Source: an optimization exercise on an open RTL-to-GDS flow (aim: small area). Production flows keep margins and buffers that such runs may drop. RTL that was checked went through simulation tests only; none was proved equivalent to the original. Not every run is shown, and edits may drop behaviour that the tests do not exercise. Function not checked in runs 3 to 6, 8, 13 and 14: the RTL went through the layout flow alone.

<file path="flow/config.mk">
export PLATFORM = sky130hd
export DESIGN_NAME = lsort_detect
export DESIGN_NICKNAME = lsort_detect
export VERILOG_FILES = /design/flow/design.v
export SDC_FILE = /design/flow/constraint.sdc
export NUM_CORES = 4
export LEC_CHECK = 0
export CAP_MARGIN = 20
export CORE_MARGIN = 2
export CORE_UTILIZATION = 40
export CTS_CLUSTER_DIAMETER = 100
export CTS_CLUSTER_SIZE = 30
export SLEW_MARGIN = 20
</file>
<file path="flow/constraint.sdc">
create_clock -name core_clock -period 14.0 [get_ports {clk}]
set_input_delay 2.8000 -clock core_clock [delete_from_list [all_inputs] [get_ports {clk}]]
set_output_delay 2.8000 -clock core_clock [all_outputs]
set_load 0.01 [all_outputs]
</file>
<file path="flow/design.v">
module lsd_filter (
    input  [11:0] x,
    input  [11:0] s1,
    input  [11:0] s2,
    output [11:0] d
);
  wire f0, f1, f2, f3, f4, f5, f6, f7;
  wire f8, f9, f10, f11, f12, f13, f14, f15;
  wire f16, f17, f18, f19, f20, f21, f22, f23;
  wire f24, f25, f26, f27, f28, f29, f30, f31;
  wire f32, f33, f34, f35, f36, f37, f38, f39;
  wire f40, f41, f42, f43, f44, f45, f46, f47;
  wire f48, f49, f50, f51, f52, f53, f54, f55;
  wire f56, f57, f58, f59, f60, f61, f62, f63;
  wire f64, f65, f66, f67, f68, f69, f70, f71;
  wire f72, f73, f74, f75, f76, f77, f78, f79;
  wire f80, f81, f82, f83, f84, f85, f86, f87;
  wire f88, f89, f90, f91, f92, f93, f94, f95;
  wire f96, f97, f98, f99, f100, f101, f102, f103;
  wire f104, f105, f106, f107, f108, f109, f110, f111;
  wire f112, f113, f114, f115, f116, f117, f118, f119;
  wire f120, f121, f122, f123, f124, f125, f126, f127;
  wire f128, f129, f130, f131, f132, f133, f134, f135;
  wire f136, f137, f138, f139, f140, f141, f142, f143;
  wire f144, f145, f146, f147, f148, f149, f150, f151;
  wire f152, f153, f154, f155, f156, f157, f158, f159;
  wire f160, f161, f162, f163, f164, f165, f166, f167;
  wire f168, f169, f170, f171, f172, f173, f174, f175;
  wire f176, f177, f178, f179, f180, f181, f182, f183;
  wire f184, f185, f186, f187, f188, f189, f190, f191;
  wire f192, f193, f194, f195, f196, f197, f198, f199;
  wire f200, f201, f202, f203, f204, f205, f206, f207;
  wire f208, f209, f210, f211, f212, f213, f214, f215;
  wire f216, f217;
  assign f0 = s1[1] ^ ~s2[0] ^ ~s2[1];
  assign f1 = (s1[1] & ~s2[0]) | (s1[1] & ~s2[1]) | (~s2[0] & ~s2[1]);
  assign f2 = s1[0] ^ s1[2] ^ ~s2[1];
  assign f3 = (s1[0] & s1[2]) | (s1[0] & ~s2[1]) | (s1[2] & ~s2[1]);
  assign f4 = s1[0] ^ s1[1] ^ s1[3];
  assign f5 = (s1[0] & s1[1]) | (s1[0] & s1[3]) | (s1[1] & s1[3]);
  assign f6 = s1[1] ^ s1[2] ^ s1[4];
  assign f7 = (s1[1] & s1[2]) | (s1[1] & s1[4]) | (s1[2] & s1[4]);
  assign f8 = s1[2] ^ s1[3] ^ s1[5];
  assign f9 = (s1[2] & s1[3]) | (s1[2] & s1[5]) | (s1[3] & s1[5]);
  assign f10 = s1[3] ^ s1[4] ^ s1[6];
  assign f11 = (s1[3] & s1[4]) | (s1[3] & s1[6]) | (s1[4] & s1[6]);
  assign f12 = ~s2[0] ^ ~s2[5] ^ ~s2[6];
  assign f13 = (~s2[0] & ~s2[5]) | (~s2[0] & ~s2[6]) | (~s2[5] & ~s2[6]);
  assign f14 = s1[0] ^ s1[4] ^ s1[5];
  assign f15 = (s1[0] & s1[4]) | (s1[0] & s1[5]) | (s1[4] & s1[5]);
  assign f16 = s1[7] ^ ~s2[0] ^ ~s2[1];
  assign f17 = (s1[7] & ~s2[0]) | (s1[7] & ~s2[1]) | (~s2[0] & ~s2[1]);
  assign f18 = ~(~s2[6] ^ ~s2[7]);
  assign f19 = ~s2[6] | ~s2[7];
  assign f20 = s1[1] ^ s1[5] ^ s1[6];
  assign f21 = (s1[1] & s1[5]) | (s1[1] & s1[6]) | (s1[5] & s1[6]);
  assign f22 = s1[8] ^ ~s2[1] ^ ~s2[2];
  assign f23 = (s1[8] & ~s2[1]) | (s1[8] & ~s2[2]) | (~s2[1] & ~s2[2]);
  assign f24 = s1[2] ^ s1[6] ^ s1[7];
  assign f25 = (s1[2] & s1[6]) | (s1[2] & s1[7]) | (s1[6] & s1[7]);
  assign f26 = s1[9] ^ ~s2[2] ^ ~s2[3];
  assign f27 = (s1[9] & ~s2[2]) | (s1[9] & ~s2[3]) | (~s2[2] & ~s2[3]);
  assign f28 = s1[0] ^ s1[3] ^ s1[7];
  assign f29 = (s1[0] & s1[3]) | (s1[0] & s1[7]) | (s1[3] & s1[7]);
  assign f30 = s1[8] ^ s1[10] ^ ~s2[3];
  assign f31 = (s1[8] & s1[10]) | (s1[8] & ~s2[3]) | (s1[10] & ~s2[3]);
  assign f32 = ~s2[4] ^ ~s2[9] ^ ~s2[10];
  assign f33 = (~s2[4] & ~s2[9]) | (~s2[4] & ~s2[10]) | (~s2[9] & ~s2[10]);
  assign f34 = s1[1] ^ s1[4] ^ s1[8];
  assign f35 = (s1[1] & s1[4]) | (s1[1] & s1[8]) | (s1[4] & s1[8]);
  assign f36 = s1[9] ^ ~s1[11] ^ ~s2[4];
  assign f37 = (s1[9] & ~s1[11]) | (s1[9] & ~s2[4]) | (~s1[11] & ~s2[4]);
  assign f38 = ~s2[5] ^ ~s2[10] ^ s2[11];
  assign f39 = (~s2[5] & ~s2[10]) | (~s2[5] & s2[11]) | (~s2[10] & s2[11]);
  assign f40 = s1[2] ^ s1[5] ^ s1[9];
  assign f41 = (s1[2] & s1[5]) | (s1[2] & s1[9]) | (s1[5] & s1[9]);
  assign f42 = s1[10] ^ ~s2[5] ^ ~s2[6];
  assign f43 = (s1[10] & ~s2[5]) | (s1[10] & ~s2[6]) | (~s2[5] & ~s2[6]);
  assign f44 = s1[3] ^ s1[6] ^ s1[10];
  assign f45 = (s1[3] & s1[6]) | (s1[3] & s1[10]) | (s1[6] & s1[10]);
  assign f46 = ~s1[11] ^ ~s2[6] ^ ~s2[7];
  assign f47 = (~s1[11] & ~s2[6]) | (~s1[11] & ~s2[7]) | (~s2[6] & ~s2[7]);
  assign f48 = s1[4] ^ s1[7] ^ ~s1[11];
  assign f49 = (s1[4] & s1[7]) | (s1[4] & ~s1[11]) | (s1[7] & ~s1[11]);
  assign f50 = s1[5] ^ s1[8] ^ ~s2[8];
  assign f51 = (s1[5] & s1[8]) | (s1[5] & ~s2[8]) | (s1[8] & ~s2[8]);
  assign f52 = s1[6] ^ s1[9] ^ ~s2[9];
  assign f53 = (s1[6] & s1[9]) | (s1[6] & ~s2[9]) | (s1[9] & ~s2[9]);
  assign f54 = s1[7] ^ s1[10] ^ ~s2[10];
  assign f55 = (s1[7] & s1[10]) | (s1[7] & ~s2[10]) | (s1[10] & ~s2[10]);
  assign f56 = s1[8] ^ ~s1[11] ^ s2[11];
  assign f57 = (s1[8] & ~s1[11]) | (s1[8] & s2[11]) | (~s1[11] & s2[11]);
  assign f58 = f1 ^ f2 ^ ~s2[2];
  assign f59 = (f1 & f2) | (f1 & ~s2[2]) | (f2 & ~s2[2]);
  assign f60 = f3 ^ f4 ^ ~s2[2];
  assign f61 = (f3 & f4) | (f3 & ~s2[2]) | (f4 & ~s2[2]);
  assign f62 = f5 ^ f6 ^ ~s2[3];
  assign f63 = (f5 & f6) | (f5 & ~s2[3]) | (f6 & ~s2[3]);
  assign f64 = f7 ^ f8 ^ ~s2[4];
  assign f65 = (f7 & f8) | (f7 & ~s2[4]) | (f8 & ~s2[4]);
  assign f66 = f9 ^ f10 ^ f12;
  assign f67 = (f9 & f10) | (f9 & f12) | (f10 & f12);
  assign f68 = f11 ^ f13 ^ f14;
  assign f69 = (f11 & f13) | (f11 & f14) | (f13 & f14);
  assign f70 = f15 ^ f17 ^ f19;
  assign f71 = (f15 & f17) | (f15 & f19) | (f17 & f19);
  assign f72 = f20 ^ f22 ^ ~s2[7];
  assign f73 = (f20 & f22) | (f20 & ~s2[7]) | (f22 & ~s2[7]);
  assign f74 = f21 ^ f23 ^ f24;
  assign f75 = (f21 & f23) | (f21 & f24) | (f23 & f24);
  assign f76 = f26 ^ ~s2[8] ^ ~s2[9];
  assign f77 = (f26 & ~s2[8]) | (f26 & ~s2[9]) | (~s2[8] & ~s2[9]);
  assign f78 = f25 ^ f27 ^ f28;
  assign f79 = (f25 & f27) | (f25 & f28) | (f27 & f28);
  assign f80 = f29 ^ f31 ^ f33;
  assign f81 = (f29 & f31) | (f29 & f33) | (f31 & f33);
  assign f82 = f34 ^ f36 ^ f38;
  assign f83 = (f34 & f36) | (f34 & f38) | (f36 & f38);
  assign f84 = f35 ^ f37 ^ f39;
  assign f85 = (f35 & f37) | (f35 & f39) | (f37 & f39);
  assign f86 = f40 ^ f42 ^ s2[11];
  assign f87 = (f40 & f42) | (f40 & s2[11]) | (f42 & s2[11]);
  assign f88 = f41 ^ f43 ^ f44;
  assign f89 = (f41 & f43) | (f41 & f44) | (f43 & f44);
  assign f90 = f45 ^ f47 ^ f48;
  assign f91 = (f45 & f47) | (f45 & f48) | (f47 & f48);
  assign f92 = f49 ^ f50 ^ ~s2[9];
  assign f93 = (f49 & f50) | (f49 & ~s2[9]) | (f50 & ~s2[9]);
  assign f94 = f51 ^ f52 ^ ~s2[10];
  assign f95 = (f51 & f52) | (f51 & ~s2[10]) | (f52 & ~s2[10]);
  assign f96 = f53 ^ f54 ^ s2[11];
  assign f97 = (f53 & f54) | (f53 & s2[11]) | (f54 & s2[11]);
  assign f98 = ~(f55 ^ f56);
  assign f99 = f55 | f56;
  assign f100 = f59 ^ f60 ^ ~s2[3];
  assign f101 = (f59 & f60) | (f59 & ~s2[3]) | (f60 & ~s2[3]);
  assign f102 = f61 ^ f62 ^ ~s2[4];
  assign f103 = (f61 & f62) | (f61 & ~s2[4]) | (f62 & ~s2[4]);
  assign f104 = f63 ^ f64 ^ ~s2[5];
  assign f105 = (f63 & f64) | (f63 & ~s2[5]) | (f64 & ~s2[5]);
  assign f106 = ~(f65 ^ f66);
  assign f107 = f65 | f66;
  assign f108 = f67 ^ f68 ^ f16;
  assign f109 = (f67 & f68) | (f67 & f16) | (f68 & f16);
  assign f110 = f69 ^ f70 ^ f72;
  assign f111 = (f69 & f70) | (f69 & f72) | (f70 & f72);
  assign f112 = f71 ^ f73 ^ f74;
  assign f113 = (f71 & f73) | (f71 & f74) | (f73 & f74);
  assign f114 = f75 ^ f77 ^ f78;
  assign f115 = (f75 & f77) | (f75 & f78) | (f77 & f78);
  assign f116 = f30 ^ f32 ^ x[0];
  assign f117 = (f30 & f32) | (f30 & x[0]) | (f32 & x[0]);
  assign f118 = f79 ^ f80 ^ f82;
  assign f119 = (f79 & f80) | (f79 & f82) | (f80 & f82);
  assign f120 = f81 ^ f83 ^ f84;
  assign f121 = (f81 & f83) | (f81 & f84) | (f83 & f84);
  assign f122 = f85 ^ f87 ^ f88;
  assign f123 = (f85 & f87) | (f85 & f88) | (f87 & f88);
  assign f124 = f89 ^ f90 ^ ~s2[7];
  assign f125 = (f89 & f90) | (f89 & ~s2[7]) | (f90 & ~s2[7]);
  assign f126 = f91 ^ f92 ^ x[5];
  assign f127 = (f91 & f92) | (f91 & x[5]) | (f92 & x[5]);
  assign f128 = f93 ^ f94 ^ x[6];
  assign f129 = (f93 & f94) | (f93 & x[6]) | (f94 & x[6]);
  assign f130 = f95 ^ f96 ^ x[7];
  assign f131 = (f95 & f96) | (f95 & x[7]) | (f96 & x[7]);
  assign f132 = f97 ^ f98 ^ x[8];
  assign f133 = (f97 & f98) | (f97 & x[8]) | (f98 & x[8]);
  assign f134 = f99 ^ f57 ^ s1[9];
  assign f135 = (f99 & f57) | (f99 & s1[9]) | (f57 & s1[9]);
  assign f136 = ~(s1[10] ^ x[10]);
  assign f137 = s1[10] | x[10];
  assign f138 = ~(~s1[11] ^ ~x[11]);
  assign f139 = ~s1[11] | ~x[11];
  assign f140 = f107 ^ f108 ^ f18;
  assign f141 = (f107 & f108) | (f107 & f18) | (f108 & f18);
  assign f142 = f109 ^ f110 ^ ~s2[8];
  assign f143 = (f109 & f110) | (f109 & ~s2[8]) | (f110 & ~s2[8]);
  assign f144 = f111 ^ f112 ^ f76;
  assign f145 = (f111 & f112) | (f111 & f76) | (f112 & f76);
  assign f146 = f113 ^ f114 ^ f116;
  assign f147 = (f113 & f114) | (f113 & f116) | (f114 & f116);
  assign f148 = f115 ^ f117 ^ f118;
  assign f149 = (f115 & f117) | (f115 & f118) | (f117 & f118);
  assign f150 = f119 ^ f120 ^ f86;
  assign f151 = (f119 & f120) | (f119 & f86) | (f120 & f86);
  assign f152 = f121 ^ f122 ^ f46;
  assign f153 = (f121 & f122) | (f121 & f46) | (f122 & f46);
  assign f154 = f123 ^ f124 ^ ~s2[8];
  assign f155 = (f123 & f124) | (f123 & ~s2[8]) | (f124 & ~s2[8]);
  assign f156 = ~(f125 ^ f126);
  assign f157 = f125 | f126;
  assign f158 = ~(f127 ^ f128);
  assign f159 = f127 | f128;
  assign f160 = f133 ^ f134 ^ x[9];
  assign f161 = (f133 & f134) | (f133 & x[9]) | (f134 & x[9]);
  assign f162 = f145 ^ f146 ^ x[11];
  assign f163 = (f145 & f146) | (f145 & x[11]) | (f146 & x[11]);
  assign f164 = f147 ^ f148 ^ x[1];
  assign f165 = (f147 & f148) | (f147 & x[1]) | (f148 & x[1]);
  assign f166 = f149 ^ f150 ^ x[2];
  assign f167 = (f149 & f150) | (f149 & x[2]) | (f150 & x[2]);
  assign f168 = f151 ^ f152 ^ x[3];
  assign f169 = (f151 & f152) | (f151 & x[3]) | (f152 & x[3]);
  assign f170 = f153 ^ f154 ^ x[4];
  assign f171 = (f153 & f154) | (f153 & x[4]) | (f154 & x[4]);
  assign f172 = f159 ^ f129 ^ f130;
  assign f173 = (f159 & f129) | (f159 & f130) | (f129 & f130);
  assign f174 = f161 ^ f135 ^ f136;
  assign f175 = (f161 & f135) | (f161 & f136) | (f135 & f136);
  assign f176 = f171 ^ f155 ^ f156;
  assign f177 = (f171 & f155) | (f171 & f156) | (f155 & f156);
  assign f178 = f173 ^ f131 ^ f132;
  assign f179 = (f173 & f131) | (f173 & f132) | (f131 & f132);
  assign f180 = f175 ^ f137 ^ f138;
  assign f181 = (f175 & f137) | (f175 & f138) | (f137 & f138);
  assign f182 = f177 ^ f157 ^ f158;
  assign f183 = (f177 & f157) | (f177 & f158) | (f157 & f158);
  assign f184 = (s1[0] & ~s2[0]) | (s1[0] & ~x[11]) | (~s2[0] & ~x[11]);
  assign f185 = (f0 & 1'b1) | (f0 & f184) | (1'b1 & f184);
  assign f186 = f58 & f185;
  assign f187 = f100 & f186;
  assign f188 = (f101 & f102) | (f101 & f187) | (f102 & f187);
  assign f189 = (f103 & f104) | (f103 & f188) | (f104 & f188);
  assign f190 = (f105 & f106) | (f105 & f189) | (f106 & f189);
  assign f191 = f140 & f190;
  assign f192 = (f141 & f142) | (f141 & f191) | (f142 & f191);
  assign f193 = (f143 & f144) | (f143 & f192) | (f144 & f192);
  assign f194 = f162 ^ f193;
  assign f195 = f162 & f193;
  assign f196 = f163 ^ f164 ^ f195;
  assign f197 = (f163 & f164) | (f163 & f195) | (f164 & f195);
  assign f198 = f165 ^ f166 ^ f197;
  assign f199 = (f165 & f166) | (f165 & f197) | (f166 & f197);
  assign f200 = f167 ^ f168 ^ f199;
  assign f201 = (f167 & f168) | (f167 & f199) | (f168 & f199);
  assign f202 = f169 ^ f170 ^ f201;
  assign f203 = (f169 & f170) | (f169 & f201) | (f170 & f201);
  assign f204 = f176 ^ f203;
  assign f205 = f176 & f203;
  assign f206 = f182 ^ f205;
  assign f207 = f182 & f205;
  assign f208 = f183 ^ f172 ^ f207;
  assign f209 = (f183 & f172) | (f183 & f207) | (f172 & f207);
  assign f210 = f178 ^ f209;
  assign f211 = f178 & f209;
  assign f212 = f179 ^ f160 ^ f211;
  assign f213 = (f179 & f160) | (f179 & f211) | (f160 & f211);
  assign f214 = f174 ^ f213;
  assign f215 = f174 & f213;
  assign f216 = f180 ^ f215;
  assign f217 = f180 & f215;
  assign d = {f216, f214, f212, f210, f208, f206, f204, f202, f200, f198, f196, f194};
endmodule
module lsd_mag (
    input  [11:0] d,
    input  [11:0] s2,
    output [11:0] y,
    output [10:0] u
);
  wire m0, m1, m2, m3, m4, m5, m6, m7;
  wire m8, m9, m10, m11, m12, m13, m14, m15;
  wire m16, m17, m18, m19, m20, m21, m22, m23;
  wire m24, m25, m26, m27, m28, m29, m30, m31;
  wire m32, m33, m34, m35, m36, m37, m38, m39;
  wire m40, m41, m42, m43, m44, m45, m46, m47;
  wire m48, m49, m50, m51, m52, m53, m54, m55;
  wire m56, m57, m58, m59, m60, m61, m62, m63;
  wire m64, m65, m66, m67, m68, m69, m70, m71;
  wire m72, m73, m74, m75, m76, m77, m78, m79;
  wire m80, m81, m82, m83, m84, m85, m86, m87;
  wire m88, m89, m90, m91, m92, m93, m94, m95;
  wire m96, m97, m98, m99, m100, m101, m102, m103;
  wire m104, m105, m106, m107, m108, m109, m110, m111;
  wire m112, m113, m114, m115, m116, m117, m118, m119;
  wire m120, m121, m122, m123, m124, m125, m126, m127;
  wire m128, m129, m130, m131, m132, m133, m134, m135;
  wire m136, m137, m138, m139, m140, m141, m142, m143;
  wire m144, m145, m146;
  assign m0 = ~(d[0] ^ ~s2[0]);
  assign m1 = d[0] | ~s2[0];
  assign m2 = m1 ^ d[1] ^ ~s2[1];
  assign m3 = (m1 & d[1]) | (m1 & ~s2[1]) | (d[1] & ~s2[1]);
  assign m4 = m3 ^ d[2] ^ ~s2[2];
  assign m5 = (m3 & d[2]) | (m3 & ~s2[2]) | (d[2] & ~s2[2]);
  assign m6 = m5 ^ d[3] ^ ~s2[3];
  assign m7 = (m5 & d[3]) | (m5 & ~s2[3]) | (d[3] & ~s2[3]);
  assign m8 = m7 ^ d[4] ^ ~s2[4];
  assign m9 = (m7 & d[4]) | (m7 & ~s2[4]) | (d[4] & ~s2[4]);
  assign m10 = m9 ^ d[5] ^ ~s2[5];
  assign m11 = (m9 & d[5]) | (m9 & ~s2[5]) | (d[5] & ~s2[5]);
  assign m12 = m11 ^ d[6] ^ ~s2[6];
  assign m13 = (m11 & d[6]) | (m11 & ~s2[6]) | (d[6] & ~s2[6]);
  assign m14 = m13 ^ d[7] ^ ~s2[7];
  assign m15 = (m13 & d[7]) | (m13 & ~s2[7]) | (d[7] & ~s2[7]);
  assign m16 = m15 ^ d[8] ^ ~s2[8];
  assign m17 = (m15 & d[8]) | (m15 & ~s2[8]) | (d[8] & ~s2[8]);
  assign m18 = m17 ^ d[9] ^ ~s2[9];
  assign m19 = (m17 & d[9]) | (m17 & ~s2[9]) | (d[9] & ~s2[9]);
  assign m20 = m19 ^ d[10] ^ ~s2[10];
  assign m21 = (m19 & d[10]) | (m19 & ~s2[10]) | (d[10] & ~s2[10]);
  assign m22 = m21 ^ ~d[11] ^ s2[11];
  assign m23 = (m21 & ~d[11]) | (m21 & s2[11]) | (~d[11] & s2[11]);
  assign m24 = m23 ^ 1'b1;
  assign m25 = m23 & 1'b1;
  assign m26 = ~m0 ^ m4 ^ ~m12;
  assign m27 = (~m0 & m4) | (~m0 & ~m12) | (m4 & ~m12);
  assign m28 = ~m2 ^ m6 ^ ~m14;
  assign m29 = (~m2 & m6) | (~m2 & ~m14) | (m6 & ~m14);
  assign m30 = m0 ^ ~m4 ^ m8;
  assign m31 = (m0 & ~m4) | (m0 & m8) | (~m4 & m8);
  assign m32 = m2 ^ ~m6 ^ m10;
  assign m33 = (m2 & ~m6) | (m2 & m10) | (~m6 & m10);
  assign m34 = m4 ^ ~m8 ^ m12;
  assign m35 = (m4 & ~m8) | (m4 & m12) | (~m8 & m12);
  assign m36 = m6 ^ ~m10 ^ m14;
  assign m37 = (m6 & ~m10) | (m6 & m14) | (~m10 & m14);
  assign m38 = m8 ^ ~m12 ^ m16;
  assign m39 = (m8 & ~m12) | (m8 & m16) | (~m12 & m16);
  assign m40 = m10 ^ ~m14 ^ m18;
  assign m41 = (m10 & ~m14) | (m10 & m18) | (~m14 & m18);
  assign m42 = m12 ^ ~m16 ^ m20;
  assign m43 = (m12 & ~m16) | (m12 & m20) | (~m16 & m20);
  assign m44 = m14 ^ ~m18 ^ m22;
  assign m45 = (m14 & ~m18) | (m14 & m22) | (~m18 & m22);
  assign m46 = m16 ^ ~m20 ^ ~m24;
  assign m47 = (m16 & ~m20) | (m16 & ~m24) | (~m20 & ~m24);
  assign m48 = ~(m18 ^ ~m22);
  assign m49 = m18 | ~m22;
  assign m50 = m29 ^ m30 ^ ~m16;
  assign m51 = (m29 & m30) | (m29 & ~m16) | (m30 & ~m16);
  assign m52 = m31 ^ m32 ^ ~m18;
  assign m53 = (m31 & m32) | (m31 & ~m18) | (m32 & ~m18);
  assign m54 = m33 ^ m34 ^ ~m20;
  assign m55 = (m33 & m34) | (m33 & ~m20) | (m34 & ~m20);
  assign m56 = m35 ^ m36 ^ ~m22;
  assign m57 = (m35 & m36) | (m35 & ~m22) | (m36 & ~m22);
  assign m58 = m37 ^ m38 ^ m24;
  assign m59 = (m37 & m38) | (m37 & m24) | (m38 & m24);
  assign m60 = ~(m39 ^ m40);
  assign m61 = m39 | m40;
  assign m62 = ~(m41 ^ m42);
  assign m63 = m41 | m42;
  assign m64 = ~(m43 ^ m44);
  assign m65 = m43 | m44;
  assign m66 = m49 ^ m20 ^ m24;
  assign m67 = (m49 & m20) | (m49 & m24) | (m20 & m24);
  assign m68 = ~(m57 ^ m58);
  assign m69 = m57 | m58;
  assign m70 = m65 ^ m45 ^ m46;
  assign m71 = (m65 & m45) | (m65 & m46) | (m45 & m46);
  assign m72 = ~(m67 ^ m22);
  assign m73 = m67 | m22;
  assign m74 = m69 ^ m59 ^ m60;
  assign m75 = (m69 & m59) | (m69 & m60) | (m59 & m60);
  assign m76 = m71 ^ m47 ^ m48;
  assign m77 = (m71 & m47) | (m71 & m48) | (m47 & m48);
  assign m78 = m75 ^ m61 ^ m62;
  assign m79 = (m75 & m61) | (m75 & m62) | (m61 & m62);
  assign m80 = m79 ^ m63 ^ m64;
  assign m81 = (m79 & m63) | (m79 & m64) | (m63 & m64);
  assign m82 = ~m0 & 1'b1;
  assign m83 = ~m2 & m82;
  assign m84 = ~m4 & m83;
  assign m85 = ~m6 & m84;
  assign m86 = (m0 & ~m8) | (m0 & m85) | (~m8 & m85);
  assign m87 = (m2 & ~m10) | (m2 & m86) | (~m10 & m86);
  assign m88 = (m26 & 1'b1) | (m26 & m87) | (1'b1 & m87);
  assign m89 = (m27 & m28) | (m27 & m88) | (m28 & m88);
  assign m90 = m50 & m89;
  assign m91 = m51 ^ m52 ^ m90;
  assign m92 = (m51 & m52) | (m51 & m90) | (m52 & m90);
  assign m93 = m53 ^ m54 ^ m92;
  assign m94 = (m53 & m54) | (m53 & m92) | (m54 & m92);
  assign m95 = m55 ^ m56 ^ m94;
  assign m96 = (m55 & m56) | (m55 & m94) | (m56 & m94);
  assign m97 = m68 ^ m96;
  assign m98 = m68 & m96;
  assign m99 = m74 ^ m98;
  assign m100 = m74 & m98;
  assign m101 = m78 ^ m100;
  assign m102 = m78 & m100;
  assign m103 = m80 ^ m102;
  assign m104 = m80 & m102;
  assign m105 = m81 ^ m70 ^ m104;
  assign m106 = (m81 & m70) | (m81 & m104) | (m70 & m104);
  assign m107 = m76 ^ m106;
  assign m108 = m76 & m106;
  assign m109 = m77 ^ m66 ^ m108;
  assign m110 = (m77 & m66) | (m77 & m108) | (m66 & m108);
  assign m111 = m72 ^ m110;
  assign m112 = m72 & m110;
  assign m113 = m73 ^ ~m24 ^ m112;
  assign m114 = (m73 & ~m24) | (m73 & m112) | (~m24 & m112);
  assign m115 = m91 ^ m113;
  assign m116 = m115 ^ m113;
  assign m117 = m115 & m113;
  assign m118 = m93 ^ m113;
  assign m119 = m118 ^ m117;
  assign m120 = m118 & m117;
  assign m121 = m95 ^ m113;
  assign m122 = m121 ^ m120;
  assign m123 = m121 & m120;
  assign m124 = m97 ^ m113;
  assign m125 = m124 ^ m123;
  assign m126 = m124 & m123;
  assign m127 = m99 ^ m113;
  assign m128 = m127 ^ m126;
  assign m129 = m127 & m126;
  assign m130 = m101 ^ m113;
  assign m131 = m130 ^ m129;
  assign m132 = m130 & m129;
  assign m133 = m103 ^ m113;
  assign m134 = m133 ^ m132;
  assign m135 = m133 & m132;
  assign m136 = m105 ^ m113;
  assign m137 = m136 ^ m135;
  assign m138 = m136 & m135;
  assign m139 = m107 ^ m113;
  assign m140 = m139 ^ m138;
  assign m141 = m139 & m138;
  assign m142 = m109 ^ m113;
  assign m143 = m142 ^ m141;
  assign m144 = m142 & m141;
  assign m145 = m111 ^ m113;
  assign m146 = m145 ^ m144;
  assign u = {m146, m143, m140, m137, m134, m131, m128, m125, m122, m119, m116};
  assign y = {m113, m111, m109, m107, m105, m103, m101, m99, m97, m95, m93, m91};
endmodule
module lsd_radix (
    input  [23:0] c,
    input  [23:0] v,
    input  [3:0] kc,
    output bit1,
    output [23:0] co,
    output [3:0] kco
);
  wire r0, r1, r2, r3, r4, r5, r6, r7;
  wire r8, r9, r10, r11, r12, r13, r14, r15;
  wire r16, r17, r18, r19, r20, r21, r22, r23;
  wire r24, r25, r26, r27, r28, r29, r30, r31;
  wire r32, r33, r34, r35, r36, r37, r38, r39;
  wire r40, r41, r42, r43, r44, r45, r46, r47;
  wire r48, r49, r50, r51, r52, r53, r54, r55;
  wire r56, r57, r58, r59, r60, r61, r62, r63;
  wire r64, r65, r66, r67, r68, r69, r70;
  assign r0 = c[0] & ~v[0];
  assign r1 = c[1] & ~v[1];
  assign r2 = c[2] & ~v[2];
  assign r3 = c[3] & ~v[3];
  assign r4 = c[4] & ~v[4];
  assign r5 = c[5] & ~v[5];
  assign r6 = c[6] & ~v[6];
  assign r7 = c[7] & ~v[7];
  assign r8 = c[8] & ~v[8];
  assign r9 = c[9] & ~v[9];
  assign r10 = c[10] & ~v[10];
  assign r11 = c[11] & ~v[11];
  assign r12 = c[12] & ~v[12];
  assign r13 = c[13] & ~v[13];
  assign r14 = c[14] & ~v[14];
  assign r15 = c[15] & ~v[15];
  assign r16 = c[16] & ~v[16];
  assign r17 = c[17] & ~v[17];
  assign r18 = c[18] & ~v[18];
  assign r19 = c[19] & ~v[19];
  assign r20 = c[20] & ~v[20];
  assign r21 = c[21] & ~v[21];
  assign r22 = c[22] & ~v[22];
  assign r23 = c[23] & ~v[23];
  assign r24 = r0 ^ r1 ^ r2;
  assign r25 = (r0 & r1) | (r0 & r2) | (r1 & r2);
  assign r26 = r3 ^ r4 ^ r5;
  assign r27 = (r3 & r4) | (r3 & r5) | (r4 & r5);
  assign r28 = r6 ^ r7 ^ r8;
  assign r29 = (r6 & r7) | (r6 & r8) | (r7 & r8);
  assign r30 = r9 ^ r10 ^ r11;
  assign r31 = (r9 & r10) | (r9 & r11) | (r10 & r11);
  assign r32 = r12 ^ r13 ^ r14;
  assign r33 = (r12 & r13) | (r12 & r14) | (r13 & r14);
  assign r34 = r15 ^ r16 ^ r17;
  assign r35 = (r15 & r16) | (r15 & r17) | (r16 & r17);
  assign r36 = r18 ^ r19 ^ r20;
  assign r37 = (r18 & r19) | (r18 & r20) | (r19 & r20);
  assign r38 = r21 ^ r22 ^ r23;
  assign r39 = (r21 & r22) | (r21 & r23) | (r22 & r23);
  assign r40 = r24 ^ r26 ^ r28;
  assign r41 = (r24 & r26) | (r24 & r28) | (r26 & r28);
  assign r42 = r30 ^ r32 ^ r34;
  assign r43 = (r30 & r32) | (r30 & r34) | (r32 & r34);
  assign r44 = r25 ^ r27 ^ r29;
  assign r45 = (r25 & r27) | (r25 & r29) | (r27 & r29);
  assign r46 = r31 ^ r33 ^ r35;
  assign r47 = (r31 & r33) | (r31 & r35) | (r33 & r35);
  assign r48 = r40 ^ r42 ^ r36;
  assign r49 = (r40 & r42) | (r40 & r36) | (r42 & r36);
  assign r50 = r41 ^ r43 ^ r44;
  assign r51 = (r41 & r43) | (r41 & r44) | (r43 & r44);
  assign r52 = r46 ^ r37 ^ r39;
  assign r53 = (r46 & r37) | (r46 & r39) | (r37 & r39);
  assign r54 = r45 ^ r47 ^ kc[2];
  assign r55 = (r45 & r47) | (r45 & kc[2]) | (r47 & kc[2]);
  assign r56 = r48 ^ r38 ^ kc[0];
  assign r57 = (r48 & r38) | (r48 & kc[0]) | (r38 & kc[0]);
  assign r58 = r49 ^ r50 ^ r52;
  assign r59 = (r49 & r50) | (r49 & r52) | (r50 & r52);
  assign r60 = r51 ^ r53 ^ r54;
  assign r61 = (r51 & r53) | (r51 & r54) | (r53 & r54);
  assign r62 = r57 ^ r58 ^ kc[1];
  assign r63 = (r57 & r58) | (r57 & kc[1]) | (r58 & kc[1]);
  assign r64 = r61 ^ r55 ^ kc[3];
  assign r65 = (r61 & r55) | (r61 & kc[3]) | (r55 & kc[3]);
  assign r66 = r63 ^ r59 ^ r60;
  assign r67 = (r63 & r59) | (r63 & r60) | (r59 & r60);
  assign r68 = r67 ^ r64;
  assign r69 = r67 & r64;
  assign r70 = (1'b0 & r62 & r66 & (r67 | r64)) | (1'b0 & r66 & (r67 | r64)) | (1'b0 & (r67 | r64)) | ((r67 & r64));
  assign bit1 = ~(r70 | r65);
  assign kco = bit1 ? {r68, r66, r62, r56} : kc;
  assign co = bit1 ? (c & v) : (c & ~v);
endmodule
module lsd_pop (
    input  [22:0] z,
    output [4:0] cnt
);
  wire p0, p1, p2, p3, p4, p5, p6, p7;
  wire p8, p9, p10, p11, p12, p13, p14, p15;
  wire p16, p17, p18, p19, p20, p21, p22, p23;
  wire p24, p25, p26, p27, p28, p29, p30, p31;
  wire p32, p33, p34, p35, p36, p37, p38, p39;
  wire p40, p41, p42, p43;
  assign p0 = z[0] ^ z[1] ^ z[2];
  assign p1 = (z[0] & z[1]) | (z[0] & z[2]) | (z[1] & z[2]);
  assign p2 = z[3] ^ z[4] ^ z[5];
  assign p3 = (z[3] & z[4]) | (z[3] & z[5]) | (z[4] & z[5]);
  assign p4 = z[6] ^ z[7] ^ z[8];
  assign p5 = (z[6] & z[7]) | (z[6] & z[8]) | (z[7] & z[8]);
  assign p6 = z[9] ^ z[10] ^ z[11];
  assign p7 = (z[9] & z[10]) | (z[9] & z[11]) | (z[10] & z[11]);
  assign p8 = z[12] ^ z[13] ^ z[14];
  assign p9 = (z[12] & z[13]) | (z[12] & z[14]) | (z[13] & z[14]);
  assign p10 = z[15] ^ z[16] ^ z[17];
  assign p11 = (z[15] & z[16]) | (z[15] & z[17]) | (z[16] & z[17]);
  assign p12 = z[18] ^ z[19] ^ z[20];
  assign p13 = (z[18] & z[19]) | (z[18] & z[20]) | (z[19] & z[20]);
  assign p14 = ~(z[21] ^ z[22]);
  assign p15 = z[21] | z[22];
  assign p16 = p0 ^ p2 ^ p4;
  assign p17 = (p0 & p2) | (p0 & p4) | (p2 & p4);
  assign p18 = p6 ^ p8 ^ p10;
  assign p19 = (p6 & p8) | (p6 & p10) | (p8 & p10);
  assign p20 = p1 ^ p3 ^ p5;
  assign p21 = (p1 & p3) | (p1 & p5) | (p3 & p5);
  assign p22 = p7 ^ p9 ^ p11;
  assign p23 = (p7 & p9) | (p7 & p11) | (p9 & p11);
  assign p24 = ~(p13 ^ p15);
  assign p25 = p13 | p15;
  assign p26 = p16 ^ p18 ^ p12;
  assign p27 = (p16 & p18) | (p16 & p12) | (p18 & p12);
  assign p28 = p17 ^ p19 ^ p20;
  assign p29 = (p17 & p19) | (p17 & p20) | (p19 & p20);
  assign p30 = p21 ^ p23 ^ p25;
  assign p31 = (p21 & p23) | (p21 & p25) | (p23 & p25);
  assign p32 = p27 ^ p28 ^ p22;
  assign p33 = (p27 & p28) | (p27 & p22) | (p28 & p22);
  assign p34 = p33 ^ p29 ^ p30;
  assign p35 = (p33 & p29) | (p33 & p30) | (p29 & p30);
  assign p36 = p26 ^ p14;
  assign p37 = p26 & p14;
  assign p38 = p32 ^ p24 ^ p37;
  assign p39 = (p32 & p24) | (p32 & p37) | (p24 & p37);
  assign p40 = p34 ^ p39;
  assign p41 = p34 & p39;
  assign p42 = p35 ^ p31 ^ p41;
  assign p43 = (p35 & p31) | (p35 & p41) | (p31 & p41);
  assign cnt = {p43, p42, p40, p38, p36};
endmodule
`timescale 1ns / 1ps
module lsort_detect (
    input               clk,
    input               rst_n,
    input               in_valid,
    input        [ 1:0] in_channel,
    input        [11:0] in_data,
    output logic        out_valid,
    output logic [ 1:0] out_channel,
    output logic [10:0] out_data,
    output logic        out_spike,
    output logic [38:0] out_time
);
  localparam int NS = 24;   
  localparam int NB1 = 4;   
  logic [1:0] ph;
  always_ff @(posedge clk or negedge rst_n)
    if (!rst_n) ph <= 2'd0;
    else ph <= ph + 2'd1;
  logic [1:0] dly;
  logic [3:1] ev;
  logic [11:0] ed1, ed2, ed3;
  assign dly = in_channel - ph;
  always_ff @(posedge clk or negedge rst_n)
    if (!rst_n) ev <= '0;
    else begin
      ev[1] <= in_valid && dly == 2'd3;
      ev[2] <= ev[1] || (in_valid && dly == 2'd2);
      ev[3] <= ev[2] || (in_valid && dly == 2'd1);
    end
  always_ff @(posedge clk) begin
    ed1 <= in_data;
    ed2 <= (in_valid && dly == 2'd2) ? in_data : ed1;
    ed3 <= (in_valid && dly == 2'd1) ? in_data : ed2;
  end
  logic pv;
  logic [11:0] x;
  assign pv = ev[3] || (in_valid && dly == 2'd0);
  assign x  = ev[3] ? ed3 : in_data;
  logic [23:0] flt0, flt1, flt2, flt3;   
  logic seen3;
  always_ff @(posedge clk or negedge rst_n)
    if (!rst_n) seen3 <= 1'b0;
    else if (pv && ph == 2'd3) seen3 <= 1'b1;
  logic [11:0] s1, s2, d;
  assign s1 = seen3 ? flt3[23:12] : 12'd0;
  assign s2 = seen3 ? flt3[11:0] : 12'd0;
  lsd_filter u_filter (
      .x (x),
      .s1(s1),
      .s2(s2),
      .d (d)
  );
  logic v1;
  logic [11:0] s2o;
  always_ff @(posedge clk or negedge rst_n)
    if (!rst_n) v1 <= 1'b0;
    else v1 <= pv;
  always_ff @(posedge clk) begin
    flt0 <= pv ? {d, s1} : flt3;
    flt1 <= flt0;
    flt2 <= flt1;
    flt3 <= flt2;
    s2o  <= s2;
  end
  logic [10:0] u;
  logic [11:0] y;
  logic [5:0] g;
  lsd_mag u_mag (
      .d (flt0[23:12]),
      .s2(s2o),
      .y (y),
      .u (u)
  );
  always_comb
    if (y[11]) g = (&y[10:6]) ? ~y[5:0] : 6'd63;
    else if (y[10:6] != 0) g = 6'd63;
    else g = (y[5:0] == 0) ? 6'd0 : y[5:0] - 6'd1;
  logic [NS-1:0][5:0] win0, win1, win2, win3;   
  always_ff @(posedge clk) begin
    win0[0] <= v1 ? g : win3[0];
    for (int j = 1; j < NS; j++) win0[j] <= v1 ? win3[j-1] : win3[j];
    win1 <= win0;
    win2 <= win1;
    win3 <= win2;
  end
  logic [4:0] fill;
  always_ff @(posedge clk or negedge rst_n)
    if (!rst_n) fill <= '0;
    else if (v1 && ph == 2'd0 && fill != 5'd24) fill <= fill + 5'd1;
  logic [NS-1:1] z1;
  logic [4:0] cnt1;
  always_comb for (int j = 1; j < NS; j++) z1[j] = (5'(j) <= fill) && !win3[j-1][5];
  lsd_pop u_pop (
      .z  (z1),
      .cnt(cnt1)
  );
  logic v2;
  logic [10:0] u2;
  logic [4:0] cnt1_q;
  always_ff @(posedge clk or negedge rst_n)
    if (!rst_n) v2 <= 1'b0;
    else v2 <= v1;
  always_ff @(posedge clk) begin
    u2 <= u;
    cnt1_q <= cnt1;
  end
  logic is3;
  logic [NS-1:0] vld;   
  assign is3 = (ph == 2'd1);
  always_comb for (int j = 0; j < NS; j++) vld[j] = 5'(j) + {4'd0, is3} <= fill;
  logic [5:0][NS-1:0] vb0, vb1;   
  always_comb
    for (int b = 0; b < 6; b++)
      for (int j = 0; j < NS; j++) begin
        vb0[b][j] = win0[j][b];
        vb1[b][j] = win1[j][b];
      end
  logic [6:0][NS-1:0] cand;
  logic [6:0][3:0] kc;
  logic [5:0] mb;
  logic [NS-1:0] cand_q;
  logic [3:0] kc_q;
  logic [5:0] mb_q;
  logic [4:0] s1c;
  assign s1c = cnt1_q + {4'd0, !win0[0][5]};
  assign mb[5] = s1c < 5'd16;
  assign kc[1] = mb[5] ? s1c[3:0] : 4'd3;
  assign cand[1] = mb[5] ? (vld & vb0[5]) : (vld & ~vb0[5]);
  genvar i;
  generate
    for (i = 1; i < 6; i++) begin : gen_step
      logic [NS-1:0] ci;
      logic [3:0] ki;
      if (i == NB1) begin : gen_m2
        assign ci = cand_q;
        assign ki = kc_q;
      end else begin : gen_m1
        assign ci = cand[i];
        assign ki = kc[i];
      end
      lsd_radix u_radix (
          .c   (ci),
          .v   (i < NB1 ? vb0[5-i] : vb1[5-i]),
          .kc  (ki),
          .bit1(mb[5-i]),
          .co  (cand[i+1]),
          .kco (kc[i+1])
      );
    end
  endgenerate
  logic v3;
  logic [10:0] u3;
  always_ff @(posedge clk or negedge rst_n)
    if (!rst_n) v3 <= 1'b0;
    else v3 <= v2;
  always_ff @(posedge clk) begin
    u3 <= u2;
    cand_q <= cand[NB1];
    kc_q <= kc[NB1];
    mb_q <= mb;
  end
  logic [5:0] med, q;
  always_comb
    for (int b = 0; b < 6; b++) med[b] = (b >= 6 - NB1) ? mb_q[b] : mb[b];
  assign q = u3[10:5] - {5'd0, u3[4:0] == 5'd0};
  assign out_valid = v3;
  assign out_data  = u3;
  assign out_spike = (u3 != 11'd0) && (q > med);
  logic [40:0] cnt, cnt_carry;
  assign {out_time, out_channel} = cnt;
  always_comb begin
    cnt_carry[0] = v3;
    for (int b = 1; b < 41; b++) cnt_carry[b] = cnt_carry[b-1] & cnt[b-1];
  end
  always_ff @(posedge clk or negedge rst_n)
    if (!rst_n) cnt <= '0;
    else cnt <= cnt ^ cnt_carry;
endmodule
</file>
<file path="flow/run.sh">
#!/bin/bash
# synth_recipe.tcl (not shown) runs the flow's synth.tcl, then flattens the netlist and writes it again
# the make line also repeats each setting of config.mk as NAME=value (left out here)
make -C /OpenROAD-flow-scripts/flow DESIGN_CONFIG=/design/flow/config.mk WORK_HOME=/design/flow/orfs CLKGATE_MAP_FILE= SYNTH_SCRIPT=/design/flow/synth_recipe.tcl finish
</file>
run_1/io_fan.png
Scale bar: 100 um.
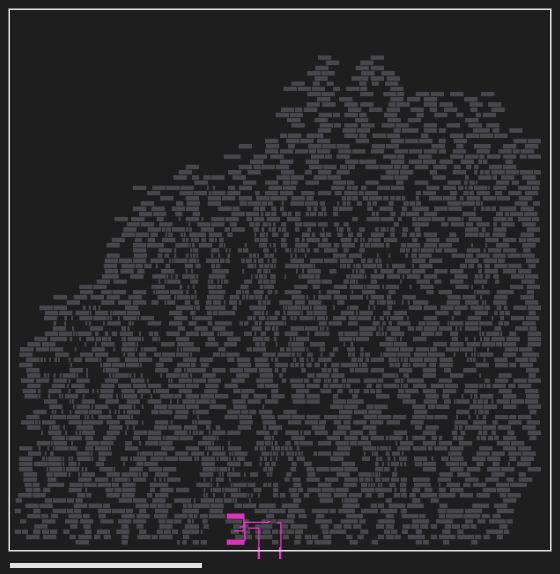
legend:
  magenta:
    port: `out_channel`
    bits: 2
    direction: output
    edge: bottom
    end_cells: 2
    wire: 72.3 um

run_1/clk_routes.png
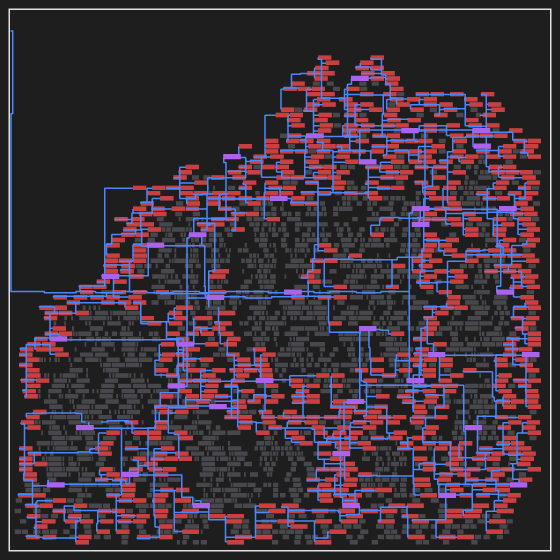
legend:
  purple:
    item: clock drivers
    count: 36
  red:
    item: flip-flops
    count: 834
  blue:
    item: clock wires
    length: 7,920 um
flops lie: all over the die

==> reports/results.txt, run 1 <==
Critical Path RT -> 14.53 ns
Synth Area in Adders -> 20.8%
Post-synthesis sequential area ratio -> 54.9%
CTS tree -> built
Clkbuf count -> 43
Vias -> 15,870
Final non-filler cell total -> 3,483
Synth Area in XOR/XNOR -> 4.27%
FILL cells -> 6,914
H-tree depth -> 2
Clock-cell share -> 3.18%
Worst path top cell family by delay -> adder cells
Die H -> 282 um
Status -> complete, no violations
CP max-delay cell -> fa_1
Insertion delay to the later sink of the worst-skew pair -> 0.60 ns
Sequential share of cell area -> 49.4%
Top Ports -> 71
Largest stage delay on the critical path -> 0.56 ns
Wire per inst -> 16.7 um
FFs w/ async S/R, synth -> 6.59%
Commonest non-fill, non-tap cell in the layout -> dfxtp_1
Synth area leader -> dfxtp_1
Worst setup margin -> 0.477 ns
Min Tclk post-route -> 13.52 ns
1st-iter DRT viols -> 803
Hold Fails Final Rpt -> 0
First-pass GRT wire length -> 93.3 mm
CTS root buf -> clkbuf_16
Max Slew Vio Count -> 0
EDFF count, synth -> 0
Simple-Gate Fraction of Synth Area -> 5.74%
Buffer share of cell area -> 3.37%
Sequential cells -> 834
Top Usage Layer GRT -> met2
Nonclk inv count -> 300
Inserted Diodes -> 1
Post-CTS Repair Setup Buffers -> 0
#MultiIn Comb -> 1,152
CP Class -> flop to flop
Mapped Area -> 30,900 um^2
Largest net degree at the start of global routing -> 78
Non-clk bufs -> 116
Most Frequent Cell on Critical Path -> fa_1
Reg2reg start -> win0[5]
Tcrit/Tclk final -> 96.6%
M1 GR Usage -> 20.7%
# Taps -> 1,030
Final ANT Viol Nets -> 0
Final core occ -> 45.1%
HP Class -> flop to flop
Syn. warnings -> 1
Cell variety after synth -> 70
Reg clk slew, reported paths -> 0.11 ns
Largest family of logic cells by synthesized area -> adder cells
Placed cell count -> 3,414
Max_cap viols -> 0
CORE AREA -> 76,200 um^2
Critical path launch point type -> flop
Initial Util -> 40.5%
Worst R2R End -> cand_q[15]
Register bit total from synthesis -> 834
Via density -> 4.56
Number of cells upsized or downsized after cts -> 1
Largest fanout on the critical path -> 8
Worst reg2reg setup slack -> 0.48 ns
Final #Nets -> 2,816
Number of global-route vias before repair -> 16,729
Clk_skew -> 0.0372 ns
Top-count cell post-synth -> dfxtp_1
Maximum clock insertion buffer count -> 3
Routability Congestion -> 0.854
Place WS -> -0.0232 ns
Crit path to -> cand_q[15]
FF+latch area -> 17,000 um^2
All-layer global routing usage -> 15.0%
Hold_buf cts -> 0
Layout cell share with drive strength beyond 1 -> 14.1%
Crit. Startpoint -> win0[5]
Share of the synthesized area in the top cell type -> 50.5%
Multi-input combinational area share -> 37.0%
Met1 wire length -> 27.1 mm
Die X-Extent -> 282 um
Max-slew headroom -> 28.4%
Metal3 WL -> 1.70 mm
Largest class -> registers
WP buf/inv -> 15
# clock sinks -> 834
Multi-input gate area -> 12,700 um^2
Final HPWL from detailed placement -> 44.1 mm
Hold Path End -> flt3[2]
Final setup fails -> 0
Worst Hold Margin -> 0.307 ns
Port bufs -> 70
Mean post-synth cell area -> 13.2 um^2
Slew of the pin with the lowest slew margin -> 1.07 ns
Post-synth top flop -> dfxtp_1
Post-DP Area -> 32,900 um^2
CTS buffer count -> 36
Antenna violations before repair -> 0
GR Util met2 -> 25.0%
Met2 wire len -> 28.2 mm
WP data arrival -> 14.05 ns
Row cnt -> 101
Top cells by area, synth -> dfxtp_1 50%, fa_1 16%, mux2_2 6.9%
RSZ-0062 raised after global routing -> true
Post-synthesis cell count -> 2,340
Met3 Usage GRT -> 1.86%
Area growth, synth to finish -> 11.3%
Levels on crit path -> 54
Routed Wire Length -> 58.3 mm
Syn nets -> 2,716
Setup TNS -> 0 ns
DRC Markers -> 0
R2R depth -> 54
Top routing layer used -> met4
Synth Area in Compound Gates -> 2.66%
Final Cell Area -> 34,400 um^2
Most frequent cells in the layout -> 778 x dfxtp_1, 296 x inv_1, 250 x fa_1, 188 x mux2_2, 106 x xnor2_1
Post-synth top cells -> 779 x dfxtp_1, 298 x inv_1, 253 x fa_1
Mux contribution to synthesized area -> 7.14%
Die area -> 79,500 um^2
Worst hold path depth -> 0
Min-delay src -> flt2[2]
Achievable frequency -> 73.9 MHz
CP endpoint kind -> flop
Global route overflow -> 0
DRT Pass-1 Iters -> 5
run_1/flops_by_reg.png
Scale bar: 100 um. Other sequential cells in the stronger gray, the rest of the logic in the fainter gray.
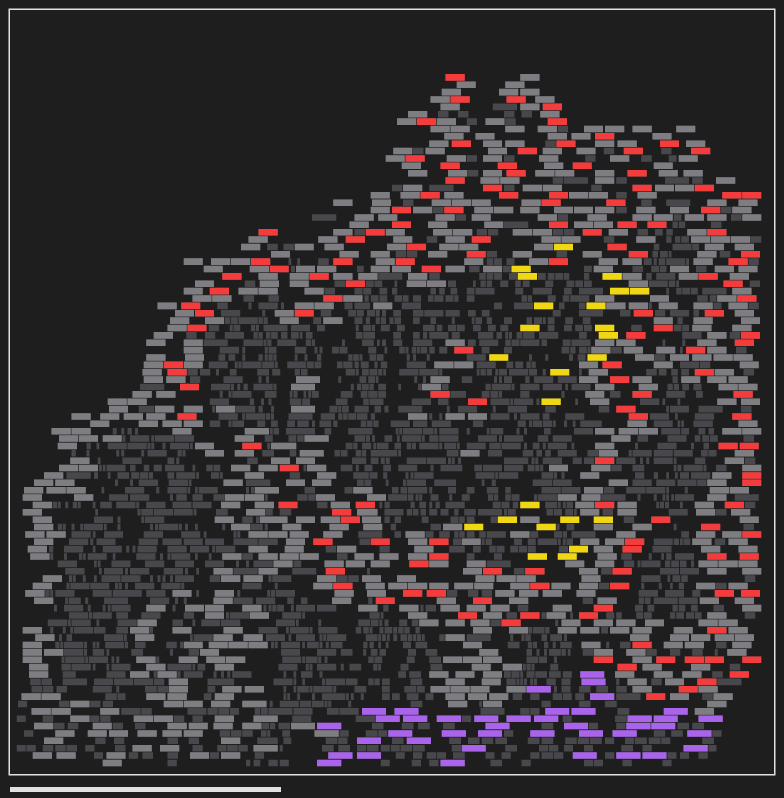
legend:
  purple:
    signal: `cnt`
    placed_flops: 41
  red:
    signal: `win3`
    placed_flops: 144
  yellow:
    signal: `cand_q`
    placed_flops: 24
    where: right middle
not colored: 625

run_1/io_placement.png
Pins as bars across the die edge, other pins in gray.
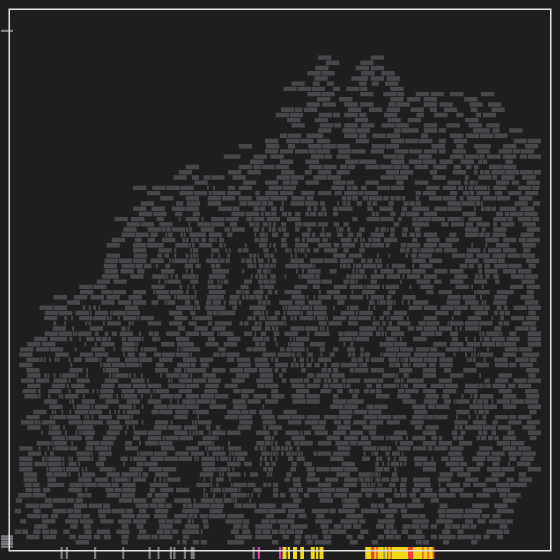

==> inputs of run 2 (changes only) <==
--- a/flow/config.mk
+++ b/flow/config.mk
@@ -9,5 +9,5 @@
 export CORE_MARGIN = 2
 export CORE_UTILIZATION = 40
-export CTS_CLUSTER_DIAMETER = 100
-export CTS_CLUSTER_SIZE = 30
+export CTS_CLUSTER_DIAMETER = 110
+export CTS_CLUSTER_SIZE = 36
 export SLEW_MARGIN = 20
run_2/io_placement.png
Pins as bars across the die edge, other pins in gray.
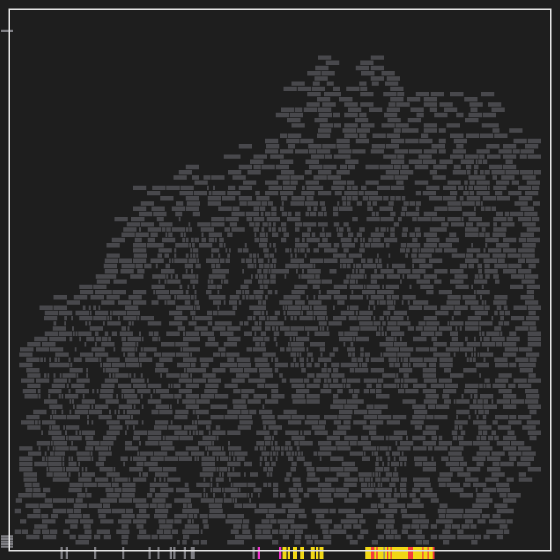
legend:
  yellow:
    port: `out_time`
    pins: 39
    direction: output
    edge: bottom
  magenta:
    port: `out_channel`
    pins: 2
    direction: output
    edge: bottom
  red:
    port: `out_data`
    pins: 11
    direction: output
    edge: bottom
all pins by edge: 65 bottom, 6 left

run_2/io_fan.png
Scale bar: 100 um.
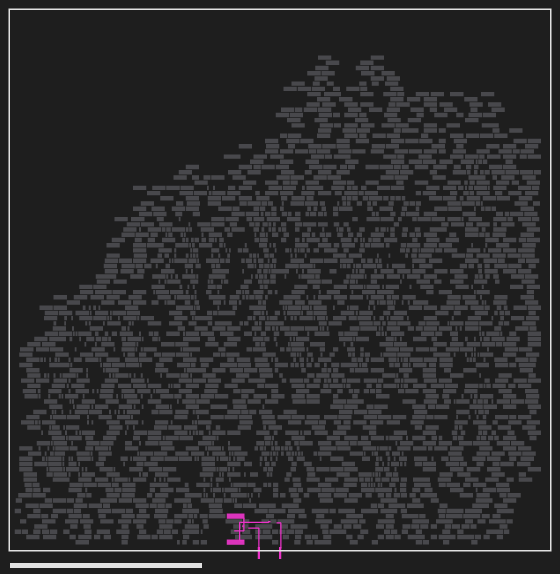
legend:
  magenta:
    port: `out_channel`
    bits: 2
    direction: output
    edge: bottom
    end_cells: 2
    wire: 74.1 um

run_2/congestion.png
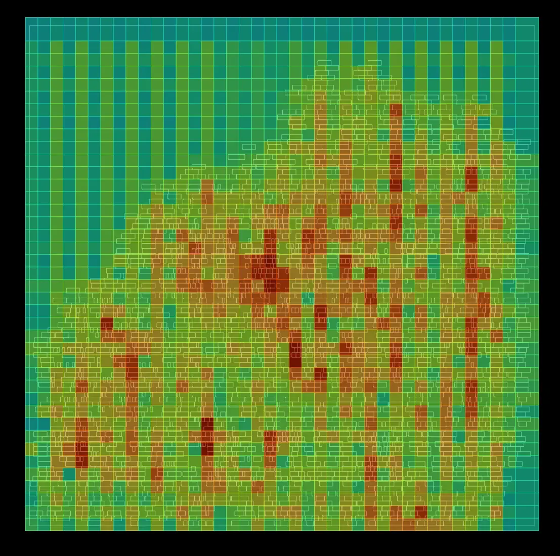
wire per inst: 16.7 um
M1 GR Usage: 20.7%
met3 Usage GRT: 1.61%
final core occ: 44.9%

run_2/flops_by_reg.png
Scale bar: 100 um. Other sequential cells in the stronger gray, the rest of the logic in the fainter gray.
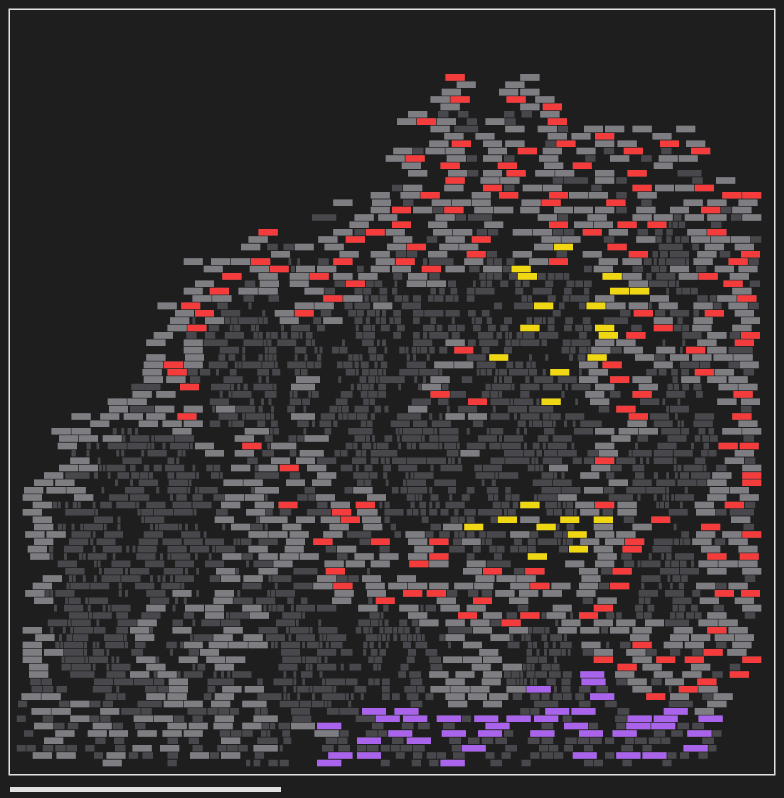
legend:
  purple:
    signal: `cnt`
    placed_flops: 41
  red:
    signal: `win3`
    placed_flops: 144
  yellow:
    signal: `cand_q`
    placed_flops: 24
    where: right middle
not colored: 625

==> reports/results.txt, run 2 <==
Post-CTS Repair Setup Buffers -> 0 (unchanged)
Layout cell share with drive strength beyond 1 -> 13.9% (was 14.1%)
# Taps -> 1,030 (unchanged)
Clkbuf count -> 33 (was 43)
Worst R2R End -> cand_q[11] (was cand_q[15])
1st-iter DRT viols -> 901 (was 803)
RSZ-0062 raised after global routing -> false (was true)
Final ANT Viol Nets -> 0 (unchanged)
WP buf/inv -> 14 (was 15)
H-tree depth -> 1 (was 2)
Top routing layer used -> met4 (unchanged)
Global route overflow -> 0 (unchanged)
Insertion delay to the later sink of the worst-skew pair -> 0.64 ns (was 0.60 ns)
Nonclk inv count -> 300 (unchanged)
Met2 wire len -> 27.8 mm (was 28.2 mm)
Hold Path End -> win2[83] (was flt3[2])
Largest net degree at the start of global routing -> 78 (unchanged)
Synth Area in XOR/XNOR -> 4.27% (unchanged)
Final HPWL from detailed placement -> 44.1 mm (unchanged)
Slew of the pin with the lowest slew margin -> 1.06 ns (was 1.07 ns)
Share of the synthesized area in the top cell type -> 50.5% (unchanged)
Routability Congestion -> 0.854 (unchanged)
Tcrit/Tclk final -> 96.2% (was 96.6%)
Status -> complete, no violations (unchanged)
Reg clk slew, reported paths -> 0.13 ns (was 0.11 ns)
Clock-cell share -> 2.65% (was 3.18%)
# clock sinks -> 834 (unchanged)
Multi-input combinational area share -> 37.3% (was 37.0%)
Max-slew headroom -> 28.9% (was 28.4%)
Achievable frequency -> 74.3 MHz (was 73.9 MHz)
All-layer global routing usage -> 14.9% (was 15.0%)
Inserted Diodes -> 0 (was 1)
CP max-delay cell -> fa_1 (unchanged)
Levels on crit path -> 52 (was 54)
Min-delay src -> win1[83] (was flt2[2])
Number of global-route vias before repair -> 16,583 (was 16,729)
Largest class -> registers (unchanged)
Synth Area in Adders -> 20.8% (unchanged)
Post-DP Area -> 32,900 um^2 (unchanged)
Final #Nets -> 2,807 (was 2,816)
Simple-Gate Fraction of Synth Area -> 5.74% (unchanged)
Post-synth top flop -> dfxtp_1 (unchanged)
Largest stage delay on the critical path -> 0.56 ns (about the same)
Clk_skew -> 0.0279 ns (was 0.0372 ns)
Routed Wire Length -> 58.1 mm (was 58.3 mm)
CP endpoint kind -> flop (unchanged)
Syn nets -> 2,716 (unchanged)
Synth area leader -> dfxtp_1 (unchanged)
Max_cap viols -> 0 (unchanged)
Largest fanout on the critical path -> 8 (unchanged)
Critical Path RT -> 14.55 ns (was 14.53 ns)
Place WS -> -0.0232 ns (unchanged)
Multi-input gate area -> 12,800 um^2 (was 12,700 um^2)
Antenna violations before repair -> 0 (unchanged)
Port bufs -> 70 (unchanged)
Reg2reg start -> win0[5] (unchanged)
Max Slew Vio Count -> 0 (unchanged)
First-pass GRT wire length -> 92.7 mm (was 93.3 mm)
Top Ports -> 71 (unchanged)
Placed cell count -> 3,414 (unchanged)
HP Class -> flop to flop (unchanged)
Most frequent cells in the layout -> 778 x dfxtp_1, 297 x inv_1, 250 x fa_1, 188 x mux2_2, 106 x xnor2_1 (was 778 x dfxtp_1, 296 x inv_1, 250 x fa_1, 188 x mux2_2, 106 x xnor2_1)
DRT Pass-1 Iters -> 6 (was 5)
Buffer share of cell area -> 3.34% (was 3.37%)
Most Frequent Cell on Critical Path -> fa_1 (unchanged)
Post-synthesis sequential area ratio -> 54.9% (unchanged)
FFs w/ async S/R, synth -> 6.59% (unchanged)
Post-synth top cells -> 779 x dfxtp_1, 298 x inv_1, 253 x fa_1 (unchanged)
Mapped Area -> 30,900 um^2 (unchanged)
EDFF count, synth -> 0 (unchanged)
R2R depth -> 52 (was 54)
Hold Fails Final Rpt -> 0 (unchanged)
Met1 wire length -> 27.3 mm (was 27.1 mm)
Number of cells upsized or downsized after cts -> 1 (unchanged)
Metal3 WL -> 1.74 mm (was 1.70 mm)
Die H -> 282 um (unchanged)
FF+latch area -> 17,000 um^2 (unchanged)
Mean post-synth cell area -> 13.2 um^2 (unchanged)
Final non-filler cell total -> 3,473 (was 3,483)
Min Tclk post-route -> 13.46 ns (was 13.52 ns)
Maximum clock insertion buffer count -> 3 (unchanged)
Row cnt -> 101 (unchanged)
Initial Util -> 40.5% (unchanged)
Post-synthesis cell count -> 2,340 (unchanged)
Vias -> 15,758 (was 15,870)
Largest family of logic cells by synthesized area -> adder cells (unchanged)
Mux contribution to synthesized area -> 7.14% (unchanged)
Sequential cells -> 834 (unchanged)
Syn. warnings -> 1 (unchanged)
Worst reg2reg setup slack -> 0.54 ns (was 0.48 ns)
WP data arrival -> 14.01 ns (was 14.05 ns)
Area growth, synth to finish -> 10.7% (was 11.3%)
Hold_buf cts -> 0 (unchanged)
Crit path to -> cand_q[11] (was cand_q[15])
FILL cells -> 6,925 (was 6,914)
Setup TNS -> 0 ns (unchanged)
Die X-Extent -> 282 um (unchanged)
CORE AREA -> 76,200 um^2 (unchanged)
Top Usage Layer GRT -> met2 (unchanged)
Register bit total from synthesis -> 834 (unchanged)
Final Cell Area -> 34,200 um^2 (was 34,400 um^2)
CP Class -> flop to flop (unchanged)
Worst hold path depth -> 0 (unchanged)
Commonest non-fill, non-tap cell in the layout -> dfxtp_1 (unchanged)
Synth Area in Compound Gates -> 2.66% (unchanged)
CTS tree -> built (unchanged)
Critical path launch point type -> flop (unchanged)
Worst setup margin -> 0.539 ns (was 0.477 ns)
Top cells by area, synth -> dfxtp_1 50%, fa_1 16%, mux2_2 6.9% (unchanged)
CTS root buf -> clkbuf_16 (unchanged)
Non-clk bufs -> 114 (was 116)
Sequential share of cell area -> 49.6% (was 49.4%)
DRC Markers -> 0 (unchanged)
CTS buffer count -> 29 (was 36)
GR Util met2 -> 24.9% (was 25.0%)
Crit. Startpoint -> win0[5] (unchanged)
Cell variety after synth -> 70 (unchanged)
Top-count cell post-synth -> dfxtp_1 (unchanged)
Worst Hold Margin -> 0.305 ns (was 0.307 ns)
Die area -> 79,500 um^2 (unchanged)
#MultiIn Comb -> 1,152 (unchanged)
Via density -> 4.54 (was 4.56)
Worst path top cell family by delay -> adder cells (unchanged)
run_2/clk_routes.png
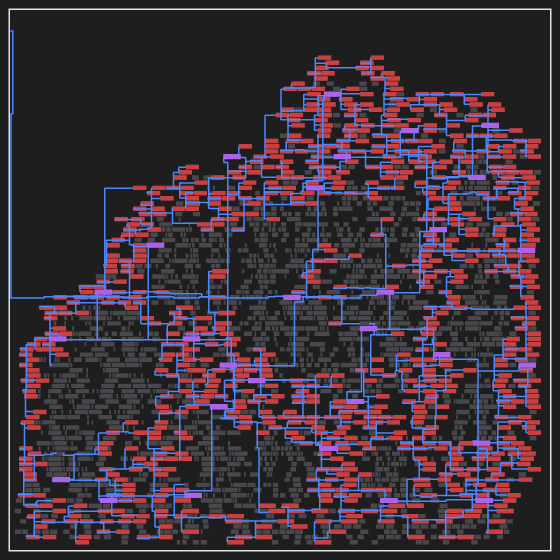

==> inputs of run 3 (changes only) <==
--- a/flow/design.v
+++ b/flow/design.v
@@ -587,5 +587,5 @@
     output logic [10:0] out_data,
     output logic        out_spike,
-    output logic [38:0] out_time
+    output logic [37:0] out_time
 );
   localparam int NS = 24;   
@@ -745,9 +745,9 @@
   assign out_data  = u3;
   assign out_spike = (u3 != 11'd0) && (q > med);
-  logic [40:0] cnt, cnt_carry;
+  logic [39:0] cnt, cnt_carry;
   assign {out_time, out_channel} = cnt;
   always_comb begin
     cnt_carry[0] = v3;
-    for (int b = 1; b < 41; b++) cnt_carry[b] = cnt_carry[b-1] & cnt[b-1];
+    for (int b = 1; b < 40; b++) cnt_carry[b] = cnt_carry[b-1] & cnt[b-1];
   end
   always_ff @(posedge clk or negedge rst_n)
--- a/flow/config.mk
+++ b/flow/config.mk
@@ -9,5 +9,3 @@
 export CORE_MARGIN = 2
 export CORE_UTILIZATION = 40
-export CTS_CLUSTER_DIAMETER = 110
-export CTS_CLUSTER_SIZE = 36
 export SLEW_MARGIN = 20
run_3/clk_routes.png
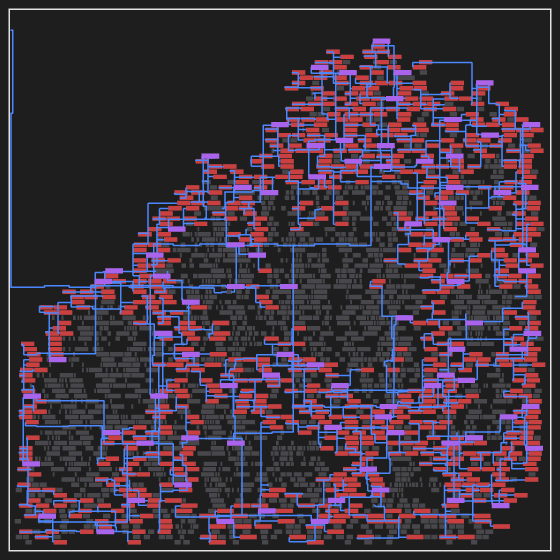
legend:
  purple:
    item: clock drivers
    count: 84
  red:
    item: flip-flops
    count: 833
  blue:
    item: clock wires
    length: 9,200 um
routed clock nets: 85
flops lie: all over the die

run_3/wires.png
Scale bar: 100 um. Two of the layers only.
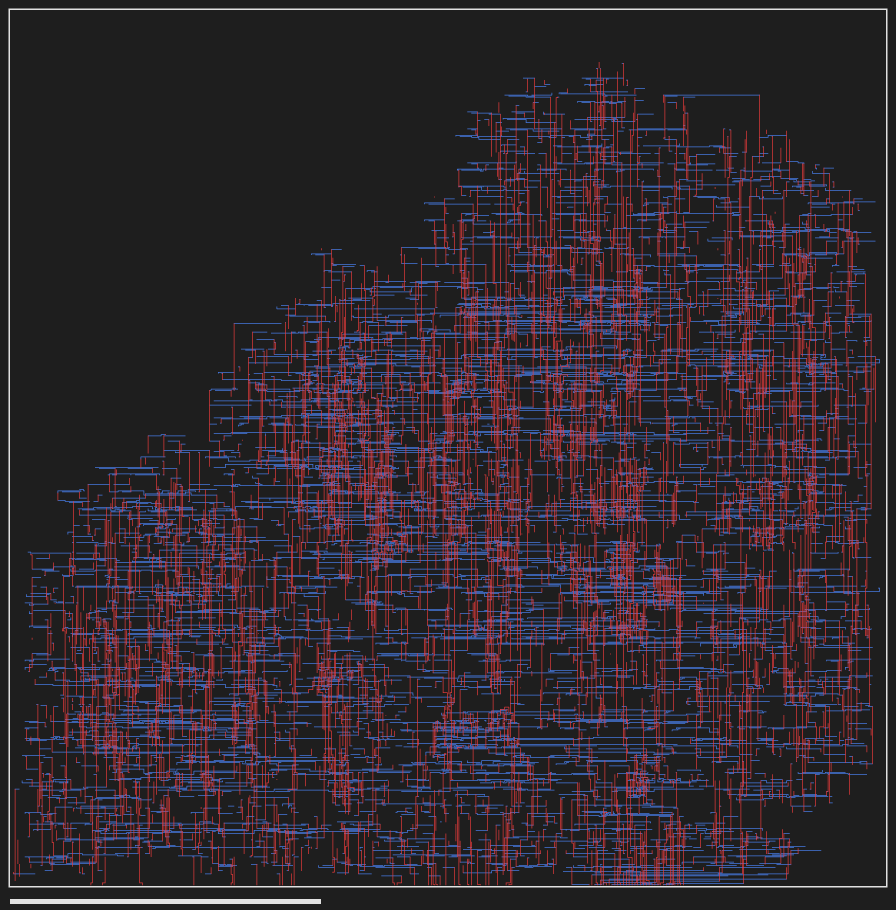
legend:
  blue:
    layer: metal 1
    wire_length: 27.0 mm
  red:
    layer: metal 2
    wire_length: 28.5 mm

run_3/io_fan.png
Scale bar: 100 um.
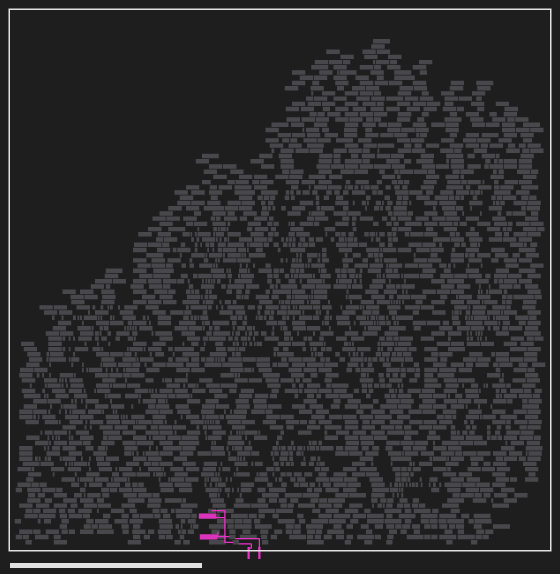
legend:
  magenta:
    port: `out_channel`
    bits: 2
    direction: output
    edge: bottom
    end_cells: 2
    wire: 70.2 um

run_3/io_placement.png
Pins as bars across the die edge, other pins in gray.
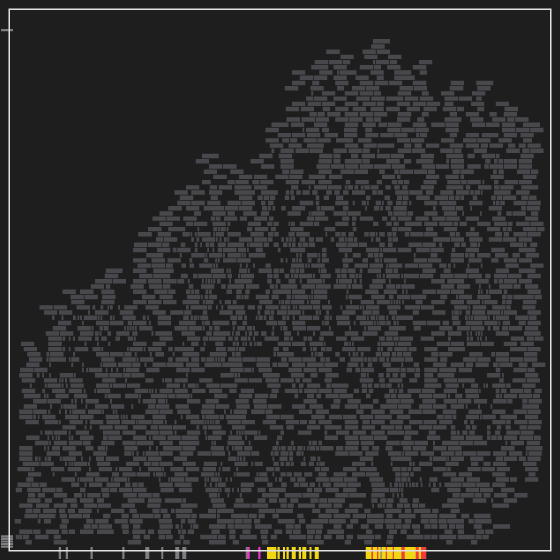
legend:
  red:
    port: `out_data`
    pins: 11
    direction: output
    edge: bottom
  yellow:
    port: `out_time`
    pins: 38
    direction: output
    edge: bottom
  magenta:
    port: `out_channel`
    pins: 2
    direction: output
    edge: bottom

==> reports/results.txt, run 3 <==
Post-CTS Repair Setup Buffers -> 1 (was 0)
Hold Fails Final Rpt -> 0 (unchanged)
Final Cell Area -> 36,300 um^2 (was 34,200 um^2)
CP endpoint kind -> flop (unchanged)
Post-synth top cells -> 779 x dfxtp_1, 298 x inv_1, 253 x fa_1 (unchanged)
Max_cap viols -> 0 (unchanged)
Place WS -> -0.437 ns (was -0.0232 ns)
Multi-input gate area -> 12,800 um^2 (about the same)
Critical Path RT -> 14.51 ns (was 14.55 ns)
Multi-input combinational area share -> 35.3% (was 37.3%)
Achievable frequency -> 74.6 MHz (was 74.3 MHz)
Mean post-synth cell area -> 13.2 um^2 (about the same)
Sequential cells -> 833 (was 834)
Mapped Area -> 30,800 um^2 (was 30,900 um^2)
Worst reg2reg setup slack -> 0.60 ns (was 0.54 ns)
Maximum clock insertion buffer count -> 3 (unchanged)
Tcrit/Tclk final -> 95.7% (was 96.2%)
Critical path launch point type -> flop (unchanged)
Post-synthesis sequential area ratio -> 55.0% (was 54.9%)
Levels on crit path -> 57 (was 52)
Worst path top cell family by delay -> adder cells (unchanged)
Via density -> 4.50 (was 4.54)
Area growth, synth to finish -> 17.7% (was 10.7%)
Largest family of logic cells by synthesized area -> adder cells (unchanged)
Commonest non-fill, non-tap cell in the layout -> dfxtp_1 (unchanged)
Register bit total from synthesis -> 833 (was 834)
Setup TNS -> 0 ns (unchanged)
Post-synthesis cell count -> 2,335 (was 2,340)
Clk_skew -> 0.0554 ns (was 0.0279 ns)
M1 GR Usage -> 20.4% (was 20.7%)
Insertion delay to the later sink of the worst-skew pair -> 0.65 ns (was 0.64 ns)
Number of global-route vias before repair -> 17,470 (was 16,583)
Largest stage delay on the critical path -> 0.55 ns (was 0.56 ns)
Met3 Usage GRT -> 2.70% (was 1.61%)
Hold_buf cts -> 0 (unchanged)
Final #Nets -> 2,867 (was 2,807)
Post-synth top flop -> dfxtp_1 (unchanged)
Wire per inst -> 16.5 um (was 16.7 um)
1st-iter DRT viols -> 842 (was 901)
Cell variety after synth -> 66 (was 70)
CP max-delay cell -> fa_2 (was fa_1)
FILL cells -> 6,823 (was 6,925)
Final HPWL from detailed placement -> 43.7 mm (was 44.1 mm)
Worst R2R End -> cand_q[11] (unchanged)
Met1 wire length -> 27.0 mm (was 27.3 mm)
Buffer share of cell area -> 3.28% (was 3.34%)
Antenna violations before repair -> 1 (was 0)
Die H -> 281 um (was 282 um)
Inserted Diodes -> 0 (unchanged)
Post-DP Area -> 32,900 um^2 (about the same)
First-pass GRT wire length -> 95.4 mm (was 92.7 mm)
Final ANT Viol Nets -> 0 (unchanged)
Clock-cell share -> 7.95% (was 2.65%)
CORE AREA -> 76,100 um^2 (was 76,200 um^2)
Vias -> 16,179 (was 15,758)
Min-delay src -> win1[53] (was win1[83])
Max-slew headroom -> 30.5% (was 28.9%)
Slew of the pin with the lowest slew margin -> 1.04 ns (was 1.06 ns)
FF+latch area -> 17,000 um^2 (about the same)
CP Class -> flop to flop (unchanged)
Largest class -> registers (unchanged)
Top Ports -> 70 (was 71)
Routability Congestion -> 0.826 (was 0.854)
CTS buffer count -> 84 (was 29)
Die area -> 79,200 um^2 (was 79,500 um^2)
Global route overflow -> 0 (unchanged)
Die X-Extent -> 281 um (was 282 um)
Largest fanout on the critical path -> 9 (was 8)
Most frequent cells in the layout -> 778 x dfxtp_1, 294 x inv_1, 246 x fa_1, 187 x mux2_2, 102 x xnor2_1 (was 778 x dfxtp_1, 297 x inv_1, 250 x fa_1, 188 x mux2_2, 106 x xnor2_1)
WP buf/inv -> 18 (was 14)
RSZ-0062 raised after global routing -> false (unchanged)
HP Class -> flop to flop (unchanged)
Reg2reg start -> win0[5] (unchanged)
Hold Path End -> win2[53] (was win2[83])
Worst hold path depth -> 0 (unchanged)
CTS tree -> built (unchanged)
Synth Area in Compound Gates -> 2.51% (was 2.66%)
Synth Area in XOR/XNOR -> 4.33% (was 4.27%)
# clock sinks -> 833 (was 834)
Clkbuf count -> 114 (was 33)
Max Slew Vio Count -> 0 (unchanged)
Port bufs -> 69 (was 70)
Largest net degree at the start of global routing -> 74 (was 78)
Placed cell count -> 3,422 (was 3,414)
Final core occ -> 47.7% (was 44.9%)
Sequential share of cell area -> 46.8% (was 49.6%)
Synth area leader -> dfxtp_1 (unchanged)
WP data arrival -> 13.91 ns (was 14.01 ns)
DRC Markers -> 0 (unchanged)
Mux contribution to synthesized area -> 7.13% (was 7.14%)
Syn. warnings -> 1 (unchanged)
Most Frequent Cell on Critical Path -> fa_1 (unchanged)
Non-clk bufs -> 123 (was 114)
#MultiIn Comb -> 1,149 (was 1,152)
Status -> complete, no violations (unchanged)
Top-count cell post-synth -> dfxtp_1 (unchanged)
Simple-Gate Fraction of Synth Area -> 5.74% (about the same)
Synth Area in Adders -> 20.8% (about the same)
All-layer global routing usage -> 15.5% (was 14.9%)
Initial Util -> 40.5% (about the same)
Min Tclk post-route -> 13.40 ns (was 13.46 ns)
Reg clk slew, reported paths -> 0.06 ns (was 0.13 ns)
GR Util met2 -> 25.5% (was 24.9%)
Syn nets -> 2,710 (was 2,716)
R2R depth -> 57 (was 52)
Top routing layer used -> met4 (unchanged)
DRT Pass-1 Iters -> 5 (was 6)
Routed Wire Length -> 59.3 mm (was 58.1 mm)
Share of the synthesized area in the top cell type -> 50.6% (was 50.5%)
Row cnt -> 101 (unchanged)
CTS root buf -> clkbuf_16 (unchanged)
Top Usage Layer GRT -> met2 (unchanged)
Crit path to -> cand_q[11] (unchanged)
Layout cell share with drive strength beyond 1 -> 17.9% (was 13.9%)
Met2 wire len -> 28.5 mm (was 27.8 mm)
Nonclk inv count -> 301 (was 300)
EDFF count, synth -> 0 (unchanged)
Metal3 WL -> 1.98 mm (was 1.74 mm)
Worst setup margin -> 0.601 ns (was 0.539 ns)
Final setup fails -> 0 (unchanged)
Top cells by area, synth -> dfxtp_1 51%, fa_1 16%, mux2_2 6.8% (was dfxtp_1 50%, fa_1 16%, mux2_2 6.9%)
Crit. Startpoint -> win0[5] (unchanged)
Worst Hold Margin -> 0.272 ns (was 0.305 ns)
Number of cells upsized or downsized after cts -> 10 (was 1)
Final non-filler cell total -> 3,592 (was 3,473)
H-tree depth -> 3 (was 1)
# Taps -> 1,030 (unchanged)
FFs w/ async S/R, synth -> 6.48% (was 6.59%)
run_3/congestion.png
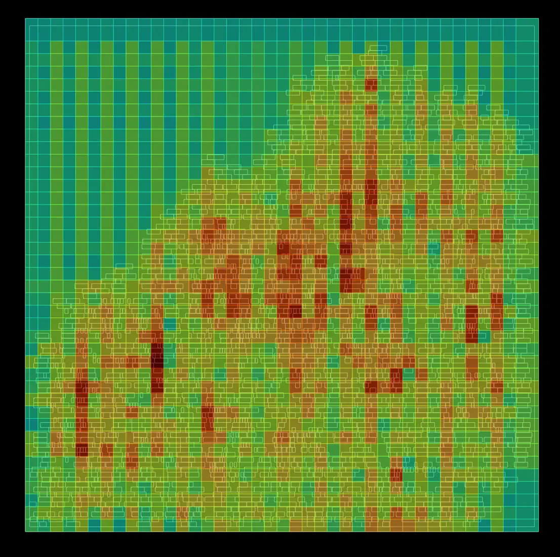

==> inputs of run 4 (changes only) <==
--- a/flow/config.mk
+++ b/flow/config.mk
@@ -9,3 +9,5 @@
 export CORE_MARGIN = 2
 export CORE_UTILIZATION = 40
+export CTS_CLUSTER_DIAMETER = 100
+export CTS_CLUSTER_SIZE = 30
 export SLEW_MARGIN = 20
run_4/congestion.png
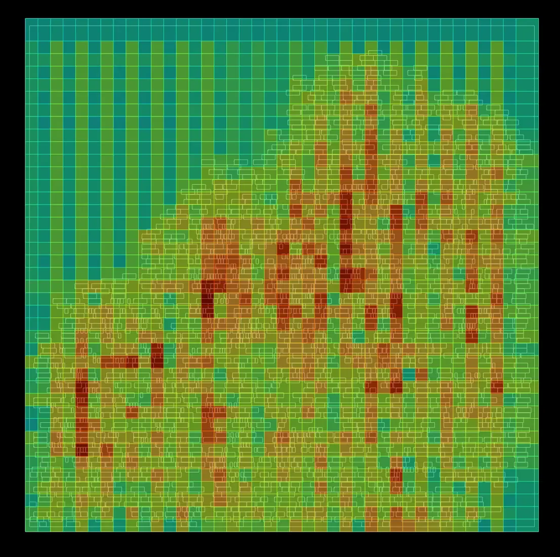
met3 Usage GRT: 1.93%
all-layer global routing usage: 14.9%

run_4/io_fan.png
Scale bar: 100 um.
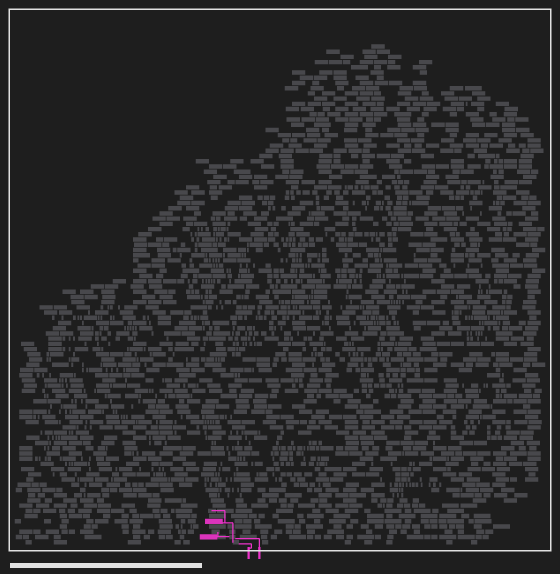
legend:
  magenta:
    port: `out_channel`
    bits: 2
    direction: output
    edge: bottom
    end_cells: 2
    wire: 67.0 um

run_4/wires.png
Scale bar: 100 um. Two of the layers only.
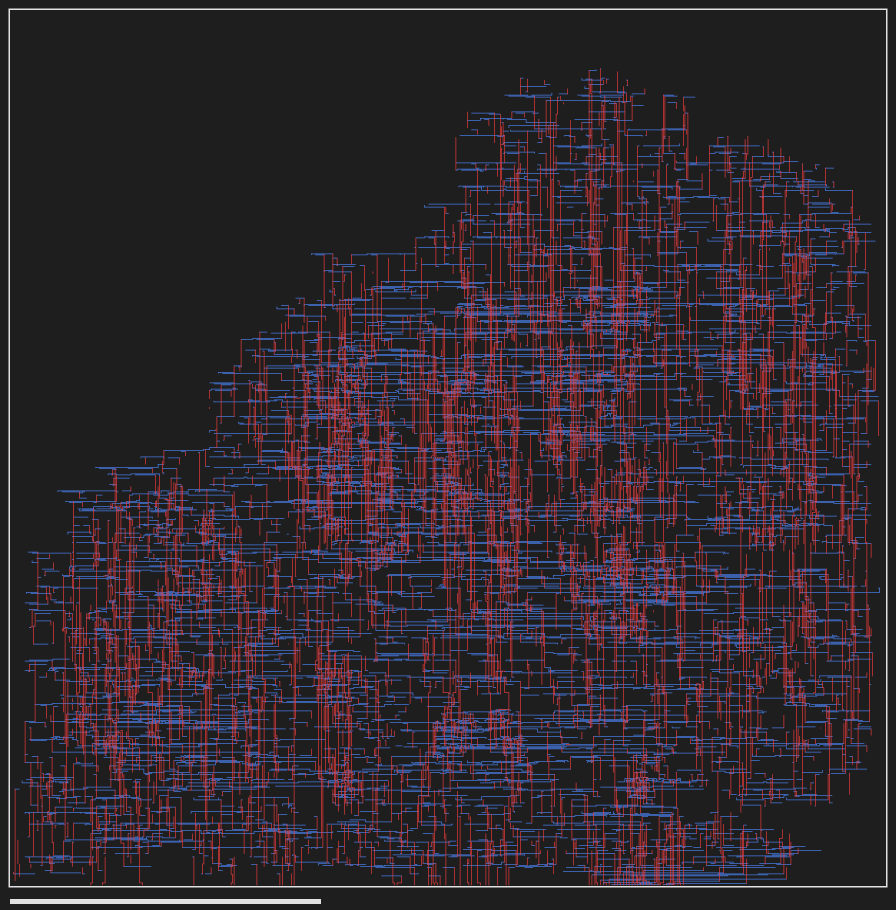
legend:
  blue:
    layer: metal 1
    wire_length: 26.7 mm
  red:
    layer: metal 2
    wire_length: 27.8 mm

run_4/clk_routes.png
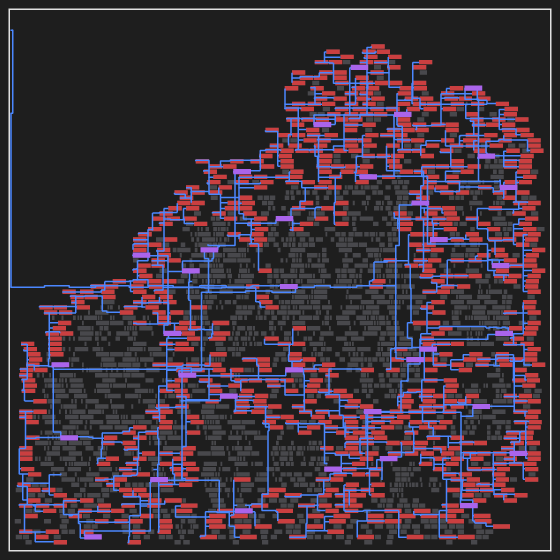
legend:
  purple:
    item: clock drivers
    count: 34
  blue:
    item: clock wires
    length: 7,860 um
  red:
    item: flip-flops
    count: 833
flops lie: all over the die

==> reports/results.txt, run 4 <==
Status -> complete, no violations (unchanged)
Clock-cell share -> 2.83% (was 7.95%)
DRT Pass-1 Iters -> 5 (unchanged)
Post-CTS Repair Setup Buffers -> 1 (unchanged)
CORE AREA -> 76,100 um^2 (unchanged)
Synth Area in XOR/XNOR -> 4.33% (unchanged)
Hold Path End -> flt3[1] (was win2[53])
Worst Hold Margin -> 0.309 ns (was 0.272 ns)
Syn. warnings -> 1 (unchanged)
Top Usage Layer GRT -> met2 (unchanged)
Largest stage delay on the critical path -> 0.55 ns (about the same)
Port bufs -> 69 (unchanged)
Met1 wire length -> 26.7 mm (was 27.0 mm)
Most Frequent Cell on Critical Path -> fa_1 (unchanged)
Area growth, synth to finish -> 11.5% (was 17.7%)
Wire per inst -> 16.5 um (about the same)
M1 GR Usage -> 20.3% (was 20.4%)
Share of the synthesized area in the top cell type -> 50.6% (unchanged)
Reg clk slew, reported paths -> 0.10 ns (was 0.06 ns)
Levels on crit path -> 55 (was 57)
Inserted Diodes -> 0 (unchanged)
Top cells by area, synth -> dfxtp_1 51%, fa_1 16%, mux2_2 6.8% (unchanged)
Final ANT Viol Nets -> 0 (unchanged)
Insertion delay to the later sink of the worst-skew pair -> 0.60 ns (was 0.65 ns)
Critical Path RT -> 14.45 ns (was 14.51 ns)
Met2 wire len -> 27.8 mm (was 28.5 mm)
Critical path launch point type -> flop (unchanged)
Multi-input gate area -> 12,800 um^2 (about the same)
# clock sinks -> 833 (unchanged)
Final core occ -> 45.1% (was 47.7%)
Post-synthesis cell count -> 2,335 (unchanged)
Placed cell count -> 3,422 (unchanged)
WP data arrival -> 13.87 ns (was 13.91 ns)
Most frequent cells in the layout -> 778 x dfxtp_1, 295 x inv_1, 247 x fa_1, 187 x mux2_2, 102 x xnor2_1 (was 778 x dfxtp_1, 294 x inv_1, 246 x fa_1, 187 x mux2_2, 102 x xnor2_1)
Mapped Area -> 30,800 um^2 (unchanged)
Global route overflow -> 0 (unchanged)
Die H -> 281 um (unchanged)
FFs w/ async S/R, synth -> 6.48% (unchanged)
Final HPWL from detailed placement -> 43.7 mm (unchanged)
Syn nets -> 2,710 (unchanged)
Place WS -> -0.437 ns (unchanged)
Row cnt -> 101 (unchanged)
Die X-Extent -> 281 um (unchanged)
CP Class -> flop to flop (unchanged)
CTS tree -> built (unchanged)
Reg2reg start -> win0[5] (unchanged)
Worst R2R End -> cand_q[11] (unchanged)
Final Cell Area -> 34,300 um^2 (was 36,300 um^2)
Worst setup margin -> 0.585 ns (was 0.601 ns)
FF+latch area -> 17,000 um^2 (unchanged)
Number of cells upsized or downsized after cts -> 8 (was 10)
EDFF count, synth -> 0 (unchanged)
Crit path to -> cand_q[11] (unchanged)
Simple-Gate Fraction of Synth Area -> 5.74% (unchanged)
Top Ports -> 70 (unchanged)
Worst path top cell family by delay -> adder cells (unchanged)
Post-synth top flop -> dfxtp_1 (unchanged)
Post-DP Area -> 32,900 um^2 (unchanged)
CP endpoint kind -> flop (unchanged)
Routed Wire Length -> 57.4 mm (was 59.3 mm)
CTS buffer count -> 34 (was 84)
Tcrit/Tclk final -> 95.8% (was 95.7%)
WP buf/inv -> 17 (was 18)
CP max-delay cell -> fa_1 (was fa_2)
Mean post-synth cell area -> 13.2 um^2 (unchanged)
run_4/io_placement.png
Pins as bars across the die edge, other pins in gray.
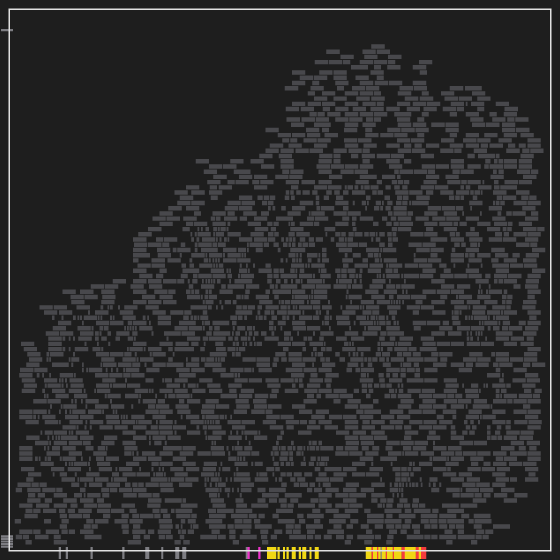

==> inputs of run 5 (changes only) <==
--- a/flow/config.mk
+++ b/flow/config.mk
@@ -9,5 +9,5 @@
 export CORE_MARGIN = 2
 export CORE_UTILIZATION = 40
-export CTS_CLUSTER_DIAMETER = 100
-export CTS_CLUSTER_SIZE = 30
+export CTS_CLUSTER_DIAMETER = 70
+export CTS_CLUSTER_SIZE = 24
 export SLEW_MARGIN = 20
run_5/io_placement.png
Pins as bars across the die edge, other pins in gray.
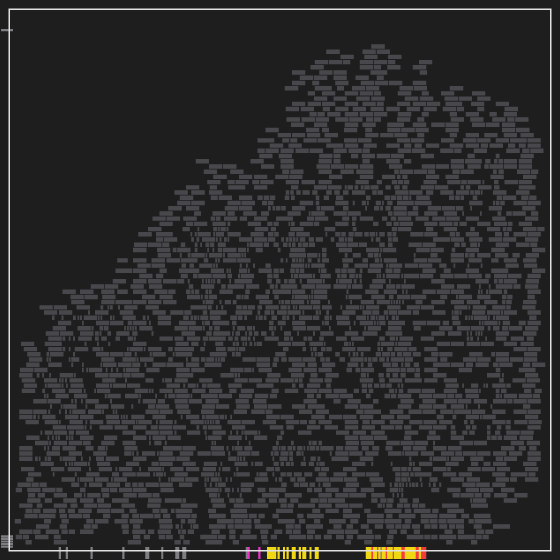
Die H: 281 um
Die X-Extent: 281 um
port bufs: 69

run_5/congestion.png
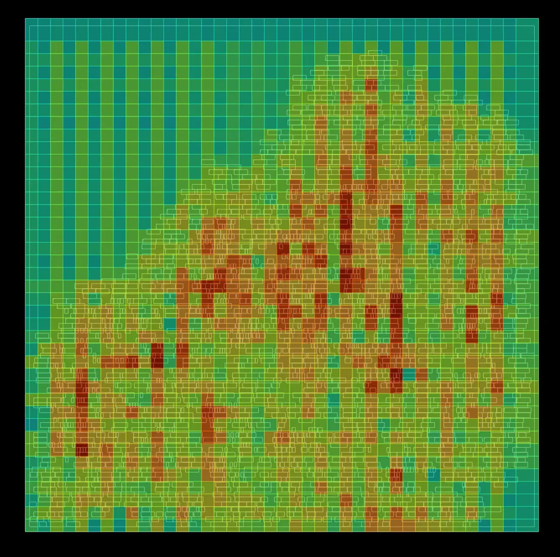
wire per inst: 16.5 um
M1 GR Usage: 20.4%
met3 Usage GRT: 1.91%
GR Util met2: 25.2%

run_5/clk_routes.png
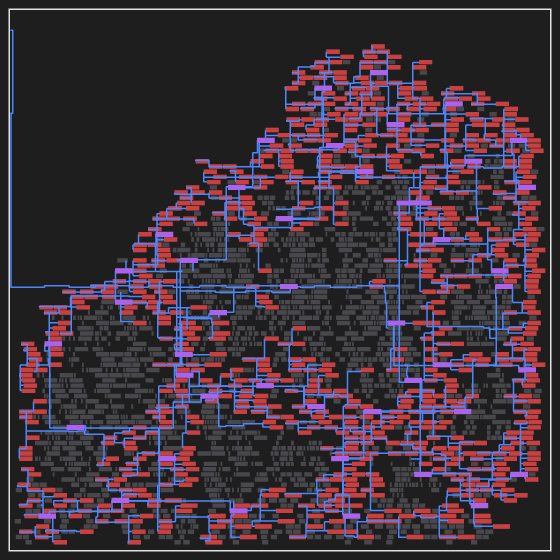
legend:
  red:
    item: flip-flops
    count: 833
  purple:
    item: clock drivers
    count: 45
  blue:
    item: clock wires
    length: 8,080 um
flops lie: all over the die

run_5/io_fan.png
Scale bar: 100 um.
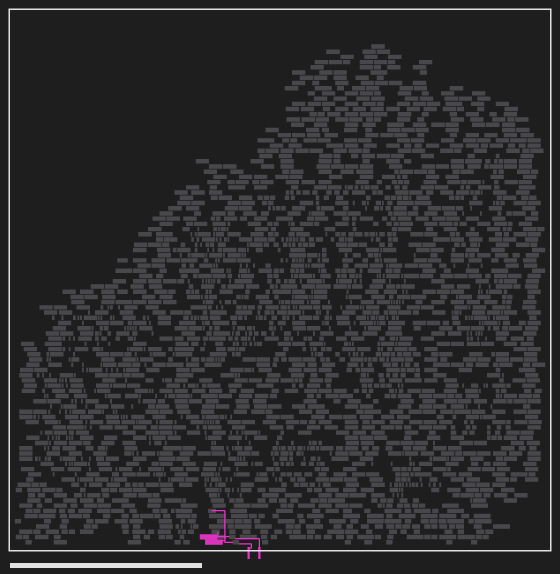
Top Ports: 70

==> reports/results.txt, run 5 <==
Status -> complete, no violations (unchanged)
Area growth, synth to finish -> 12.9% (was 11.5%)
Post-CTS Repair Setup Buffers -> 1 (unchanged)
Largest class -> registers (unchanged)
Routed Wire Length -> 57.8 mm (was 57.4 mm)
Achievable frequency -> 74.5 MHz (about the same)
Synth area leader -> dfxtp_1 (unchanged)
Max_cap viols -> 0 (unchanged)
Initial Util -> 40.5% (unchanged)
Critical path launch point type -> flop (unchanged)
Most Frequent Cell on Critical Path -> fa_1 (unchanged)
Hold Fails Final Rpt -> 0 (unchanged)
Reg clk slew, reported paths -> 0.09 ns (was 0.10 ns)
Min Tclk post-route -> 13.42 ns (was 13.41 ns)
Post-synth top flop -> dfxtp_1 (unchanged)
Crit. Startpoint -> win0[5] (unchanged)
Post-DP Area -> 32,900 um^2 (unchanged)
Final #Nets -> 2,827 (was 2,815)
Multi-input gate area -> 12,800 um^2 (about the same)
CTS buffer count -> 45 (was 34)
Register bit total from synthesis -> 833 (unchanged)
Synth Area in XOR/XNOR -> 4.33% (unchanged)
Metal3 WL -> 1.78 mm (was 1.54 mm)
Row cnt -> 101 (unchanged)
Max Slew Vio Count -> 0 (unchanged)
# clock sinks -> 833 (unchanged)
Crit path to -> cand_q[11] (unchanged)
Placed cell count -> 3,422 (unchanged)
Slew of the pin with the lowest slew margin -> 1.04 ns (about the same)
Mapped Area -> 30,800 um^2 (unchanged)
Final setup fails -> 0 (unchanged)
Mean post-synth cell area -> 13.2 um^2 (unchanged)
Syn nets -> 2,710 (unchanged)
Top routing layer used -> met4 (unchanged)
Max-slew headroom -> 30.7% (was 30.6%)
Final Cell Area -> 34,800 um^2 (was 34,300 um^2)
Number of cells upsized or downsized after cts -> 6 (was 8)
Reg2reg start -> win0[5] (unchanged)
Top-count cell post-synth -> dfxtp_1 (unchanged)
R2R depth -> 53 (was 55)
Final ANT Viol Nets -> 0 (unchanged)
Met2 wire len -> 27.9 mm (was 27.8 mm)
Met1 wire length -> 26.6 mm (was 26.7 mm)
WP buf/inv -> 16 (was 17)
RSZ-0062 raised after global routing -> true
Top Usage Layer GRT -> met2 (unchanged)
FF+latch area -> 17,000 um^2 (unchanged)
Inserted Diodes -> 0 (unchanged)
Hold Path End -> win3[88] (was flt3[1])
DRC Markers -> 0 (unchanged)
CORE AREA -> 76,100 um^2 (unchanged)
Post-synthesis cell count -> 2,335 (unchanged)
Cell variety after synth -> 66 (unchanged)
run_5/wires.png
Scale bar: 100 um. Two of the layers only.
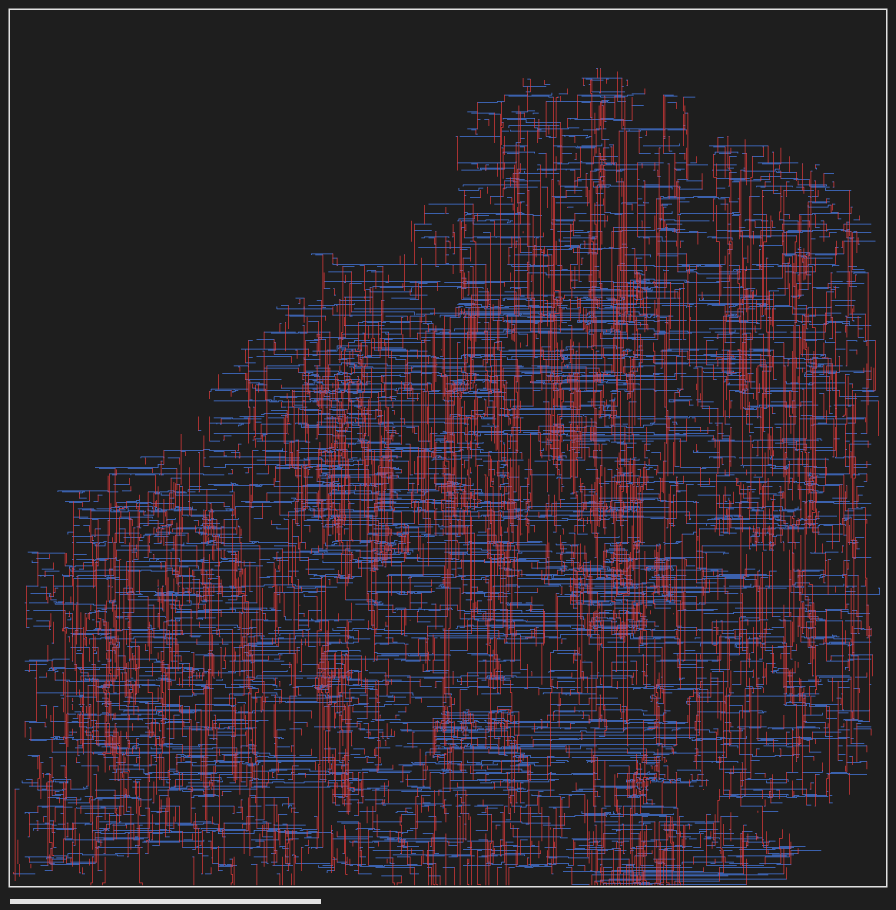

==> inputs of run 6 (changes only) <==
--- a/flow/config.mk
+++ b/flow/config.mk
@@ -8,6 +8,7 @@
 export CAP_MARGIN = 20
 export CORE_MARGIN = 2
-export CORE_UTILIZATION = 40
-export CTS_CLUSTER_DIAMETER = 70
-export CTS_CLUSTER_SIZE = 24
+export CORE_UTILIZATION = 50
+export CTS_BUF_LIST = sky130_fd_sc_hd__clkbuf_8
+export CTS_CLUSTER_SIZE = 20
+export GPL_TIMING_DRIVEN = 0
 export SLEW_MARGIN = 20
run_6/wires.png
Scale bar: 100 um. Two of the layers only.
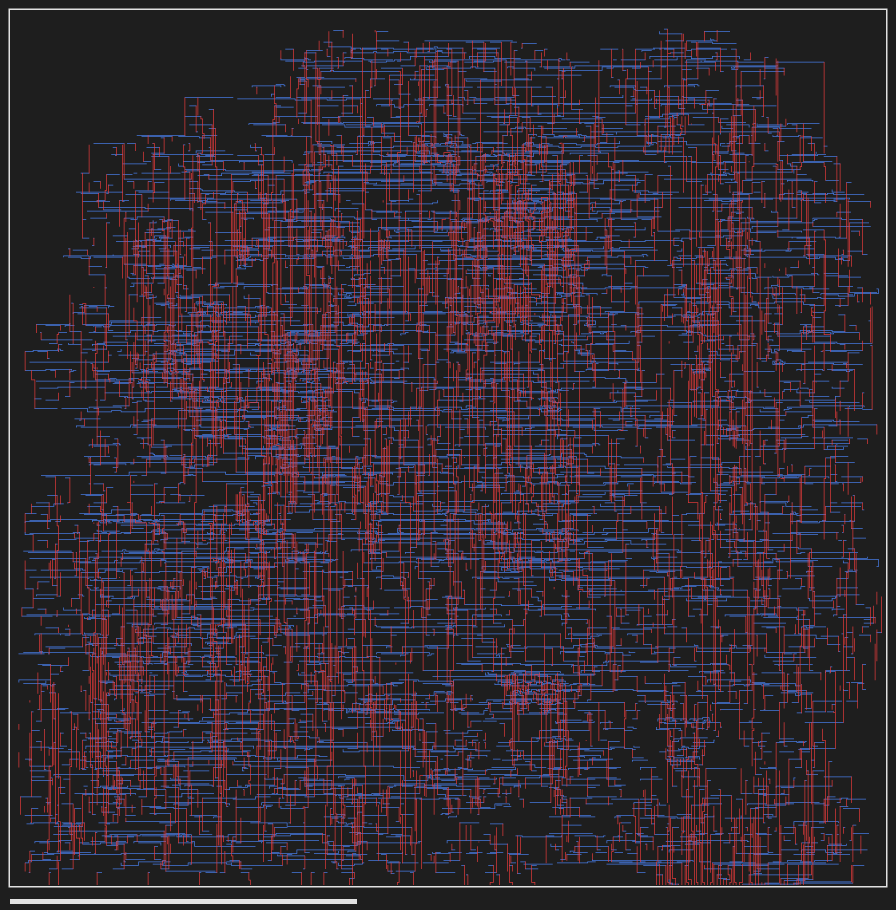
wire per inst: 17.8 um
all-layer global routing usage: 20.6%
Vias: 17,028
Routed Wire Length: 62.9 mm

run_6/congestion.png
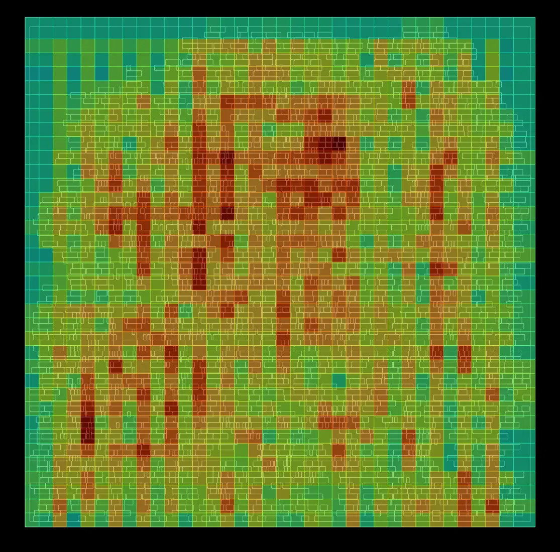
GR Util met2: 32.0%
met3 Usage GRT: 5.03%

==> reports/results.txt, run 6 <==
Status -> complete, no violations (unchanged)
Largest class -> registers (unchanged)
Max-slew headroom -> 34.2% (was 30.7%)
Hold_buf cts -> 0 (unchanged)
Worst hold path depth -> 0 (unchanged)
Post-synthesis sequential area ratio -> 55.0% (unchanged)
Syn. warnings -> 1 (unchanged)
Met2 wire len -> 28.9 mm (was 27.9 mm)
Via density -> 4.83 (was 4.52)
Final core occ -> 60.7% (was 45.7%)
Most Frequent Cell on Critical Path -> buf_4 (was fa_1)
Crit. Startpoint -> ph[1] (was win0[5])
Worst Hold Margin -> 0.306 ns (was 0.284 ns)
Min-delay src -> win2[80] (was win2[88])
Inserted Diodes -> 2 (was 0)
# clock sinks -> 833 (unchanged)
DRT Pass-1 Iters -> 5 (unchanged)
Final HPWL from detailed placement -> 45.2 mm (was 43.7 mm)
CP endpoint kind -> flop (unchanged)
Commonest non-fill, non-tap cell in the layout -> dfxtp_1 (unchanged)
Hold Path End -> win3[80] (was win3[88])
Max_cap viols -> 0 (unchanged)
Sequential cells -> 833 (unchanged)
Worst setup margin -> 0.202 ns (was 0.580 ns)
FILL cells -> 4,768 (was 6,937)
Layout cell share with drive strength beyond 1 -> 23.2% (was 15.3%)
R2R depth -> 78 (was 53)
Simple-Gate Fraction of Synth Area -> 5.74% (unchanged)
Antenna violations before repair -> 2 (was 1)
Most frequent cells in the layout -> 778 x dfxtp_1, 308 x inv_1, 233 x fa_1, 187 x mux2_2, 169 x clkbuf_8 (was 778 x dfxtp_1, 295 x inv_1, 247 x fa_1, 187 x mux2_2, 102 x xnor2_1)
Cell variety after synth -> 66 (unchanged)
Routability Congestion -> 0.855 (was 0.826)
Mux contribution to synthesized area -> 7.13% (unchanged)
Post-CTS Repair Setup Buffers -> 66 (was 1)
Reg clk slew, reported paths -> 0.07 ns (was 0.09 ns)
Largest stage delay on the critical path -> 0.55 ns (was 0.61 ns)
Worst reg2reg setup slack -> 0.20 ns (was 0.58 ns)
Post-synthesis cell count -> 2,335 (unchanged)
HP Class -> flop to flop (unchanged)
Hold Fails Final Rpt -> 0 (unchanged)
Clkbuf count -> 167 (was 52)
FF+latch area -> 17,000 um^2 (about the same)
Share of the synthesized area in the top cell type -> 50.6% (unchanged)
Critical path launch point type -> flop (unchanged)
Tcrit/Tclk final -> 98.6% (was 95.9%)
Largest net degree at the start of global routing -> 55 (was 74)
Row cnt -> 90 (was 101)
DRC Markers -> 0 (unchanged)
CTS root buf -> clkbuf_8 (was clkbuf_16)
Top-count cell post-synth -> dfxtp_1 (unchanged)
Non-clk bufs -> 223 (was 122)
Setup TNS -> 0 ns (unchanged)
Syn nets -> 2,710 (unchanged)
Placed cell count -> 3,187 (was 3,422)
Worst path top cell family by delay -> adder cells (unchanged)
Levels on crit path -> 78 (was 53)
CTS buffer count -> 134 (was 45)
Post-DP Area -> 32,500 um^2 (was 32,900 um^2)
CP Class -> flop to flop (unchanged)
Die X-Extent -> 252 um (was 281 um)
Top Ports -> 70 (unchanged)
Mean post-synth cell area -> 13.2 um^2 (unchanged)
FFs w/ async S/R, synth -> 6.48% (unchanged)
Achievable frequency -> 72.5 MHz (was 74.5 MHz)
WP buf/inv -> 50 (was 16)
M1 GR Usage -> 27.7% (was 20.4%)
Synth Area in Adders -> 20.8% (unchanged)
CTS tree -> built (unchanged)
#MultiIn Comb -> 1,149 (unchanged)
Maximum clock insertion buffer count -> 3 (unchanged)
Number of cells upsized or downsized after cts -> 110 (was 6)
Die area -> 63,600 um^2 (was 79,200 um^2)
Largest family of logic cells by synthesized area -> adder cells (unchanged)
run_6/clk_routes.png
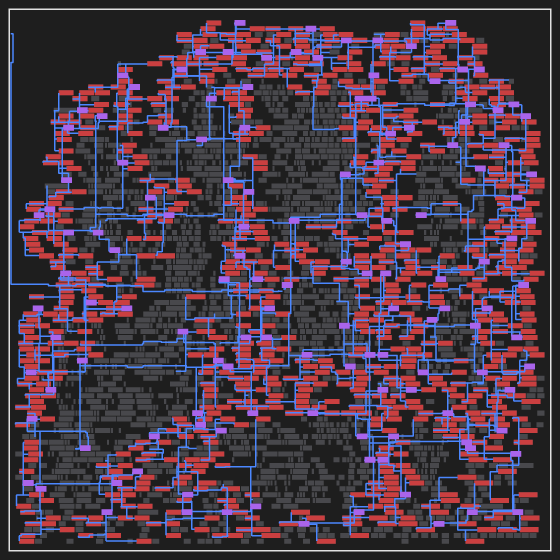
insertion delay to the later sink of the worst-skew pair: 0.80 ns
clk_skew: 0.0293 ns

run_6/io_fan.png
Scale bar: 100 um.
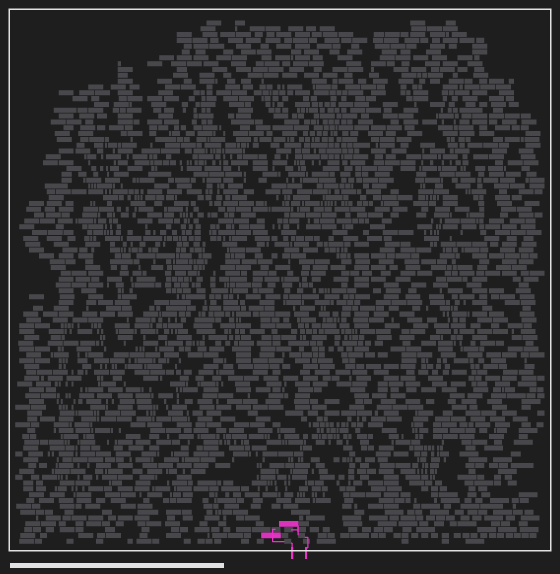

run_6/io_placement.png
Pins as bars across the die edge, other pins in gray.
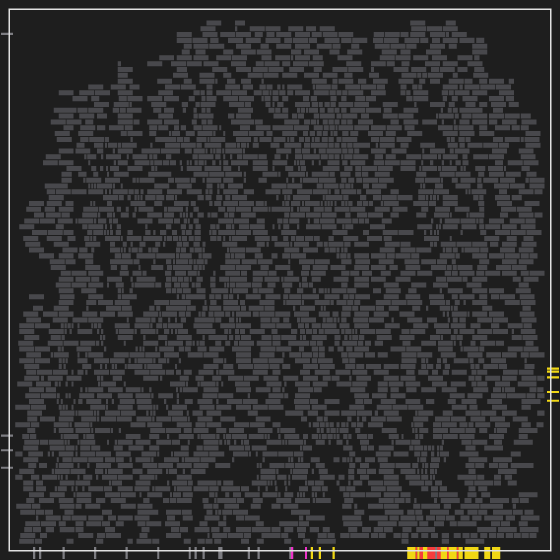

==> inputs of run 7 (changes only) <==
--- a/flow/design.v
+++ b/flow/design.v
@@ -587,5 +587,5 @@
     output logic [10:0] out_data,
     output logic        out_spike,
-    output logic [37:0] out_time
+    output logic [38:0] out_time
 );
   localparam int NS = 24;   
@@ -745,9 +745,9 @@
   assign out_data  = u3;
   assign out_spike = (u3 != 11'd0) && (q > med);
-  logic [39:0] cnt, cnt_carry;
+  logic [40:0] cnt, cnt_carry;
   assign {out_time, out_channel} = cnt;
   always_comb begin
     cnt_carry[0] = v3;
-    for (int b = 1; b < 40; b++) cnt_carry[b] = cnt_carry[b-1] & cnt[b-1];
+    for (int b = 1; b < 41; b++) cnt_carry[b] = cnt_carry[b-1] & cnt[b-1];
   end
   always_ff @(posedge clk or negedge rst_n)
==> flow/flow/run.sh (new file) <==
#!/bin/bash
# Layout flow: the standard layout (standard.sh), with the port buffers
# made of the smallest buffer cell. Each tool's output goes to its own log
# under orfs/logs; this script's own output goes to flow_standard.log.
set -euo pipefail
export BUFFER_PORTS_ARGS="-buffer_cell sky130_fd_sc_hd__buf_1"
bash standard.sh finish > flow_standard.log 2>&1
==> flow/standard.sh (new file) <==
#!/bin/bash
# synth_recipe.tcl (not shown) runs the flow's synth.tcl, then flattens the netlist and writes it again
# the make line also repeats each setting of config.mk as NAME=value (left out here)
make -C /OpenROAD-flow-scripts/flow DESIGN_CONFIG=/design/flow/config.mk WORK_HOME=/design/flow/orfs CLKGATE_MAP_FILE= SYNTH_SCRIPT=/design/flow/synth_recipe.tcl "${@:-finish}"
--- a/flow/config.mk
+++ b/flow/config.mk
@@ -8,7 +8,6 @@
 export CAP_MARGIN = 20
 export CORE_MARGIN = 2
-export CORE_UTILIZATION = 50
-export CTS_BUF_LIST = sky130_fd_sc_hd__clkbuf_8
-export CTS_CLUSTER_SIZE = 20
-export GPL_TIMING_DRIVEN = 0
+export CORE_UTILIZATION = 40
+export CTS_CLUSTER_DIAMETER = 100
+export CTS_CLUSTER_SIZE = 30
 export SLEW_MARGIN = 20
removed: flow/run.sh
run_7/io_placement.png
Pins as bars across the die edge, other pins in gray.
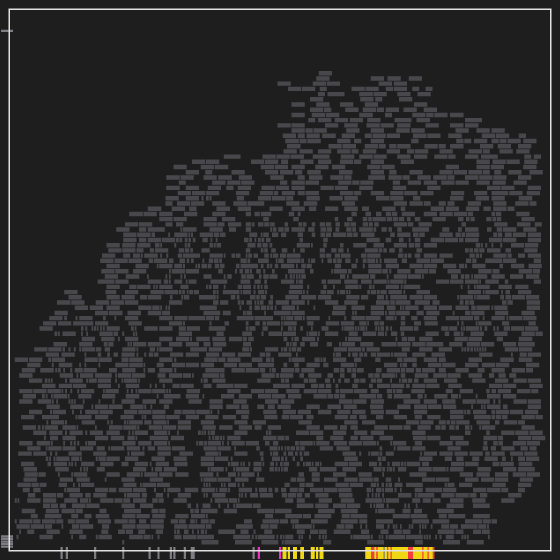
legend:
  magenta:
    port: `out_channel`
    pins: 2
    direction: output
    edge: bottom
  red:
    port: `out_data`
    pins: 11
    direction: output
    edge: bottom
  yellow:
    port: `out_time`
    pins: 39
    direction: output
    edge: bottom

run_7/io_fan.png
Scale bar: 100 um.
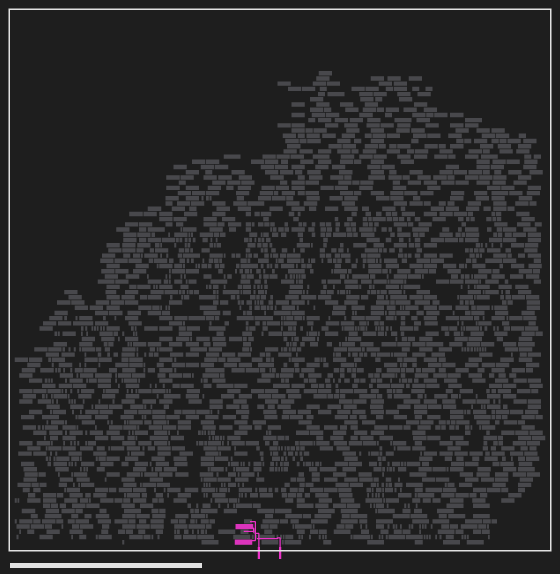
legend:
  magenta:
    port: `out_channel`
    bits: 2
    direction: output
    edge: bottom
    end_cells: 2
    wire: 50.8 um

run_7/clk_routes.png
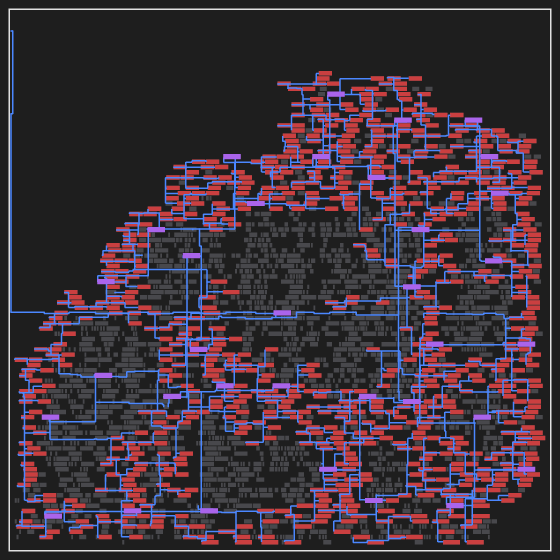
legend:
  blue:
    item: clock wires
    length: 7,870 um
  purple:
    item: clock drivers
    count: 34
  red:
    item: flip-flops
    count: 834
flops lie: all over the die

run_7/flops_by_reg.png
Scale bar: 100 um. Other sequential cells in the stronger gray, the rest of the logic in the fainter gray.
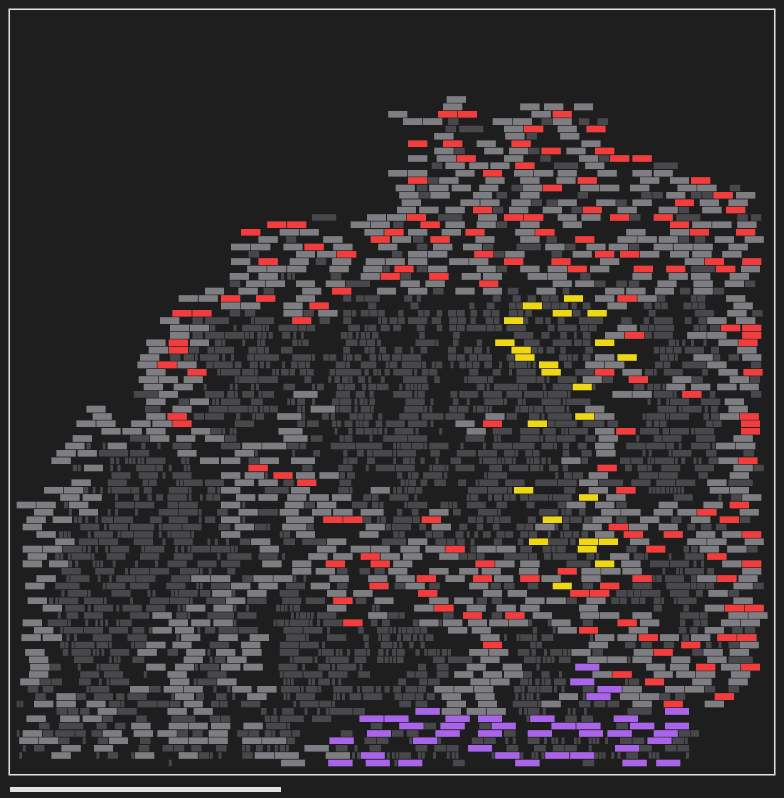
FF+latch area: 17,000 um^2

==> reports/results.txt, run 7 <==
Hold_buf cts -> 0 (unchanged)
Largest class -> registers (unchanged)
Number of global-route vias before repair -> 17,003 (was 18,177)
CP Class -> flop to flop (unchanged)
CORE AREA -> 76,200 um^2 (was 60,600 um^2)
Die H -> 282 um (was 252 um)
Global route overflow -> 0 (unchanged)
Max_cap viols -> 0 (unchanged)
Nonclk inv count -> 300 (was 301)
Clock-cell share -> 2.95% (was 7.87%)
Top cells by area, synth -> dfxtp_1 50%, fa_1 16%, mux2_2 6.9% (was dfxtp_1 51%, fa_1 16%, mux2_2 6.8%)
Max Slew Vio Count -> 0 (unchanged)
Die X-Extent -> 282 um (was 252 um)
Min-delay src -> flt2[2] (was win2[80])
Syn. warnings -> 1 (unchanged)
Inserted Diodes -> 0 (was 2)
Clk_skew -> 0.0359 ns (was 0.0293 ns)
Crit path to -> cand_q[7] (was cand_q[17])
CP endpoint kind -> flop (unchanged)
All-layer global routing usage -> 15.0% (was 20.6%)
Mapped Area -> 30,900 um^2 (was 30,800 um^2)
Met2 wire len -> 27.6 mm (was 28.9 mm)
Top routing layer used -> met4 (unchanged)
Max-slew headroom -> 45.9% (was 34.2%)
Top Usage Layer GRT -> met2 (unchanged)
Achievable frequency -> 74.5 MHz (was 72.5 MHz)
Final ANT Viol Nets -> 0 (unchanged)
H-tree depth -> 2 (was 4)
CTS root buf -> clkbuf_16 (was clkbuf_8)
Area growth, synth to finish -> 10.1% (was 19.5%)
Metal3 WL -> 1.71 mm (was 2.38 mm)
Largest stage delay on the critical path -> 0.58 ns (was 0.55 ns)
DRT Pass-1 Iters -> 7 (was 5)
Worst Hold Margin -> 0.308 ns (was 0.306 ns)
Register bit total from synthesis -> 834 (was 833)
Synth area leader -> dfxtp_1 (unchanged)
Post-synth top flop -> dfxtp_1 (unchanged)
First-pass GRT wire length -> 93.6 mm (was 99.4 mm)
Insertion delay to the later sink of the worst-skew pair -> 0.60 ns (was 0.80 ns)
R2R depth -> 53 (was 78)
#MultiIn Comb -> 1,152 (was 1,149)
Most Frequent Cell on Critical Path -> fa_1 (was buf_4)
Reg clk slew, reported paths -> 0.11 ns (was 0.07 ns)
Cell variety after synth -> 70 (was 66)
Setup TNS -> 0 ns (unchanged)
Sequential cells -> 834 (was 833)
Wire per inst -> 16.6 um (was 17.8 um)
Vias -> 15,852 (was 17,028)
Simple-Gate Fraction of Synth Area -> 5.74% (about the same)
Post-synthesis sequential area ratio -> 54.9% (was 55.0%)
FFs w/ async S/R, synth -> 6.59% (was 6.48%)
DRC Markers -> 0 (unchanged)
Worst setup margin -> 0.573 ns (was 0.202 ns)
WP buf/inv -> 14 (was 50)
Commonest non-fill, non-tap cell in the layout -> dfxtp_1 (unchanged)
Synth Area in XOR/XNOR -> 4.27% (was 4.33%)
Mux contribution to synthesized area -> 7.14% (was 7.13%)
Place WS -> -0.257 ns (was -2.96 ns)
Critical path launch point type -> flop (unchanged)
Final non-filler cell total -> 3,495 (was 3,528)
Layout cell share with drive strength beyond 1 -> 14.5% (was 23.2%)
Synth Area in Adders -> 20.8% (about the same)
Clkbuf count -> 44 (was 167)
Final core occ -> 44.6% (was 60.7%)
Initial Util -> 40.5% (was 50.8%)
HP Class -> flop to flop (unchanged)
Met1 wire length -> 27.2 mm (was 29.7 mm)
Sequential share of cell area -> 49.9% (was 46.1%)
Die area -> 79,500 um^2 (was 63,600 um^2)
Worst hold path depth -> 0 (unchanged)
Top Ports -> 71 (was 70)
Met3 Usage GRT -> 1.85% (was 5.03%)
Placed cell count -> 3,422 (was 3,187)
1st-iter DRT viols -> 809 (was 789)
Slew of the pin with the lowest slew margin -> 0.811 ns (was 0.987 ns)
Syn nets -> 2,716 (was 2,710)
Worst reg2reg setup slack -> 0.57 ns (was 0.20 ns)
Largest fanout on the critical path -> 10 (was 8)
Worst R2R End -> cand_q[7] (was cand_q[17])
Levels on crit path -> 53 (was 78)
Post-synth top cells -> 779 x dfxtp_1, 298 x inv_1, 253 x fa_1 (unchanged)
Share of the synthesized area in the top cell type -> 50.5% (was 50.6%)
WP data arrival -> 13.94 ns (was 14.52 ns)
Non-clk bufs -> 130 (was 223)
Post-synthesis cell count -> 2,340 (was 2,335)
Number of cells upsized or downsized after cts -> 2 (was 110)
Row cnt -> 101 (was 90)
M1 GR Usage -> 20.7% (was 27.7%)
# Taps -> 1,030 (was 782)
FILL cells -> 6,868 (was 4,768)
Status -> complete, no violations (unchanged)
Hold Fails Final Rpt -> 0 (unchanged)
Worst path top cell family by delay -> adder cells (unchanged)
CTS tree -> built (unchanged)
Via density -> 4.54 (was 4.83)
Routed Wire Length -> 58.0 mm (was 62.9 mm)
run_7/congestion.png
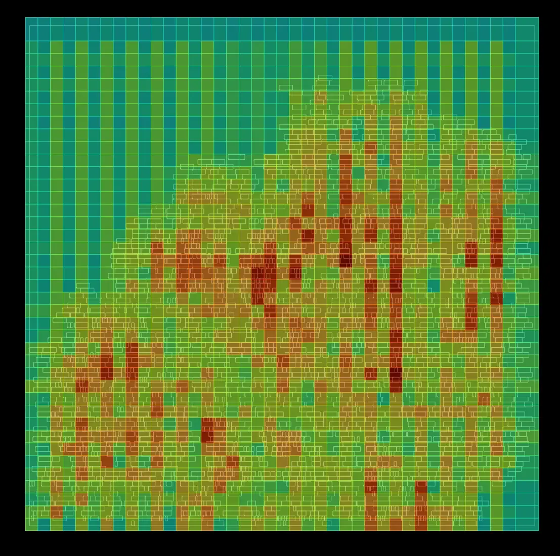

==> inputs of run 8 (changes only) <==
--- a/flow/design.v
+++ b/flow/design.v
@@ -520,60 +520,4 @@
   assign co = bit1 ? (c & v) : (c & ~v);
 endmodule
-module lsd_pop (
-    input  [22:0] z,
-    output [4:0] cnt
-);
-  wire p0, p1, p2, p3, p4, p5, p6, p7;
-  wire p8, p9, p10, p11, p12, p13, p14, p15;
-  wire p16, p17, p18, p19, p20, p21, p22, p23;
-  wire p24, p25, p26, p27, p28, p29, p30, p31;
-  wire p32, p33, p34, p35, p36, p37, p38, p39;
-  wire p40, p41, p42, p43;
-  assign p0 = z[0] ^ z[1] ^ z[2];
-  assign p1 = (z[0] & z[1]) | (z[0] & z[2]) | (z[1] & z[2]);
-  assign p2 = z[3] ^ z[4] ^ z[5];
-  assign p3 = (z[3] & z[4]) | (z[3] & z[5]) | (z[4] & z[5]);
-  assign p4 = z[6] ^ z[7] ^ z[8];
-  assign p5 = (z[6] & z[7]) | (z[6] & z[8]) | (z[7] & z[8]);
-  assign p6 = z[9] ^ z[10] ^ z[11];
-  assign p7 = (z[9] & z[10]) | (z[9] & z[11]) | (z[10] & z[11]);
-  assign p8 = z[12] ^ z[13] ^ z[14];
-  assign p9 = (z[12] & z[13]) | (z[12] & z[14]) | (z[13] & z[14]);
-  assign p10 = z[15] ^ z[16] ^ z[17];
-  assign p11 = (z[15] & z[16]) | (z[15] & z[17]) | (z[16] & z[17]);
-  assign p12 = z[18] ^ z[19] ^ z[20];
-  assign p13 = (z[18] & z[19]) | (z[18] & z[20]) | (z[19] & z[20]);
-  assign p14 = ~(z[21] ^ z[22]);
-  assign p15 = z[21] | z[22];
-  assign p16 = p0 ^ p2 ^ p4;
-  assign p17 = (p0 & p2) | (p0 & p4) | (p2 & p4);
-  assign p18 = p6 ^ p8 ^ p10;
-  assign p19 = (p6 & p8) | (p6 & p10) | (p8 & p10);
-  assign p20 = p1 ^ p3 ^ p5;
-  assign p21 = (p1 & p3) | (p1 & p5) | (p3 & p5);
-  assign p22 = p7 ^ p9 ^ p11;
-  assign p23 = (p7 & p9) | (p7 & p11) | (p9 & p11);
-  assign p24 = ~(p13 ^ p15);
-  assign p25 = p13 | p15;
-  assign p26 = p16 ^ p18 ^ p12;
-  assign p27 = (p16 & p18) | (p16 & p12) | (p18 & p12);
-  assign p28 = p17 ^ p19 ^ p20;
-  assign p29 = (p17 & p19) | (p17 & p20) | (p19 & p20);
-  assign p30 = p21 ^ p23 ^ p25;
-  assign p31 = (p21 & p23) | (p21 & p25) | (p23 & p25);
-  assign p32 = p27 ^ p28 ^ p22;
-  assign p33 = (p27 & p28) | (p27 & p22) | (p28 & p22);
-  assign p34 = p33 ^ p29 ^ p30;
-  assign p35 = (p33 & p29) | (p33 & p30) | (p29 & p30);
-  assign p36 = p26 ^ p14;
-  assign p37 = p26 & p14;
-  assign p38 = p32 ^ p24 ^ p37;
-  assign p39 = (p32 & p24) | (p32 & p37) | (p24 & p37);
-  assign p40 = p34 ^ p39;
-  assign p41 = p34 & p39;
-  assign p42 = p35 ^ p31 ^ p41;
-  assign p43 = (p35 & p31) | (p35 & p41) | (p31 & p41);
-  assign cnt = {p43, p42, p40, p38, p36};
-endmodule
 `timescale 1ns / 1ps
 module lsort_detect (
@@ -587,5 +531,5 @@
     output logic [10:0] out_data,
     output logic        out_spike,
-    output logic [38:0] out_time
+    output logic [37:0] out_time
 );
   localparam int NS = 24;   
@@ -595,24 +539,30 @@
     if (!rst_n) ph <= 2'd0;
     else ph <= ph + 2'd1;
-  logic [1:0] dly;
-  logic [3:1] ev;
-  logic [11:0] ed1, ed2, ed3;
-  assign dly = in_channel - ph;
+  logic [3:1] dv;
+  logic [1:0] dc1, dc2, dc3;
+  logic [11:0] dd1, dd2, dd3;
   always_ff @(posedge clk or negedge rst_n)
-    if (!rst_n) ev <= '0;
-    else begin
-      ev[1] <= in_valid && dly == 2'd3;
-      ev[2] <= ev[1] || (in_valid && dly == 2'd2);
-      ev[3] <= ev[2] || (in_valid && dly == 2'd1);
-    end
+    if (!rst_n) dv <= '0;
+    else dv <= {dv[2:1], in_valid};
   always_ff @(posedge clk) begin
-    ed1 <= in_data;
-    ed2 <= (in_valid && dly == 2'd2) ? in_data : ed1;
-    ed3 <= (in_valid && dly == 2'd1) ? in_data : ed2;
+    dc1 <= in_channel;
+    dd1 <= in_data;
+    dc2 <= dc1;
+    dd2 <= dd1;
+    dc3 <= dc2;
+    dd3 <= dd2;
   end
   logic pv;
   logic [11:0] x;
-  assign pv = ev[3] || (in_valid && dly == 2'd0);
-  assign x  = ev[3] ? ed3 : in_data;
+  always_comb begin
+    pv = 1'b1;
+    if (in_valid && in_channel == ph) x = in_data;
+    else if (dv[1] && dc1 == ph) x = dd1;
+    else if (dv[2] && dc2 == ph) x = dd2;
+    else begin
+      x  = dd3;
+      pv = dv[3] && dc3 == ph;
+    end
+  end
   logic [23:0] flt0, flt1, flt2, flt3;   
   logic seen3;
@@ -662,29 +612,16 @@
     win3 <= win2;
   end
-  logic [4:0] fill;
-  always_ff @(posedge clk or negedge rst_n)
-    if (!rst_n) fill <= '0;
-    else if (v1 && ph == 2'd0 && fill != 5'd24) fill <= fill + 5'd1;
-  logic [NS-1:1] z1;
-  logic [4:0] cnt1;
-  always_comb for (int j = 1; j < NS; j++) z1[j] = (5'(j) <= fill) && !win3[j-1][5];
-  lsd_pop u_pop (
-      .z  (z1),
-      .cnt(cnt1)
-  );
   logic v2;
   logic [10:0] u2;
-  logic [4:0] cnt1_q;
   always_ff @(posedge clk or negedge rst_n)
     if (!rst_n) v2 <= 1'b0;
     else v2 <= v1;
-  always_ff @(posedge clk) begin
-    u2 <= u;
-    cnt1_q <= cnt1;
-  end
-  logic is3;
+  always_ff @(posedge clk) u2 <= u;
+  logic [4:0] fill;
+  always_ff @(posedge clk or negedge rst_n)
+    if (!rst_n) fill <= '0;
+    else if (v2 && ph == 2'd1 && fill != 5'd24) fill <= fill + 5'd1;
   logic [NS-1:0] vld;   
-  assign is3 = (ph == 2'd1);
-  always_comb for (int j = 0; j < NS; j++) vld[j] = 5'(j) + {4'd0, is3} <= fill;
+  always_comb for (int j = 0; j < NS; j++) vld[j] = 5'(j) <= fill;
   logic [5:0][NS-1:0] vb0, vb1;   
   always_comb
@@ -700,12 +637,9 @@
   logic [3:0] kc_q;
   logic [5:0] mb_q;
-  logic [4:0] s1c;
-  assign s1c = cnt1_q + {4'd0, !win0[0][5]};
-  assign mb[5] = s1c < 5'd16;
-  assign kc[1] = mb[5] ? s1c[3:0] : 4'd3;
-  assign cand[1] = mb[5] ? (vld & vb0[5]) : (vld & ~vb0[5]);
+  assign cand[0] = vld;
+  assign kc[0] = 4'd3;   
   genvar i;
   generate
-    for (i = 1; i < 6; i++) begin : gen_step
+    for (i = 0; i < 6; i++) begin : gen_step
       logic [NS-1:0] ci;
       logic [3:0] ki;
@@ -745,9 +679,9 @@
   assign out_data  = u3;
   assign out_spike = (u3 != 11'd0) && (q > med);
-  logic [40:0] cnt, cnt_carry;
+  logic [39:0] cnt, cnt_carry;
   assign {out_time, out_channel} = cnt;
   always_comb begin
     cnt_carry[0] = v3;
-    for (int b = 1; b < 41; b++) cnt_carry[b] = cnt_carry[b-1] & cnt[b-1];
+    for (int b = 1; b < 40; b++) cnt_carry[b] = cnt_carry[b-1] & cnt[b-1];
   end
   always_ff @(posedge clk or negedge rst_n)
==> flow/run.sh (new file) <==
#!/bin/bash
# synth_recipe.tcl (not shown) runs the flow's synth.tcl, then flattens the netlist and writes it again
# the make line also repeats each setting of config.mk as NAME=value (left out here)
make -C /OpenROAD-flow-scripts/flow DESIGN_CONFIG=/design/flow/config.mk WORK_HOME=/design/flow/orfs CLKGATE_MAP_FILE= SYNTH_SCRIPT=/design/flow/synth_recipe.tcl finish
--- a/flow/config.mk
+++ b/flow/config.mk
@@ -9,5 +9,3 @@
 export CORE_MARGIN = 2
 export CORE_UTILIZATION = 40
-export CTS_CLUSTER_DIAMETER = 100
-export CTS_CLUSTER_SIZE = 30
 export SLEW_MARGIN = 20
removed: flow/flow/run.sh
removed: flow/standard.sh
run_8/congestion.png
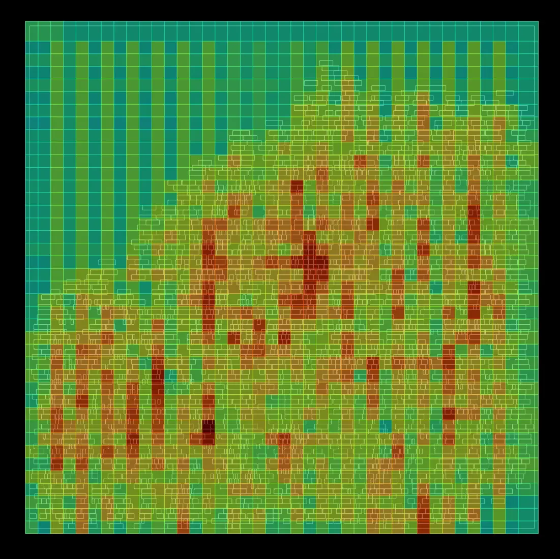
all-layer global routing usage: 15.2%
GR Util met2: 25.6%
final core occ: 49.3%
Top Usage Layer GRT: met2
wire per inst: 15.8 um

run_8/io_placement.png
Pins as bars across the die edge, other pins in gray.
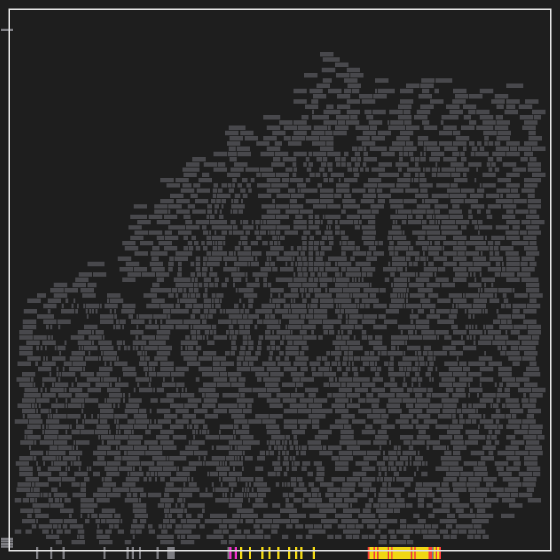
legend:
  magenta:
    port: `out_channel`
    pins: 2
    direction: output
    edge: bottom
  yellow:
    port: `out_time`
    pins: 38
    direction: output
    edge: bottom
  red:
    port: `out_data`
    pins: 11
    direction: output
    edge: bottom
all pins by edge: 65 bottom, 5 left

run_8/io_fan.png
Scale bar: 100 um.
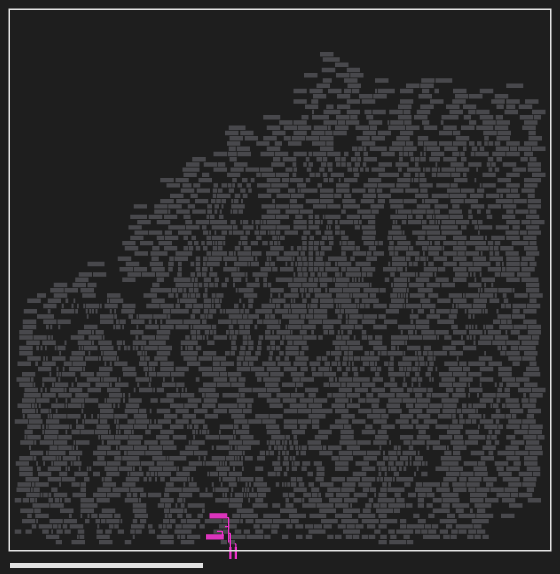

run_8/clk_routes.png
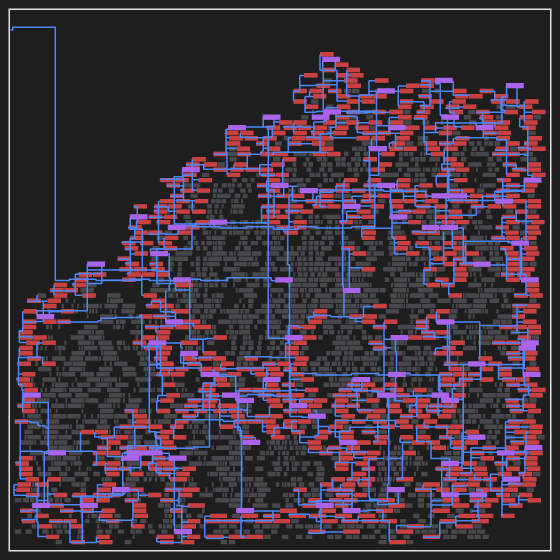
clk_skew: 0.0433 ns
insertion delay to the later sink of the worst-skew pair: 0.64 ns

==> reports/results.txt, run 8 <==
Share of the synthesized area in the top cell type -> 51.3% (was 50.5%)
Global route overflow -> 0 (unchanged)
#MultiIn Comb -> 1,140 (was 1,152)
Commonest non-fill, non-tap cell in the layout -> dfxtp_1 (unchanged)
FILL cells -> 6,574 (was 6,868)
Layout cell share with drive strength beyond 1 -> 24.7% (was 14.5%)
EDFF count, synth -> 0 (unchanged)
Simple-Gate Fraction of Synth Area -> 6.06% (was 5.74%)
Final setup fails -> 29 (was 0)
Mean post-synth cell area -> 13.2 um^2 (about the same)
CP max-delay cell -> fa_2 (was fa_1)
Max-slew headroom -> 32.2% (was 45.9%)
Hold Fails Final Rpt -> 0 (unchanged)
Slew of the pin with the lowest slew margin -> 1.02 ns (was 0.811 ns)
Largest class -> registers (unchanged)
Die X-Extent -> 280 um (was 282 um)
DRT Pass-1 Iters -> 5 (was 7)
Synth Area in XOR/XNOR -> 4.44% (was 4.27%)
Met1 wire length -> 26.7 mm (was 27.2 mm)
Number of global-route vias before repair -> 17,666 (was 17,003)
Critical path launch point type -> flop (unchanged)
Post-synthesis sequential area ratio -> 55.7% (was 54.9%)
Die area -> 78,400 um^2 (was 79,500 um^2)
Sequential share of cell area -> 45.5% (was 49.9%)
Post-synthesis cell count -> 2,311 (was 2,340)
Row cnt -> 101 (unchanged)
Levels on crit path -> 62 (was 53)
Met2 wire len -> 28.2 mm (was 27.6 mm)
Port bufs -> 69 (was 70)
Routed Wire Length -> 58.0 mm (about the same)
DRC Markers -> 0 (unchanged)
Final non-filler cell total -> 3,667 (was 3,495)
Max_cap viols -> 0 (unchanged)
M1 GR Usage -> 19.8% (was 20.7%)
FF+latch area -> 17,000 um^2 (about the same)
Worst path top cell family by delay -> adder cells (unchanged)
Worst setup margin -> -1.62 ns (was 0.573 ns)
Via density -> 4.40 (was 4.54)
Non-clk bufs -> 289 (was 130)
Final HPWL from detailed placement -> 42.3 mm (was 44.2 mm)
CTS tree -> built (unchanged)
Nonclk inv count -> 280 (was 300)
Hold Path End -> flt3[5] (was flt3[2])
Worst hold path depth -> 0 (unchanged)
Hold_buf cts -> 0 (unchanged)
Synth Area in Compound Gates -> 2.58% (was 2.66%)
Min-delay src -> flt2[5] (was flt2[2])
Multi-input gate area -> 12,700 um^2 (was 12,800 um^2)
Max Slew Vio Count -> 0 (unchanged)
Inserted Diodes -> 0 (unchanged)
Routability Congestion -> 0.846 (was 0.863)
Worst reg2reg setup slack -> -1.62 ns (was 0.57 ns)
HP Class -> flop to flop (unchanged)
FFs w/ async S/R, synth -> 6.47% (was 6.59%)
First-pass GRT wire length -> 94.0 mm (was 93.6 mm)
Most frequent cells in the layout -> 780 x dfxtp_1, 253 x inv_1, 225 x fa_1, 203 x buf_4, 151 x mux2_2 (was 778 x dfxtp_1, 294 x inv_1, 248 x fa_1, 188 x mux2_2, 107 x xnor2_1)
Buffer share of cell area -> 6.80% (was 2.52%)
Crit path to -> kc_q[1] (was cand_q[7])
Met3 Usage GRT -> 2.49% (was 1.85%)
Synth Area in Adders -> 20.7% (was 20.8%)
Setup TNS -> -45.07 ns (was 0 ns)
Synth area leader -> dfxtp_1 (unchanged)
Antenna violations before repair -> 0 (unchanged)
Clkbuf count -> 113 (was 44)
Metal3 WL -> 1.45 mm (was 1.71 mm)
CORE AREA -> 75,700 um^2 (was 76,200 um^2)
Top routing layer used -> met4 (unchanged)
WP buf/inv -> 19 (was 14)
Worst R2R End -> kc_q[1] (was cand_q[7])
Tcrit/Tclk final -> 112% (was 95.9%)
Number of cells upsized or downsized after cts -> 23 (was 2)
Cell variety after synth -> 63 (was 70)
Initial Util -> 40.2% (was 40.5%)
Largest net degree at the start of global routing -> 63 (was 61)
Syn. warnings -> 1 (unchanged)
Largest stage delay on the critical path -> 0.56 ns (was 0.58 ns)
Largest fanout on the critical path -> 16 (was 10)
Post-synth top cells -> 780 x dfxtp_1, 278 x inv_1, 254 x fa_1 (was 779 x dfxtp_1, 298 x inv_1, 253 x fa_1)
WP data arrival -> 16.13 ns (was 13.94 ns)
H-tree depth -> 3 (was 2)
Reg2reg start -> fill[1] (was win0[5])
Critical Path RT -> 14.52 ns (was 14.51 ns)
Largest family of logic cells by synthesized area -> adder cells (unchanged)
Final Cell Area -> 37,300 um^2 (was 34,000 um^2)
Register bit total from synthesis -> 834 (unchanged)
Multi-input combinational area share -> 34.1% (was 37.5%)
Worst Hold Margin -> 0.282 ns (was 0.308 ns)
Clock-cell share -> 7.42% (was 2.95%)
Post-synth top flop -> dfxtp_1 (unchanged)
Place WS -> -1.77 ns (was -0.257 ns)
Mapped Area -> 30,500 um^2 (was 30,900 um^2)
Most Frequent Cell on Critical Path -> fa_2 (was fa_1)
Crit. Startpoint -> fill[1] (was win0[5])
Reg clk slew, reported paths -> 0.06 ns (was 0.11 ns)
1st-iter DRT viols -> 622 (was 809)
CTS root buf -> clkbuf_16 (unchanged)
CTS buffer count -> 80 (was 34)
Top Ports -> 70 (was 71)
Final #Nets -> 2,991 (was 2,828)
Mux contribution to synthesized area -> 6.27% (was 7.14%)
Die H -> 280 um (was 282 um)
Vias -> 16,137 (was 15,852)
Placed cell count -> 3,465 (was 3,422)
Top-count cell post-synth -> dfxtp_1 (unchanged)
Maximum clock insertion buffer count -> 3 (unchanged)
CP endpoint kind -> flop (unchanged)
Layout check fault list -> negative setup slack
CP Class -> flop to flop (unchanged)
Achievable frequency -> 64.0 MHz (was 74.5 MHz)
Final ANT Viol Nets -> 0 (unchanged)
Post-DP Area -> 33,600 um^2 (was 32,500 um^2)
Area growth, synth to finish -> 22.4% (was 10.1%)
Status -> finished with violations (was complete, no violations)
Post-CTS Repair Setup Buffers -> 35 (was 6)
# clock sinks -> 834 (unchanged)
Syn nets -> 2,677 (was 2,716)
RSZ-0062 raised after global routing -> true
Min Tclk post-route -> 15.62 ns (was 13.43 ns)
# Taps -> 978 (was 1,030)
Top cells by area, synth -> dfxtp_1 51%, fa_1 17%, mux2_2 5.7% (was dfxtp_1 50%, fa_1 16%, mux2_2 6.9%)
Sequential cells -> 834 (unchanged)
R2R depth -> 62 (was 53)
==> inputs of run 9 (changes only) <==
--- a/flow/design.v
+++ b/flow/design.v
@@ -520,4 +520,60 @@
   assign co = bit1 ? (c & v) : (c & ~v);
 endmodule
+module lsd_pop (
+    input  [22:0] z,
+    output [4:0] cnt
+);
+  wire p0, p1, p2, p3, p4, p5, p6, p7;
+  wire p8, p9, p10, p11, p12, p13, p14, p15;
+  wire p16, p17, p18, p19, p20, p21, p22, p23;
+  wire p24, p25, p26, p27, p28, p29, p30, p31;
+  wire p32, p33, p34, p35, p36, p37, p38, p39;
+  wire p40, p41, p42, p43;
+  assign p0 = z[0] ^ z[1] ^ z[2];
+  assign p1 = (z[0] & z[1]) | (z[0] & z[2]) | (z[1] & z[2]);
+  assign p2 = z[3] ^ z[4] ^ z[5];
+  assign p3 = (z[3] & z[4]) | (z[3] & z[5]) | (z[4] & z[5]);
+  assign p4 = z[6] ^ z[7] ^ z[8];
+  assign p5 = (z[6] & z[7]) | (z[6] & z[8]) | (z[7] & z[8]);
+  assign p6 = z[9] ^ z[10] ^ z[11];
+  assign p7 = (z[9] & z[10]) | (z[9] & z[11]) | (z[10] & z[11]);
+  assign p8 = z[12] ^ z[13] ^ z[14];
+  assign p9 = (z[12] & z[13]) | (z[12] & z[14]) | (z[13] & z[14]);
+  assign p10 = z[15] ^ z[16] ^ z[17];
+  assign p11 = (z[15] & z[16]) | (z[15] & z[17]) | (z[16] & z[17]);
+  assign p12 = z[18] ^ z[19] ^ z[20];
+  assign p13 = (z[18] & z[19]) | (z[18] & z[20]) | (z[19] & z[20]);
+  assign p14 = ~(z[21] ^ z[22]);
+  assign p15 = z[21] | z[22];
+  assign p16 = p0 ^ p2 ^ p4;
+  assign p17 = (p0 & p2) | (p0 & p4) | (p2 & p4);
+  assign p18 = p6 ^ p8 ^ p10;
+  assign p19 = (p6 & p8) | (p6 & p10) | (p8 & p10);
+  assign p20 = p1 ^ p3 ^ p5;
+  assign p21 = (p1 & p3) | (p1 & p5) | (p3 & p5);
+  assign p22 = p7 ^ p9 ^ p11;
+  assign p23 = (p7 & p9) | (p7 & p11) | (p9 & p11);
+  assign p24 = ~(p13 ^ p15);
+  assign p25 = p13 | p15;
+  assign p26 = p16 ^ p18 ^ p12;
+  assign p27 = (p16 & p18) | (p16 & p12) | (p18 & p12);
+  assign p28 = p17 ^ p19 ^ p20;
+  assign p29 = (p17 & p19) | (p17 & p20) | (p19 & p20);
+  assign p30 = p21 ^ p23 ^ p25;
+  assign p31 = (p21 & p23) | (p21 & p25) | (p23 & p25);
+  assign p32 = p27 ^ p28 ^ p22;
+  assign p33 = (p27 & p28) | (p27 & p22) | (p28 & p22);
+  assign p34 = p33 ^ p29 ^ p30;
+  assign p35 = (p33 & p29) | (p33 & p30) | (p29 & p30);
+  assign p36 = p26 ^ p14;
+  assign p37 = p26 & p14;
+  assign p38 = p32 ^ p24 ^ p37;
+  assign p39 = (p32 & p24) | (p32 & p37) | (p24 & p37);
+  assign p40 = p34 ^ p39;
+  assign p41 = p34 & p39;
+  assign p42 = p35 ^ p31 ^ p41;
+  assign p43 = (p35 & p31) | (p35 & p41) | (p31 & p41);
+  assign cnt = {p43, p42, p40, p38, p36};
+endmodule
 `timescale 1ns / 1ps
 module lsort_detect (
@@ -531,5 +587,5 @@
     output logic [10:0] out_data,
     output logic        out_spike,
-    output logic [37:0] out_time
+    output logic [38:0] out_time
 );
   localparam int NS = 24;   
@@ -539,30 +595,24 @@
     if (!rst_n) ph <= 2'd0;
     else ph <= ph + 2'd1;
-  logic [3:1] dv;
-  logic [1:0] dc1, dc2, dc3;
-  logic [11:0] dd1, dd2, dd3;
+  logic [1:0] dly;
+  logic [3:1] ev;
+  logic [11:0] ed1, ed2, ed3;
+  assign dly = in_channel - ph;
   always_ff @(posedge clk or negedge rst_n)
-    if (!rst_n) dv <= '0;
-    else dv <= {dv[2:1], in_valid};
+    if (!rst_n) ev <= '0;
+    else begin
+      ev[1] <= in_valid && dly == 2'd3;
+      ev[2] <= ev[1] || (in_valid && dly == 2'd2);
+      ev[3] <= ev[2] || (in_valid && dly == 2'd1);
+    end
   always_ff @(posedge clk) begin
-    dc1 <= in_channel;
-    dd1 <= in_data;
-    dc2 <= dc1;
-    dd2 <= dd1;
-    dc3 <= dc2;
-    dd3 <= dd2;
+    ed1 <= in_data;
+    ed2 <= (in_valid && dly == 2'd2) ? in_data : ed1;
+    ed3 <= (in_valid && dly == 2'd1) ? in_data : ed2;
   end
   logic pv;
   logic [11:0] x;
-  always_comb begin
-    pv = 1'b1;
-    if (in_valid && in_channel == ph) x = in_data;
-    else if (dv[1] && dc1 == ph) x = dd1;
-    else if (dv[2] && dc2 == ph) x = dd2;
-    else begin
-      x  = dd3;
-      pv = dv[3] && dc3 == ph;
-    end
-  end
+  assign pv = ev[3] || (in_valid && dly == 2'd0);
+  assign x  = ev[3] ? ed3 : in_data;
   logic [23:0] flt0, flt1, flt2, flt3;   
   logic seen3;
@@ -612,16 +662,29 @@
     win3 <= win2;
   end
+  logic [4:0] fill;
+  always_ff @(posedge clk or negedge rst_n)
+    if (!rst_n) fill <= '0;
+    else if (v1 && ph == 2'd0 && fill != 5'd24) fill <= fill + 5'd1;
+  logic [NS-1:1] z1;
+  logic [4:0] cnt1;
+  always_comb for (int j = 1; j < NS; j++) z1[j] = (5'(j) <= fill) && !win3[j-1][5];
+  lsd_pop u_pop (
+      .z  (z1),
+      .cnt(cnt1)
+  );
   logic v2;
   logic [10:0] u2;
+  logic [4:0] cnt1_q;
   always_ff @(posedge clk or negedge rst_n)
     if (!rst_n) v2 <= 1'b0;
     else v2 <= v1;
-  always_ff @(posedge clk) u2 <= u;
-  logic [4:0] fill;
-  always_ff @(posedge clk or negedge rst_n)
-    if (!rst_n) fill <= '0;
-    else if (v2 && ph == 2'd1 && fill != 5'd24) fill <= fill + 5'd1;
+  always_ff @(posedge clk) begin
+    u2 <= u;
+    cnt1_q <= cnt1;
+  end
+  logic is3;
   logic [NS-1:0] vld;   
-  always_comb for (int j = 0; j < NS; j++) vld[j] = 5'(j) <= fill;
+  assign is3 = (ph == 2'd1);
+  always_comb for (int j = 0; j < NS; j++) vld[j] = 5'(j) + {4'd0, is3} <= fill;
   logic [5:0][NS-1:0] vb0, vb1;   
   always_comb
@@ -637,9 +700,12 @@
   logic [3:0] kc_q;
   logic [5:0] mb_q;
-  assign cand[0] = vld;
-  assign kc[0] = 4'd3;   
+  logic [4:0] s1c;
+  assign s1c = cnt1_q + {4'd0, !win0[0][5]};
+  assign mb[5] = s1c < 5'd16;
+  assign kc[1] = mb[5] ? s1c[3:0] : 4'd3;
+  assign cand[1] = mb[5] ? (vld & vb0[5]) : (vld & ~vb0[5]);
   genvar i;
   generate
-    for (i = 0; i < 6; i++) begin : gen_step
+    for (i = 1; i < 6; i++) begin : gen_step
       logic [NS-1:0] ci;
       logic [3:0] ki;
@@ -679,9 +745,9 @@
   assign out_data  = u3;
   assign out_spike = (u3 != 11'd0) && (q > med);
-  logic [39:0] cnt, cnt_carry;
+  logic [40:0] cnt, cnt_carry;
   assign {out_time, out_channel} = cnt;
   always_comb begin
     cnt_carry[0] = v3;
-    for (int b = 1; b < 40; b++) cnt_carry[b] = cnt_carry[b-1] & cnt[b-1];
+    for (int b = 1; b < 41; b++) cnt_carry[b] = cnt_carry[b-1] & cnt[b-1];
   end
   always_ff @(posedge clk or negedge rst_n)
==> flow/flow/run.sh (new file) <==
#!/bin/bash
# Layout flow: the standard layout (standard.sh) with two changes:
#  - after the standard synthesis, fa_polarity.py picks the polarity of each
#    full adder so that fewer inverters sit between adders (the registers and
#    all other cells stay as synthesis made them);
#  - the port buffers are the smallest buffer cell.
# Each step's output goes to a log of its own here; the tools' own logs are
# under orfs/logs.
set -euo pipefail
export BUFFER_PORTS_ARGS="-buffer_cell sky130_fd_sc_hd__buf_1"
R=orfs/results/${FLOW_PLATFORM}/lsort_detect/base
bash standard.sh synth > flow_synth.log 2>&1
cp $R/1_2_yosys.v flow_yosys_standard.v
python3 flow/fa_polarity.py flow_yosys_standard.v $R/1_2_yosys.new.v > flow_fa_polarity.log 2>&1
# the edited netlist is newer than 1_synth.odb, so make rebuilds it from there
mv $R/1_2_yosys.new.v $R/1_2_yosys.v
bash standard.sh finish > flow_finish.log 2>&1
==> flow/flow/fa_polarity.py (new file) <==
#!/usr/bin/env python3
"""Removes inverters around full adders in a Yosys gate-level netlist.

Yosys's extract_fa gives each full adder the polarity it finds first, so
chains of adders often pass through inverters. A full adder is self-dual:
FA(~a, ~b, ~c) = (~sum, ~carry), so each adder may take either polarity.
This pass folds the netlist's inverters into signal polarities, chooses the
polarity of every adder by local search to need the fewest inverters, and
writes the netlist back with one inverter per signal that some sink needs
inverted. Registers and all other cells are left as they are.

usage: fa_polarity.py IN.v OUT.v
"""
import random
import re
import sys

INV = "sky130_fd_sc_hd__inv_1"
OUT_PINS = {"X", "Y", "Q", "Q_N", "SUM", "COUT", "HI", "LO"}


def parse(text):
    m = re.search(r"^\s*module\s+(\S+)\s*\((.*?)\);", text, re.S | re.M)
    head_end = m.end()
    body_end = text.rindex("endmodule")
    body = text[head_end:body_end]
    items = []
    cell_re = re.compile(
        r"\s*(\S+)\s+(\\\S+\s|\S+)\s*\(\s*((?:\.\w+\([^()]*\)\s*,?\s*)*)\);", re.S)
    stmts = re.findall(r"[^;]*;", body, re.S)
    for s in stmts:
        cm = cell_re.fullmatch(s)
        if cm and cm.group(1).startswith("sky130_"):
            pins = [[p, n.strip()] for p, n in re.findall(r"\.(\w+)\(([^()]*)\)", cm.group(3))]
            items.append(["cell", cm.group(1), cm.group(2).strip(), pins])
        else:
            items.append(["text", s])
    tail = body[sum(len(x) for x in stmts):]
    return text[:head_end], items, tail, text[body_end:]


def run(src, dst, iters=300000, seed=1):
    text = open(src).read()
    head, items, tail, end = parse(text)
    cells = [it for it in items if it[0] == "cell"]

    # nets that assigns or ports name keep their driver and value
    fixed_text = " ".join(it[1] for it in items
                          if it[0] == "text" and it[1].strip().startswith("assign")) + head
    names = set(re.findall(r"\\\S+|[A-Za-z_][\w$]*", fixed_text))

    def fixed(n):
        return n in names or n.split("[")[0] in names

    def is_inv(c):
        return re.fullmatch(r"sky130_fd_sc_hd__inv_\d+", c[1]) is not None

    def is_fa(c):
        return re.fullmatch(r"sky130_fd_sc_hd__fa_\d+", c[1]) is not None

    drv = {}
    for c in cells:
        for p, n in c[3]:
            if p in OUT_PINS:
                drv[n] = c
    # foldable inverters: those whose output net is not fixed
    fold = set()
    for c in cells:
        if is_inv(c) and not fixed(dict(c[3])["Y"]):
            fold.add(id(c))

    def base(n):
        pol = 0
        seen = 0
        while n in drv and id(drv[n]) in fold and seen < 100:
            n = dict(drv[n][3])["A"]
            pol ^= 1
            seen += 1
        return n, pol

    fas = [c for c in cells if is_fa(c)]
    fa_index = {id(c): i for i, c in enumerate(fas)}
    # requirements: signal -> list of (adder index or -1, polarity)
    req = {}
    for c in cells:
        if id(c) in fold:
            continue
        fi = fa_index.get(id(c), -1)
        for p, n in c[3]:
            if p in OUT_PINS:
                continue
            s, pol = base(n)
            req.setdefault(s, []).append((fi, pol))
    for c in cells:
        if id(c) in fold:
            continue
        for p, n in c[3]:
            if p in OUT_PINS and fixed(n):
                req.setdefault(n, []).append((-1, 0))
    src_fa = {}
    for c in fas:
        for p, n in c[3]:
            if p in ("SUM", "COUT"):
                src_fa[n] = fa_index[id(c)]
    sigs = list(req)
    sig_id = {s: i for i, s in enumerate(sigs)}
    touch = [[] for _ in fas]
    for s in sigs:
        if s in src_fa:
            touch[src_fa[s]].append(sig_id[s])
        for fi, _ in req[s]:
            if fi >= 0:
                touch[fi].append(sig_id[s])
    touch = [sorted(set(t)) for t in touch]
    x = [0] * len(fas)

    def cost(si):
        s = sigs[si]
        pi = x[src_fa[s]] if s in src_fa else 0
        for fi, pol in req[s]:
            if (pol ^ (x[fi] if fi >= 0 else 0)) != pi:
                return 1
        return 0

    cur = [cost(i) for i in range(len(sigs))]
    total0 = sum(cur)
    total = total0
    best = total
    best_x = list(x)
    rng = random.Random(seed)
    for it in range(iters if fas else 0):
        temp = max(0.05, 1.0 - it / (0.8 * iters))
        f = rng.randrange(len(fas))
        x[f] ^= 1
        new = [(si, cost(si)) for si in touch[f]]
        delta = sum(c for _, c in new) - sum(cur[si] for si in touch[f])
        if delta <= 0 or rng.random() < pow(2.718281828, -delta / temp):
            for si, c in new:
                cur[si] = c
            total += delta
            if total < best:
                best = total
                best_x = list(x)
        else:
            x[f] ^= 1
    x = best_x

    # rebuild: one inverter per signal that some sink needs inverted
    inv_net = {}
    new_cells = []
    for s in sigs:
        pi = x[src_fa[s]] if s in src_fa else 0
        if any((pol ^ (x[fi] if fi >= 0 else 0)) != pi for fi, pol in req[s]):
            m = f"fapol_n{len(inv_net)}"
            inv_net[s] = m
            new_cells.append(["cell", INV, f"fapol_i{len(inv_net)}", [["A", s], ["Y", m]]])
    for c in cells:
        if id(c) in fold:
            continue
        fi = fa_index.get(id(c), -1)
        for pn in c[3]:
            p, n = pn
            if p in OUT_PINS:
                continue
            s, pol = base(n)
            want = pol ^ (x[fi] if fi >= 0 else 0)
            pi = x[src_fa[s]] if s in src_fa else 0
            pn[1] = s if want == pi else inv_net[s]
    for c in cells:
        if id(c) in fold:
            c[1] = None
    out = [head]
    out.append("".join(f"\n  wire {w};" for w in sorted(inv_net.values())))
    esc = chr(92)
    for it in items + new_cells:
        if it[0] == "text":
            out.append(it[1])
        elif it[1] is not None:
            conns = ",\n".join(f"    .{p}({n}{' ' if n.startswith(esc) else ''})"
                               for p, n in it[3])
            name = it[2] + (" " if it[2].startswith(esc) else "")
            out.append(f"\n  {it[1]} {name} (\n{conns}\n  );")
    out.append(tail)
    out.append(end)
    open(dst, "w").write("".join(out))
    print(f"fa_polarity: {len(fas)} adders, {len(fold)} inverters folded, "
          f"{len(inv_net)} placed ({total0} before the search)")


if __name__ == "__main__":
    run(sys.argv[1], sys.argv[2])
==> flow/standard.sh (new file) <==
#!/bin/bash
# synth_recipe.tcl (not shown) runs the flow's synth.tcl, then flattens the netlist and writes it again
# the make line also repeats each setting of config.mk as NAME=value (left out here)
make -C /OpenROAD-flow-scripts/flow DESIGN_CONFIG=/design/flow/config.mk WORK_HOME=/design/flow/orfs CLKGATE_MAP_FILE= SYNTH_SCRIPT=/design/flow/synth_recipe.tcl "${@:-finish}"
--- a/flow/config.mk
+++ b/flow/config.mk
@@ -8,4 +8,6 @@
 export CAP_MARGIN = 20
 export CORE_MARGIN = 2
-export CORE_UTILIZATION = 40
+export CORE_UTILIZATION = 55
+export CTS_CLUSTER_DIAMETER = 100
+export CTS_CLUSTER_SIZE = 30
 export SLEW_MARGIN = 20
removed: flow/run.sh
run_9/io_fan.png
Scale bar: 50 um.
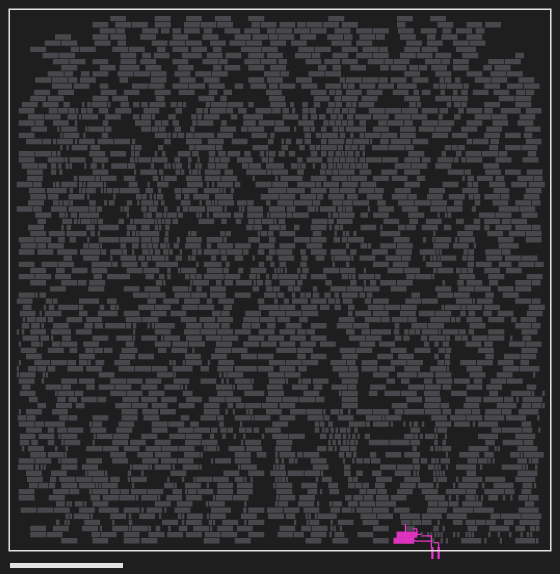
port bufs: 70
Top Ports: 71

run_9/flops_by_reg.png
Scale bar: 50 um. Other sequential cells in the stronger gray, the rest of the logic in the fainter gray.
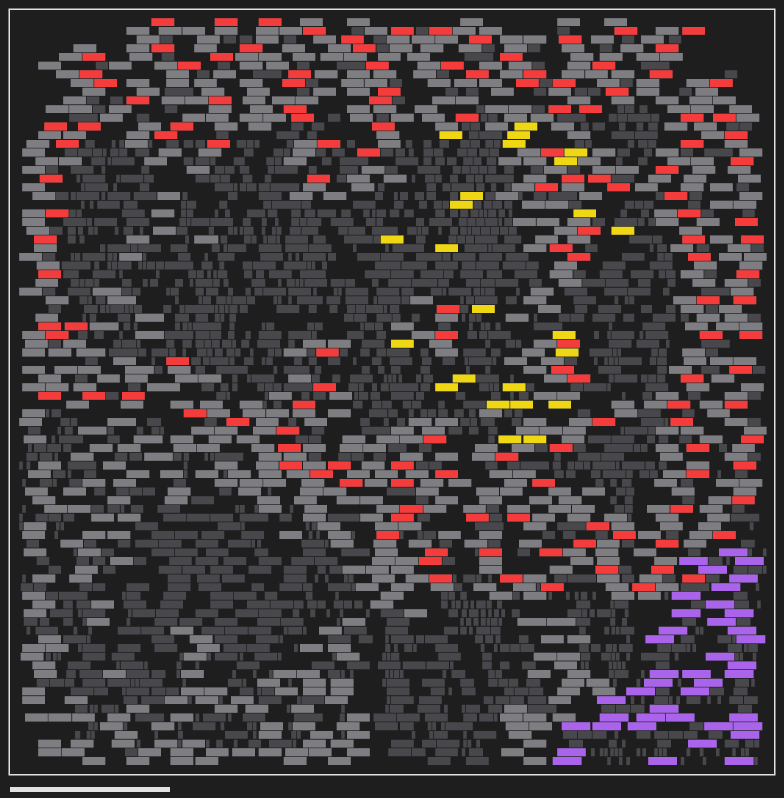
legend:
  purple:
    signal: `cnt`
    placed_flops: 41
    where: bottom right
  red:
    signal: `win3`
    placed_flops: 144
    where: all over the die
  yellow:
    signal: `cand_q`
    placed_flops: 24
not colored: 625

run_9/clk_routes.png
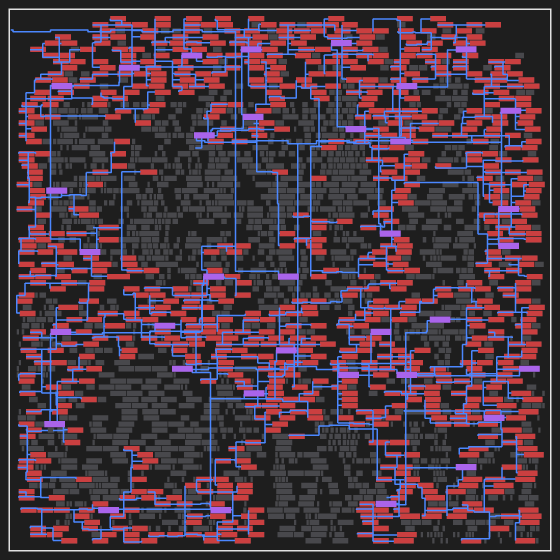
legend:
  red:
    item: flip-flops
    count: 834
  purple:
    item: clock drivers
    count: 35
  blue:
    item: clock wires
    length: 7,710 um
routed clock nets: 36

run_9/io_placement.png
Pins as bars across the die edge, other pins in gray.
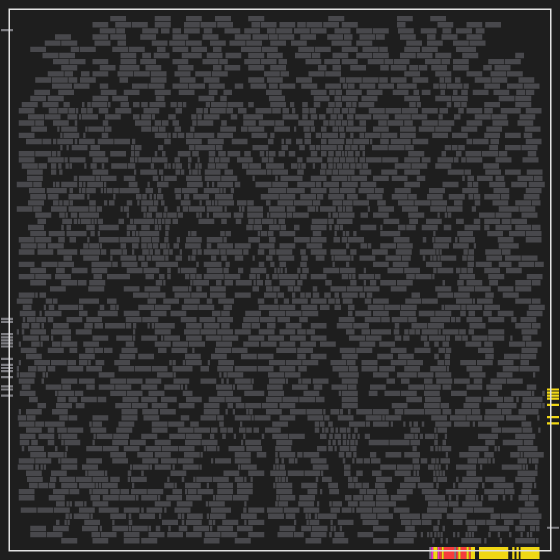
Die H: 239 um
Die X-Extent: 239 um

==> reports/results.txt, run 9 <==
Most Frequent Cell on Critical Path -> buf_4 (was fa_2)
Clock-cell share -> 3.11% (was 7.42%)
Metal3 WL -> 2.06 mm (was 1.45 mm)
Routed Wire Length -> 57.1 mm (was 58.0 mm)
CORE AREA -> 54,900 um^2 (was 75,700 um^2)
CTS root buf -> clkbuf_16 (unchanged)
GR Util met2 -> 34.0% (was 25.6%)
CP max-delay cell -> fa_2 (unchanged)
Achievable frequency -> 73.4 MHz (was 64.0 MHz)
WP buf/inv -> 40 (was 19)
Final non-filler cell total -> 3,076 (was 3,667)
Met2 wire len -> 27.0 mm (was 28.2 mm)
Max Slew Vio Count -> 0 (unchanged)
CP Class -> flop to flop (unchanged)
Area growth, synth to finish -> 10.2% (was 22.4%)
Antenna violations before repair -> 1 (was 0)
Clk_skew -> 0.0274 ns (was 0.0433 ns)
Min Tclk post-route -> 13.62 ns (was 15.62 ns)
Multi-input gate area -> 12,900 um^2 (was 12,700 um^2)
# clock sinks -> 834 (unchanged)
Largest class -> registers (unchanged)
CP endpoint kind -> flop (unchanged)
Tcrit/Tclk final -> 97.3% (was 112%)
Clkbuf count -> 45 (was 113)
Multi-input combinational area share -> 38.4% (was 34.1%)
Commonest non-fill, non-tap cell in the layout -> dfxtp_1 (unchanged)
M1 GR Usage -> 29.1% (was 19.8%)
Largest fanout on the critical path -> 8 (was 16)
Critical Path RT -> 14.52 ns (about the same)
Worst hold path depth -> 0 (unchanged)
Setup TNS -> 0 ns (was -45.07 ns)
Mean post-synth cell area -> 13.8 um^2 (was 13.2 um^2)
Insertion delay to the later sink of the worst-skew pair -> 0.59 ns (was 0.64 ns)
Reg clk slew, reported paths -> 0.11 ns (was 0.06 ns)
Place WS -> -0.480 ns (was -1.77 ns)
Met3 Usage GRT -> 3.41% (was 2.49%)
Slew of the pin with the lowest slew margin -> 1.02 ns (about the same)
H-tree depth -> 2 (was 3)
Initial Util -> 55.4% (was 40.2%)
Max_cap viols -> 0 (unchanged)
Met1 wire length -> 26.8 mm (was 26.7 mm)
1st-iter DRT viols -> 827 (was 622)
Final setup fails -> 0 (was 29)
Min-delay src -> win2[41] (was flt2[5])
# Taps -> 704 (was 978)
Crit path to -> cand_q[17] (was kc_q[1])
Wire per inst -> 18.6 um (was 15.8 um)
Largest stage delay on the critical path -> 0.57 ns (was 0.56 ns)
Row cnt -> 86 (was 101)
Max-slew headroom -> 31.8% (was 32.2%)
Worst setup margin -> 0.380 ns (was -1.62 ns)
Hold Fails Final Rpt -> 0 (unchanged)
Maximum clock insertion buffer count -> 3 (unchanged)
FF+latch area -> 17,000 um^2 (about the same)
Sequential cells -> 834 (unchanged)
Vias -> 15,451 (was 16,137)
Crit. Startpoint -> ph[1] (was fill[1])
Worst reg2reg setup slack -> 0.38 ns (was -1.62 ns)
Levels on crit path -> 69 (was 62)
Worst path top cell family by delay -> adder cells (unchanged)
Number of cells upsized or downsized after cts -> 17 (was 23)
Mapped Area -> 30,400 um^2 (was 30,500 um^2)
Post-DP Area -> 31,700 um^2 (was 33,600 um^2)
Syn nets -> 2,584 (was 2,677)
CTS buffer count -> 35 (was 80)
Status -> complete, no violations (was finished with violations)
Sequential share of cell area -> 50.7% (was 45.5%)
CTS tree -> built (unchanged)
R2R depth -> 69 (was 62)
Die area -> 57,200 um^2 (was 78,400 um^2)
Final HPWL from detailed placement -> 42.5 mm (was 42.3 mm)
HP Class -> flop to flop (unchanged)
Via density -> 5.02 (was 4.40)
First-pass GRT wire length -> 91.4 mm (was 94.0 mm)
Placed cell count -> 2,975 (was 3,465)
Inserted Diodes -> 0 (unchanged)
Worst R2R End -> cand_q[17] (was kc_q[1])
DRT Pass-1 Iters -> 5 (unchanged)
Global route overflow -> 0 (unchanged)
DRC Markers -> 0 (unchanged)
Worst Hold Margin -> 0.321 ns (was 0.282 ns)
#MultiIn Comb -> 1,152 (was 1,140)
Top Usage Layer GRT -> met2 (unchanged)
Layout cell share with drive strength beyond 1 -> 17.2% (was 24.7%)
Hold_buf cts -> 0 (unchanged)
Post-CTS Repair Setup Buffers -> 39 (was 35)
Nonclk inv count -> 168 (was 280)
WP data arrival -> 14.14 ns (was 16.13 ns)
Final core occ -> 61.0% (was 49.3%)
Syn. warnings -> 1 (unchanged)
FILL cells -> 4,392 (was 6,574)
Routability Congestion -> 0.861 (was 0.846)
Hold Path End -> win3[41] (was flt3[5])
Critical path launch point type -> flop (unchanged)
Most frequent cells in the layout -> 778 x dfxtp_1, 244 x fa_1, 188 x mux2_2, 164 x inv_1, 103 x xnor2_1 (was 780 x dfxtp_1, 253 x inv_1, 225 x fa_1, 203 x buf_4, 151 x mux2_2)
Final Cell Area -> 33,500 um^2 (was 37,300 um^2)
Largest net degree at the start of global routing -> 71 (was 63)
Final ANT Viol Nets -> 0 (unchanged)
Buffer share of cell area -> 3.30% (was 6.80%)
Reg2reg start -> ph[1] (was fill[1])
Top routing layer used -> met4 (unchanged)
All-layer global routing usage -> 20.8% (was 15.2%)
Final #Nets -> 2,734 (was 2,991)
Non-clk bufs -> 167 (was 289)
Number of global-route vias before repair -> 16,560 (was 17,666)
Post-synthesis cell count -> 2,208 (was 2,311)
run_9/congestion.png
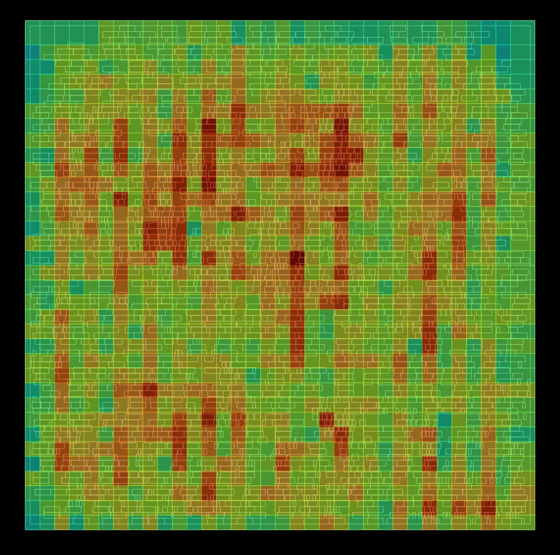

==> inputs of run 10 (changes only) <==
--- a/flow/config.mk
+++ b/flow/config.mk
@@ -8,5 +8,5 @@
 export CAP_MARGIN = 20
 export CORE_MARGIN = 2
-export CORE_UTILIZATION = 55
+export CORE_UTILIZATION = 40
 export CTS_CLUSTER_DIAMETER = 100
 export CTS_CLUSTER_SIZE = 30
run_10/congestion.png
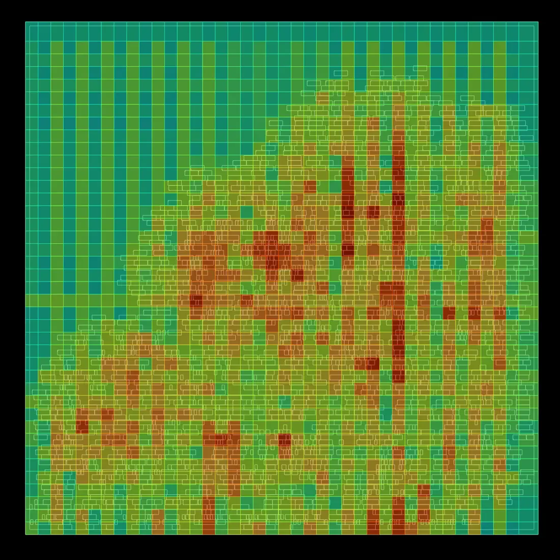
wire per inst: 17.1 um
all-layer global routing usage: 14.9%
M1 GR Usage: 20.3%
final core occ: 44.4%

run_10/io_fan.png
Scale bar: 100 um.
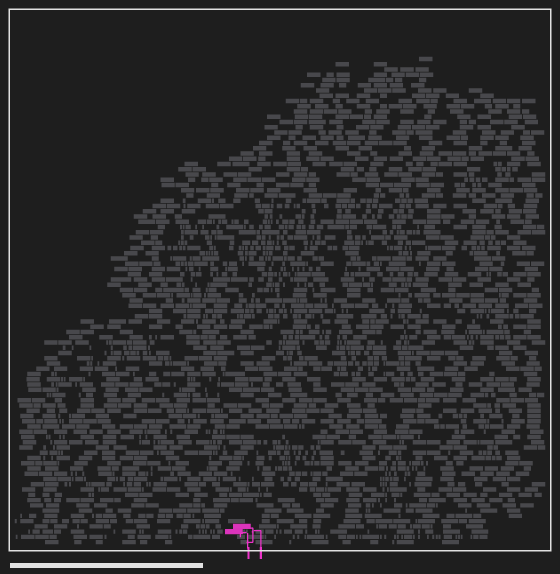
legend:
  magenta:
    port: `out_channel`
    bits: 2
    direction: output
    edge: bottom
    end_cells: 2
    wire: 40.2 um

run_10/io_placement.png
Pins as bars across the die edge, other pins in gray.
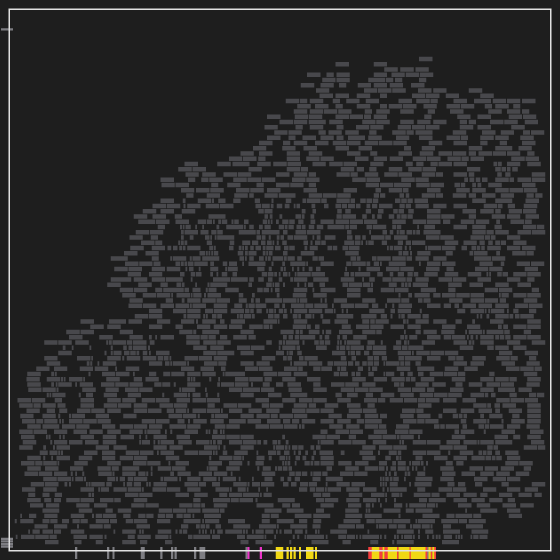
legend:
  red:
    port: `out_data`
    pins: 11
    direction: output
    edge: bottom
  yellow:
    port: `out_time`
    pins: 39
    direction: output
    edge: bottom
  magenta:
    port: `out_channel`
    pins: 2
    direction: output
    edge: bottom
all pins by edge: 66 bottom, 5 left

run_10/flops_by_reg.png
Scale bar: 100 um. Other sequential cells in the stronger gray, the rest of the logic in the fainter gray.
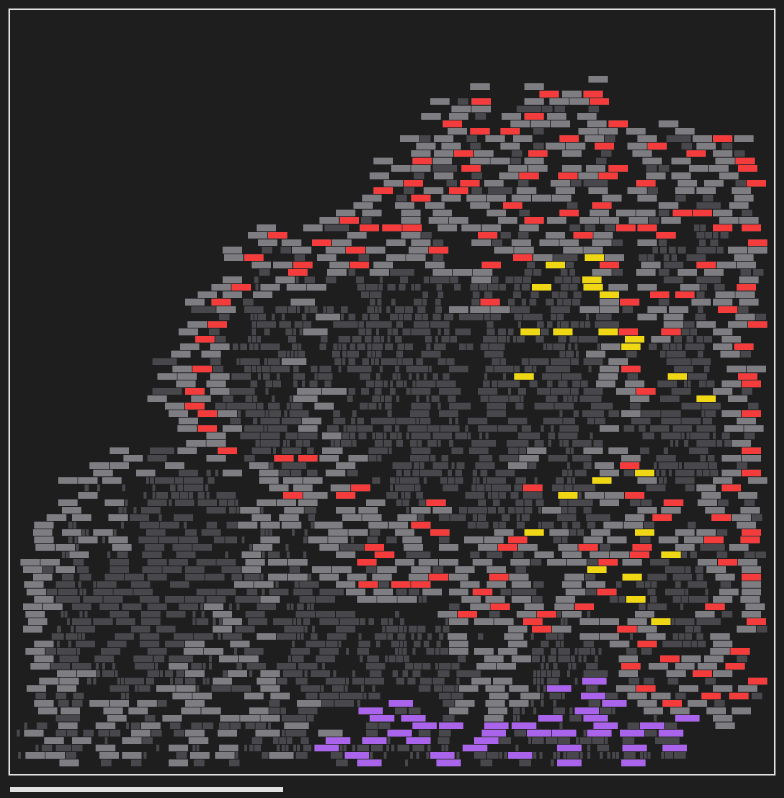
legend:
  yellow:
    signal: `cand_q`
    placed_flops: 24
    where: right middle
  red:
    signal: `win3`
    placed_flops: 144
  purple:
    signal: `cnt`
    placed_flops: 41

==> reports/results.txt, run 10 <==
Reg clk slew, reported paths -> 0.11 ns (about the same)
Vias -> 15,324 (was 15,451)
Clock-cell share -> 3.09% (was 3.11%)
Worst setup margin -> 0.520 ns (was 0.380 ns)
WP data arrival -> 14.02 ns (was 14.14 ns)
Mean post-synth cell area -> 13.8 um^2 (unchanged)
Multi-input gate area -> 12,800 um^2 (was 12,900 um^2)
Max Slew Vio Count -> 0 (unchanged)
Insertion delay to the later sink of the worst-skew pair -> 0.61 ns (was 0.59 ns)
Critical Path RT -> 14.54 ns (was 14.52 ns)
Worst reg2reg setup slack -> 0.52 ns (was 0.38 ns)
Multi-input combinational area share -> 38.2% (was 38.4%)
Global route overflow -> 0 (unchanged)
Clk_skew -> 0.0350 ns (was 0.0274 ns)
Non-clk bufs -> 135 (was 167)
Worst hold path depth -> 0 (unchanged)
CTS buffer count -> 35 (unchanged)
Final ANT Viol Nets -> 0 (unchanged)
Placed cell count -> 3,252 (was 2,975)
Largest class -> registers (unchanged)
Status -> complete, no violations (unchanged)
# Taps -> 978 (was 704)
Commonest non-fill, non-tap cell in the layout -> dfxtp_1 (unchanged)
WP buf/inv -> 10 (was 40)
Nonclk inv count -> 168 (unchanged)
Syn nets -> 2,584 (unchanged)
Final #Nets -> 2,703 (was 2,734)
Crit. Startpoint -> win0[5] (was ph[1])
CP Class -> flop to flop (unchanged)
Hold Path End -> win2[65] (was win3[41])
DRC Markers -> 0 (unchanged)
Die X-Extent -> 280 um (was 239 um)
Setup TNS -> 0 ns (unchanged)
Place WS -> -0.561 ns (was -0.480 ns)
# clock sinks -> 834 (unchanged)
HP Class -> flop to flop (unchanged)
Post-CTS Repair Setup Buffers -> 3 (was 39)
Row cnt -> 101 (was 86)
Met1 wire length -> 26.5 mm (was 26.8 mm)
Maximum clock insertion buffer count -> 3 (unchanged)
Inserted Diodes -> 0 (unchanged)
Worst path top cell family by delay -> adder cells (unchanged)
R2R depth -> 48 (was 69)
Mapped Area -> 30,400 um^2 (unchanged)
Final setup fails -> 0 (unchanged)
Number of cells upsized or downsized after cts -> 18 (was 17)
FF+latch area -> 17,000 um^2 (unchanged)
Max-slew headroom -> 32.8% (was 31.8%)
Reg2reg start -> win0[5] (was ph[1])
Die area -> 78,200 um^2 (was 57,200 um^2)
Most Frequent Cell on Critical Path -> fa_1 (was buf_4)
Min-delay src -> win1[65] (was win2[41])
Number of global-route vias before repair -> 16,604 (was 16,560)
Layout cell share with drive strength beyond 1 -> 15.9% (was 17.2%)
Critical path launch point type -> flop (unchanged)
Largest net degree at the start of global routing -> 75 (was 71)
CTS root buf -> clkbuf_16 (unchanged)
Final HPWL from detailed placement -> 43.1 mm (was 42.5 mm)
Clkbuf count -> 42 (was 45)
Via density -> 4.62 (was 5.02)
Largest fanout on the critical path -> 7 (was 8)
Achievable frequency -> 74.2 MHz (was 73.4 MHz)
Slew of the pin with the lowest slew margin -> 1.01 ns (was 1.02 ns)
Buffer share of cell area -> 2.57% (was 3.30%)
Routability Congestion -> 0.860 (was 0.861)
Top routing layer used -> met5 (was met4)
Sequential share of cell area -> 50.6% (was 50.7%)
Min Tclk post-route -> 13.48 ns (was 13.62 ns)
H-tree depth -> 2 (unchanged)
run_10/clk_routes.png
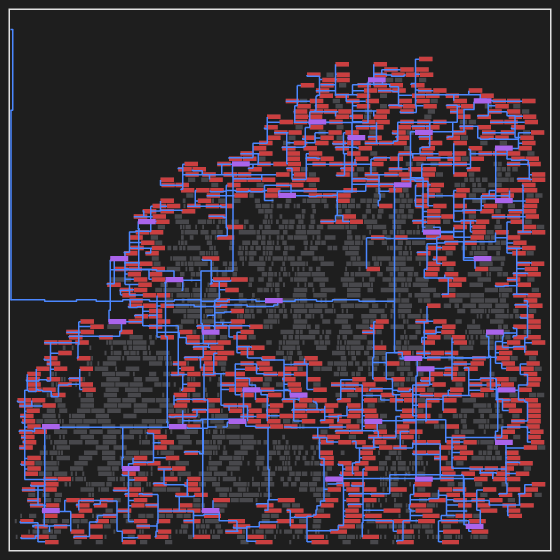

==> inputs of run 11 (changes only) <==
--- a/flow/config.mk
+++ b/flow/config.mk
@@ -11,3 +11,4 @@
 export CTS_CLUSTER_DIAMETER = 100
 export CTS_CLUSTER_SIZE = 30
+export GPL_TIMING_DRIVEN = 0
 export SLEW_MARGIN = 20
run_11/clk_routes.png
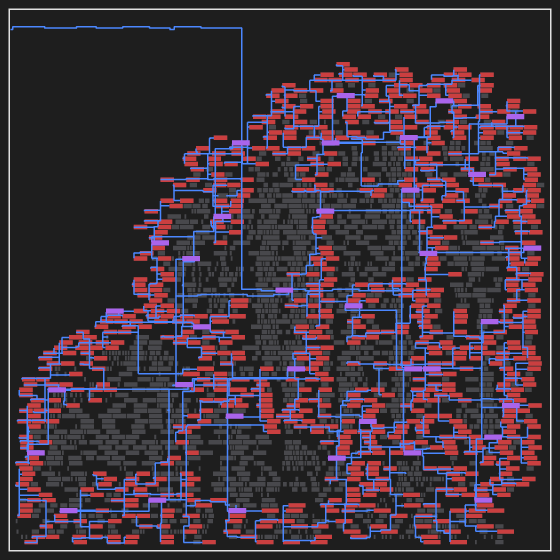
legend:
  blue:
    item: clock wires
    length: 7,790 um
  purple:
    item: clock drivers
    count: 35
  red:
    item: flip-flops
    count: 834
routed clock nets: 36
flops lie: all over the die

run_11/io_fan.png
Scale bar: 100 um.
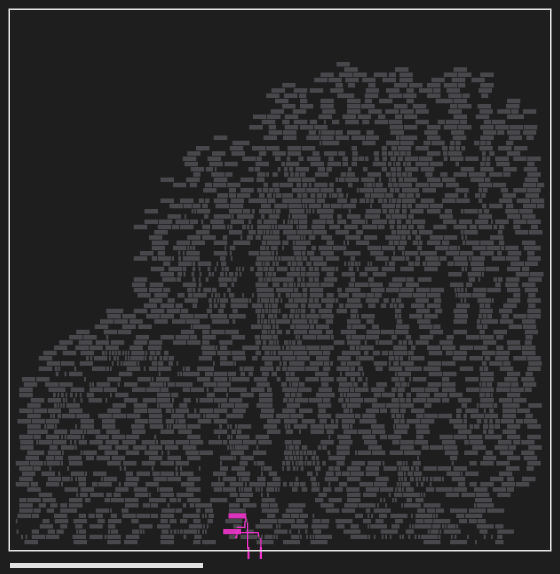
legend:
  magenta:
    port: `out_channel`
    bits: 2
    direction: output
    edge: bottom
    end_cells: 2
    wire: 48.1 um

run_11/io_placement.png
Pins as bars across the die edge, other pins in gray.
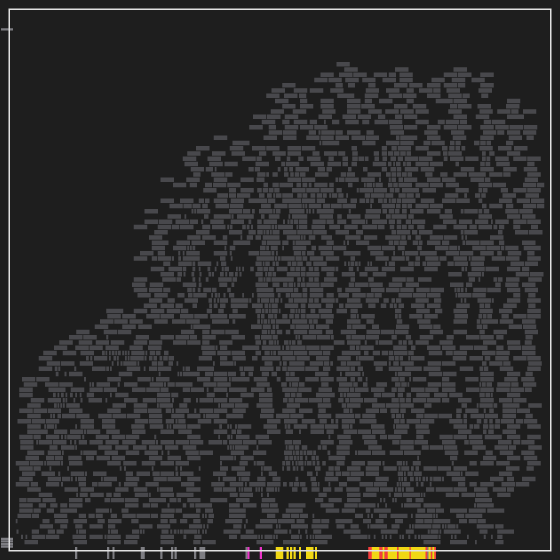
legend:
  red:
    port: `out_data`
    pins: 11
    direction: output
    edge: bottom
  yellow:
    port: `out_time`
    pins: 39
    direction: output
    edge: bottom
  magenta:
    port: `out_channel`
    pins: 2
    direction: output
    edge: bottom
all pins by edge: 66 bottom, 5 left

run_11/flops_by_reg.png
Scale bar: 100 um. Other sequential cells in the stronger gray, the rest of the logic in the fainter gray.
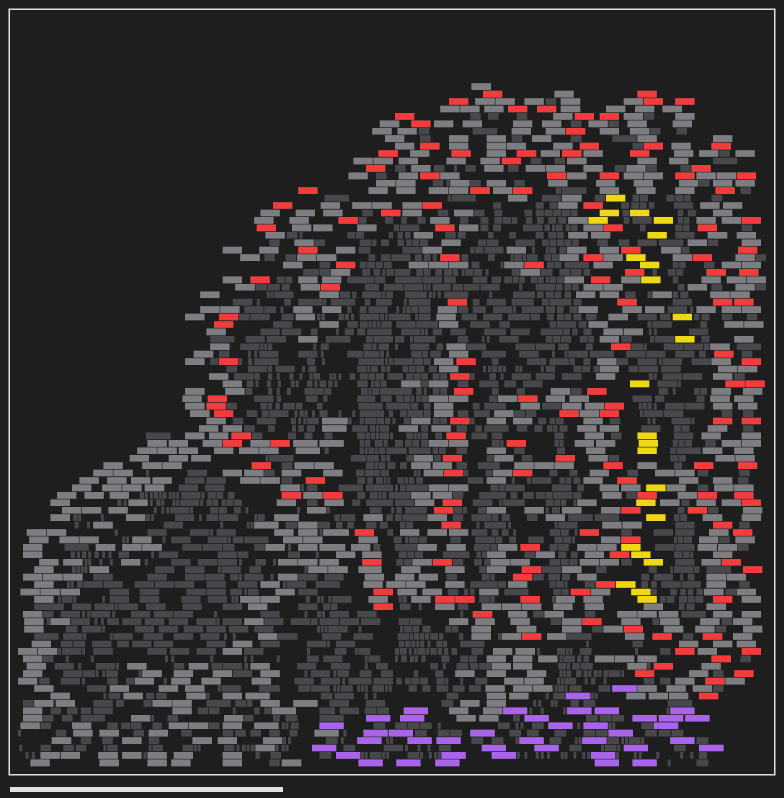
legend:
  red:
    signal: `win3`
    placed_flops: 144
  purple:
    signal: `cnt`
    placed_flops: 41
  yellow:
    signal: `cand_q`
    placed_flops: 24
not colored: 625

==> reports/results.txt, run 11 <==
Vias -> 16,029 (was 15,324)
Worst setup margin -> 0.451 ns (was 0.520 ns)
Setup TNS -> 0 ns (unchanged)
Sequential cells -> 834 (unchanged)
First-pass GRT wire length -> 96.5 mm (was 91.7 mm)
Post-CTS Repair Setup Buffers -> 93 (was 3)
Via density -> 4.70 (was 4.62)
Achievable frequency -> 73.8 MHz (was 74.2 MHz)
Slew of the pin with the lowest slew margin -> 0.747 ns (was 1.01 ns)
Buffer share of cell area -> 4.30% (was 2.57%)
Mean post-synth cell area -> 13.8 um^2 (unchanged)
Insertion delay to the later sink of the worst-skew pair -> 0.60 ns (was 0.61 ns)
Post-DP Area -> 31,900 um^2 (was 32,100 um^2)
Final non-filler cell total -> 3,411 (was 3,317)
CTS tree -> built (unchanged)
Reg2reg start -> win0[5] (unchanged)
Die H -> 280 um (unchanged)
Hold Path End -> flt3[18] (was win2[65])
Layout cell share with drive strength beyond 1 -> 20.2% (was 15.9%)
Largest fanout on the critical path -> 10 (was 7)
Routability Congestion -> 0.886 (was 0.860)
# clock sinks -> 834 (unchanged)
Clkbuf count -> 42 (unchanged)
FILL cells -> 6,742 (was 6,841)
Top routing layer used -> met4 (was met5)
CORE AREA -> 75,600 um^2 (unchanged)
Met1 wire length -> 27.3 mm (was 26.5 mm)
Top Usage Layer GRT -> met2 (unchanged)
Number of global-route vias before repair -> 17,506 (was 16,604)
CTS root buf -> clkbuf_16 (unchanged)
Worst R2R End -> cand_q[0] (was cand_q[3])
Syn. warnings -> 1 (unchanged)
M1 GR Usage -> 21.0% (was 20.3%)
Hold_buf cts -> 0 (unchanged)
Worst path top cell family by delay -> adder cells (unchanged)
Nonclk inv count -> 168 (unchanged)
# Taps -> 978 (unchanged)
Placed cell count -> 3,257 (was 3,252)
Critical path launch point type -> flop (unchanged)
Non-clk bufs -> 230 (was 135)
Commonest non-fill, non-tap cell in the layout -> dfxtp_1 (unchanged)
Worst hold path depth -> 0 (unchanged)
CP Class -> flop to flop (unchanged)
Most Frequent Cell on Critical Path -> fa_2 (was fa_1)
Maximum clock insertion buffer count -> 3 (unchanged)
Clock-cell share -> 2.95% (was 3.09%)
Final #Nets -> 2,797 (was 2,703)
Final setup fails -> 0 (unchanged)
Wire per inst -> 17.6 um (was 17.1 um)
Crit path to -> cand_q[0] (was cand_q[3])
Max_cap viols -> 0 (unchanged)
Area growth, synth to finish -> 13.5% (was 10.4%)
Routed Wire Length -> 60.1 mm (was 56.9 mm)
HP Class -> flop to flop (unchanged)
Min Tclk post-route -> 13.55 ns (was 13.48 ns)
Die X-Extent -> 280 um (unchanged)
Crit. Startpoint -> win0[5] (unchanged)
WP data arrival -> 14.02 ns (about the same)
Inserted Diodes -> 0 (unchanged)
Initial Util -> 40.2% (unchanged)
Hold Fails Final Rpt -> 0 (unchanged)
Number of cells upsized or downsized after cts -> 124 (was 18)
Clk_skew -> 0.0426 ns (was 0.0350 ns)
Post-synthesis cell count -> 2,208 (unchanged)
Max-slew headroom -> 50.2% (was 32.8%)
Top Ports -> 71 (unchanged)
Final HPWL from detailed placement -> 45.1 mm (was 43.1 mm)
Most frequent cells in the layout -> 778 x dfxtp_1, 232 x fa_1, 188 x mux2_2, 159 x inv_1, 106 x buf_4 (was 778 x dfxtp_1, 242 x fa_1, 188 x mux2_2, 164 x inv_1, 106 x xnor2_1)
Reg clk slew, reported paths -> 0.11 ns (about the same)
CP max-delay cell -> fa_2 (unchanged)
Syn nets -> 2,584 (unchanged)
GR Util met2 -> 26.4% (was 24.9%)
Tcrit/Tclk final -> 96.8% (was 96.3%)
Final Cell Area -> 34,500 um^2 (was 33,600 um^2)
Multi-input combinational area share -> 38.1% (was 38.2%)
Port bufs -> 70 (unchanged)
#MultiIn Comb -> 1,152 (was 1,153)
Worst reg2reg setup slack -> 0.45 ns (was 0.52 ns)
WP buf/inv -> 13 (was 10)
Metal3 WL -> 1.82 mm (was 1.53 mm)
Min-delay src -> flt2[18] (was win1[65])
R2R depth -> 50 (was 48)
H-tree depth -> 2 (unchanged)
Die area -> 78,200 um^2 (unchanged)
Global route overflow -> 0 (unchanged)
CTS buffer count -> 35 (unchanged)
Place WS -> -2.62 ns (was -0.561 ns)
Max Slew Vio Count -> 0 (unchanged)
Met3 Usage GRT -> 2.03% (was 1.81%)
Largest stage delay on the critical path -> 0.62 ns (was 0.59 ns)
Mapped Area -> 30,400 um^2 (unchanged)
CP endpoint kind -> flop (unchanged)
Sequential share of cell area -> 49.2% (was 50.6%)
FF+latch area -> 17,000 um^2 (about the same)
DRT Pass-1 Iters -> 5 (unchanged)
Antenna violations before repair -> 1 (unchanged)
Worst Hold Margin -> 0.311 ns (was 0.298 ns)
All-layer global routing usage -> 15.8% (was 14.9%)
Met2 wire len -> 28.8 mm (was 27.3 mm)
Final ANT Viol Nets -> 0 (unchanged)
Multi-input gate area -> 13,100 um^2 (was 12,800 um^2)
Critical Path RT -> 14.47 ns (was 14.54 ns)
1st-iter DRT viols -> 761 (was 714)
Largest class -> registers (unchanged)
Levels on crit path -> 50 (was 48)
Largest net degree at the start of global routing -> 33 (was 75)
DRC Markers -> 0 (unchanged)
Status -> complete, no violations (unchanged)
Row cnt -> 101 (unchanged)
Final core occ -> 45.6% (was 44.4%)
run_11/congestion.png
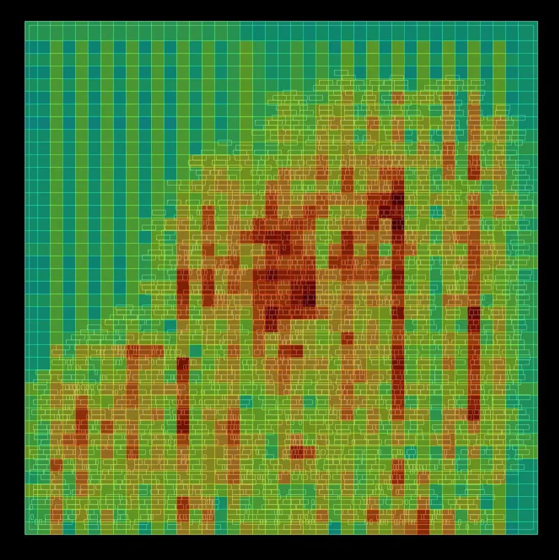

==> inputs of run 12 (changes only) <==
--- a/flow/design.v
+++ b/flow/design.v
@@ -657,5 +657,6 @@
   always_ff @(posedge clk) begin
     win0[0] <= v1 ? g : win3[0];
-    for (int j = 1; j < NS; j++) win0[j] <= v1 ? win3[j-1] : win3[j];
+    for (int j = 1; j < NS - 1; j++) win0[j] <= v1 ? win3[j-1] : win3[j];
+    win0[NS-1] <= win3[NS-2];
     win1 <= win0;
     win2 <= win1;
--- a/flow/config.mk
+++ b/flow/config.mk
@@ -11,4 +11,3 @@
 export CTS_CLUSTER_DIAMETER = 100
 export CTS_CLUSTER_SIZE = 30
-export GPL_TIMING_DRIVEN = 0
 export SLEW_MARGIN = 20
run_12/congestion.png
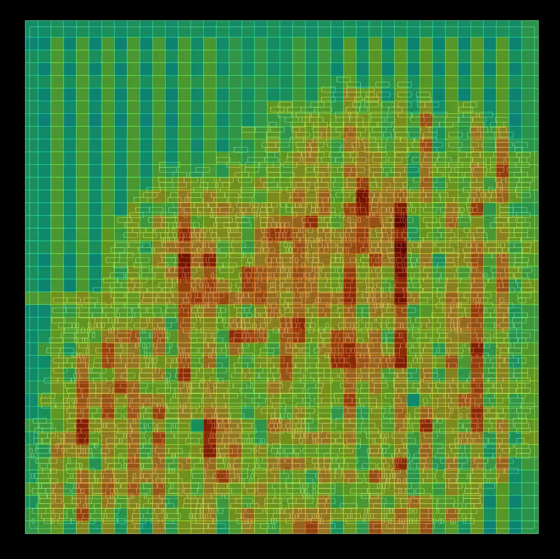
final core occ: 44.6%
met3 Usage GRT: 1.80%
GR Util met2: 25.6%

run_12/clk_routes.png
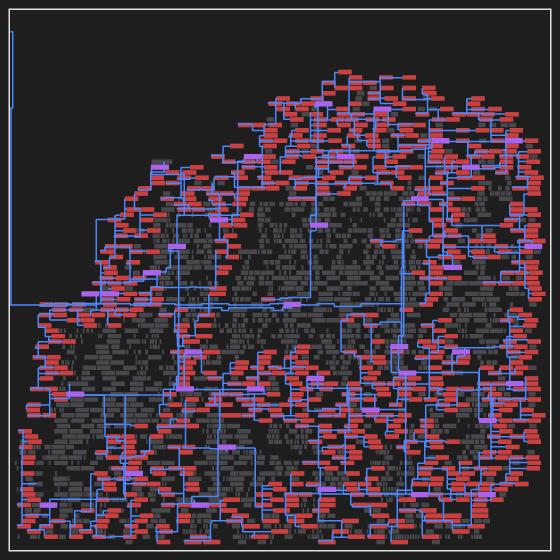
legend:
  red:
    item: flip-flops
    count: 818
  purple:
    item: clock drivers
    count: 36
  blue:
    item: clock wires
    length: 7,750 um
routed clock nets: 37
flops lie: all over the die

run_12/io_fan.png
Scale bar: 100 um.
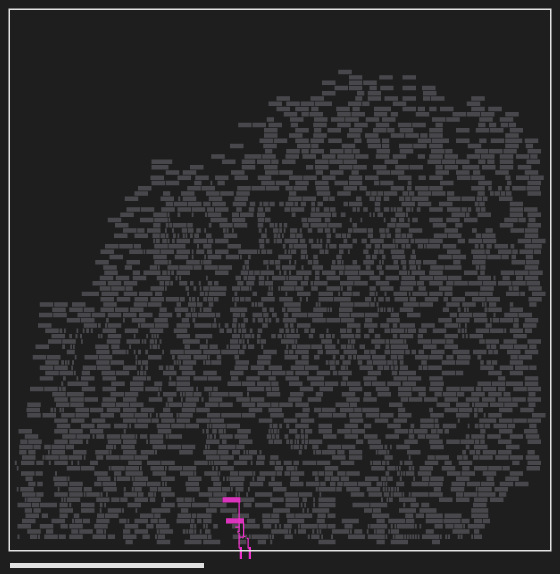

run_12/flops_by_reg.png
Scale bar: 100 um. Other sequential cells in the stronger gray, the rest of the logic in the fainter gray.
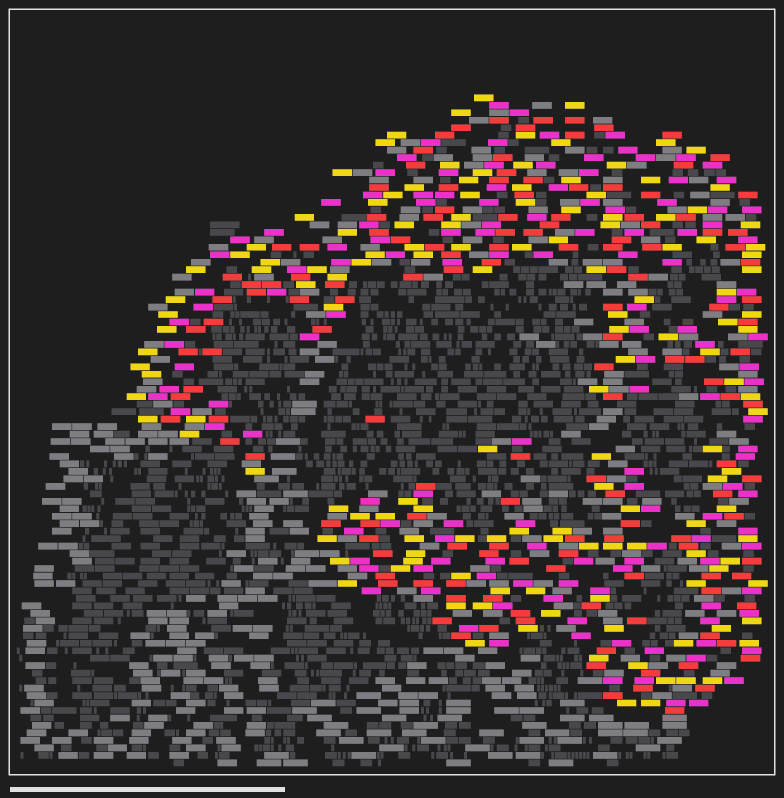
legend:
  yellow:
    signal: `win1`
    placed_flops: 140
  red:
    signal: `win0`
    placed_flops: 144
  magenta:
    signal: `win3`
    placed_flops: 138
not colored: 396

==> reports/results.txt, run 12 <==
Clk_skew -> 0.0423 ns (was 0.0426 ns)
Top routing layer used -> met4 (unchanged)
Largest class -> registers (unchanged)
Final setup fails -> 0 (unchanged)
Worst path top cell family by delay -> adder cells (unchanged)
Maximum clock insertion buffer count -> 3 (unchanged)
Non-clk bufs -> 141 (was 230)
1st-iter DRT viols -> 792 (was 761)
Row cnt -> 100 (was 101)
Largest fanout on the critical path -> 8 (was 10)
Final HPWL from detailed placement -> 42.7 mm (was 45.1 mm)
Buffer share of cell area -> 2.53% (was 4.30%)
Top Ports -> 71 (unchanged)
Top Usage Layer GRT -> met2 (unchanged)
CP endpoint kind -> flop (unchanged)
DRC Markers -> 0 (unchanged)
Die X-Extent -> 278 um (was 280 um)
# clock sinks -> 818 (was 834)
FILL cells -> 6,707 (was 6,742)
Tcrit/Tclk final -> 96.3% (was 96.8%)
Reg clk slew, reported paths -> 0.12 ns (was 0.11 ns)
Post-DP Area -> 31,800 um^2 (was 31,900 um^2)
Final Cell Area -> 33,200 um^2 (was 34,500 um^2)
CORE AREA -> 74,400 um^2 (was 75,600 um^2)
RSZ-0062 raised after global routing -> false
M1 GR Usage -> 20.2% (was 21.0%)
Die H -> 278 um (was 280 um)
Hold Fails Final Rpt -> 0 (unchanged)
Die area -> 77,400 um^2 (was 78,200 um^2)
Final ANT Viol Nets -> 0 (unchanged)
H-tree depth -> 2 (unchanged)
Worst setup margin -> 0.521 ns (was 0.451 ns)
Worst R2R End -> cand_q[15] (was cand_q[0])
DRT Pass-1 Iters -> 5 (unchanged)
Met2 wire len -> 27.5 mm (was 28.8 mm)
Nonclk inv count -> 172 (was 168)
Initial Util -> 40.4% (was 40.2%)
Routed Wire Length -> 56.4 mm (was 60.1 mm)
Min Tclk post-route -> 13.48 ns (was 13.55 ns)
Post-CTS Repair Setup Buffers -> 3 (was 93)
Slew of the pin with the lowest slew margin -> 0.975 ns (was 0.747 ns)
Commonest non-fill, non-tap cell in the layout -> dfxtp_1 (unchanged)
Port bufs -> 70 (unchanged)
Critical path launch point type -> flop (unchanged)
Reg2reg start -> win0[5] (unchanged)
Max Slew Vio Count -> 0 (unchanged)
Mapped Area -> 30,100 um^2 (was 30,400 um^2)
CP max-delay cell -> fa_2 (unchanged)
Setup TNS -> 0 ns (unchanged)
Most frequent cells in the layout -> 763 x dfxtp_1, 243 x fa_1, 178 x mux2_2, 169 x inv_1, 102 x ha_1 (was 778 x dfxtp_1, 232 x fa_1, 188 x mux2_2, 159 x inv_1, 106 x buf_4)
Place WS -> -0.424 ns (was -2.62 ns)
Metal3 WL -> 1.52 mm (was 1.82 mm)
Biggest register -> win0
All-layer global routing usage -> 15.0% (was 15.8%)
#MultiIn Comb -> 1,141 (was 1,152)
Number of global-route vias before repair -> 16,459 (was 17,506)
HP Class -> flop to flop (unchanged)
Clock-cell share -> 3.38% (was 2.95%)
Worst Hold Margin -> 0.315 ns (was 0.311 ns)
Achievable frequency -> 74.2 MHz (was 73.8 MHz)
Max-slew headroom -> 35.0% (was 50.2%)
Hold_buf cts -> 0 (unchanged)
Number of cells upsized or downsized after cts -> 9 (was 124)
Largest stage delay on the critical path -> 0.59 ns (was 0.62 ns)
FF+latch area -> 16,700 um^2 (was 17,000 um^2)
Sequential share of cell area -> 50.1% (was 49.2%)
Most Frequent Cell on Critical Path -> fa_1 (was fa_2)
CP Class -> flop to flop (unchanged)
Max reg flops -> 144
Multi-input gate area -> 12,800 um^2 (was 13,100 um^2)
Routability Congestion -> 0.869 (was 0.886)
Antenna violations before repair -> 1 (unchanged)
Placed cell count -> 3,227 (was 3,257)
Status -> complete, no violations (unchanged)
Via density -> 4.62 (was 4.70)
Final non-filler cell total -> 3,295 (was 3,411)
Syn. warnings -> 1 (unchanged)
Max_cap viols -> 0 (unchanged)
Final #Nets -> 2,686 (was 2,797)
CTS buffer count -> 36 (was 35)
Crit. Startpoint -> win0[5] (unchanged)
First-pass GRT wire length -> 91.5 mm (was 96.5 mm)
Met1 wire length -> 26.2 mm (was 27.3 mm)
Critical Path RT -> 14.54 ns (was 14.47 ns)
Levels on crit path -> 47 (was 50)
R2R depth -> 47 (was 50)
Hold Path End -> win3[77] (was flt3[18])
Wire per inst -> 17.1 um (was 17.6 um)
Multi-input combinational area share -> 38.4% (was 38.1%)
Largest regs -> win0 (144), win1 (140)
Worst hold path depth -> 0 (unchanged)
Mean post-synth cell area -> 13.8 um^2 (about the same)
Min-delay src -> win2[77] (was flt2[18])
Global route overflow -> 0 (unchanged)
Largest net degree at the start of global routing -> 69 (was 33)
Clkbuf count -> 44 (was 42)
Vias -> 15,219 (was 16,029)
CTS tree -> built (unchanged)
Post-synthesis cell count -> 2,182 (was 2,208)
Crit path to -> cand_q[15] (was cand_q[0])
Syn nets -> 2,558 (was 2,584)
WP data arrival -> 14.02 ns (about the same)
CTS root buf -> clkbuf_16 (unchanged)
Sequential cells -> 818 (was 834)
Insertion delay to the later sink of the worst-skew pair -> 0.60 ns (about the same)
Worst reg2reg setup slack -> 0.52 ns (was 0.45 ns)
Area growth, synth to finish -> 10.6% (was 13.5%)
WP buf/inv -> 8 (was 13)
Inserted Diodes -> 0 (unchanged)
# Taps -> 969 (was 978)
Layout cell share with drive strength beyond 1 -> 16.2% (was 20.2%)
run_12/io_placement.png
Pins as bars across the die edge, other pins in gray.
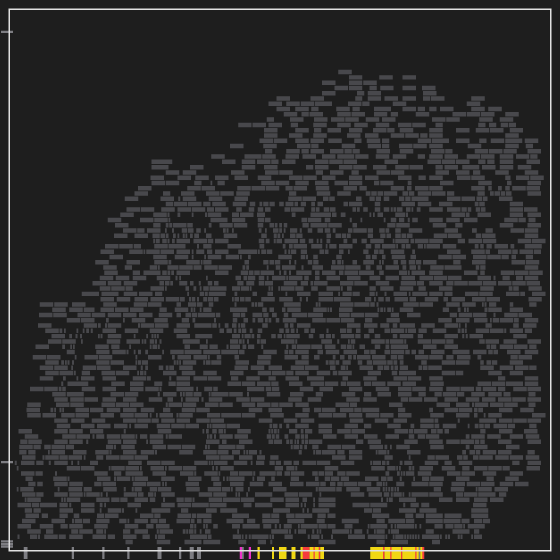

==> inputs of run 13 (changes only) <==
--- a/flow/design.v
+++ b/flow/design.v
@@ -428,96 +428,4 @@
   assign y = {m113, m111, m109, m107, m105, m103, m101, m99, m97, m95, m93, m91};
 endmodule
-module lsd_radix (
-    input  [23:0] c,
-    input  [23:0] v,
-    input  [3:0] kc,
-    output bit1,
-    output [23:0] co,
-    output [3:0] kco
-);
-  wire r0, r1, r2, r3, r4, r5, r6, r7;
-  wire r8, r9, r10, r11, r12, r13, r14, r15;
-  wire r16, r17, r18, r19, r20, r21, r22, r23;
-  wire r24, r25, r26, r27, r28, r29, r30, r31;
-  wire r32, r33, r34, r35, r36, r37, r38, r39;
-  wire r40, r41, r42, r43, r44, r45, r46, r47;
-  wire r48, r49, r50, r51, r52, r53, r54, r55;
-  wire r56, r57, r58, r59, r60, r61, r62, r63;
-  wire r64, r65, r66, r67, r68, r69, r70;
-  assign r0 = c[0] & ~v[0];
-  assign r1 = c[1] & ~v[1];
-  assign r2 = c[2] & ~v[2];
-  assign r3 = c[3] & ~v[3];
-  assign r4 = c[4] & ~v[4];
-  assign r5 = c[5] & ~v[5];
-  assign r6 = c[6] & ~v[6];
-  assign r7 = c[7] & ~v[7];
-  assign r8 = c[8] & ~v[8];
-  assign r9 = c[9] & ~v[9];
-  assign r10 = c[10] & ~v[10];
-  assign r11 = c[11] & ~v[11];
-  assign r12 = c[12] & ~v[12];
-  assign r13 = c[13] & ~v[13];
-  assign r14 = c[14] & ~v[14];
-  assign r15 = c[15] & ~v[15];
-  assign r16 = c[16] & ~v[16];
-  assign r17 = c[17] & ~v[17];
-  assign r18 = c[18] & ~v[18];
-  assign r19 = c[19] & ~v[19];
-  assign r20 = c[20] & ~v[20];
-  assign r21 = c[21] & ~v[21];
-  assign r22 = c[22] & ~v[22];
-  assign r23 = c[23] & ~v[23];
-  assign r24 = r0 ^ r1 ^ r2;
-  assign r25 = (r0 & r1) | (r0 & r2) | (r1 & r2);
-  assign r26 = r3 ^ r4 ^ r5;
-  assign r27 = (r3 & r4) | (r3 & r5) | (r4 & r5);
-  assign r28 = r6 ^ r7 ^ r8;
-  assign r29 = (r6 & r7) | (r6 & r8) | (r7 & r8);
-  assign r30 = r9 ^ r10 ^ r11;
-  assign r31 = (r9 & r10) | (r9 & r11) | (r10 & r11);
-  assign r32 = r12 ^ r13 ^ r14;
-  assign r33 = (r12 & r13) | (r12 & r14) | (r13 & r14);
-  assign r34 = r15 ^ r16 ^ r17;
-  assign r35 = (r15 & r16) | (r15 & r17) | (r16 & r17);
-  assign r36 = r18 ^ r19 ^ r20;
-  assign r37 = (r18 & r19) | (r18 & r20) | (r19 & r20);
-  assign r38 = r21 ^ r22 ^ r23;
-  assign r39 = (r21 & r22) | (r21 & r23) | (r22 & r23);
-  assign r40 = r24 ^ r26 ^ r28;
-  assign r41 = (r24 & r26) | (r24 & r28) | (r26 & r28);
-  assign r42 = r30 ^ r32 ^ r34;
-  assign r43 = (r30 & r32) | (r30 & r34) | (r32 & r34);
-  assign r44 = r25 ^ r27 ^ r29;
-  assign r45 = (r25 & r27) | (r25 & r29) | (r27 & r29);
-  assign r46 = r31 ^ r33 ^ r35;
-  assign r47 = (r31 & r33) | (r31 & r35) | (r33 & r35);
-  assign r48 = r40 ^ r42 ^ r36;
-  assign r49 = (r40 & r42) | (r40 & r36) | (r42 & r36);
-  assign r50 = r41 ^ r43 ^ r44;
-  assign r51 = (r41 & r43) | (r41 & r44) | (r43 & r44);
-  assign r52 = r46 ^ r37 ^ r39;
-  assign r53 = (r46 & r37) | (r46 & r39) | (r37 & r39);
-  assign r54 = r45 ^ r47 ^ kc[2];
-  assign r55 = (r45 & r47) | (r45 & kc[2]) | (r47 & kc[2]);
-  assign r56 = r48 ^ r38 ^ kc[0];
-  assign r57 = (r48 & r38) | (r48 & kc[0]) | (r38 & kc[0]);
-  assign r58 = r49 ^ r50 ^ r52;
-  assign r59 = (r49 & r50) | (r49 & r52) | (r50 & r52);
-  assign r60 = r51 ^ r53 ^ r54;
-  assign r61 = (r51 & r53) | (r51 & r54) | (r53 & r54);
-  assign r62 = r57 ^ r58 ^ kc[1];
-  assign r63 = (r57 & r58) | (r57 & kc[1]) | (r58 & kc[1]);
-  assign r64 = r61 ^ r55 ^ kc[3];
-  assign r65 = (r61 & r55) | (r61 & kc[3]) | (r55 & kc[3]);
-  assign r66 = r63 ^ r59 ^ r60;
-  assign r67 = (r63 & r59) | (r63 & r60) | (r59 & r60);
-  assign r68 = r67 ^ r64;
-  assign r69 = r67 & r64;
-  assign r70 = (1'b0 & r62 & r66 & (r67 | r64)) | (1'b0 & r66 & (r67 | r64)) | (1'b0 & (r67 | r64)) | ((r67 & r64));
-  assign bit1 = ~(r70 | r65);
-  assign kco = bit1 ? {r68, r66, r62, r56} : kc;
-  assign co = bit1 ? (c & v) : (c & ~v);
-endmodule
 module lsd_pop (
     input  [22:0] z,
@@ -590,5 +498,4 @@
 );
   localparam int NS = 24;   
-  localparam int NB1 = 4;   
   logic [1:0] ph;
   always_ff @(posedge clk or negedge rst_n)
@@ -667,87 +574,29 @@
     if (!rst_n) fill <= '0;
     else if (v1 && ph == 2'd0 && fill != 5'd24) fill <= fill + 5'd1;
-  logic [NS-1:1] z1;
-  logic [4:0] cnt1;
-  always_comb for (int j = 1; j < NS; j++) z1[j] = (5'(j) <= fill) && !win3[j-1][5];
-  lsd_pop u_pop (
-      .z  (z1),
-      .cnt(cnt1)
-  );
   logic v2;
   logic [10:0] u2;
-  logic [4:0] cnt1_q;
   always_ff @(posedge clk or negedge rst_n)
     if (!rst_n) v2 <= 1'b0;
     else v2 <= v1;
-  always_ff @(posedge clk) begin
-    u2 <= u;
-    cnt1_q <= cnt1;
-  end
+  always_ff @(posedge clk) u2 <= u;
   logic is3;
-  logic [NS-1:0] vld;   
-  assign is3 = (ph == 2'd1);
-  always_comb for (int j = 0; j < NS; j++) vld[j] = 5'(j) + {4'd0, is3} <= fill;
-  logic [5:0][NS-1:0] vb0, vb1;   
+  logic [5:0] q;
+  logic [NS-1:1] lt;
+  logic [4:0] nlt;
+  assign is3 = (ph == 2'd1);   
+  assign q = u2[10:5] - {5'd0, u2[4:0] == 5'd0};
   always_comb
-    for (int b = 0; b < 6; b++)
-      for (int j = 0; j < NS; j++) begin
-        vb0[b][j] = win0[j][b];
-        vb1[b][j] = win1[j][b];
-      end
-  logic [6:0][NS-1:0] cand;
-  logic [6:0][3:0] kc;
-  logic [5:0] mb;
-  logic [NS-1:0] cand_q;
-  logic [3:0] kc_q;
-  logic [5:0] mb_q;
-  logic [4:0] s1c;
-  assign s1c = cnt1_q + {4'd0, !win0[0][5]};
-  assign mb[5] = s1c < 5'd16;
-  assign kc[1] = mb[5] ? s1c[3:0] : 4'd3;
-  assign cand[1] = mb[5] ? (vld & vb0[5]) : (vld & ~vb0[5]);
-  genvar i;
-  generate
-    for (i = 1; i < 6; i++) begin : gen_step
-      logic [NS-1:0] ci;
-      logic [3:0] ki;
-      if (i == NB1) begin : gen_m2
-        assign ci = cand_q;
-        assign ki = kc_q;
-      end else begin : gen_m1
-        assign ci = cand[i];
-        assign ki = kc[i];
-      end
-      lsd_radix u_radix (
-          .c   (ci),
-          .v   (i < NB1 ? vb0[5-i] : vb1[5-i]),
-          .kc  (ki),
-          .bit1(mb[5-i]),
-          .co  (cand[i+1]),
-          .kco (kc[i+1])
-      );
-    end
-  endgenerate
-  logic v3;
-  logic [10:0] u3;
-  always_ff @(posedge clk or negedge rst_n)
-    if (!rst_n) v3 <= 1'b0;
-    else v3 <= v2;
-  always_ff @(posedge clk) begin
-    u3 <= u2;
-    cand_q <= cand[NB1];
-    kc_q <= kc[NB1];
-    mb_q <= mb;
-  end
-  logic [5:0] med, q;
-  always_comb
-    for (int b = 0; b < 6; b++) med[b] = (b >= 6 - NB1) ? mb_q[b] : mb[b];
-  assign q = u3[10:5] - {5'd0, u3[4:0] == 5'd0};
-  assign out_valid = v3;
-  assign out_data  = u3;
-  assign out_spike = (u3 != 11'd0) && (q > med);
+    for (int j = 1; j < NS; j++) lt[j] = (5'(j) + {4'd0, is3} <= fill) && (win0[j] < q);
+  lsd_pop u_pop (
+      .z  (lt),
+      .cnt(nlt)   
+  );
+  assign out_valid = v2;
+  assign out_data  = u2;
+  assign out_spike = (u2 != 11'd0) && nlt[4];
   logic [40:0] cnt, cnt_carry;
   assign {out_time, out_channel} = cnt;
   always_comb begin
-    cnt_carry[0] = v3;
+    cnt_carry[0] = v2;
     for (int b = 1; b < 41; b++) cnt_carry[b] = cnt_carry[b-1] & cnt[b-1];
   end
run_13/io_placement.png
Pins as bars across the die edge, other pins in gray.
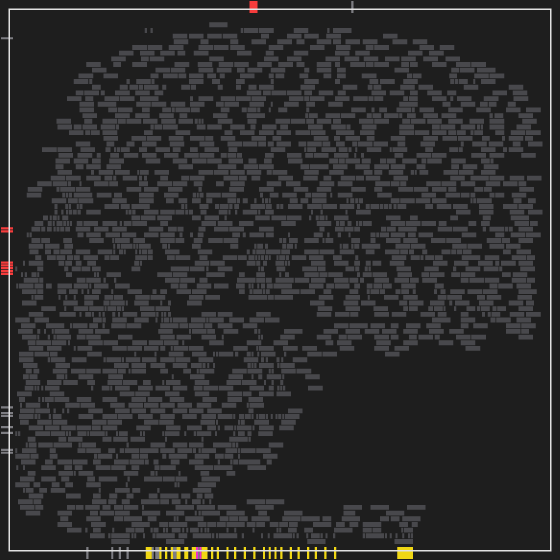
legend:
  magenta:
    port: `out_channel`
    pins: 2
    direction: output
    edge: bottom
  red:
    port: `out_data`
    pins: 11
    direction: output
    edge: 7 left, 4 top
  yellow:
    port: `out_time`
    pins: 39
    direction: output
    edge: bottom

run_13/flops_by_reg.png
Scale bar: 100 um. Other sequential cells in the stronger gray, the rest of the logic in the fainter gray.
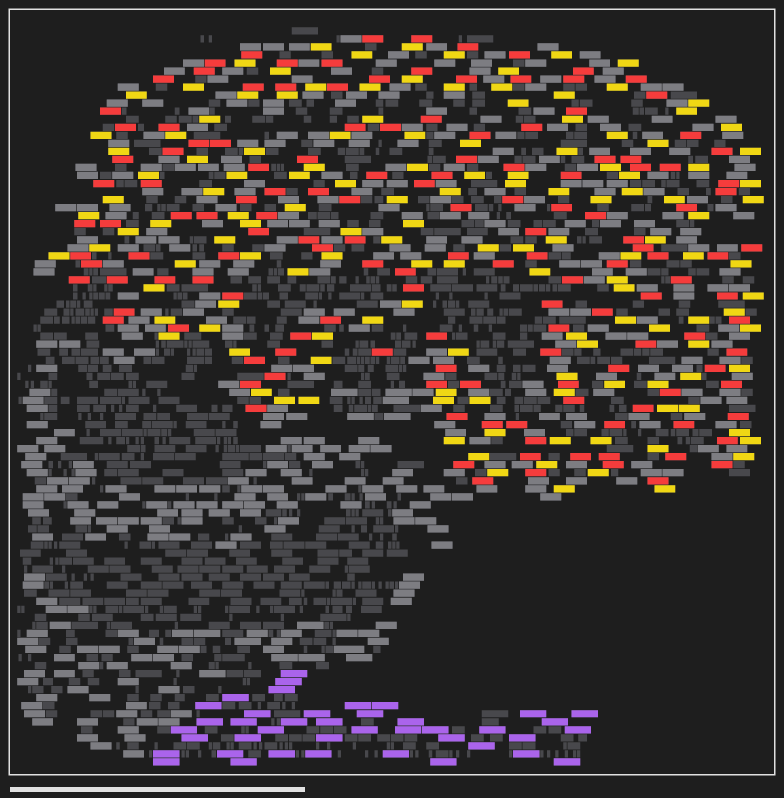
sequential share of cell area: 55.5%

run_13/congestion.png
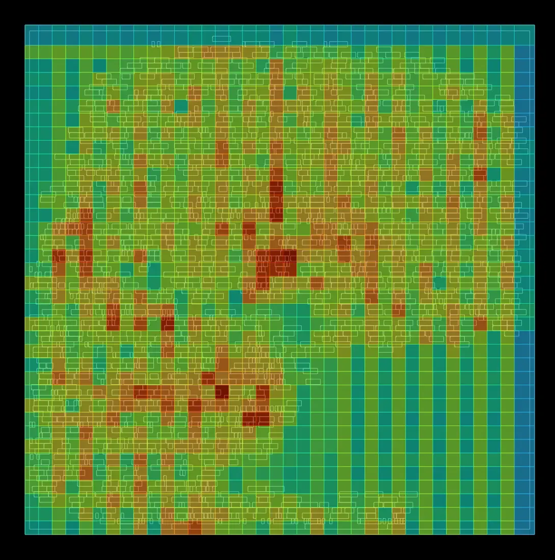
met3 Usage GRT: 1.86%
GR Util met2: 22.2%

run_13/clk_routes.png
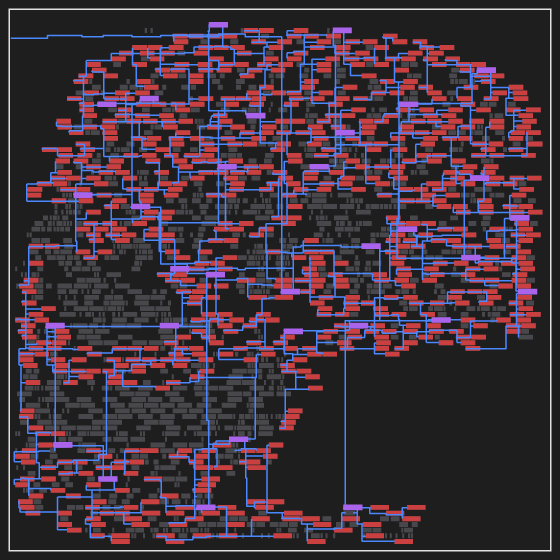
legend:
  blue:
    item: clock wires
    length: 7,690 um
  purple:
    item: clock drivers
    count: 31
  red:
    item: flip-flops
    count: 767
flops lie: all over the die
routed clock nets: 32

==> reports/results.txt, run 13 <==
Die H -> 259 um (was 278 um)
Multi-input combinational area share -> 34.7% (was 38.4%)
CP endpoint kind -> flop (unchanged)
Min-delay src -> win2[95] (was win2[77])
# clock sinks -> 767 (was 818)
Status -> complete, no violations (unchanged)
FILL cells -> 5,837 (was 6,707)
Hold Path End -> win3[95] (was win3[77])
Met1 wire length -> 21.3 mm (was 26.2 mm)
Number of global-route vias before repair -> 13,693 (was 16,459)
CTS root buf -> clkbuf_16 (unchanged)
Most frequent cells in the layout -> 713 x dfxtp_1, 212 x ha_1, 172 x mux2_2, 142 x fa_1, 115 x inv_1 (was 763 x dfxtp_1, 243 x fa_1, 178 x mux2_2, 169 x inv_1, 102 x ha_1)
RSZ-0062 raised after global routing -> false (unchanged)
Post-DP Area -> 27,200 um^2 (was 31,800 um^2)
Inserted Diodes -> 0 (unchanged)
Largest class -> registers (unchanged)
Crit. Startpoint -> flt0[12] (was win0[5])
Die area -> 66,900 um^2 (was 77,400 um^2)
1st-iter DRT viols -> 454 (was 792)
Antenna violations before repair -> 0 (was 1)
Largest stage delay on the critical path -> 0.67 ns (was 0.59 ns)
Initial Util -> 40.4% (about the same)
Place WS -> 2.64 ns (was -0.424 ns)
Syn nets -> 2,189 (was 2,558)
Worst setup margin -> 2.71 ns (was 0.521 ns)
Die X-Extent -> 259 um (was 278 um)
Worst Hold Margin -> 0.329 ns (was 0.315 ns)
Largest fanout on the critical path -> 13 (was 8)
Hold Fails Final Rpt -> 0 (unchanged)
Crit path to -> u2[10] (was cand_q[15])
Top Usage Layer GRT -> met2 (unchanged)
Final non-filler cell total -> 2,764 (was 3,295)
Worst path top cell family by delay -> adder cells (unchanged)
Post-CTS Repair Setup Buffers -> 0 (was 3)
Top routing layer used -> met4 (unchanged)
Slew of the pin with the lowest slew margin -> 0.951 ns (was 0.975 ns)
First-pass GRT wire length -> 72.4 mm (was 91.5 mm)
Port bufs -> 70 (unchanged)
Max reg flops -> 144 (unchanged)
HP Class -> flop to flop (unchanged)
Vias -> 12,753 (was 15,219)
Routed Wire Length -> 43.9 mm (was 56.4 mm)
Row cnt -> 93 (was 100)
Wire per inst -> 15.9 um (was 17.1 um)
Post-synthesis cell count -> 1,818 (was 2,182)
FF+latch area -> 15,600 um^2 (was 16,700 um^2)
Worst reg2reg setup slack -> 2.71 ns (was 0.52 ns)
Most Frequent Cell on Critical Path -> fa_1 (unchanged)
Worst hold path depth -> 0 (unchanged)
Clock-cell share -> 3.14% (was 3.38%)
Sequential cells -> 767 (was 818)
Final HPWL from detailed placement -> 30.9 mm (was 42.7 mm)
CP Class -> flop to flop (unchanged)
Final Cell Area -> 28,100 um^2 (was 33,200 um^2)
#MultiIn Comb -> 904 (was 1,141)
WP buf/inv -> 5 (was 8)
Syn. warnings -> 1 (unchanged)
CTS buffer count -> 31 (was 36)
Max Slew Vio Count -> 0 (unchanged)
Hold_buf cts -> 0 (unchanged)
Maximum clock insertion buffer count -> 3 (unchanged)
Max_cap viols -> 0 (unchanged)
Final setup fails -> 0 (unchanged)
Max-slew headroom -> 34.8% (was 35.0%)
Number of cells upsized or downsized after cts -> 0 (was 9)
Worst R2R End -> u2[10] (was cand_q[15])
Routability Congestion -> 0.792 (was 0.869)
CTS tree -> built (unchanged)
Commonest non-fill, non-tap cell in the layout -> dfxtp_1 (unchanged)
Met2 wire len -> 20.1 mm (was 27.5 mm)
Levels on crit path -> 40 (was 47)
Critical path launch point type -> flop (unchanged)
Buffer share of cell area -> 1.26% (was 2.53%)
WP data arrival -> 11.79 ns (was 14.02 ns)
DRC Markers -> 0 (unchanged)
Metal3 WL -> 1.25 mm (was 1.52 mm)
Biggest register -> win0 (unchanged)
Setup TNS -> 0 ns (unchanged)
Placed cell count -> 2,721 (was 3,227)
run_13/io_fan.png
Scale bar: 100 um.
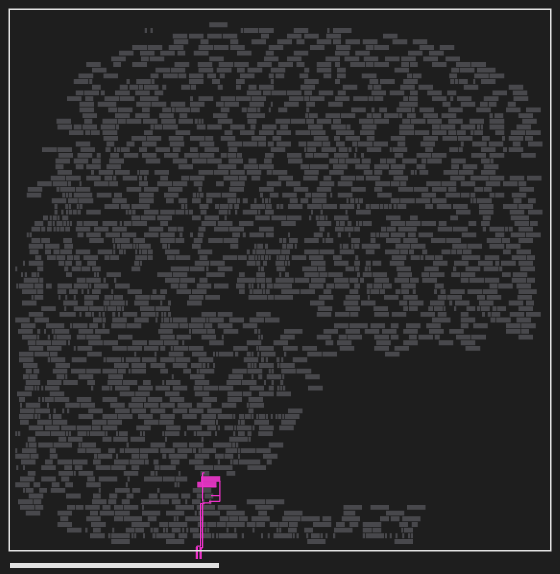

==> inputs of run 14 (changes only) <==
--- a/flow/design.v
+++ b/flow/design.v
@@ -497,5 +497,5 @@
     output logic [38:0] out_time
 );
-  localparam int NS = 24;   
+  localparam int NW = 23;   
   logic [1:0] ph;
   always_ff @(posedge clk or negedge rst_n)
@@ -549,22 +549,22 @@
   end
   logic [10:0] u;
-  logic [11:0] y;
-  logic [5:0] g;
   lsd_mag u_mag (
       .d (flt0[23:12]),
       .s2(s2o),
-      .y (y),
+      .y (),
       .u (u)
   );
-  always_comb
-    if (y[11]) g = (&y[10:6]) ? ~y[5:0] : 6'd63;
-    else if (y[10:6] != 0) g = 6'd63;
-    else g = (y[5:0] == 0) ? 6'd0 : y[5:0] - 6'd1;
-  logic [NS-1:0][5:0] win0, win1, win2, win3;   
+  logic v2;
+  logic [10:0] u2;
+  always_ff @(posedge clk or negedge rst_n)
+    if (!rst_n) v2 <= 1'b0;
+    else v2 <= v1;
+  always_ff @(posedge clk) u2 <= u;
+  logic [5:0] g;   
+  assign g = (u2[10:6] != 0) ? 6'd63 : (u2[5:0] == 0) ? 6'd0 : u2[5:0] - 6'd1;
+  logic [NW-1:0][5:0] win0, win1, win2, win3;
   always_ff @(posedge clk) begin
-    win0[0] <= v1 ? g : win3[0];
-    for (int j = 1; j < NS - 1; j++) win0[j] <= v1 ? win3[j-1] : win3[j];
-    win0[NS-1] <= win3[NS-2];
-    win1 <= win0;
+    win0 <= win3;
+    win1 <= v2 ? {win0[NW-2:0], g} : win0;
     win2 <= win1;
     win3 <= win2;
@@ -573,19 +573,10 @@
   always_ff @(posedge clk or negedge rst_n)
     if (!rst_n) fill <= '0;
-    else if (v1 && ph == 2'd0 && fill != 5'd24) fill <= fill + 5'd1;
-  logic v2;
-  logic [10:0] u2;
-  always_ff @(posedge clk or negedge rst_n)
-    if (!rst_n) v2 <= 1'b0;
-    else v2 <= v1;
-  always_ff @(posedge clk) u2 <= u;
-  logic is3;
+    else if (v2 && ph == 2'd1 && fill != 5'd23) fill <= fill + 5'd1;
   logic [5:0] q;
-  logic [NS-1:1] lt;
+  logic [NW-1:0] lt;
   logic [4:0] nlt;
-  assign is3 = (ph == 2'd1);   
   assign q = u2[10:5] - {5'd0, u2[4:0] == 5'd0};
-  always_comb
-    for (int j = 1; j < NS; j++) lt[j] = (5'(j) + {4'd0, is3} <= fill) && (win0[j] < q);
+  always_comb for (int j = 0; j < NW; j++) lt[j] = (5'(j) < fill) && (win0[j] < q);
   lsd_pop u_pop (
       .z  (lt),
run_14/io_fan.png
Scale bar: 100 um.
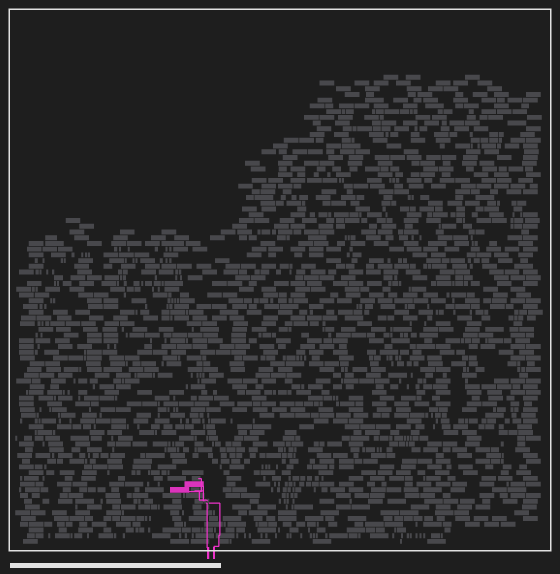
legend:
  magenta:
    port: `out_channel`
    bits: 2
    direction: output
    edge: bottom
    end_cells: 2
    wire: 85.9 um

run_14/flops_by_reg.png
Scale bar: 100 um. Other sequential cells in the stronger gray, the rest of the logic in the fainter gray.
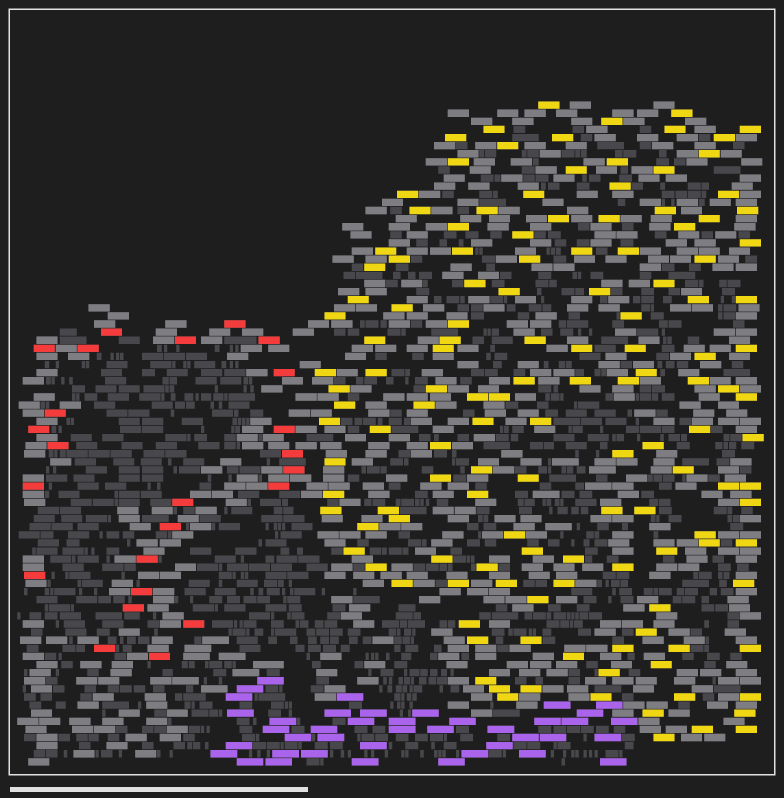
final core occ: 43.8%
FF+latch area: 15,500 um^2

==> reports/results.txt, run 14 <==
All-layer global routing usage -> 12.9% (was 13.5%)
1st-iter DRT viols -> 501 (was 454)
Maximum clock insertion buffer count -> 3 (unchanged)
Non-clk bufs -> 82 (was 81)
Syn nets -> 2,116 (was 2,189)
Top Ports -> 71 (unchanged)
Multi-input gate area -> 9440 um^2 (was 9780 um^2)
CORE AREA -> 63,000 um^2 (was 64,200 um^2)
Nonclk inv count -> 106 (was 115)
Syn. warnings -> 1 (unchanged)
# Taps -> 846 (was 855)
Top routing layer used -> met4 (unchanged)
Min-delay src -> flt0[8] (was win2[95])
Largest class -> registers (unchanged)
Final non-filler cell total -> 2,688 (was 2,764)
HP Class -> flop to flop (unchanged)
M1 GR Usage -> 17.1% (was 18.5%)
Slew of the pin with the lowest slew margin -> 1.03 ns (was 0.951 ns)
Multi-input combinational area share -> 34.2% (was 34.7%)
Port bufs -> 70 (unchanged)
WP buf/inv -> 9 (was 5)
Final HPWL from detailed placement -> 28.6 mm (was 30.9 mm)
DRT Pass-1 Iters -> 4 (unchanged)
Placed cell count -> 2,647 (was 2,721)
Setup TNS -> 0 ns (unchanged)
Post-synthesis cell count -> 1,756 (was 1,818)
Worst reg2reg setup slack -> 2.50 ns (was 2.71 ns)
Reg clk slew, reported paths -> 0.11 ns (about the same)
Initial Util -> 40.4% (about the same)
CTS root buf -> clkbuf_16 (unchanged)
Via density -> 4.49 (was 4.61)
Sequential share of cell area -> 56.2% (was 55.5%)
Die area -> 65,700 um^2 (was 66,900 um^2)
Largest net degree at the start of global routing -> 55 (unchanged)
# clock sinks -> 761 (was 767)
Inserted Diodes -> 0 (unchanged)
Top Usage Layer GRT -> met2 (unchanged)
Final ANT Viol Nets -> 0 (unchanged)
Area growth, synth to finish -> 8.32% (was 8.49%)
Final #Nets -> 2,193 (was 2,271)
Crit path to -> u2[10] (unchanged)
Insertion delay to the later sink of the worst-skew pair -> 0.62 ns (about the same)
Hold Fails Final Rpt -> 0 (unchanged)
Clkbuf count -> 37 (was 36)
Hold_buf cts -> 0 (unchanged)
Commonest non-fill, non-tap cell in the layout -> dfxtp_1 (unchanged)
Number of global-route vias before repair -> 13,115 (was 13,693)
Routed Wire Length -> 41.5 mm (was 43.9 mm)
Clk_skew -> 0.0278 ns (was 0.0283 ns)
Place WS -> 2.41 ns (was 2.64 ns)
Wire per inst -> 15.4 um (was 15.9 um)
Met2 wire len -> 20.3 mm (was 20.1 mm)
Post-CTS Repair Setup Buffers -> 0 (unchanged)
Largest fanout on the critical path -> 12 (was 13)
Critical path launch point type -> flop (unchanged)
FILL cells -> 5,693 (was 5,837)
CTS buffer count -> 29 (was 31)
DRC Markers -> 0 (unchanged)
Met1 wire length -> 19.6 mm (was 21.3 mm)
Max Slew Vio Count -> 0 (unchanged)
Crit. Startpoint -> flt0[12] (unchanged)
First-pass GRT wire length -> 69.4 mm (was 72.4 mm)
Worst R2R End -> u2[10] (unchanged)
Max_cap viols -> 0 (unchanged)
Mean post-synth cell area -> 14.5 um^2 (was 14.3 um^2)
Worst setup margin -> 2.50 ns (was 2.71 ns)
Sequential cells -> 761 (was 767)
Number of cells upsized or downsized after cts -> 0 (unchanged)
Max-slew headroom -> 31.6% (was 34.8%)
CP endpoint kind -> flop (unchanged)
#MultiIn Comb -> 853 (was 904)
CP Class -> flop to flop (unchanged)
CP max-delay cell -> fa_1 (was xnor3_1)
Status -> complete, no violations (unchanged)
Buffer share of cell area -> 1.31% (was 1.26%)
Most Frequent Cell on Critical Path -> fa_1 (unchanged)
Metal3 WL -> 831 um (was 1.25 mm)
Post-DP Area -> 26,700 um^2 (was 27,200 um^2)
Mapped Area -> 25,500 um^2 (was 25,900 um^2)
Global route overflow -> 0 (unchanged)
Clock-cell share -> 2.98% (was 3.14%)
Vias -> 12,075 (was 12,753)
Largest stage delay on the critical path -> 0.59 ns (was 0.67 ns)
Tcrit/Tclk final -> 82.1% (was 80.6%)
R2R depth -> 45 (was 40)
Worst path top cell family by delay -> adder cells (unchanged)
Worst hold path depth -> 0 (unchanged)
Routability Congestion -> 0.789 (was 0.792)
run_14/clk_routes.png
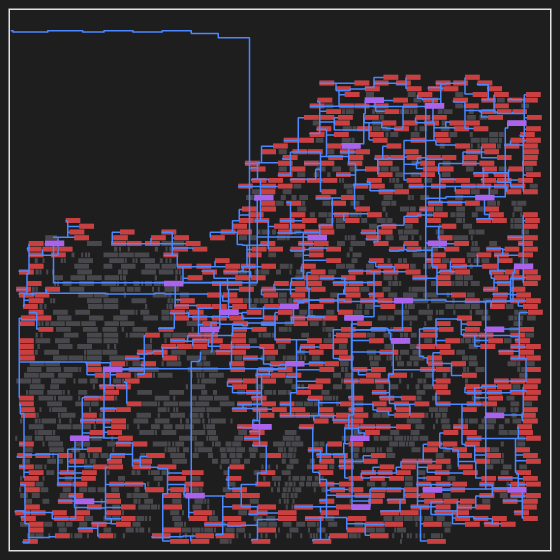
legend:
  purple:
    item: clock drivers
    count: 29
  blue:
    item: clock wires
    length: 7,090 um
  red:
    item: flip-flops
    count: 761
routed clock nets: 30
flops lie: all over the die

run_14/io_placement.png
Pins as bars across the die edge, other pins in gray.
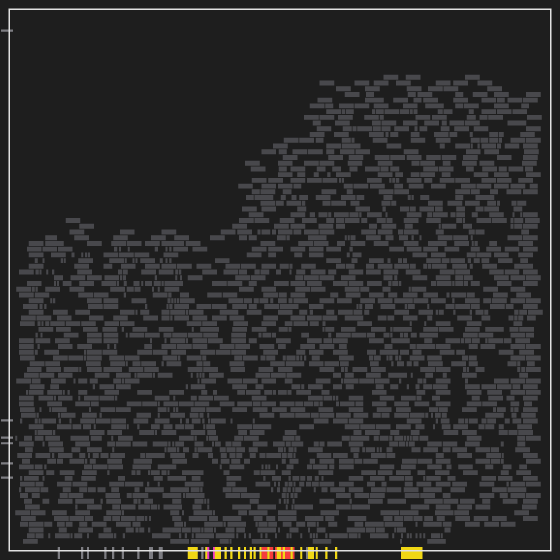
Die X-Extent: 256 um
Die H: 256 um

run_14/congestion.png
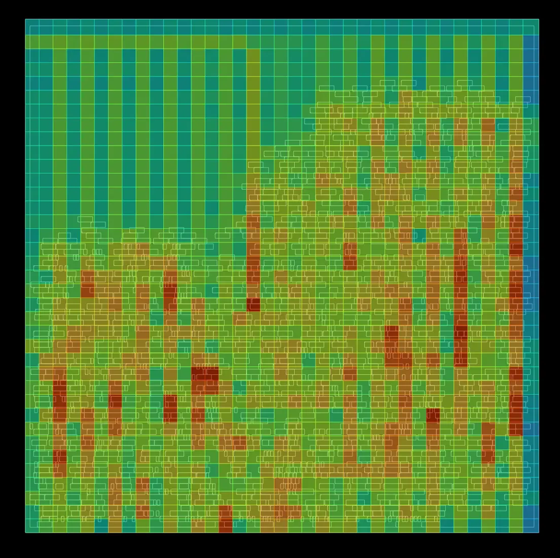

==> inputs of run 15 (changes only) <==
--- a/flow/design.v
+++ b/flow/design.v
@@ -578,5 +578,11 @@
   logic [4:0] nlt;
   assign q = u2[10:5] - {5'd0, u2[4:0] == 5'd0};
-  always_comb for (int j = 0; j < NW; j++) lt[j] = (5'(j) < fill) && (win0[j] < q);
+  always_comb
+    for (int j = 0; j < NW; j++) begin
+      logic c;
+      c = 1'b0;
+      for (int b = 0; b < 6; b++) c = (~win0[j][b] & q[b]) | ((~win0[j][b] | q[b]) & c);
+      lt[j] = (5'(j) < fill) && c;
+    end
   lsd_pop u_pop (
       .z  (lt),
run_15/congestion.png
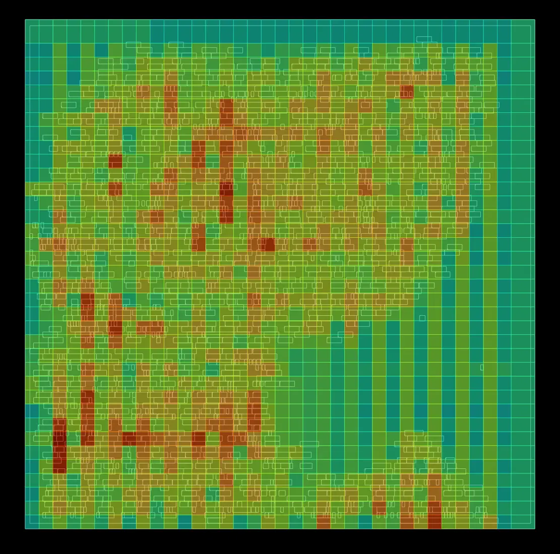
M1 GR Usage: 19.2%
all-layer global routing usage: 13.7%
GR Util met2: 22.5%
final core occ: 43.8%
wire per inst: 15.7 um

run_15/io_placement.png
Pins as bars across the die edge, other pins in gray.
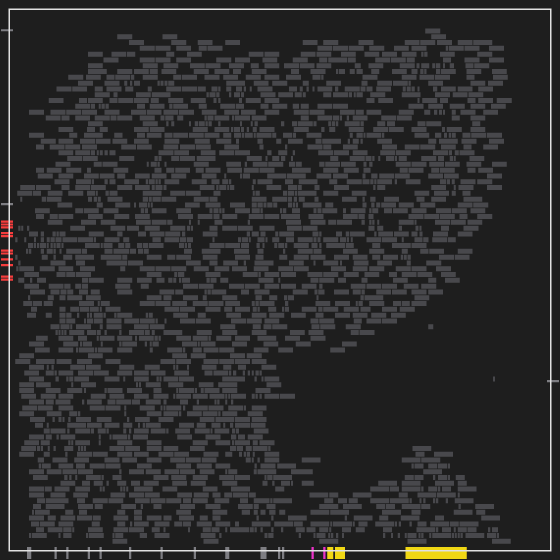
legend:
  magenta:
    port: `out_channel`
    pins: 2
    direction: output
    edge: bottom
  yellow:
    port: `out_time`
    pins: 39
    direction: output
    edge: bottom
  red:
    port: `out_data`
    pins: 11
    direction: output
    edge: left
all pins by edge: 57 bottom, 13 left, 1 right

run_15/clk_routes.png
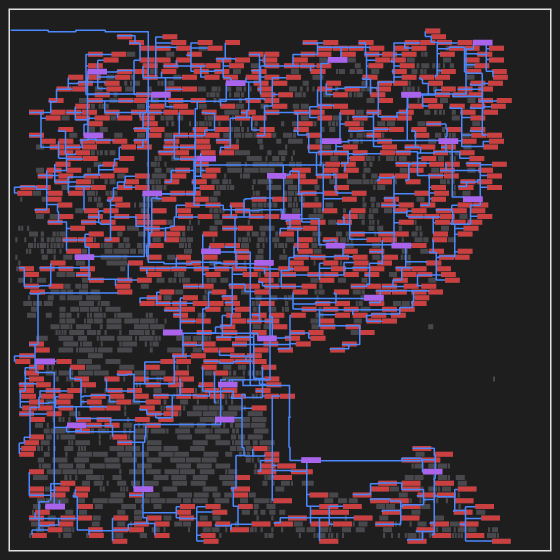
clk_skew: 0.0270 ns

run_15/io_fan.png
Scale bar: 100 um.
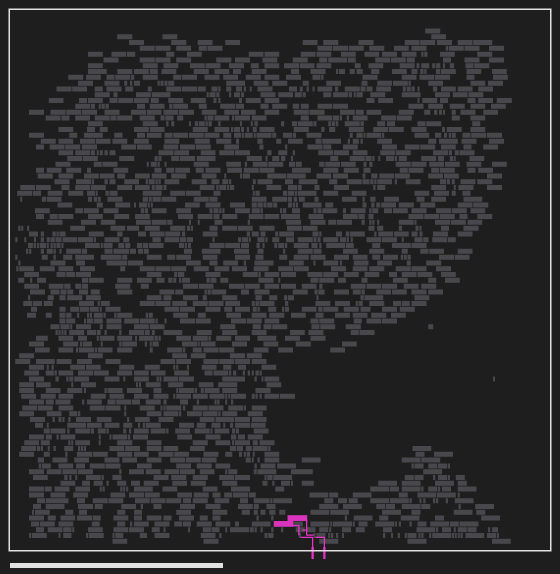
legend:
  magenta:
    port: `out_channel`
    bits: 2
    direction: output
    edge: bottom
    end_cells: 2
    wire: 40.3 um

==> reports/results.txt, run 15 <==
Die area -> 64,100 um^2 (was 65,700 um^2)
Initial Util -> 40.3% (was 40.4%)
Final setup fails -> 0 (unchanged)
Clock-cell share -> 3.22% (was 2.98%)
CP Class -> flop to flop (unchanged)
CP endpoint kind -> flop (unchanged)
Sequential share of cell area -> 57.5% (was 56.2%)
CTS buffer count -> 30 (was 29)
Final ANT Viol Nets -> 0 (unchanged)
Final Cell Area -> 27,000 um^2 (was 27,600 um^2)
R2R depth -> 45 (unchanged)
# Taps -> 837 (was 846)
Placed cell count -> 2,664 (was 2,647)
Most Frequent Cell on Critical Path -> fa_1 (unchanged)
Mapped Area -> 24,900 um^2 (was 25,500 um^2)
Vias -> 12,759 (was 12,075)
Multi-input combinational area share -> 32.5% (was 34.2%)
Worst R2R End -> u2[10] (unchanged)
FILL cells -> 5,612 (was 5,693)
DRT Pass-1 Iters -> 6 (was 4)
Worst reg2reg setup slack -> 2.57 ns (was 2.50 ns)
Reg2reg start -> flt0[12] (unchanged)
Antenna violations before repair -> 1 (was 0)
Largest class -> registers (unchanged)
Largest net degree at the start of global routing -> 66 (was 55)
Area growth, synth to finish -> 8.50% (was 8.32%)
Post-synthesis cell count -> 1,804 (was 1,756)
First-pass GRT wire length -> 71.3 mm (was 69.4 mm)
Die X-Extent -> 253 um (was 256 um)
Buffer share of cell area -> 1.37% (was 1.31%)
Hold Fails Final Rpt -> 0 (unchanged)
Worst path top cell family by delay -> adder cells (unchanged)
Place WS -> 2.46 ns (was 2.41 ns)
Nonclk inv count -> 108 (was 106)
Max-slew headroom -> 33.5% (was 31.6%)
Worst hold path depth -> 0 (unchanged)
Slew of the pin with the lowest slew margin -> 0.997 ns (was 1.03 ns)
CTS root buf -> clkbuf_16 (unchanged)
Global route overflow -> 0 (unchanged)
CORE AREA -> 61,600 um^2 (was 63,000 um^2)
Metal3 WL -> 1.13 mm (was 831 um)
Port bufs -> 70 (unchanged)
Routed Wire Length -> 42.3 mm (was 41.5 mm)
Max_cap viols -> 0 (unchanged)
Setup TNS -> 0 ns (unchanged)
Min-delay src -> flt2[16] (was flt0[8])
Routability Congestion -> 0.815 (was 0.789)
Clkbuf count -> 34 (was 37)
Via density -> 4.72 (was 4.49)
Max Slew Vio Count -> 0 (unchanged)
Hold Path End -> flt3[16] (was flt1[8])
FF+latch area -> 15,500 um^2 (unchanged)
Layout cell share with drive strength beyond 1 -> 13.0% (was 12.5%)
Commonest non-fill, non-tap cell in the layout -> dfxtp_1 (unchanged)
HP Class -> flop to flop (unchanged)
Crit. Startpoint -> flt0[12] (unchanged)
Maximum clock insertion buffer count -> 3 (unchanged)
Largest stage delay on the critical path -> 0.59 ns (about the same)
Critical Path RT -> 14.54 ns (was 14.52 ns)
Final non-filler cell total -> 2,702 (was 2,688)
Post-DP Area -> 26,100 um^2 (was 26,700 um^2)
Insertion delay to the later sink of the worst-skew pair -> 0.64 ns (was 0.62 ns)
Inserted Diodes -> 0 (unchanged)
Final HPWL from detailed placement -> 29.1 mm (was 28.6 mm)
RSZ-0062 raised after global routing -> false (unchanged)
Final #Nets -> 2,104 (was 2,193)
Crit path to -> u2[10] (unchanged)
Met1 wire length -> 20.7 mm (was 19.6 mm)
Status -> complete, no violations (unchanged)
Met2 wire len -> 19.7 mm (was 20.3 mm)
Hold_buf cts -> 0 (unchanged)
Tcrit/Tclk final -> 81.6% (was 82.1%)
Levels on crit path -> 45 (unchanged)
Row cnt -> 91 (was 92)
Syn nets -> 2,049 (was 2,116)
1st-iter DRT viols -> 635 (was 501)
Die H -> 253 um (was 256 um)
Multi-input gate area -> 8770 um^2 (was 9440 um^2)
Largest fanout on the critical path -> 12 (unchanged)
Top Usage Layer GRT -> met2 (unchanged)
Non-clk bufs -> 84 (was 82)
Number of global-route vias before repair -> 13,466 (was 13,115)
run_15/flops_by_reg.png
Scale bar: 100 um. Other sequential cells in the stronger gray, the rest of the logic in the fainter gray.
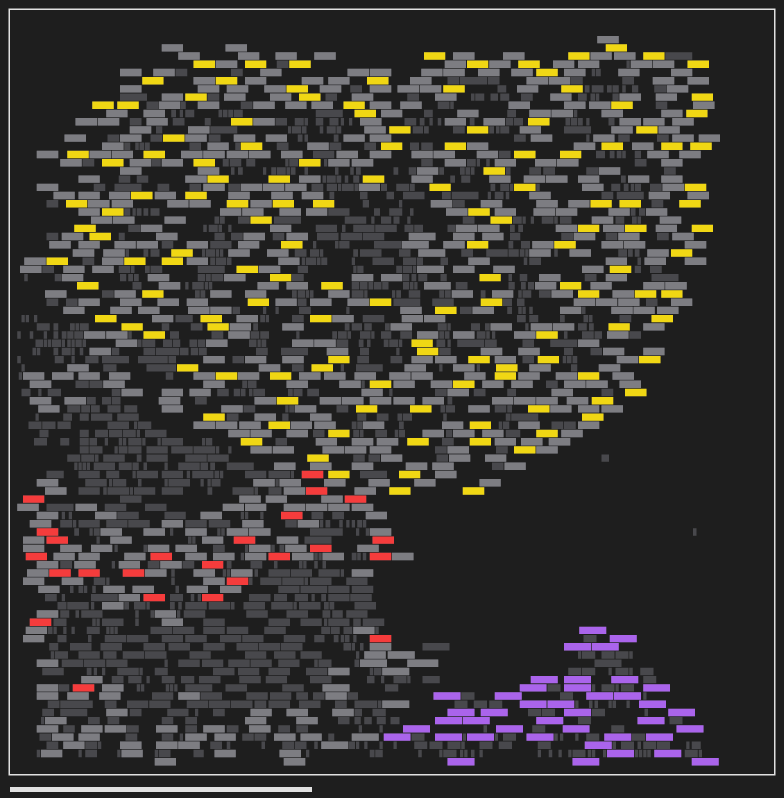

==> inputs of run 16 (changes only) <==
--- a/flow/design.v
+++ b/flow/design.v
@@ -570,8 +570,7 @@
     win3 <= win2;
   end
-  logic [4:0] fill;
-  always_ff @(posedge clk or negedge rst_n)
-    if (!rst_n) fill <= '0;
-    else if (v2 && ph == 2'd1 && fill != 5'd23) fill <= fill + 5'd1;
+  logic [NW-1:0] old_ok;
+  always_comb
+    for (int j = 0; j < NW; j++) old_ok[j] = (out_time[38:5] != 0) || (5'(j) < out_time[4:0]);
   logic [5:0] q;
   logic [NW-1:0] lt;
@@ -583,5 +582,5 @@
       c = 1'b0;
       for (int b = 0; b < 6; b++) c = (~win0[j][b] & q[b]) | ((~win0[j][b] | q[b]) & c);
-      lt[j] = (5'(j) < fill) && c;
+      lt[j] = old_ok[j] && c;
     end
   lsd_pop u_pop (
@@ -592,12 +591,12 @@
   assign out_data  = u2;
   assign out_spike = (u2 != 11'd0) && nlt[4];
-  logic [40:0] cnt, cnt_carry;
-  assign {out_time, out_channel} = cnt;
+  assign out_channel = ph + 2'd2;
+  logic [38:0] tcarry;
   always_comb begin
-    cnt_carry[0] = v2;
-    for (int b = 1; b < 41; b++) cnt_carry[b] = cnt_carry[b-1] & cnt[b-1];
+    tcarry[0] = v2 && ph == 2'd1;
+    for (int b = 1; b < 39; b++) tcarry[b] = tcarry[b-1] & out_time[b-1];
   end
   always_ff @(posedge clk or negedge rst_n)
-    if (!rst_n) cnt <= '0;
-    else cnt <= cnt ^ cnt_carry;
+    if (!rst_n) out_time <= '0;
+    else out_time <= out_time ^ tcarry;
 endmodule
--- a/flow/config.mk
+++ b/flow/config.mk
@@ -8,6 +8,6 @@
 export CAP_MARGIN = 20
 export CORE_MARGIN = 2
-export CORE_UTILIZATION = 40
-export CTS_CLUSTER_DIAMETER = 100
-export CTS_CLUSTER_SIZE = 30
+export CORE_UTILIZATION = 60
+export CTS_CLUSTER_DIAMETER = 80
+export CTS_CLUSTER_SIZE = 36
 export SLEW_MARGIN = 20
run_16/flops_by_reg.png
Scale bar: 50 um. Other sequential cells in the stronger gray, the rest of the logic in the fainter gray.
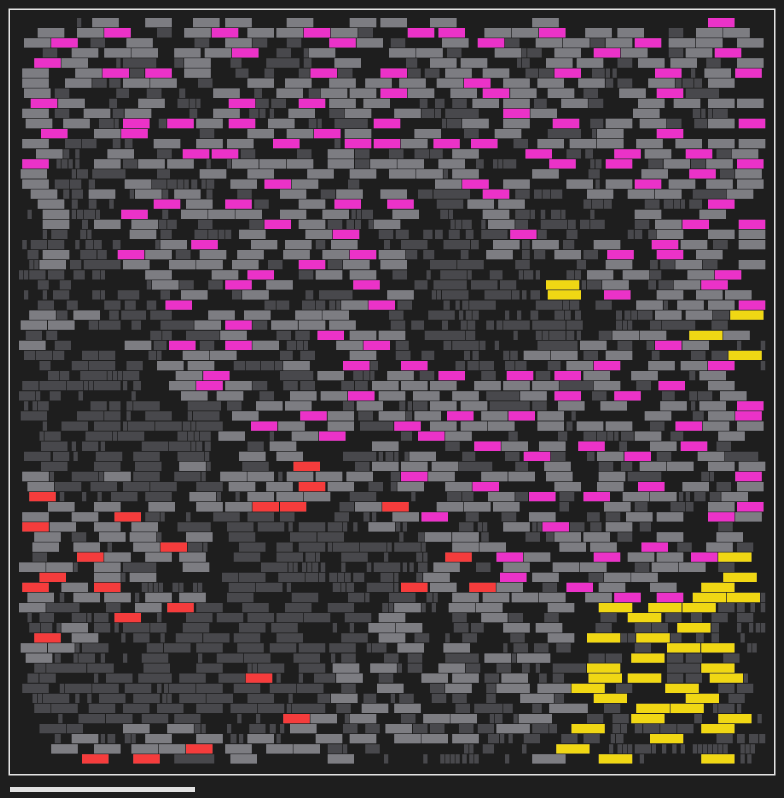
legend:
  yellow:
    signal: `out_time`
    placed_flops: 39
  magenta:
    signal: `win3`
    placed_flops: 138
  red:
    signal: `flt2`
    placed_flops: 24
not colored: 553

run_16/io_placement.png
Pins as bars across the die edge, other pins in gray.
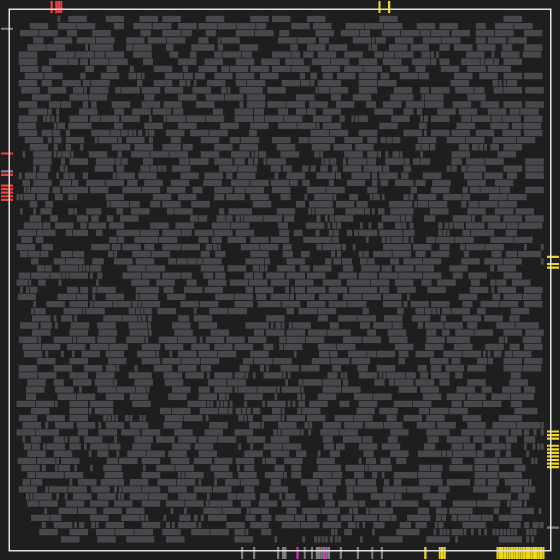
Die X-Extent: 206 um
Die H: 206 um

==> reports/results.txt, run 16 <==
Max-slew headroom -> 39.9% (was 33.5%)
CP Class -> flop to flop (unchanged)
Worst setup margin -> 2.55 ns (was 2.57 ns)
Largest net degree at the start of global routing -> 62 (was 66)
Hold Fails Final Rpt -> 0 (unchanged)
Slew of the pin with the lowest slew margin -> 0.877 ns (was 0.997 ns)
Via density -> 5.19 (was 4.72)
Placed cell count -> 2,296 (was 2,664)
Clkbuf count -> 33 (was 34)
Final HPWL from detailed placement -> 29.2 mm (was 29.1 mm)
# clock sinks -> 754 (was 761)
Hold Path End -> flt2[11] (was flt3[16])
Most frequent cells in the layout -> 707 x dfxtp_1, 179 x mux2_2, 143 x fa_1, 109 x inv_1, 82 x ha_1 (was 707 x dfxtp_1, 178 x mux2_2, 143 x fa_1, 108 x inv_1, 93 x nand2_1)
Post-DP Area -> 25,400 um^2 (was 26,100 um^2)
Mapped Area -> 24,500 um^2 (was 24,900 um^2)
Insertion delay to the later sink of the worst-skew pair -> 0.62 ns (was 0.64 ns)
Worst R2R End -> u2[10] (unchanged)
FILL cells -> 3,038 (was 5,612)
Commonest non-fill, non-tap cell in the layout -> dfxtp_1 (unchanged)
Sequential cells -> 754 (was 761)
Layout cell share with drive strength beyond 1 -> 14.3% (was 13.0%)
Final non-filler cell total -> 2,348 (was 2,702)
WP buf/inv -> 9 (unchanged)
CTS tree -> built (unchanged)
Worst Hold Margin -> 0.296 ns (was 0.324 ns)
HP Class -> flop to flop (unchanged)
Final ANT Viol Nets -> 0 (unchanged)
Multi-input combinational area share -> 32.5% (about the same)
All-layer global routing usage -> 20.4% (was 13.7%)
CTS root buf -> clkbuf_16 (unchanged)
Critical Path RT -> 14.52 ns (was 14.54 ns)
Met2 wire len -> 18.7 mm (was 19.7 mm)
M1 GR Usage -> 31.3% (was 19.2%)
CP max-delay cell -> fa_1 (unchanged)
Final setup fails -> 0 (unchanged)
Levels on crit path -> 45 (unchanged)
Status -> complete, no violations (unchanged)
Vias -> 12,175 (was 12,759)
Area growth, synth to finish -> 8.00% (was 8.50%)
Reg clk slew, reported paths -> 0.12 ns (about the same)
Multi-input gate area -> 8590 um^2 (was 8770 um^2)
Critical path launch point type -> flop (unchanged)
Crit path to -> u2[10] (unchanged)
Max_cap viols -> 0 (unchanged)
Tcrit/Tclk final -> 81.8% (was 81.6%)
Post-CTS Repair Setup Buffers -> 0 (unchanged)
Final Cell Area -> 26,500 um^2 (was 27,000 um^2)
Number of global-route vias before repair -> 12,214 (was 13,466)
Place WS -> 2.46 ns (about the same)
First-pass GRT wire length -> 67.2 mm (was 71.3 mm)
Achievable frequency -> 87.4 MHz (was 87.5 MHz)
Worst hold path depth -> 0 (unchanged)
Hold_buf cts -> 0 (unchanged)
Global route overflow -> 0 (unchanged)
Most Frequent Cell on Critical Path -> fa_1 (unchanged)
Largest fanout on the critical path -> 12 (unchanged)
Non-clk bufs -> 84 (unchanged)
Inserted Diodes -> 0 (unchanged)
R2R depth -> 45 (unchanged)
DRT Pass-1 Iters -> 4 (was 6)
Nonclk inv count -> 109 (was 108)
Crit. Startpoint -> flt0[12] (unchanged)
run_16/io_fan.png
Scale bar: 50 um.
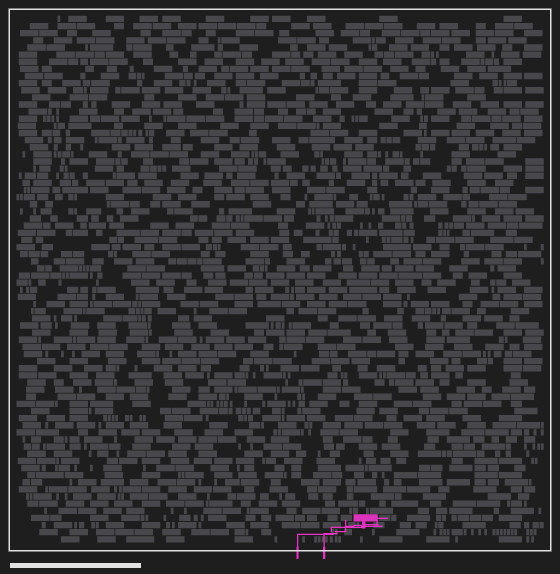
legend:
  magenta:
    port: `out_channel`
    bits: 2
    direction: output
    edge: bottom
    end_cells: 2
    wire: 80.0 um

run_16/clk_routes.png
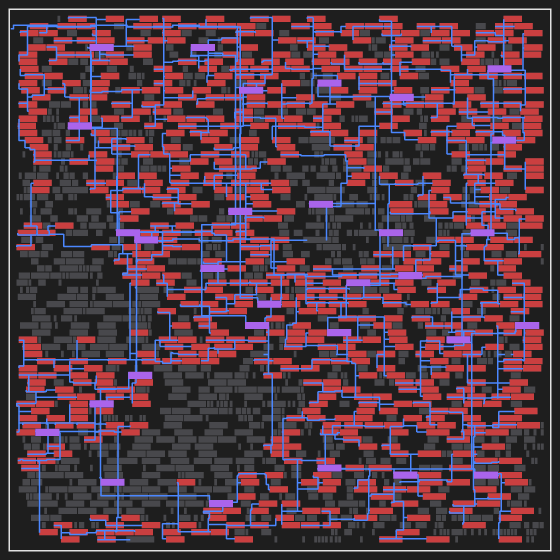
legend:
  purple:
    item: clock drivers
    count: 30
  red:
    item: flip-flops
    count: 754
  blue:
    item: clock wires
    length: 6,670 um
routed clock nets: 31

[what the ideal ports hide]
How much do the figures lean on ideal ports? The routed layouts below were timed once more, with nothing changed but the port constraints.
Step 1 (the two cells are an assumption about what drives the block):
set clk [get_ports {clk}]
set_driving_cell -lib_cell sky130_fd_sc_hd__clkbuf_16 $clk
set_driving_cell -lib_cell sky130_fd_sc_hd__buf_2 [delete_from_list [all_inputs] $clk]
Step 2, shift: input delay + t, output delay - t, t = (earliest + latest rising clock arrival at the registers) / 2. This alone moves slack from input paths to output paths.
Slacks: ideal / step 1 / step 2; pairs: ideal / step 1.
run	shift t [ns]	setup slack, ns	hold WS [ns]	pins driven straight from the clock port
run 1	0.638	0.477 / 0.477 / 0.477	0.307 / 0.307 / 0.307	1
run 2	0.691	0.539 / 0.539 / 0.539	0.305 / 0.305 / 0.305	1
run 3	0.681	0.601 / 0.601 / 0.601	0.272 / 0.272 / 0.272	1
run 4	0.639	0.585 / 0.585 / 0.585	0.309 / 0.309 / 0.309	1
run 5	0.653	0.580 / 0.580 / 0.580	0.284 / 0.284 / 0.284	1
run 6	0.837	0.202 / 0.202 / 0.202	0.306 / 0.306 / 0.306	1
run 7	0.642	0.573 / 0.573 / 0.573	0.308 / 0.308 / 0.308	1
run 8	0.677	-1.616 / -1.616 / -1.616	0.282 / 0.282 / 0.282	1
run 9	0.637	0.380 / 0.380 / 0.380	0.321 / 0.321 / 0.321	1
run 10	0.633	0.520 / 0.520 / 0.520	0.298 / 0.298 / 0.298	1
run 11	0.637	0.451 / 0.451 / 0.451	0.311 / 0.311 / 0.311	1
run 12	0.633	0.521 / 0.521 / 0.521	0.315 / 0.315 / 0.315	1
run 13	0.674	2.712 / 2.712 / 2.712	0.329 / 0.329 / 0.329	1
run 14	0.667	2.502 / 2.502 / 2.502	0.309 / 0.309 / 0.309	1
run 15	0.683	2.572 / 2.572 / 2.572	0.324 / 0.324 / 0.324	1
run 16	0.660	2.554 / 2.554 / 2.554	0.296 / 0.296 / 0.296	1
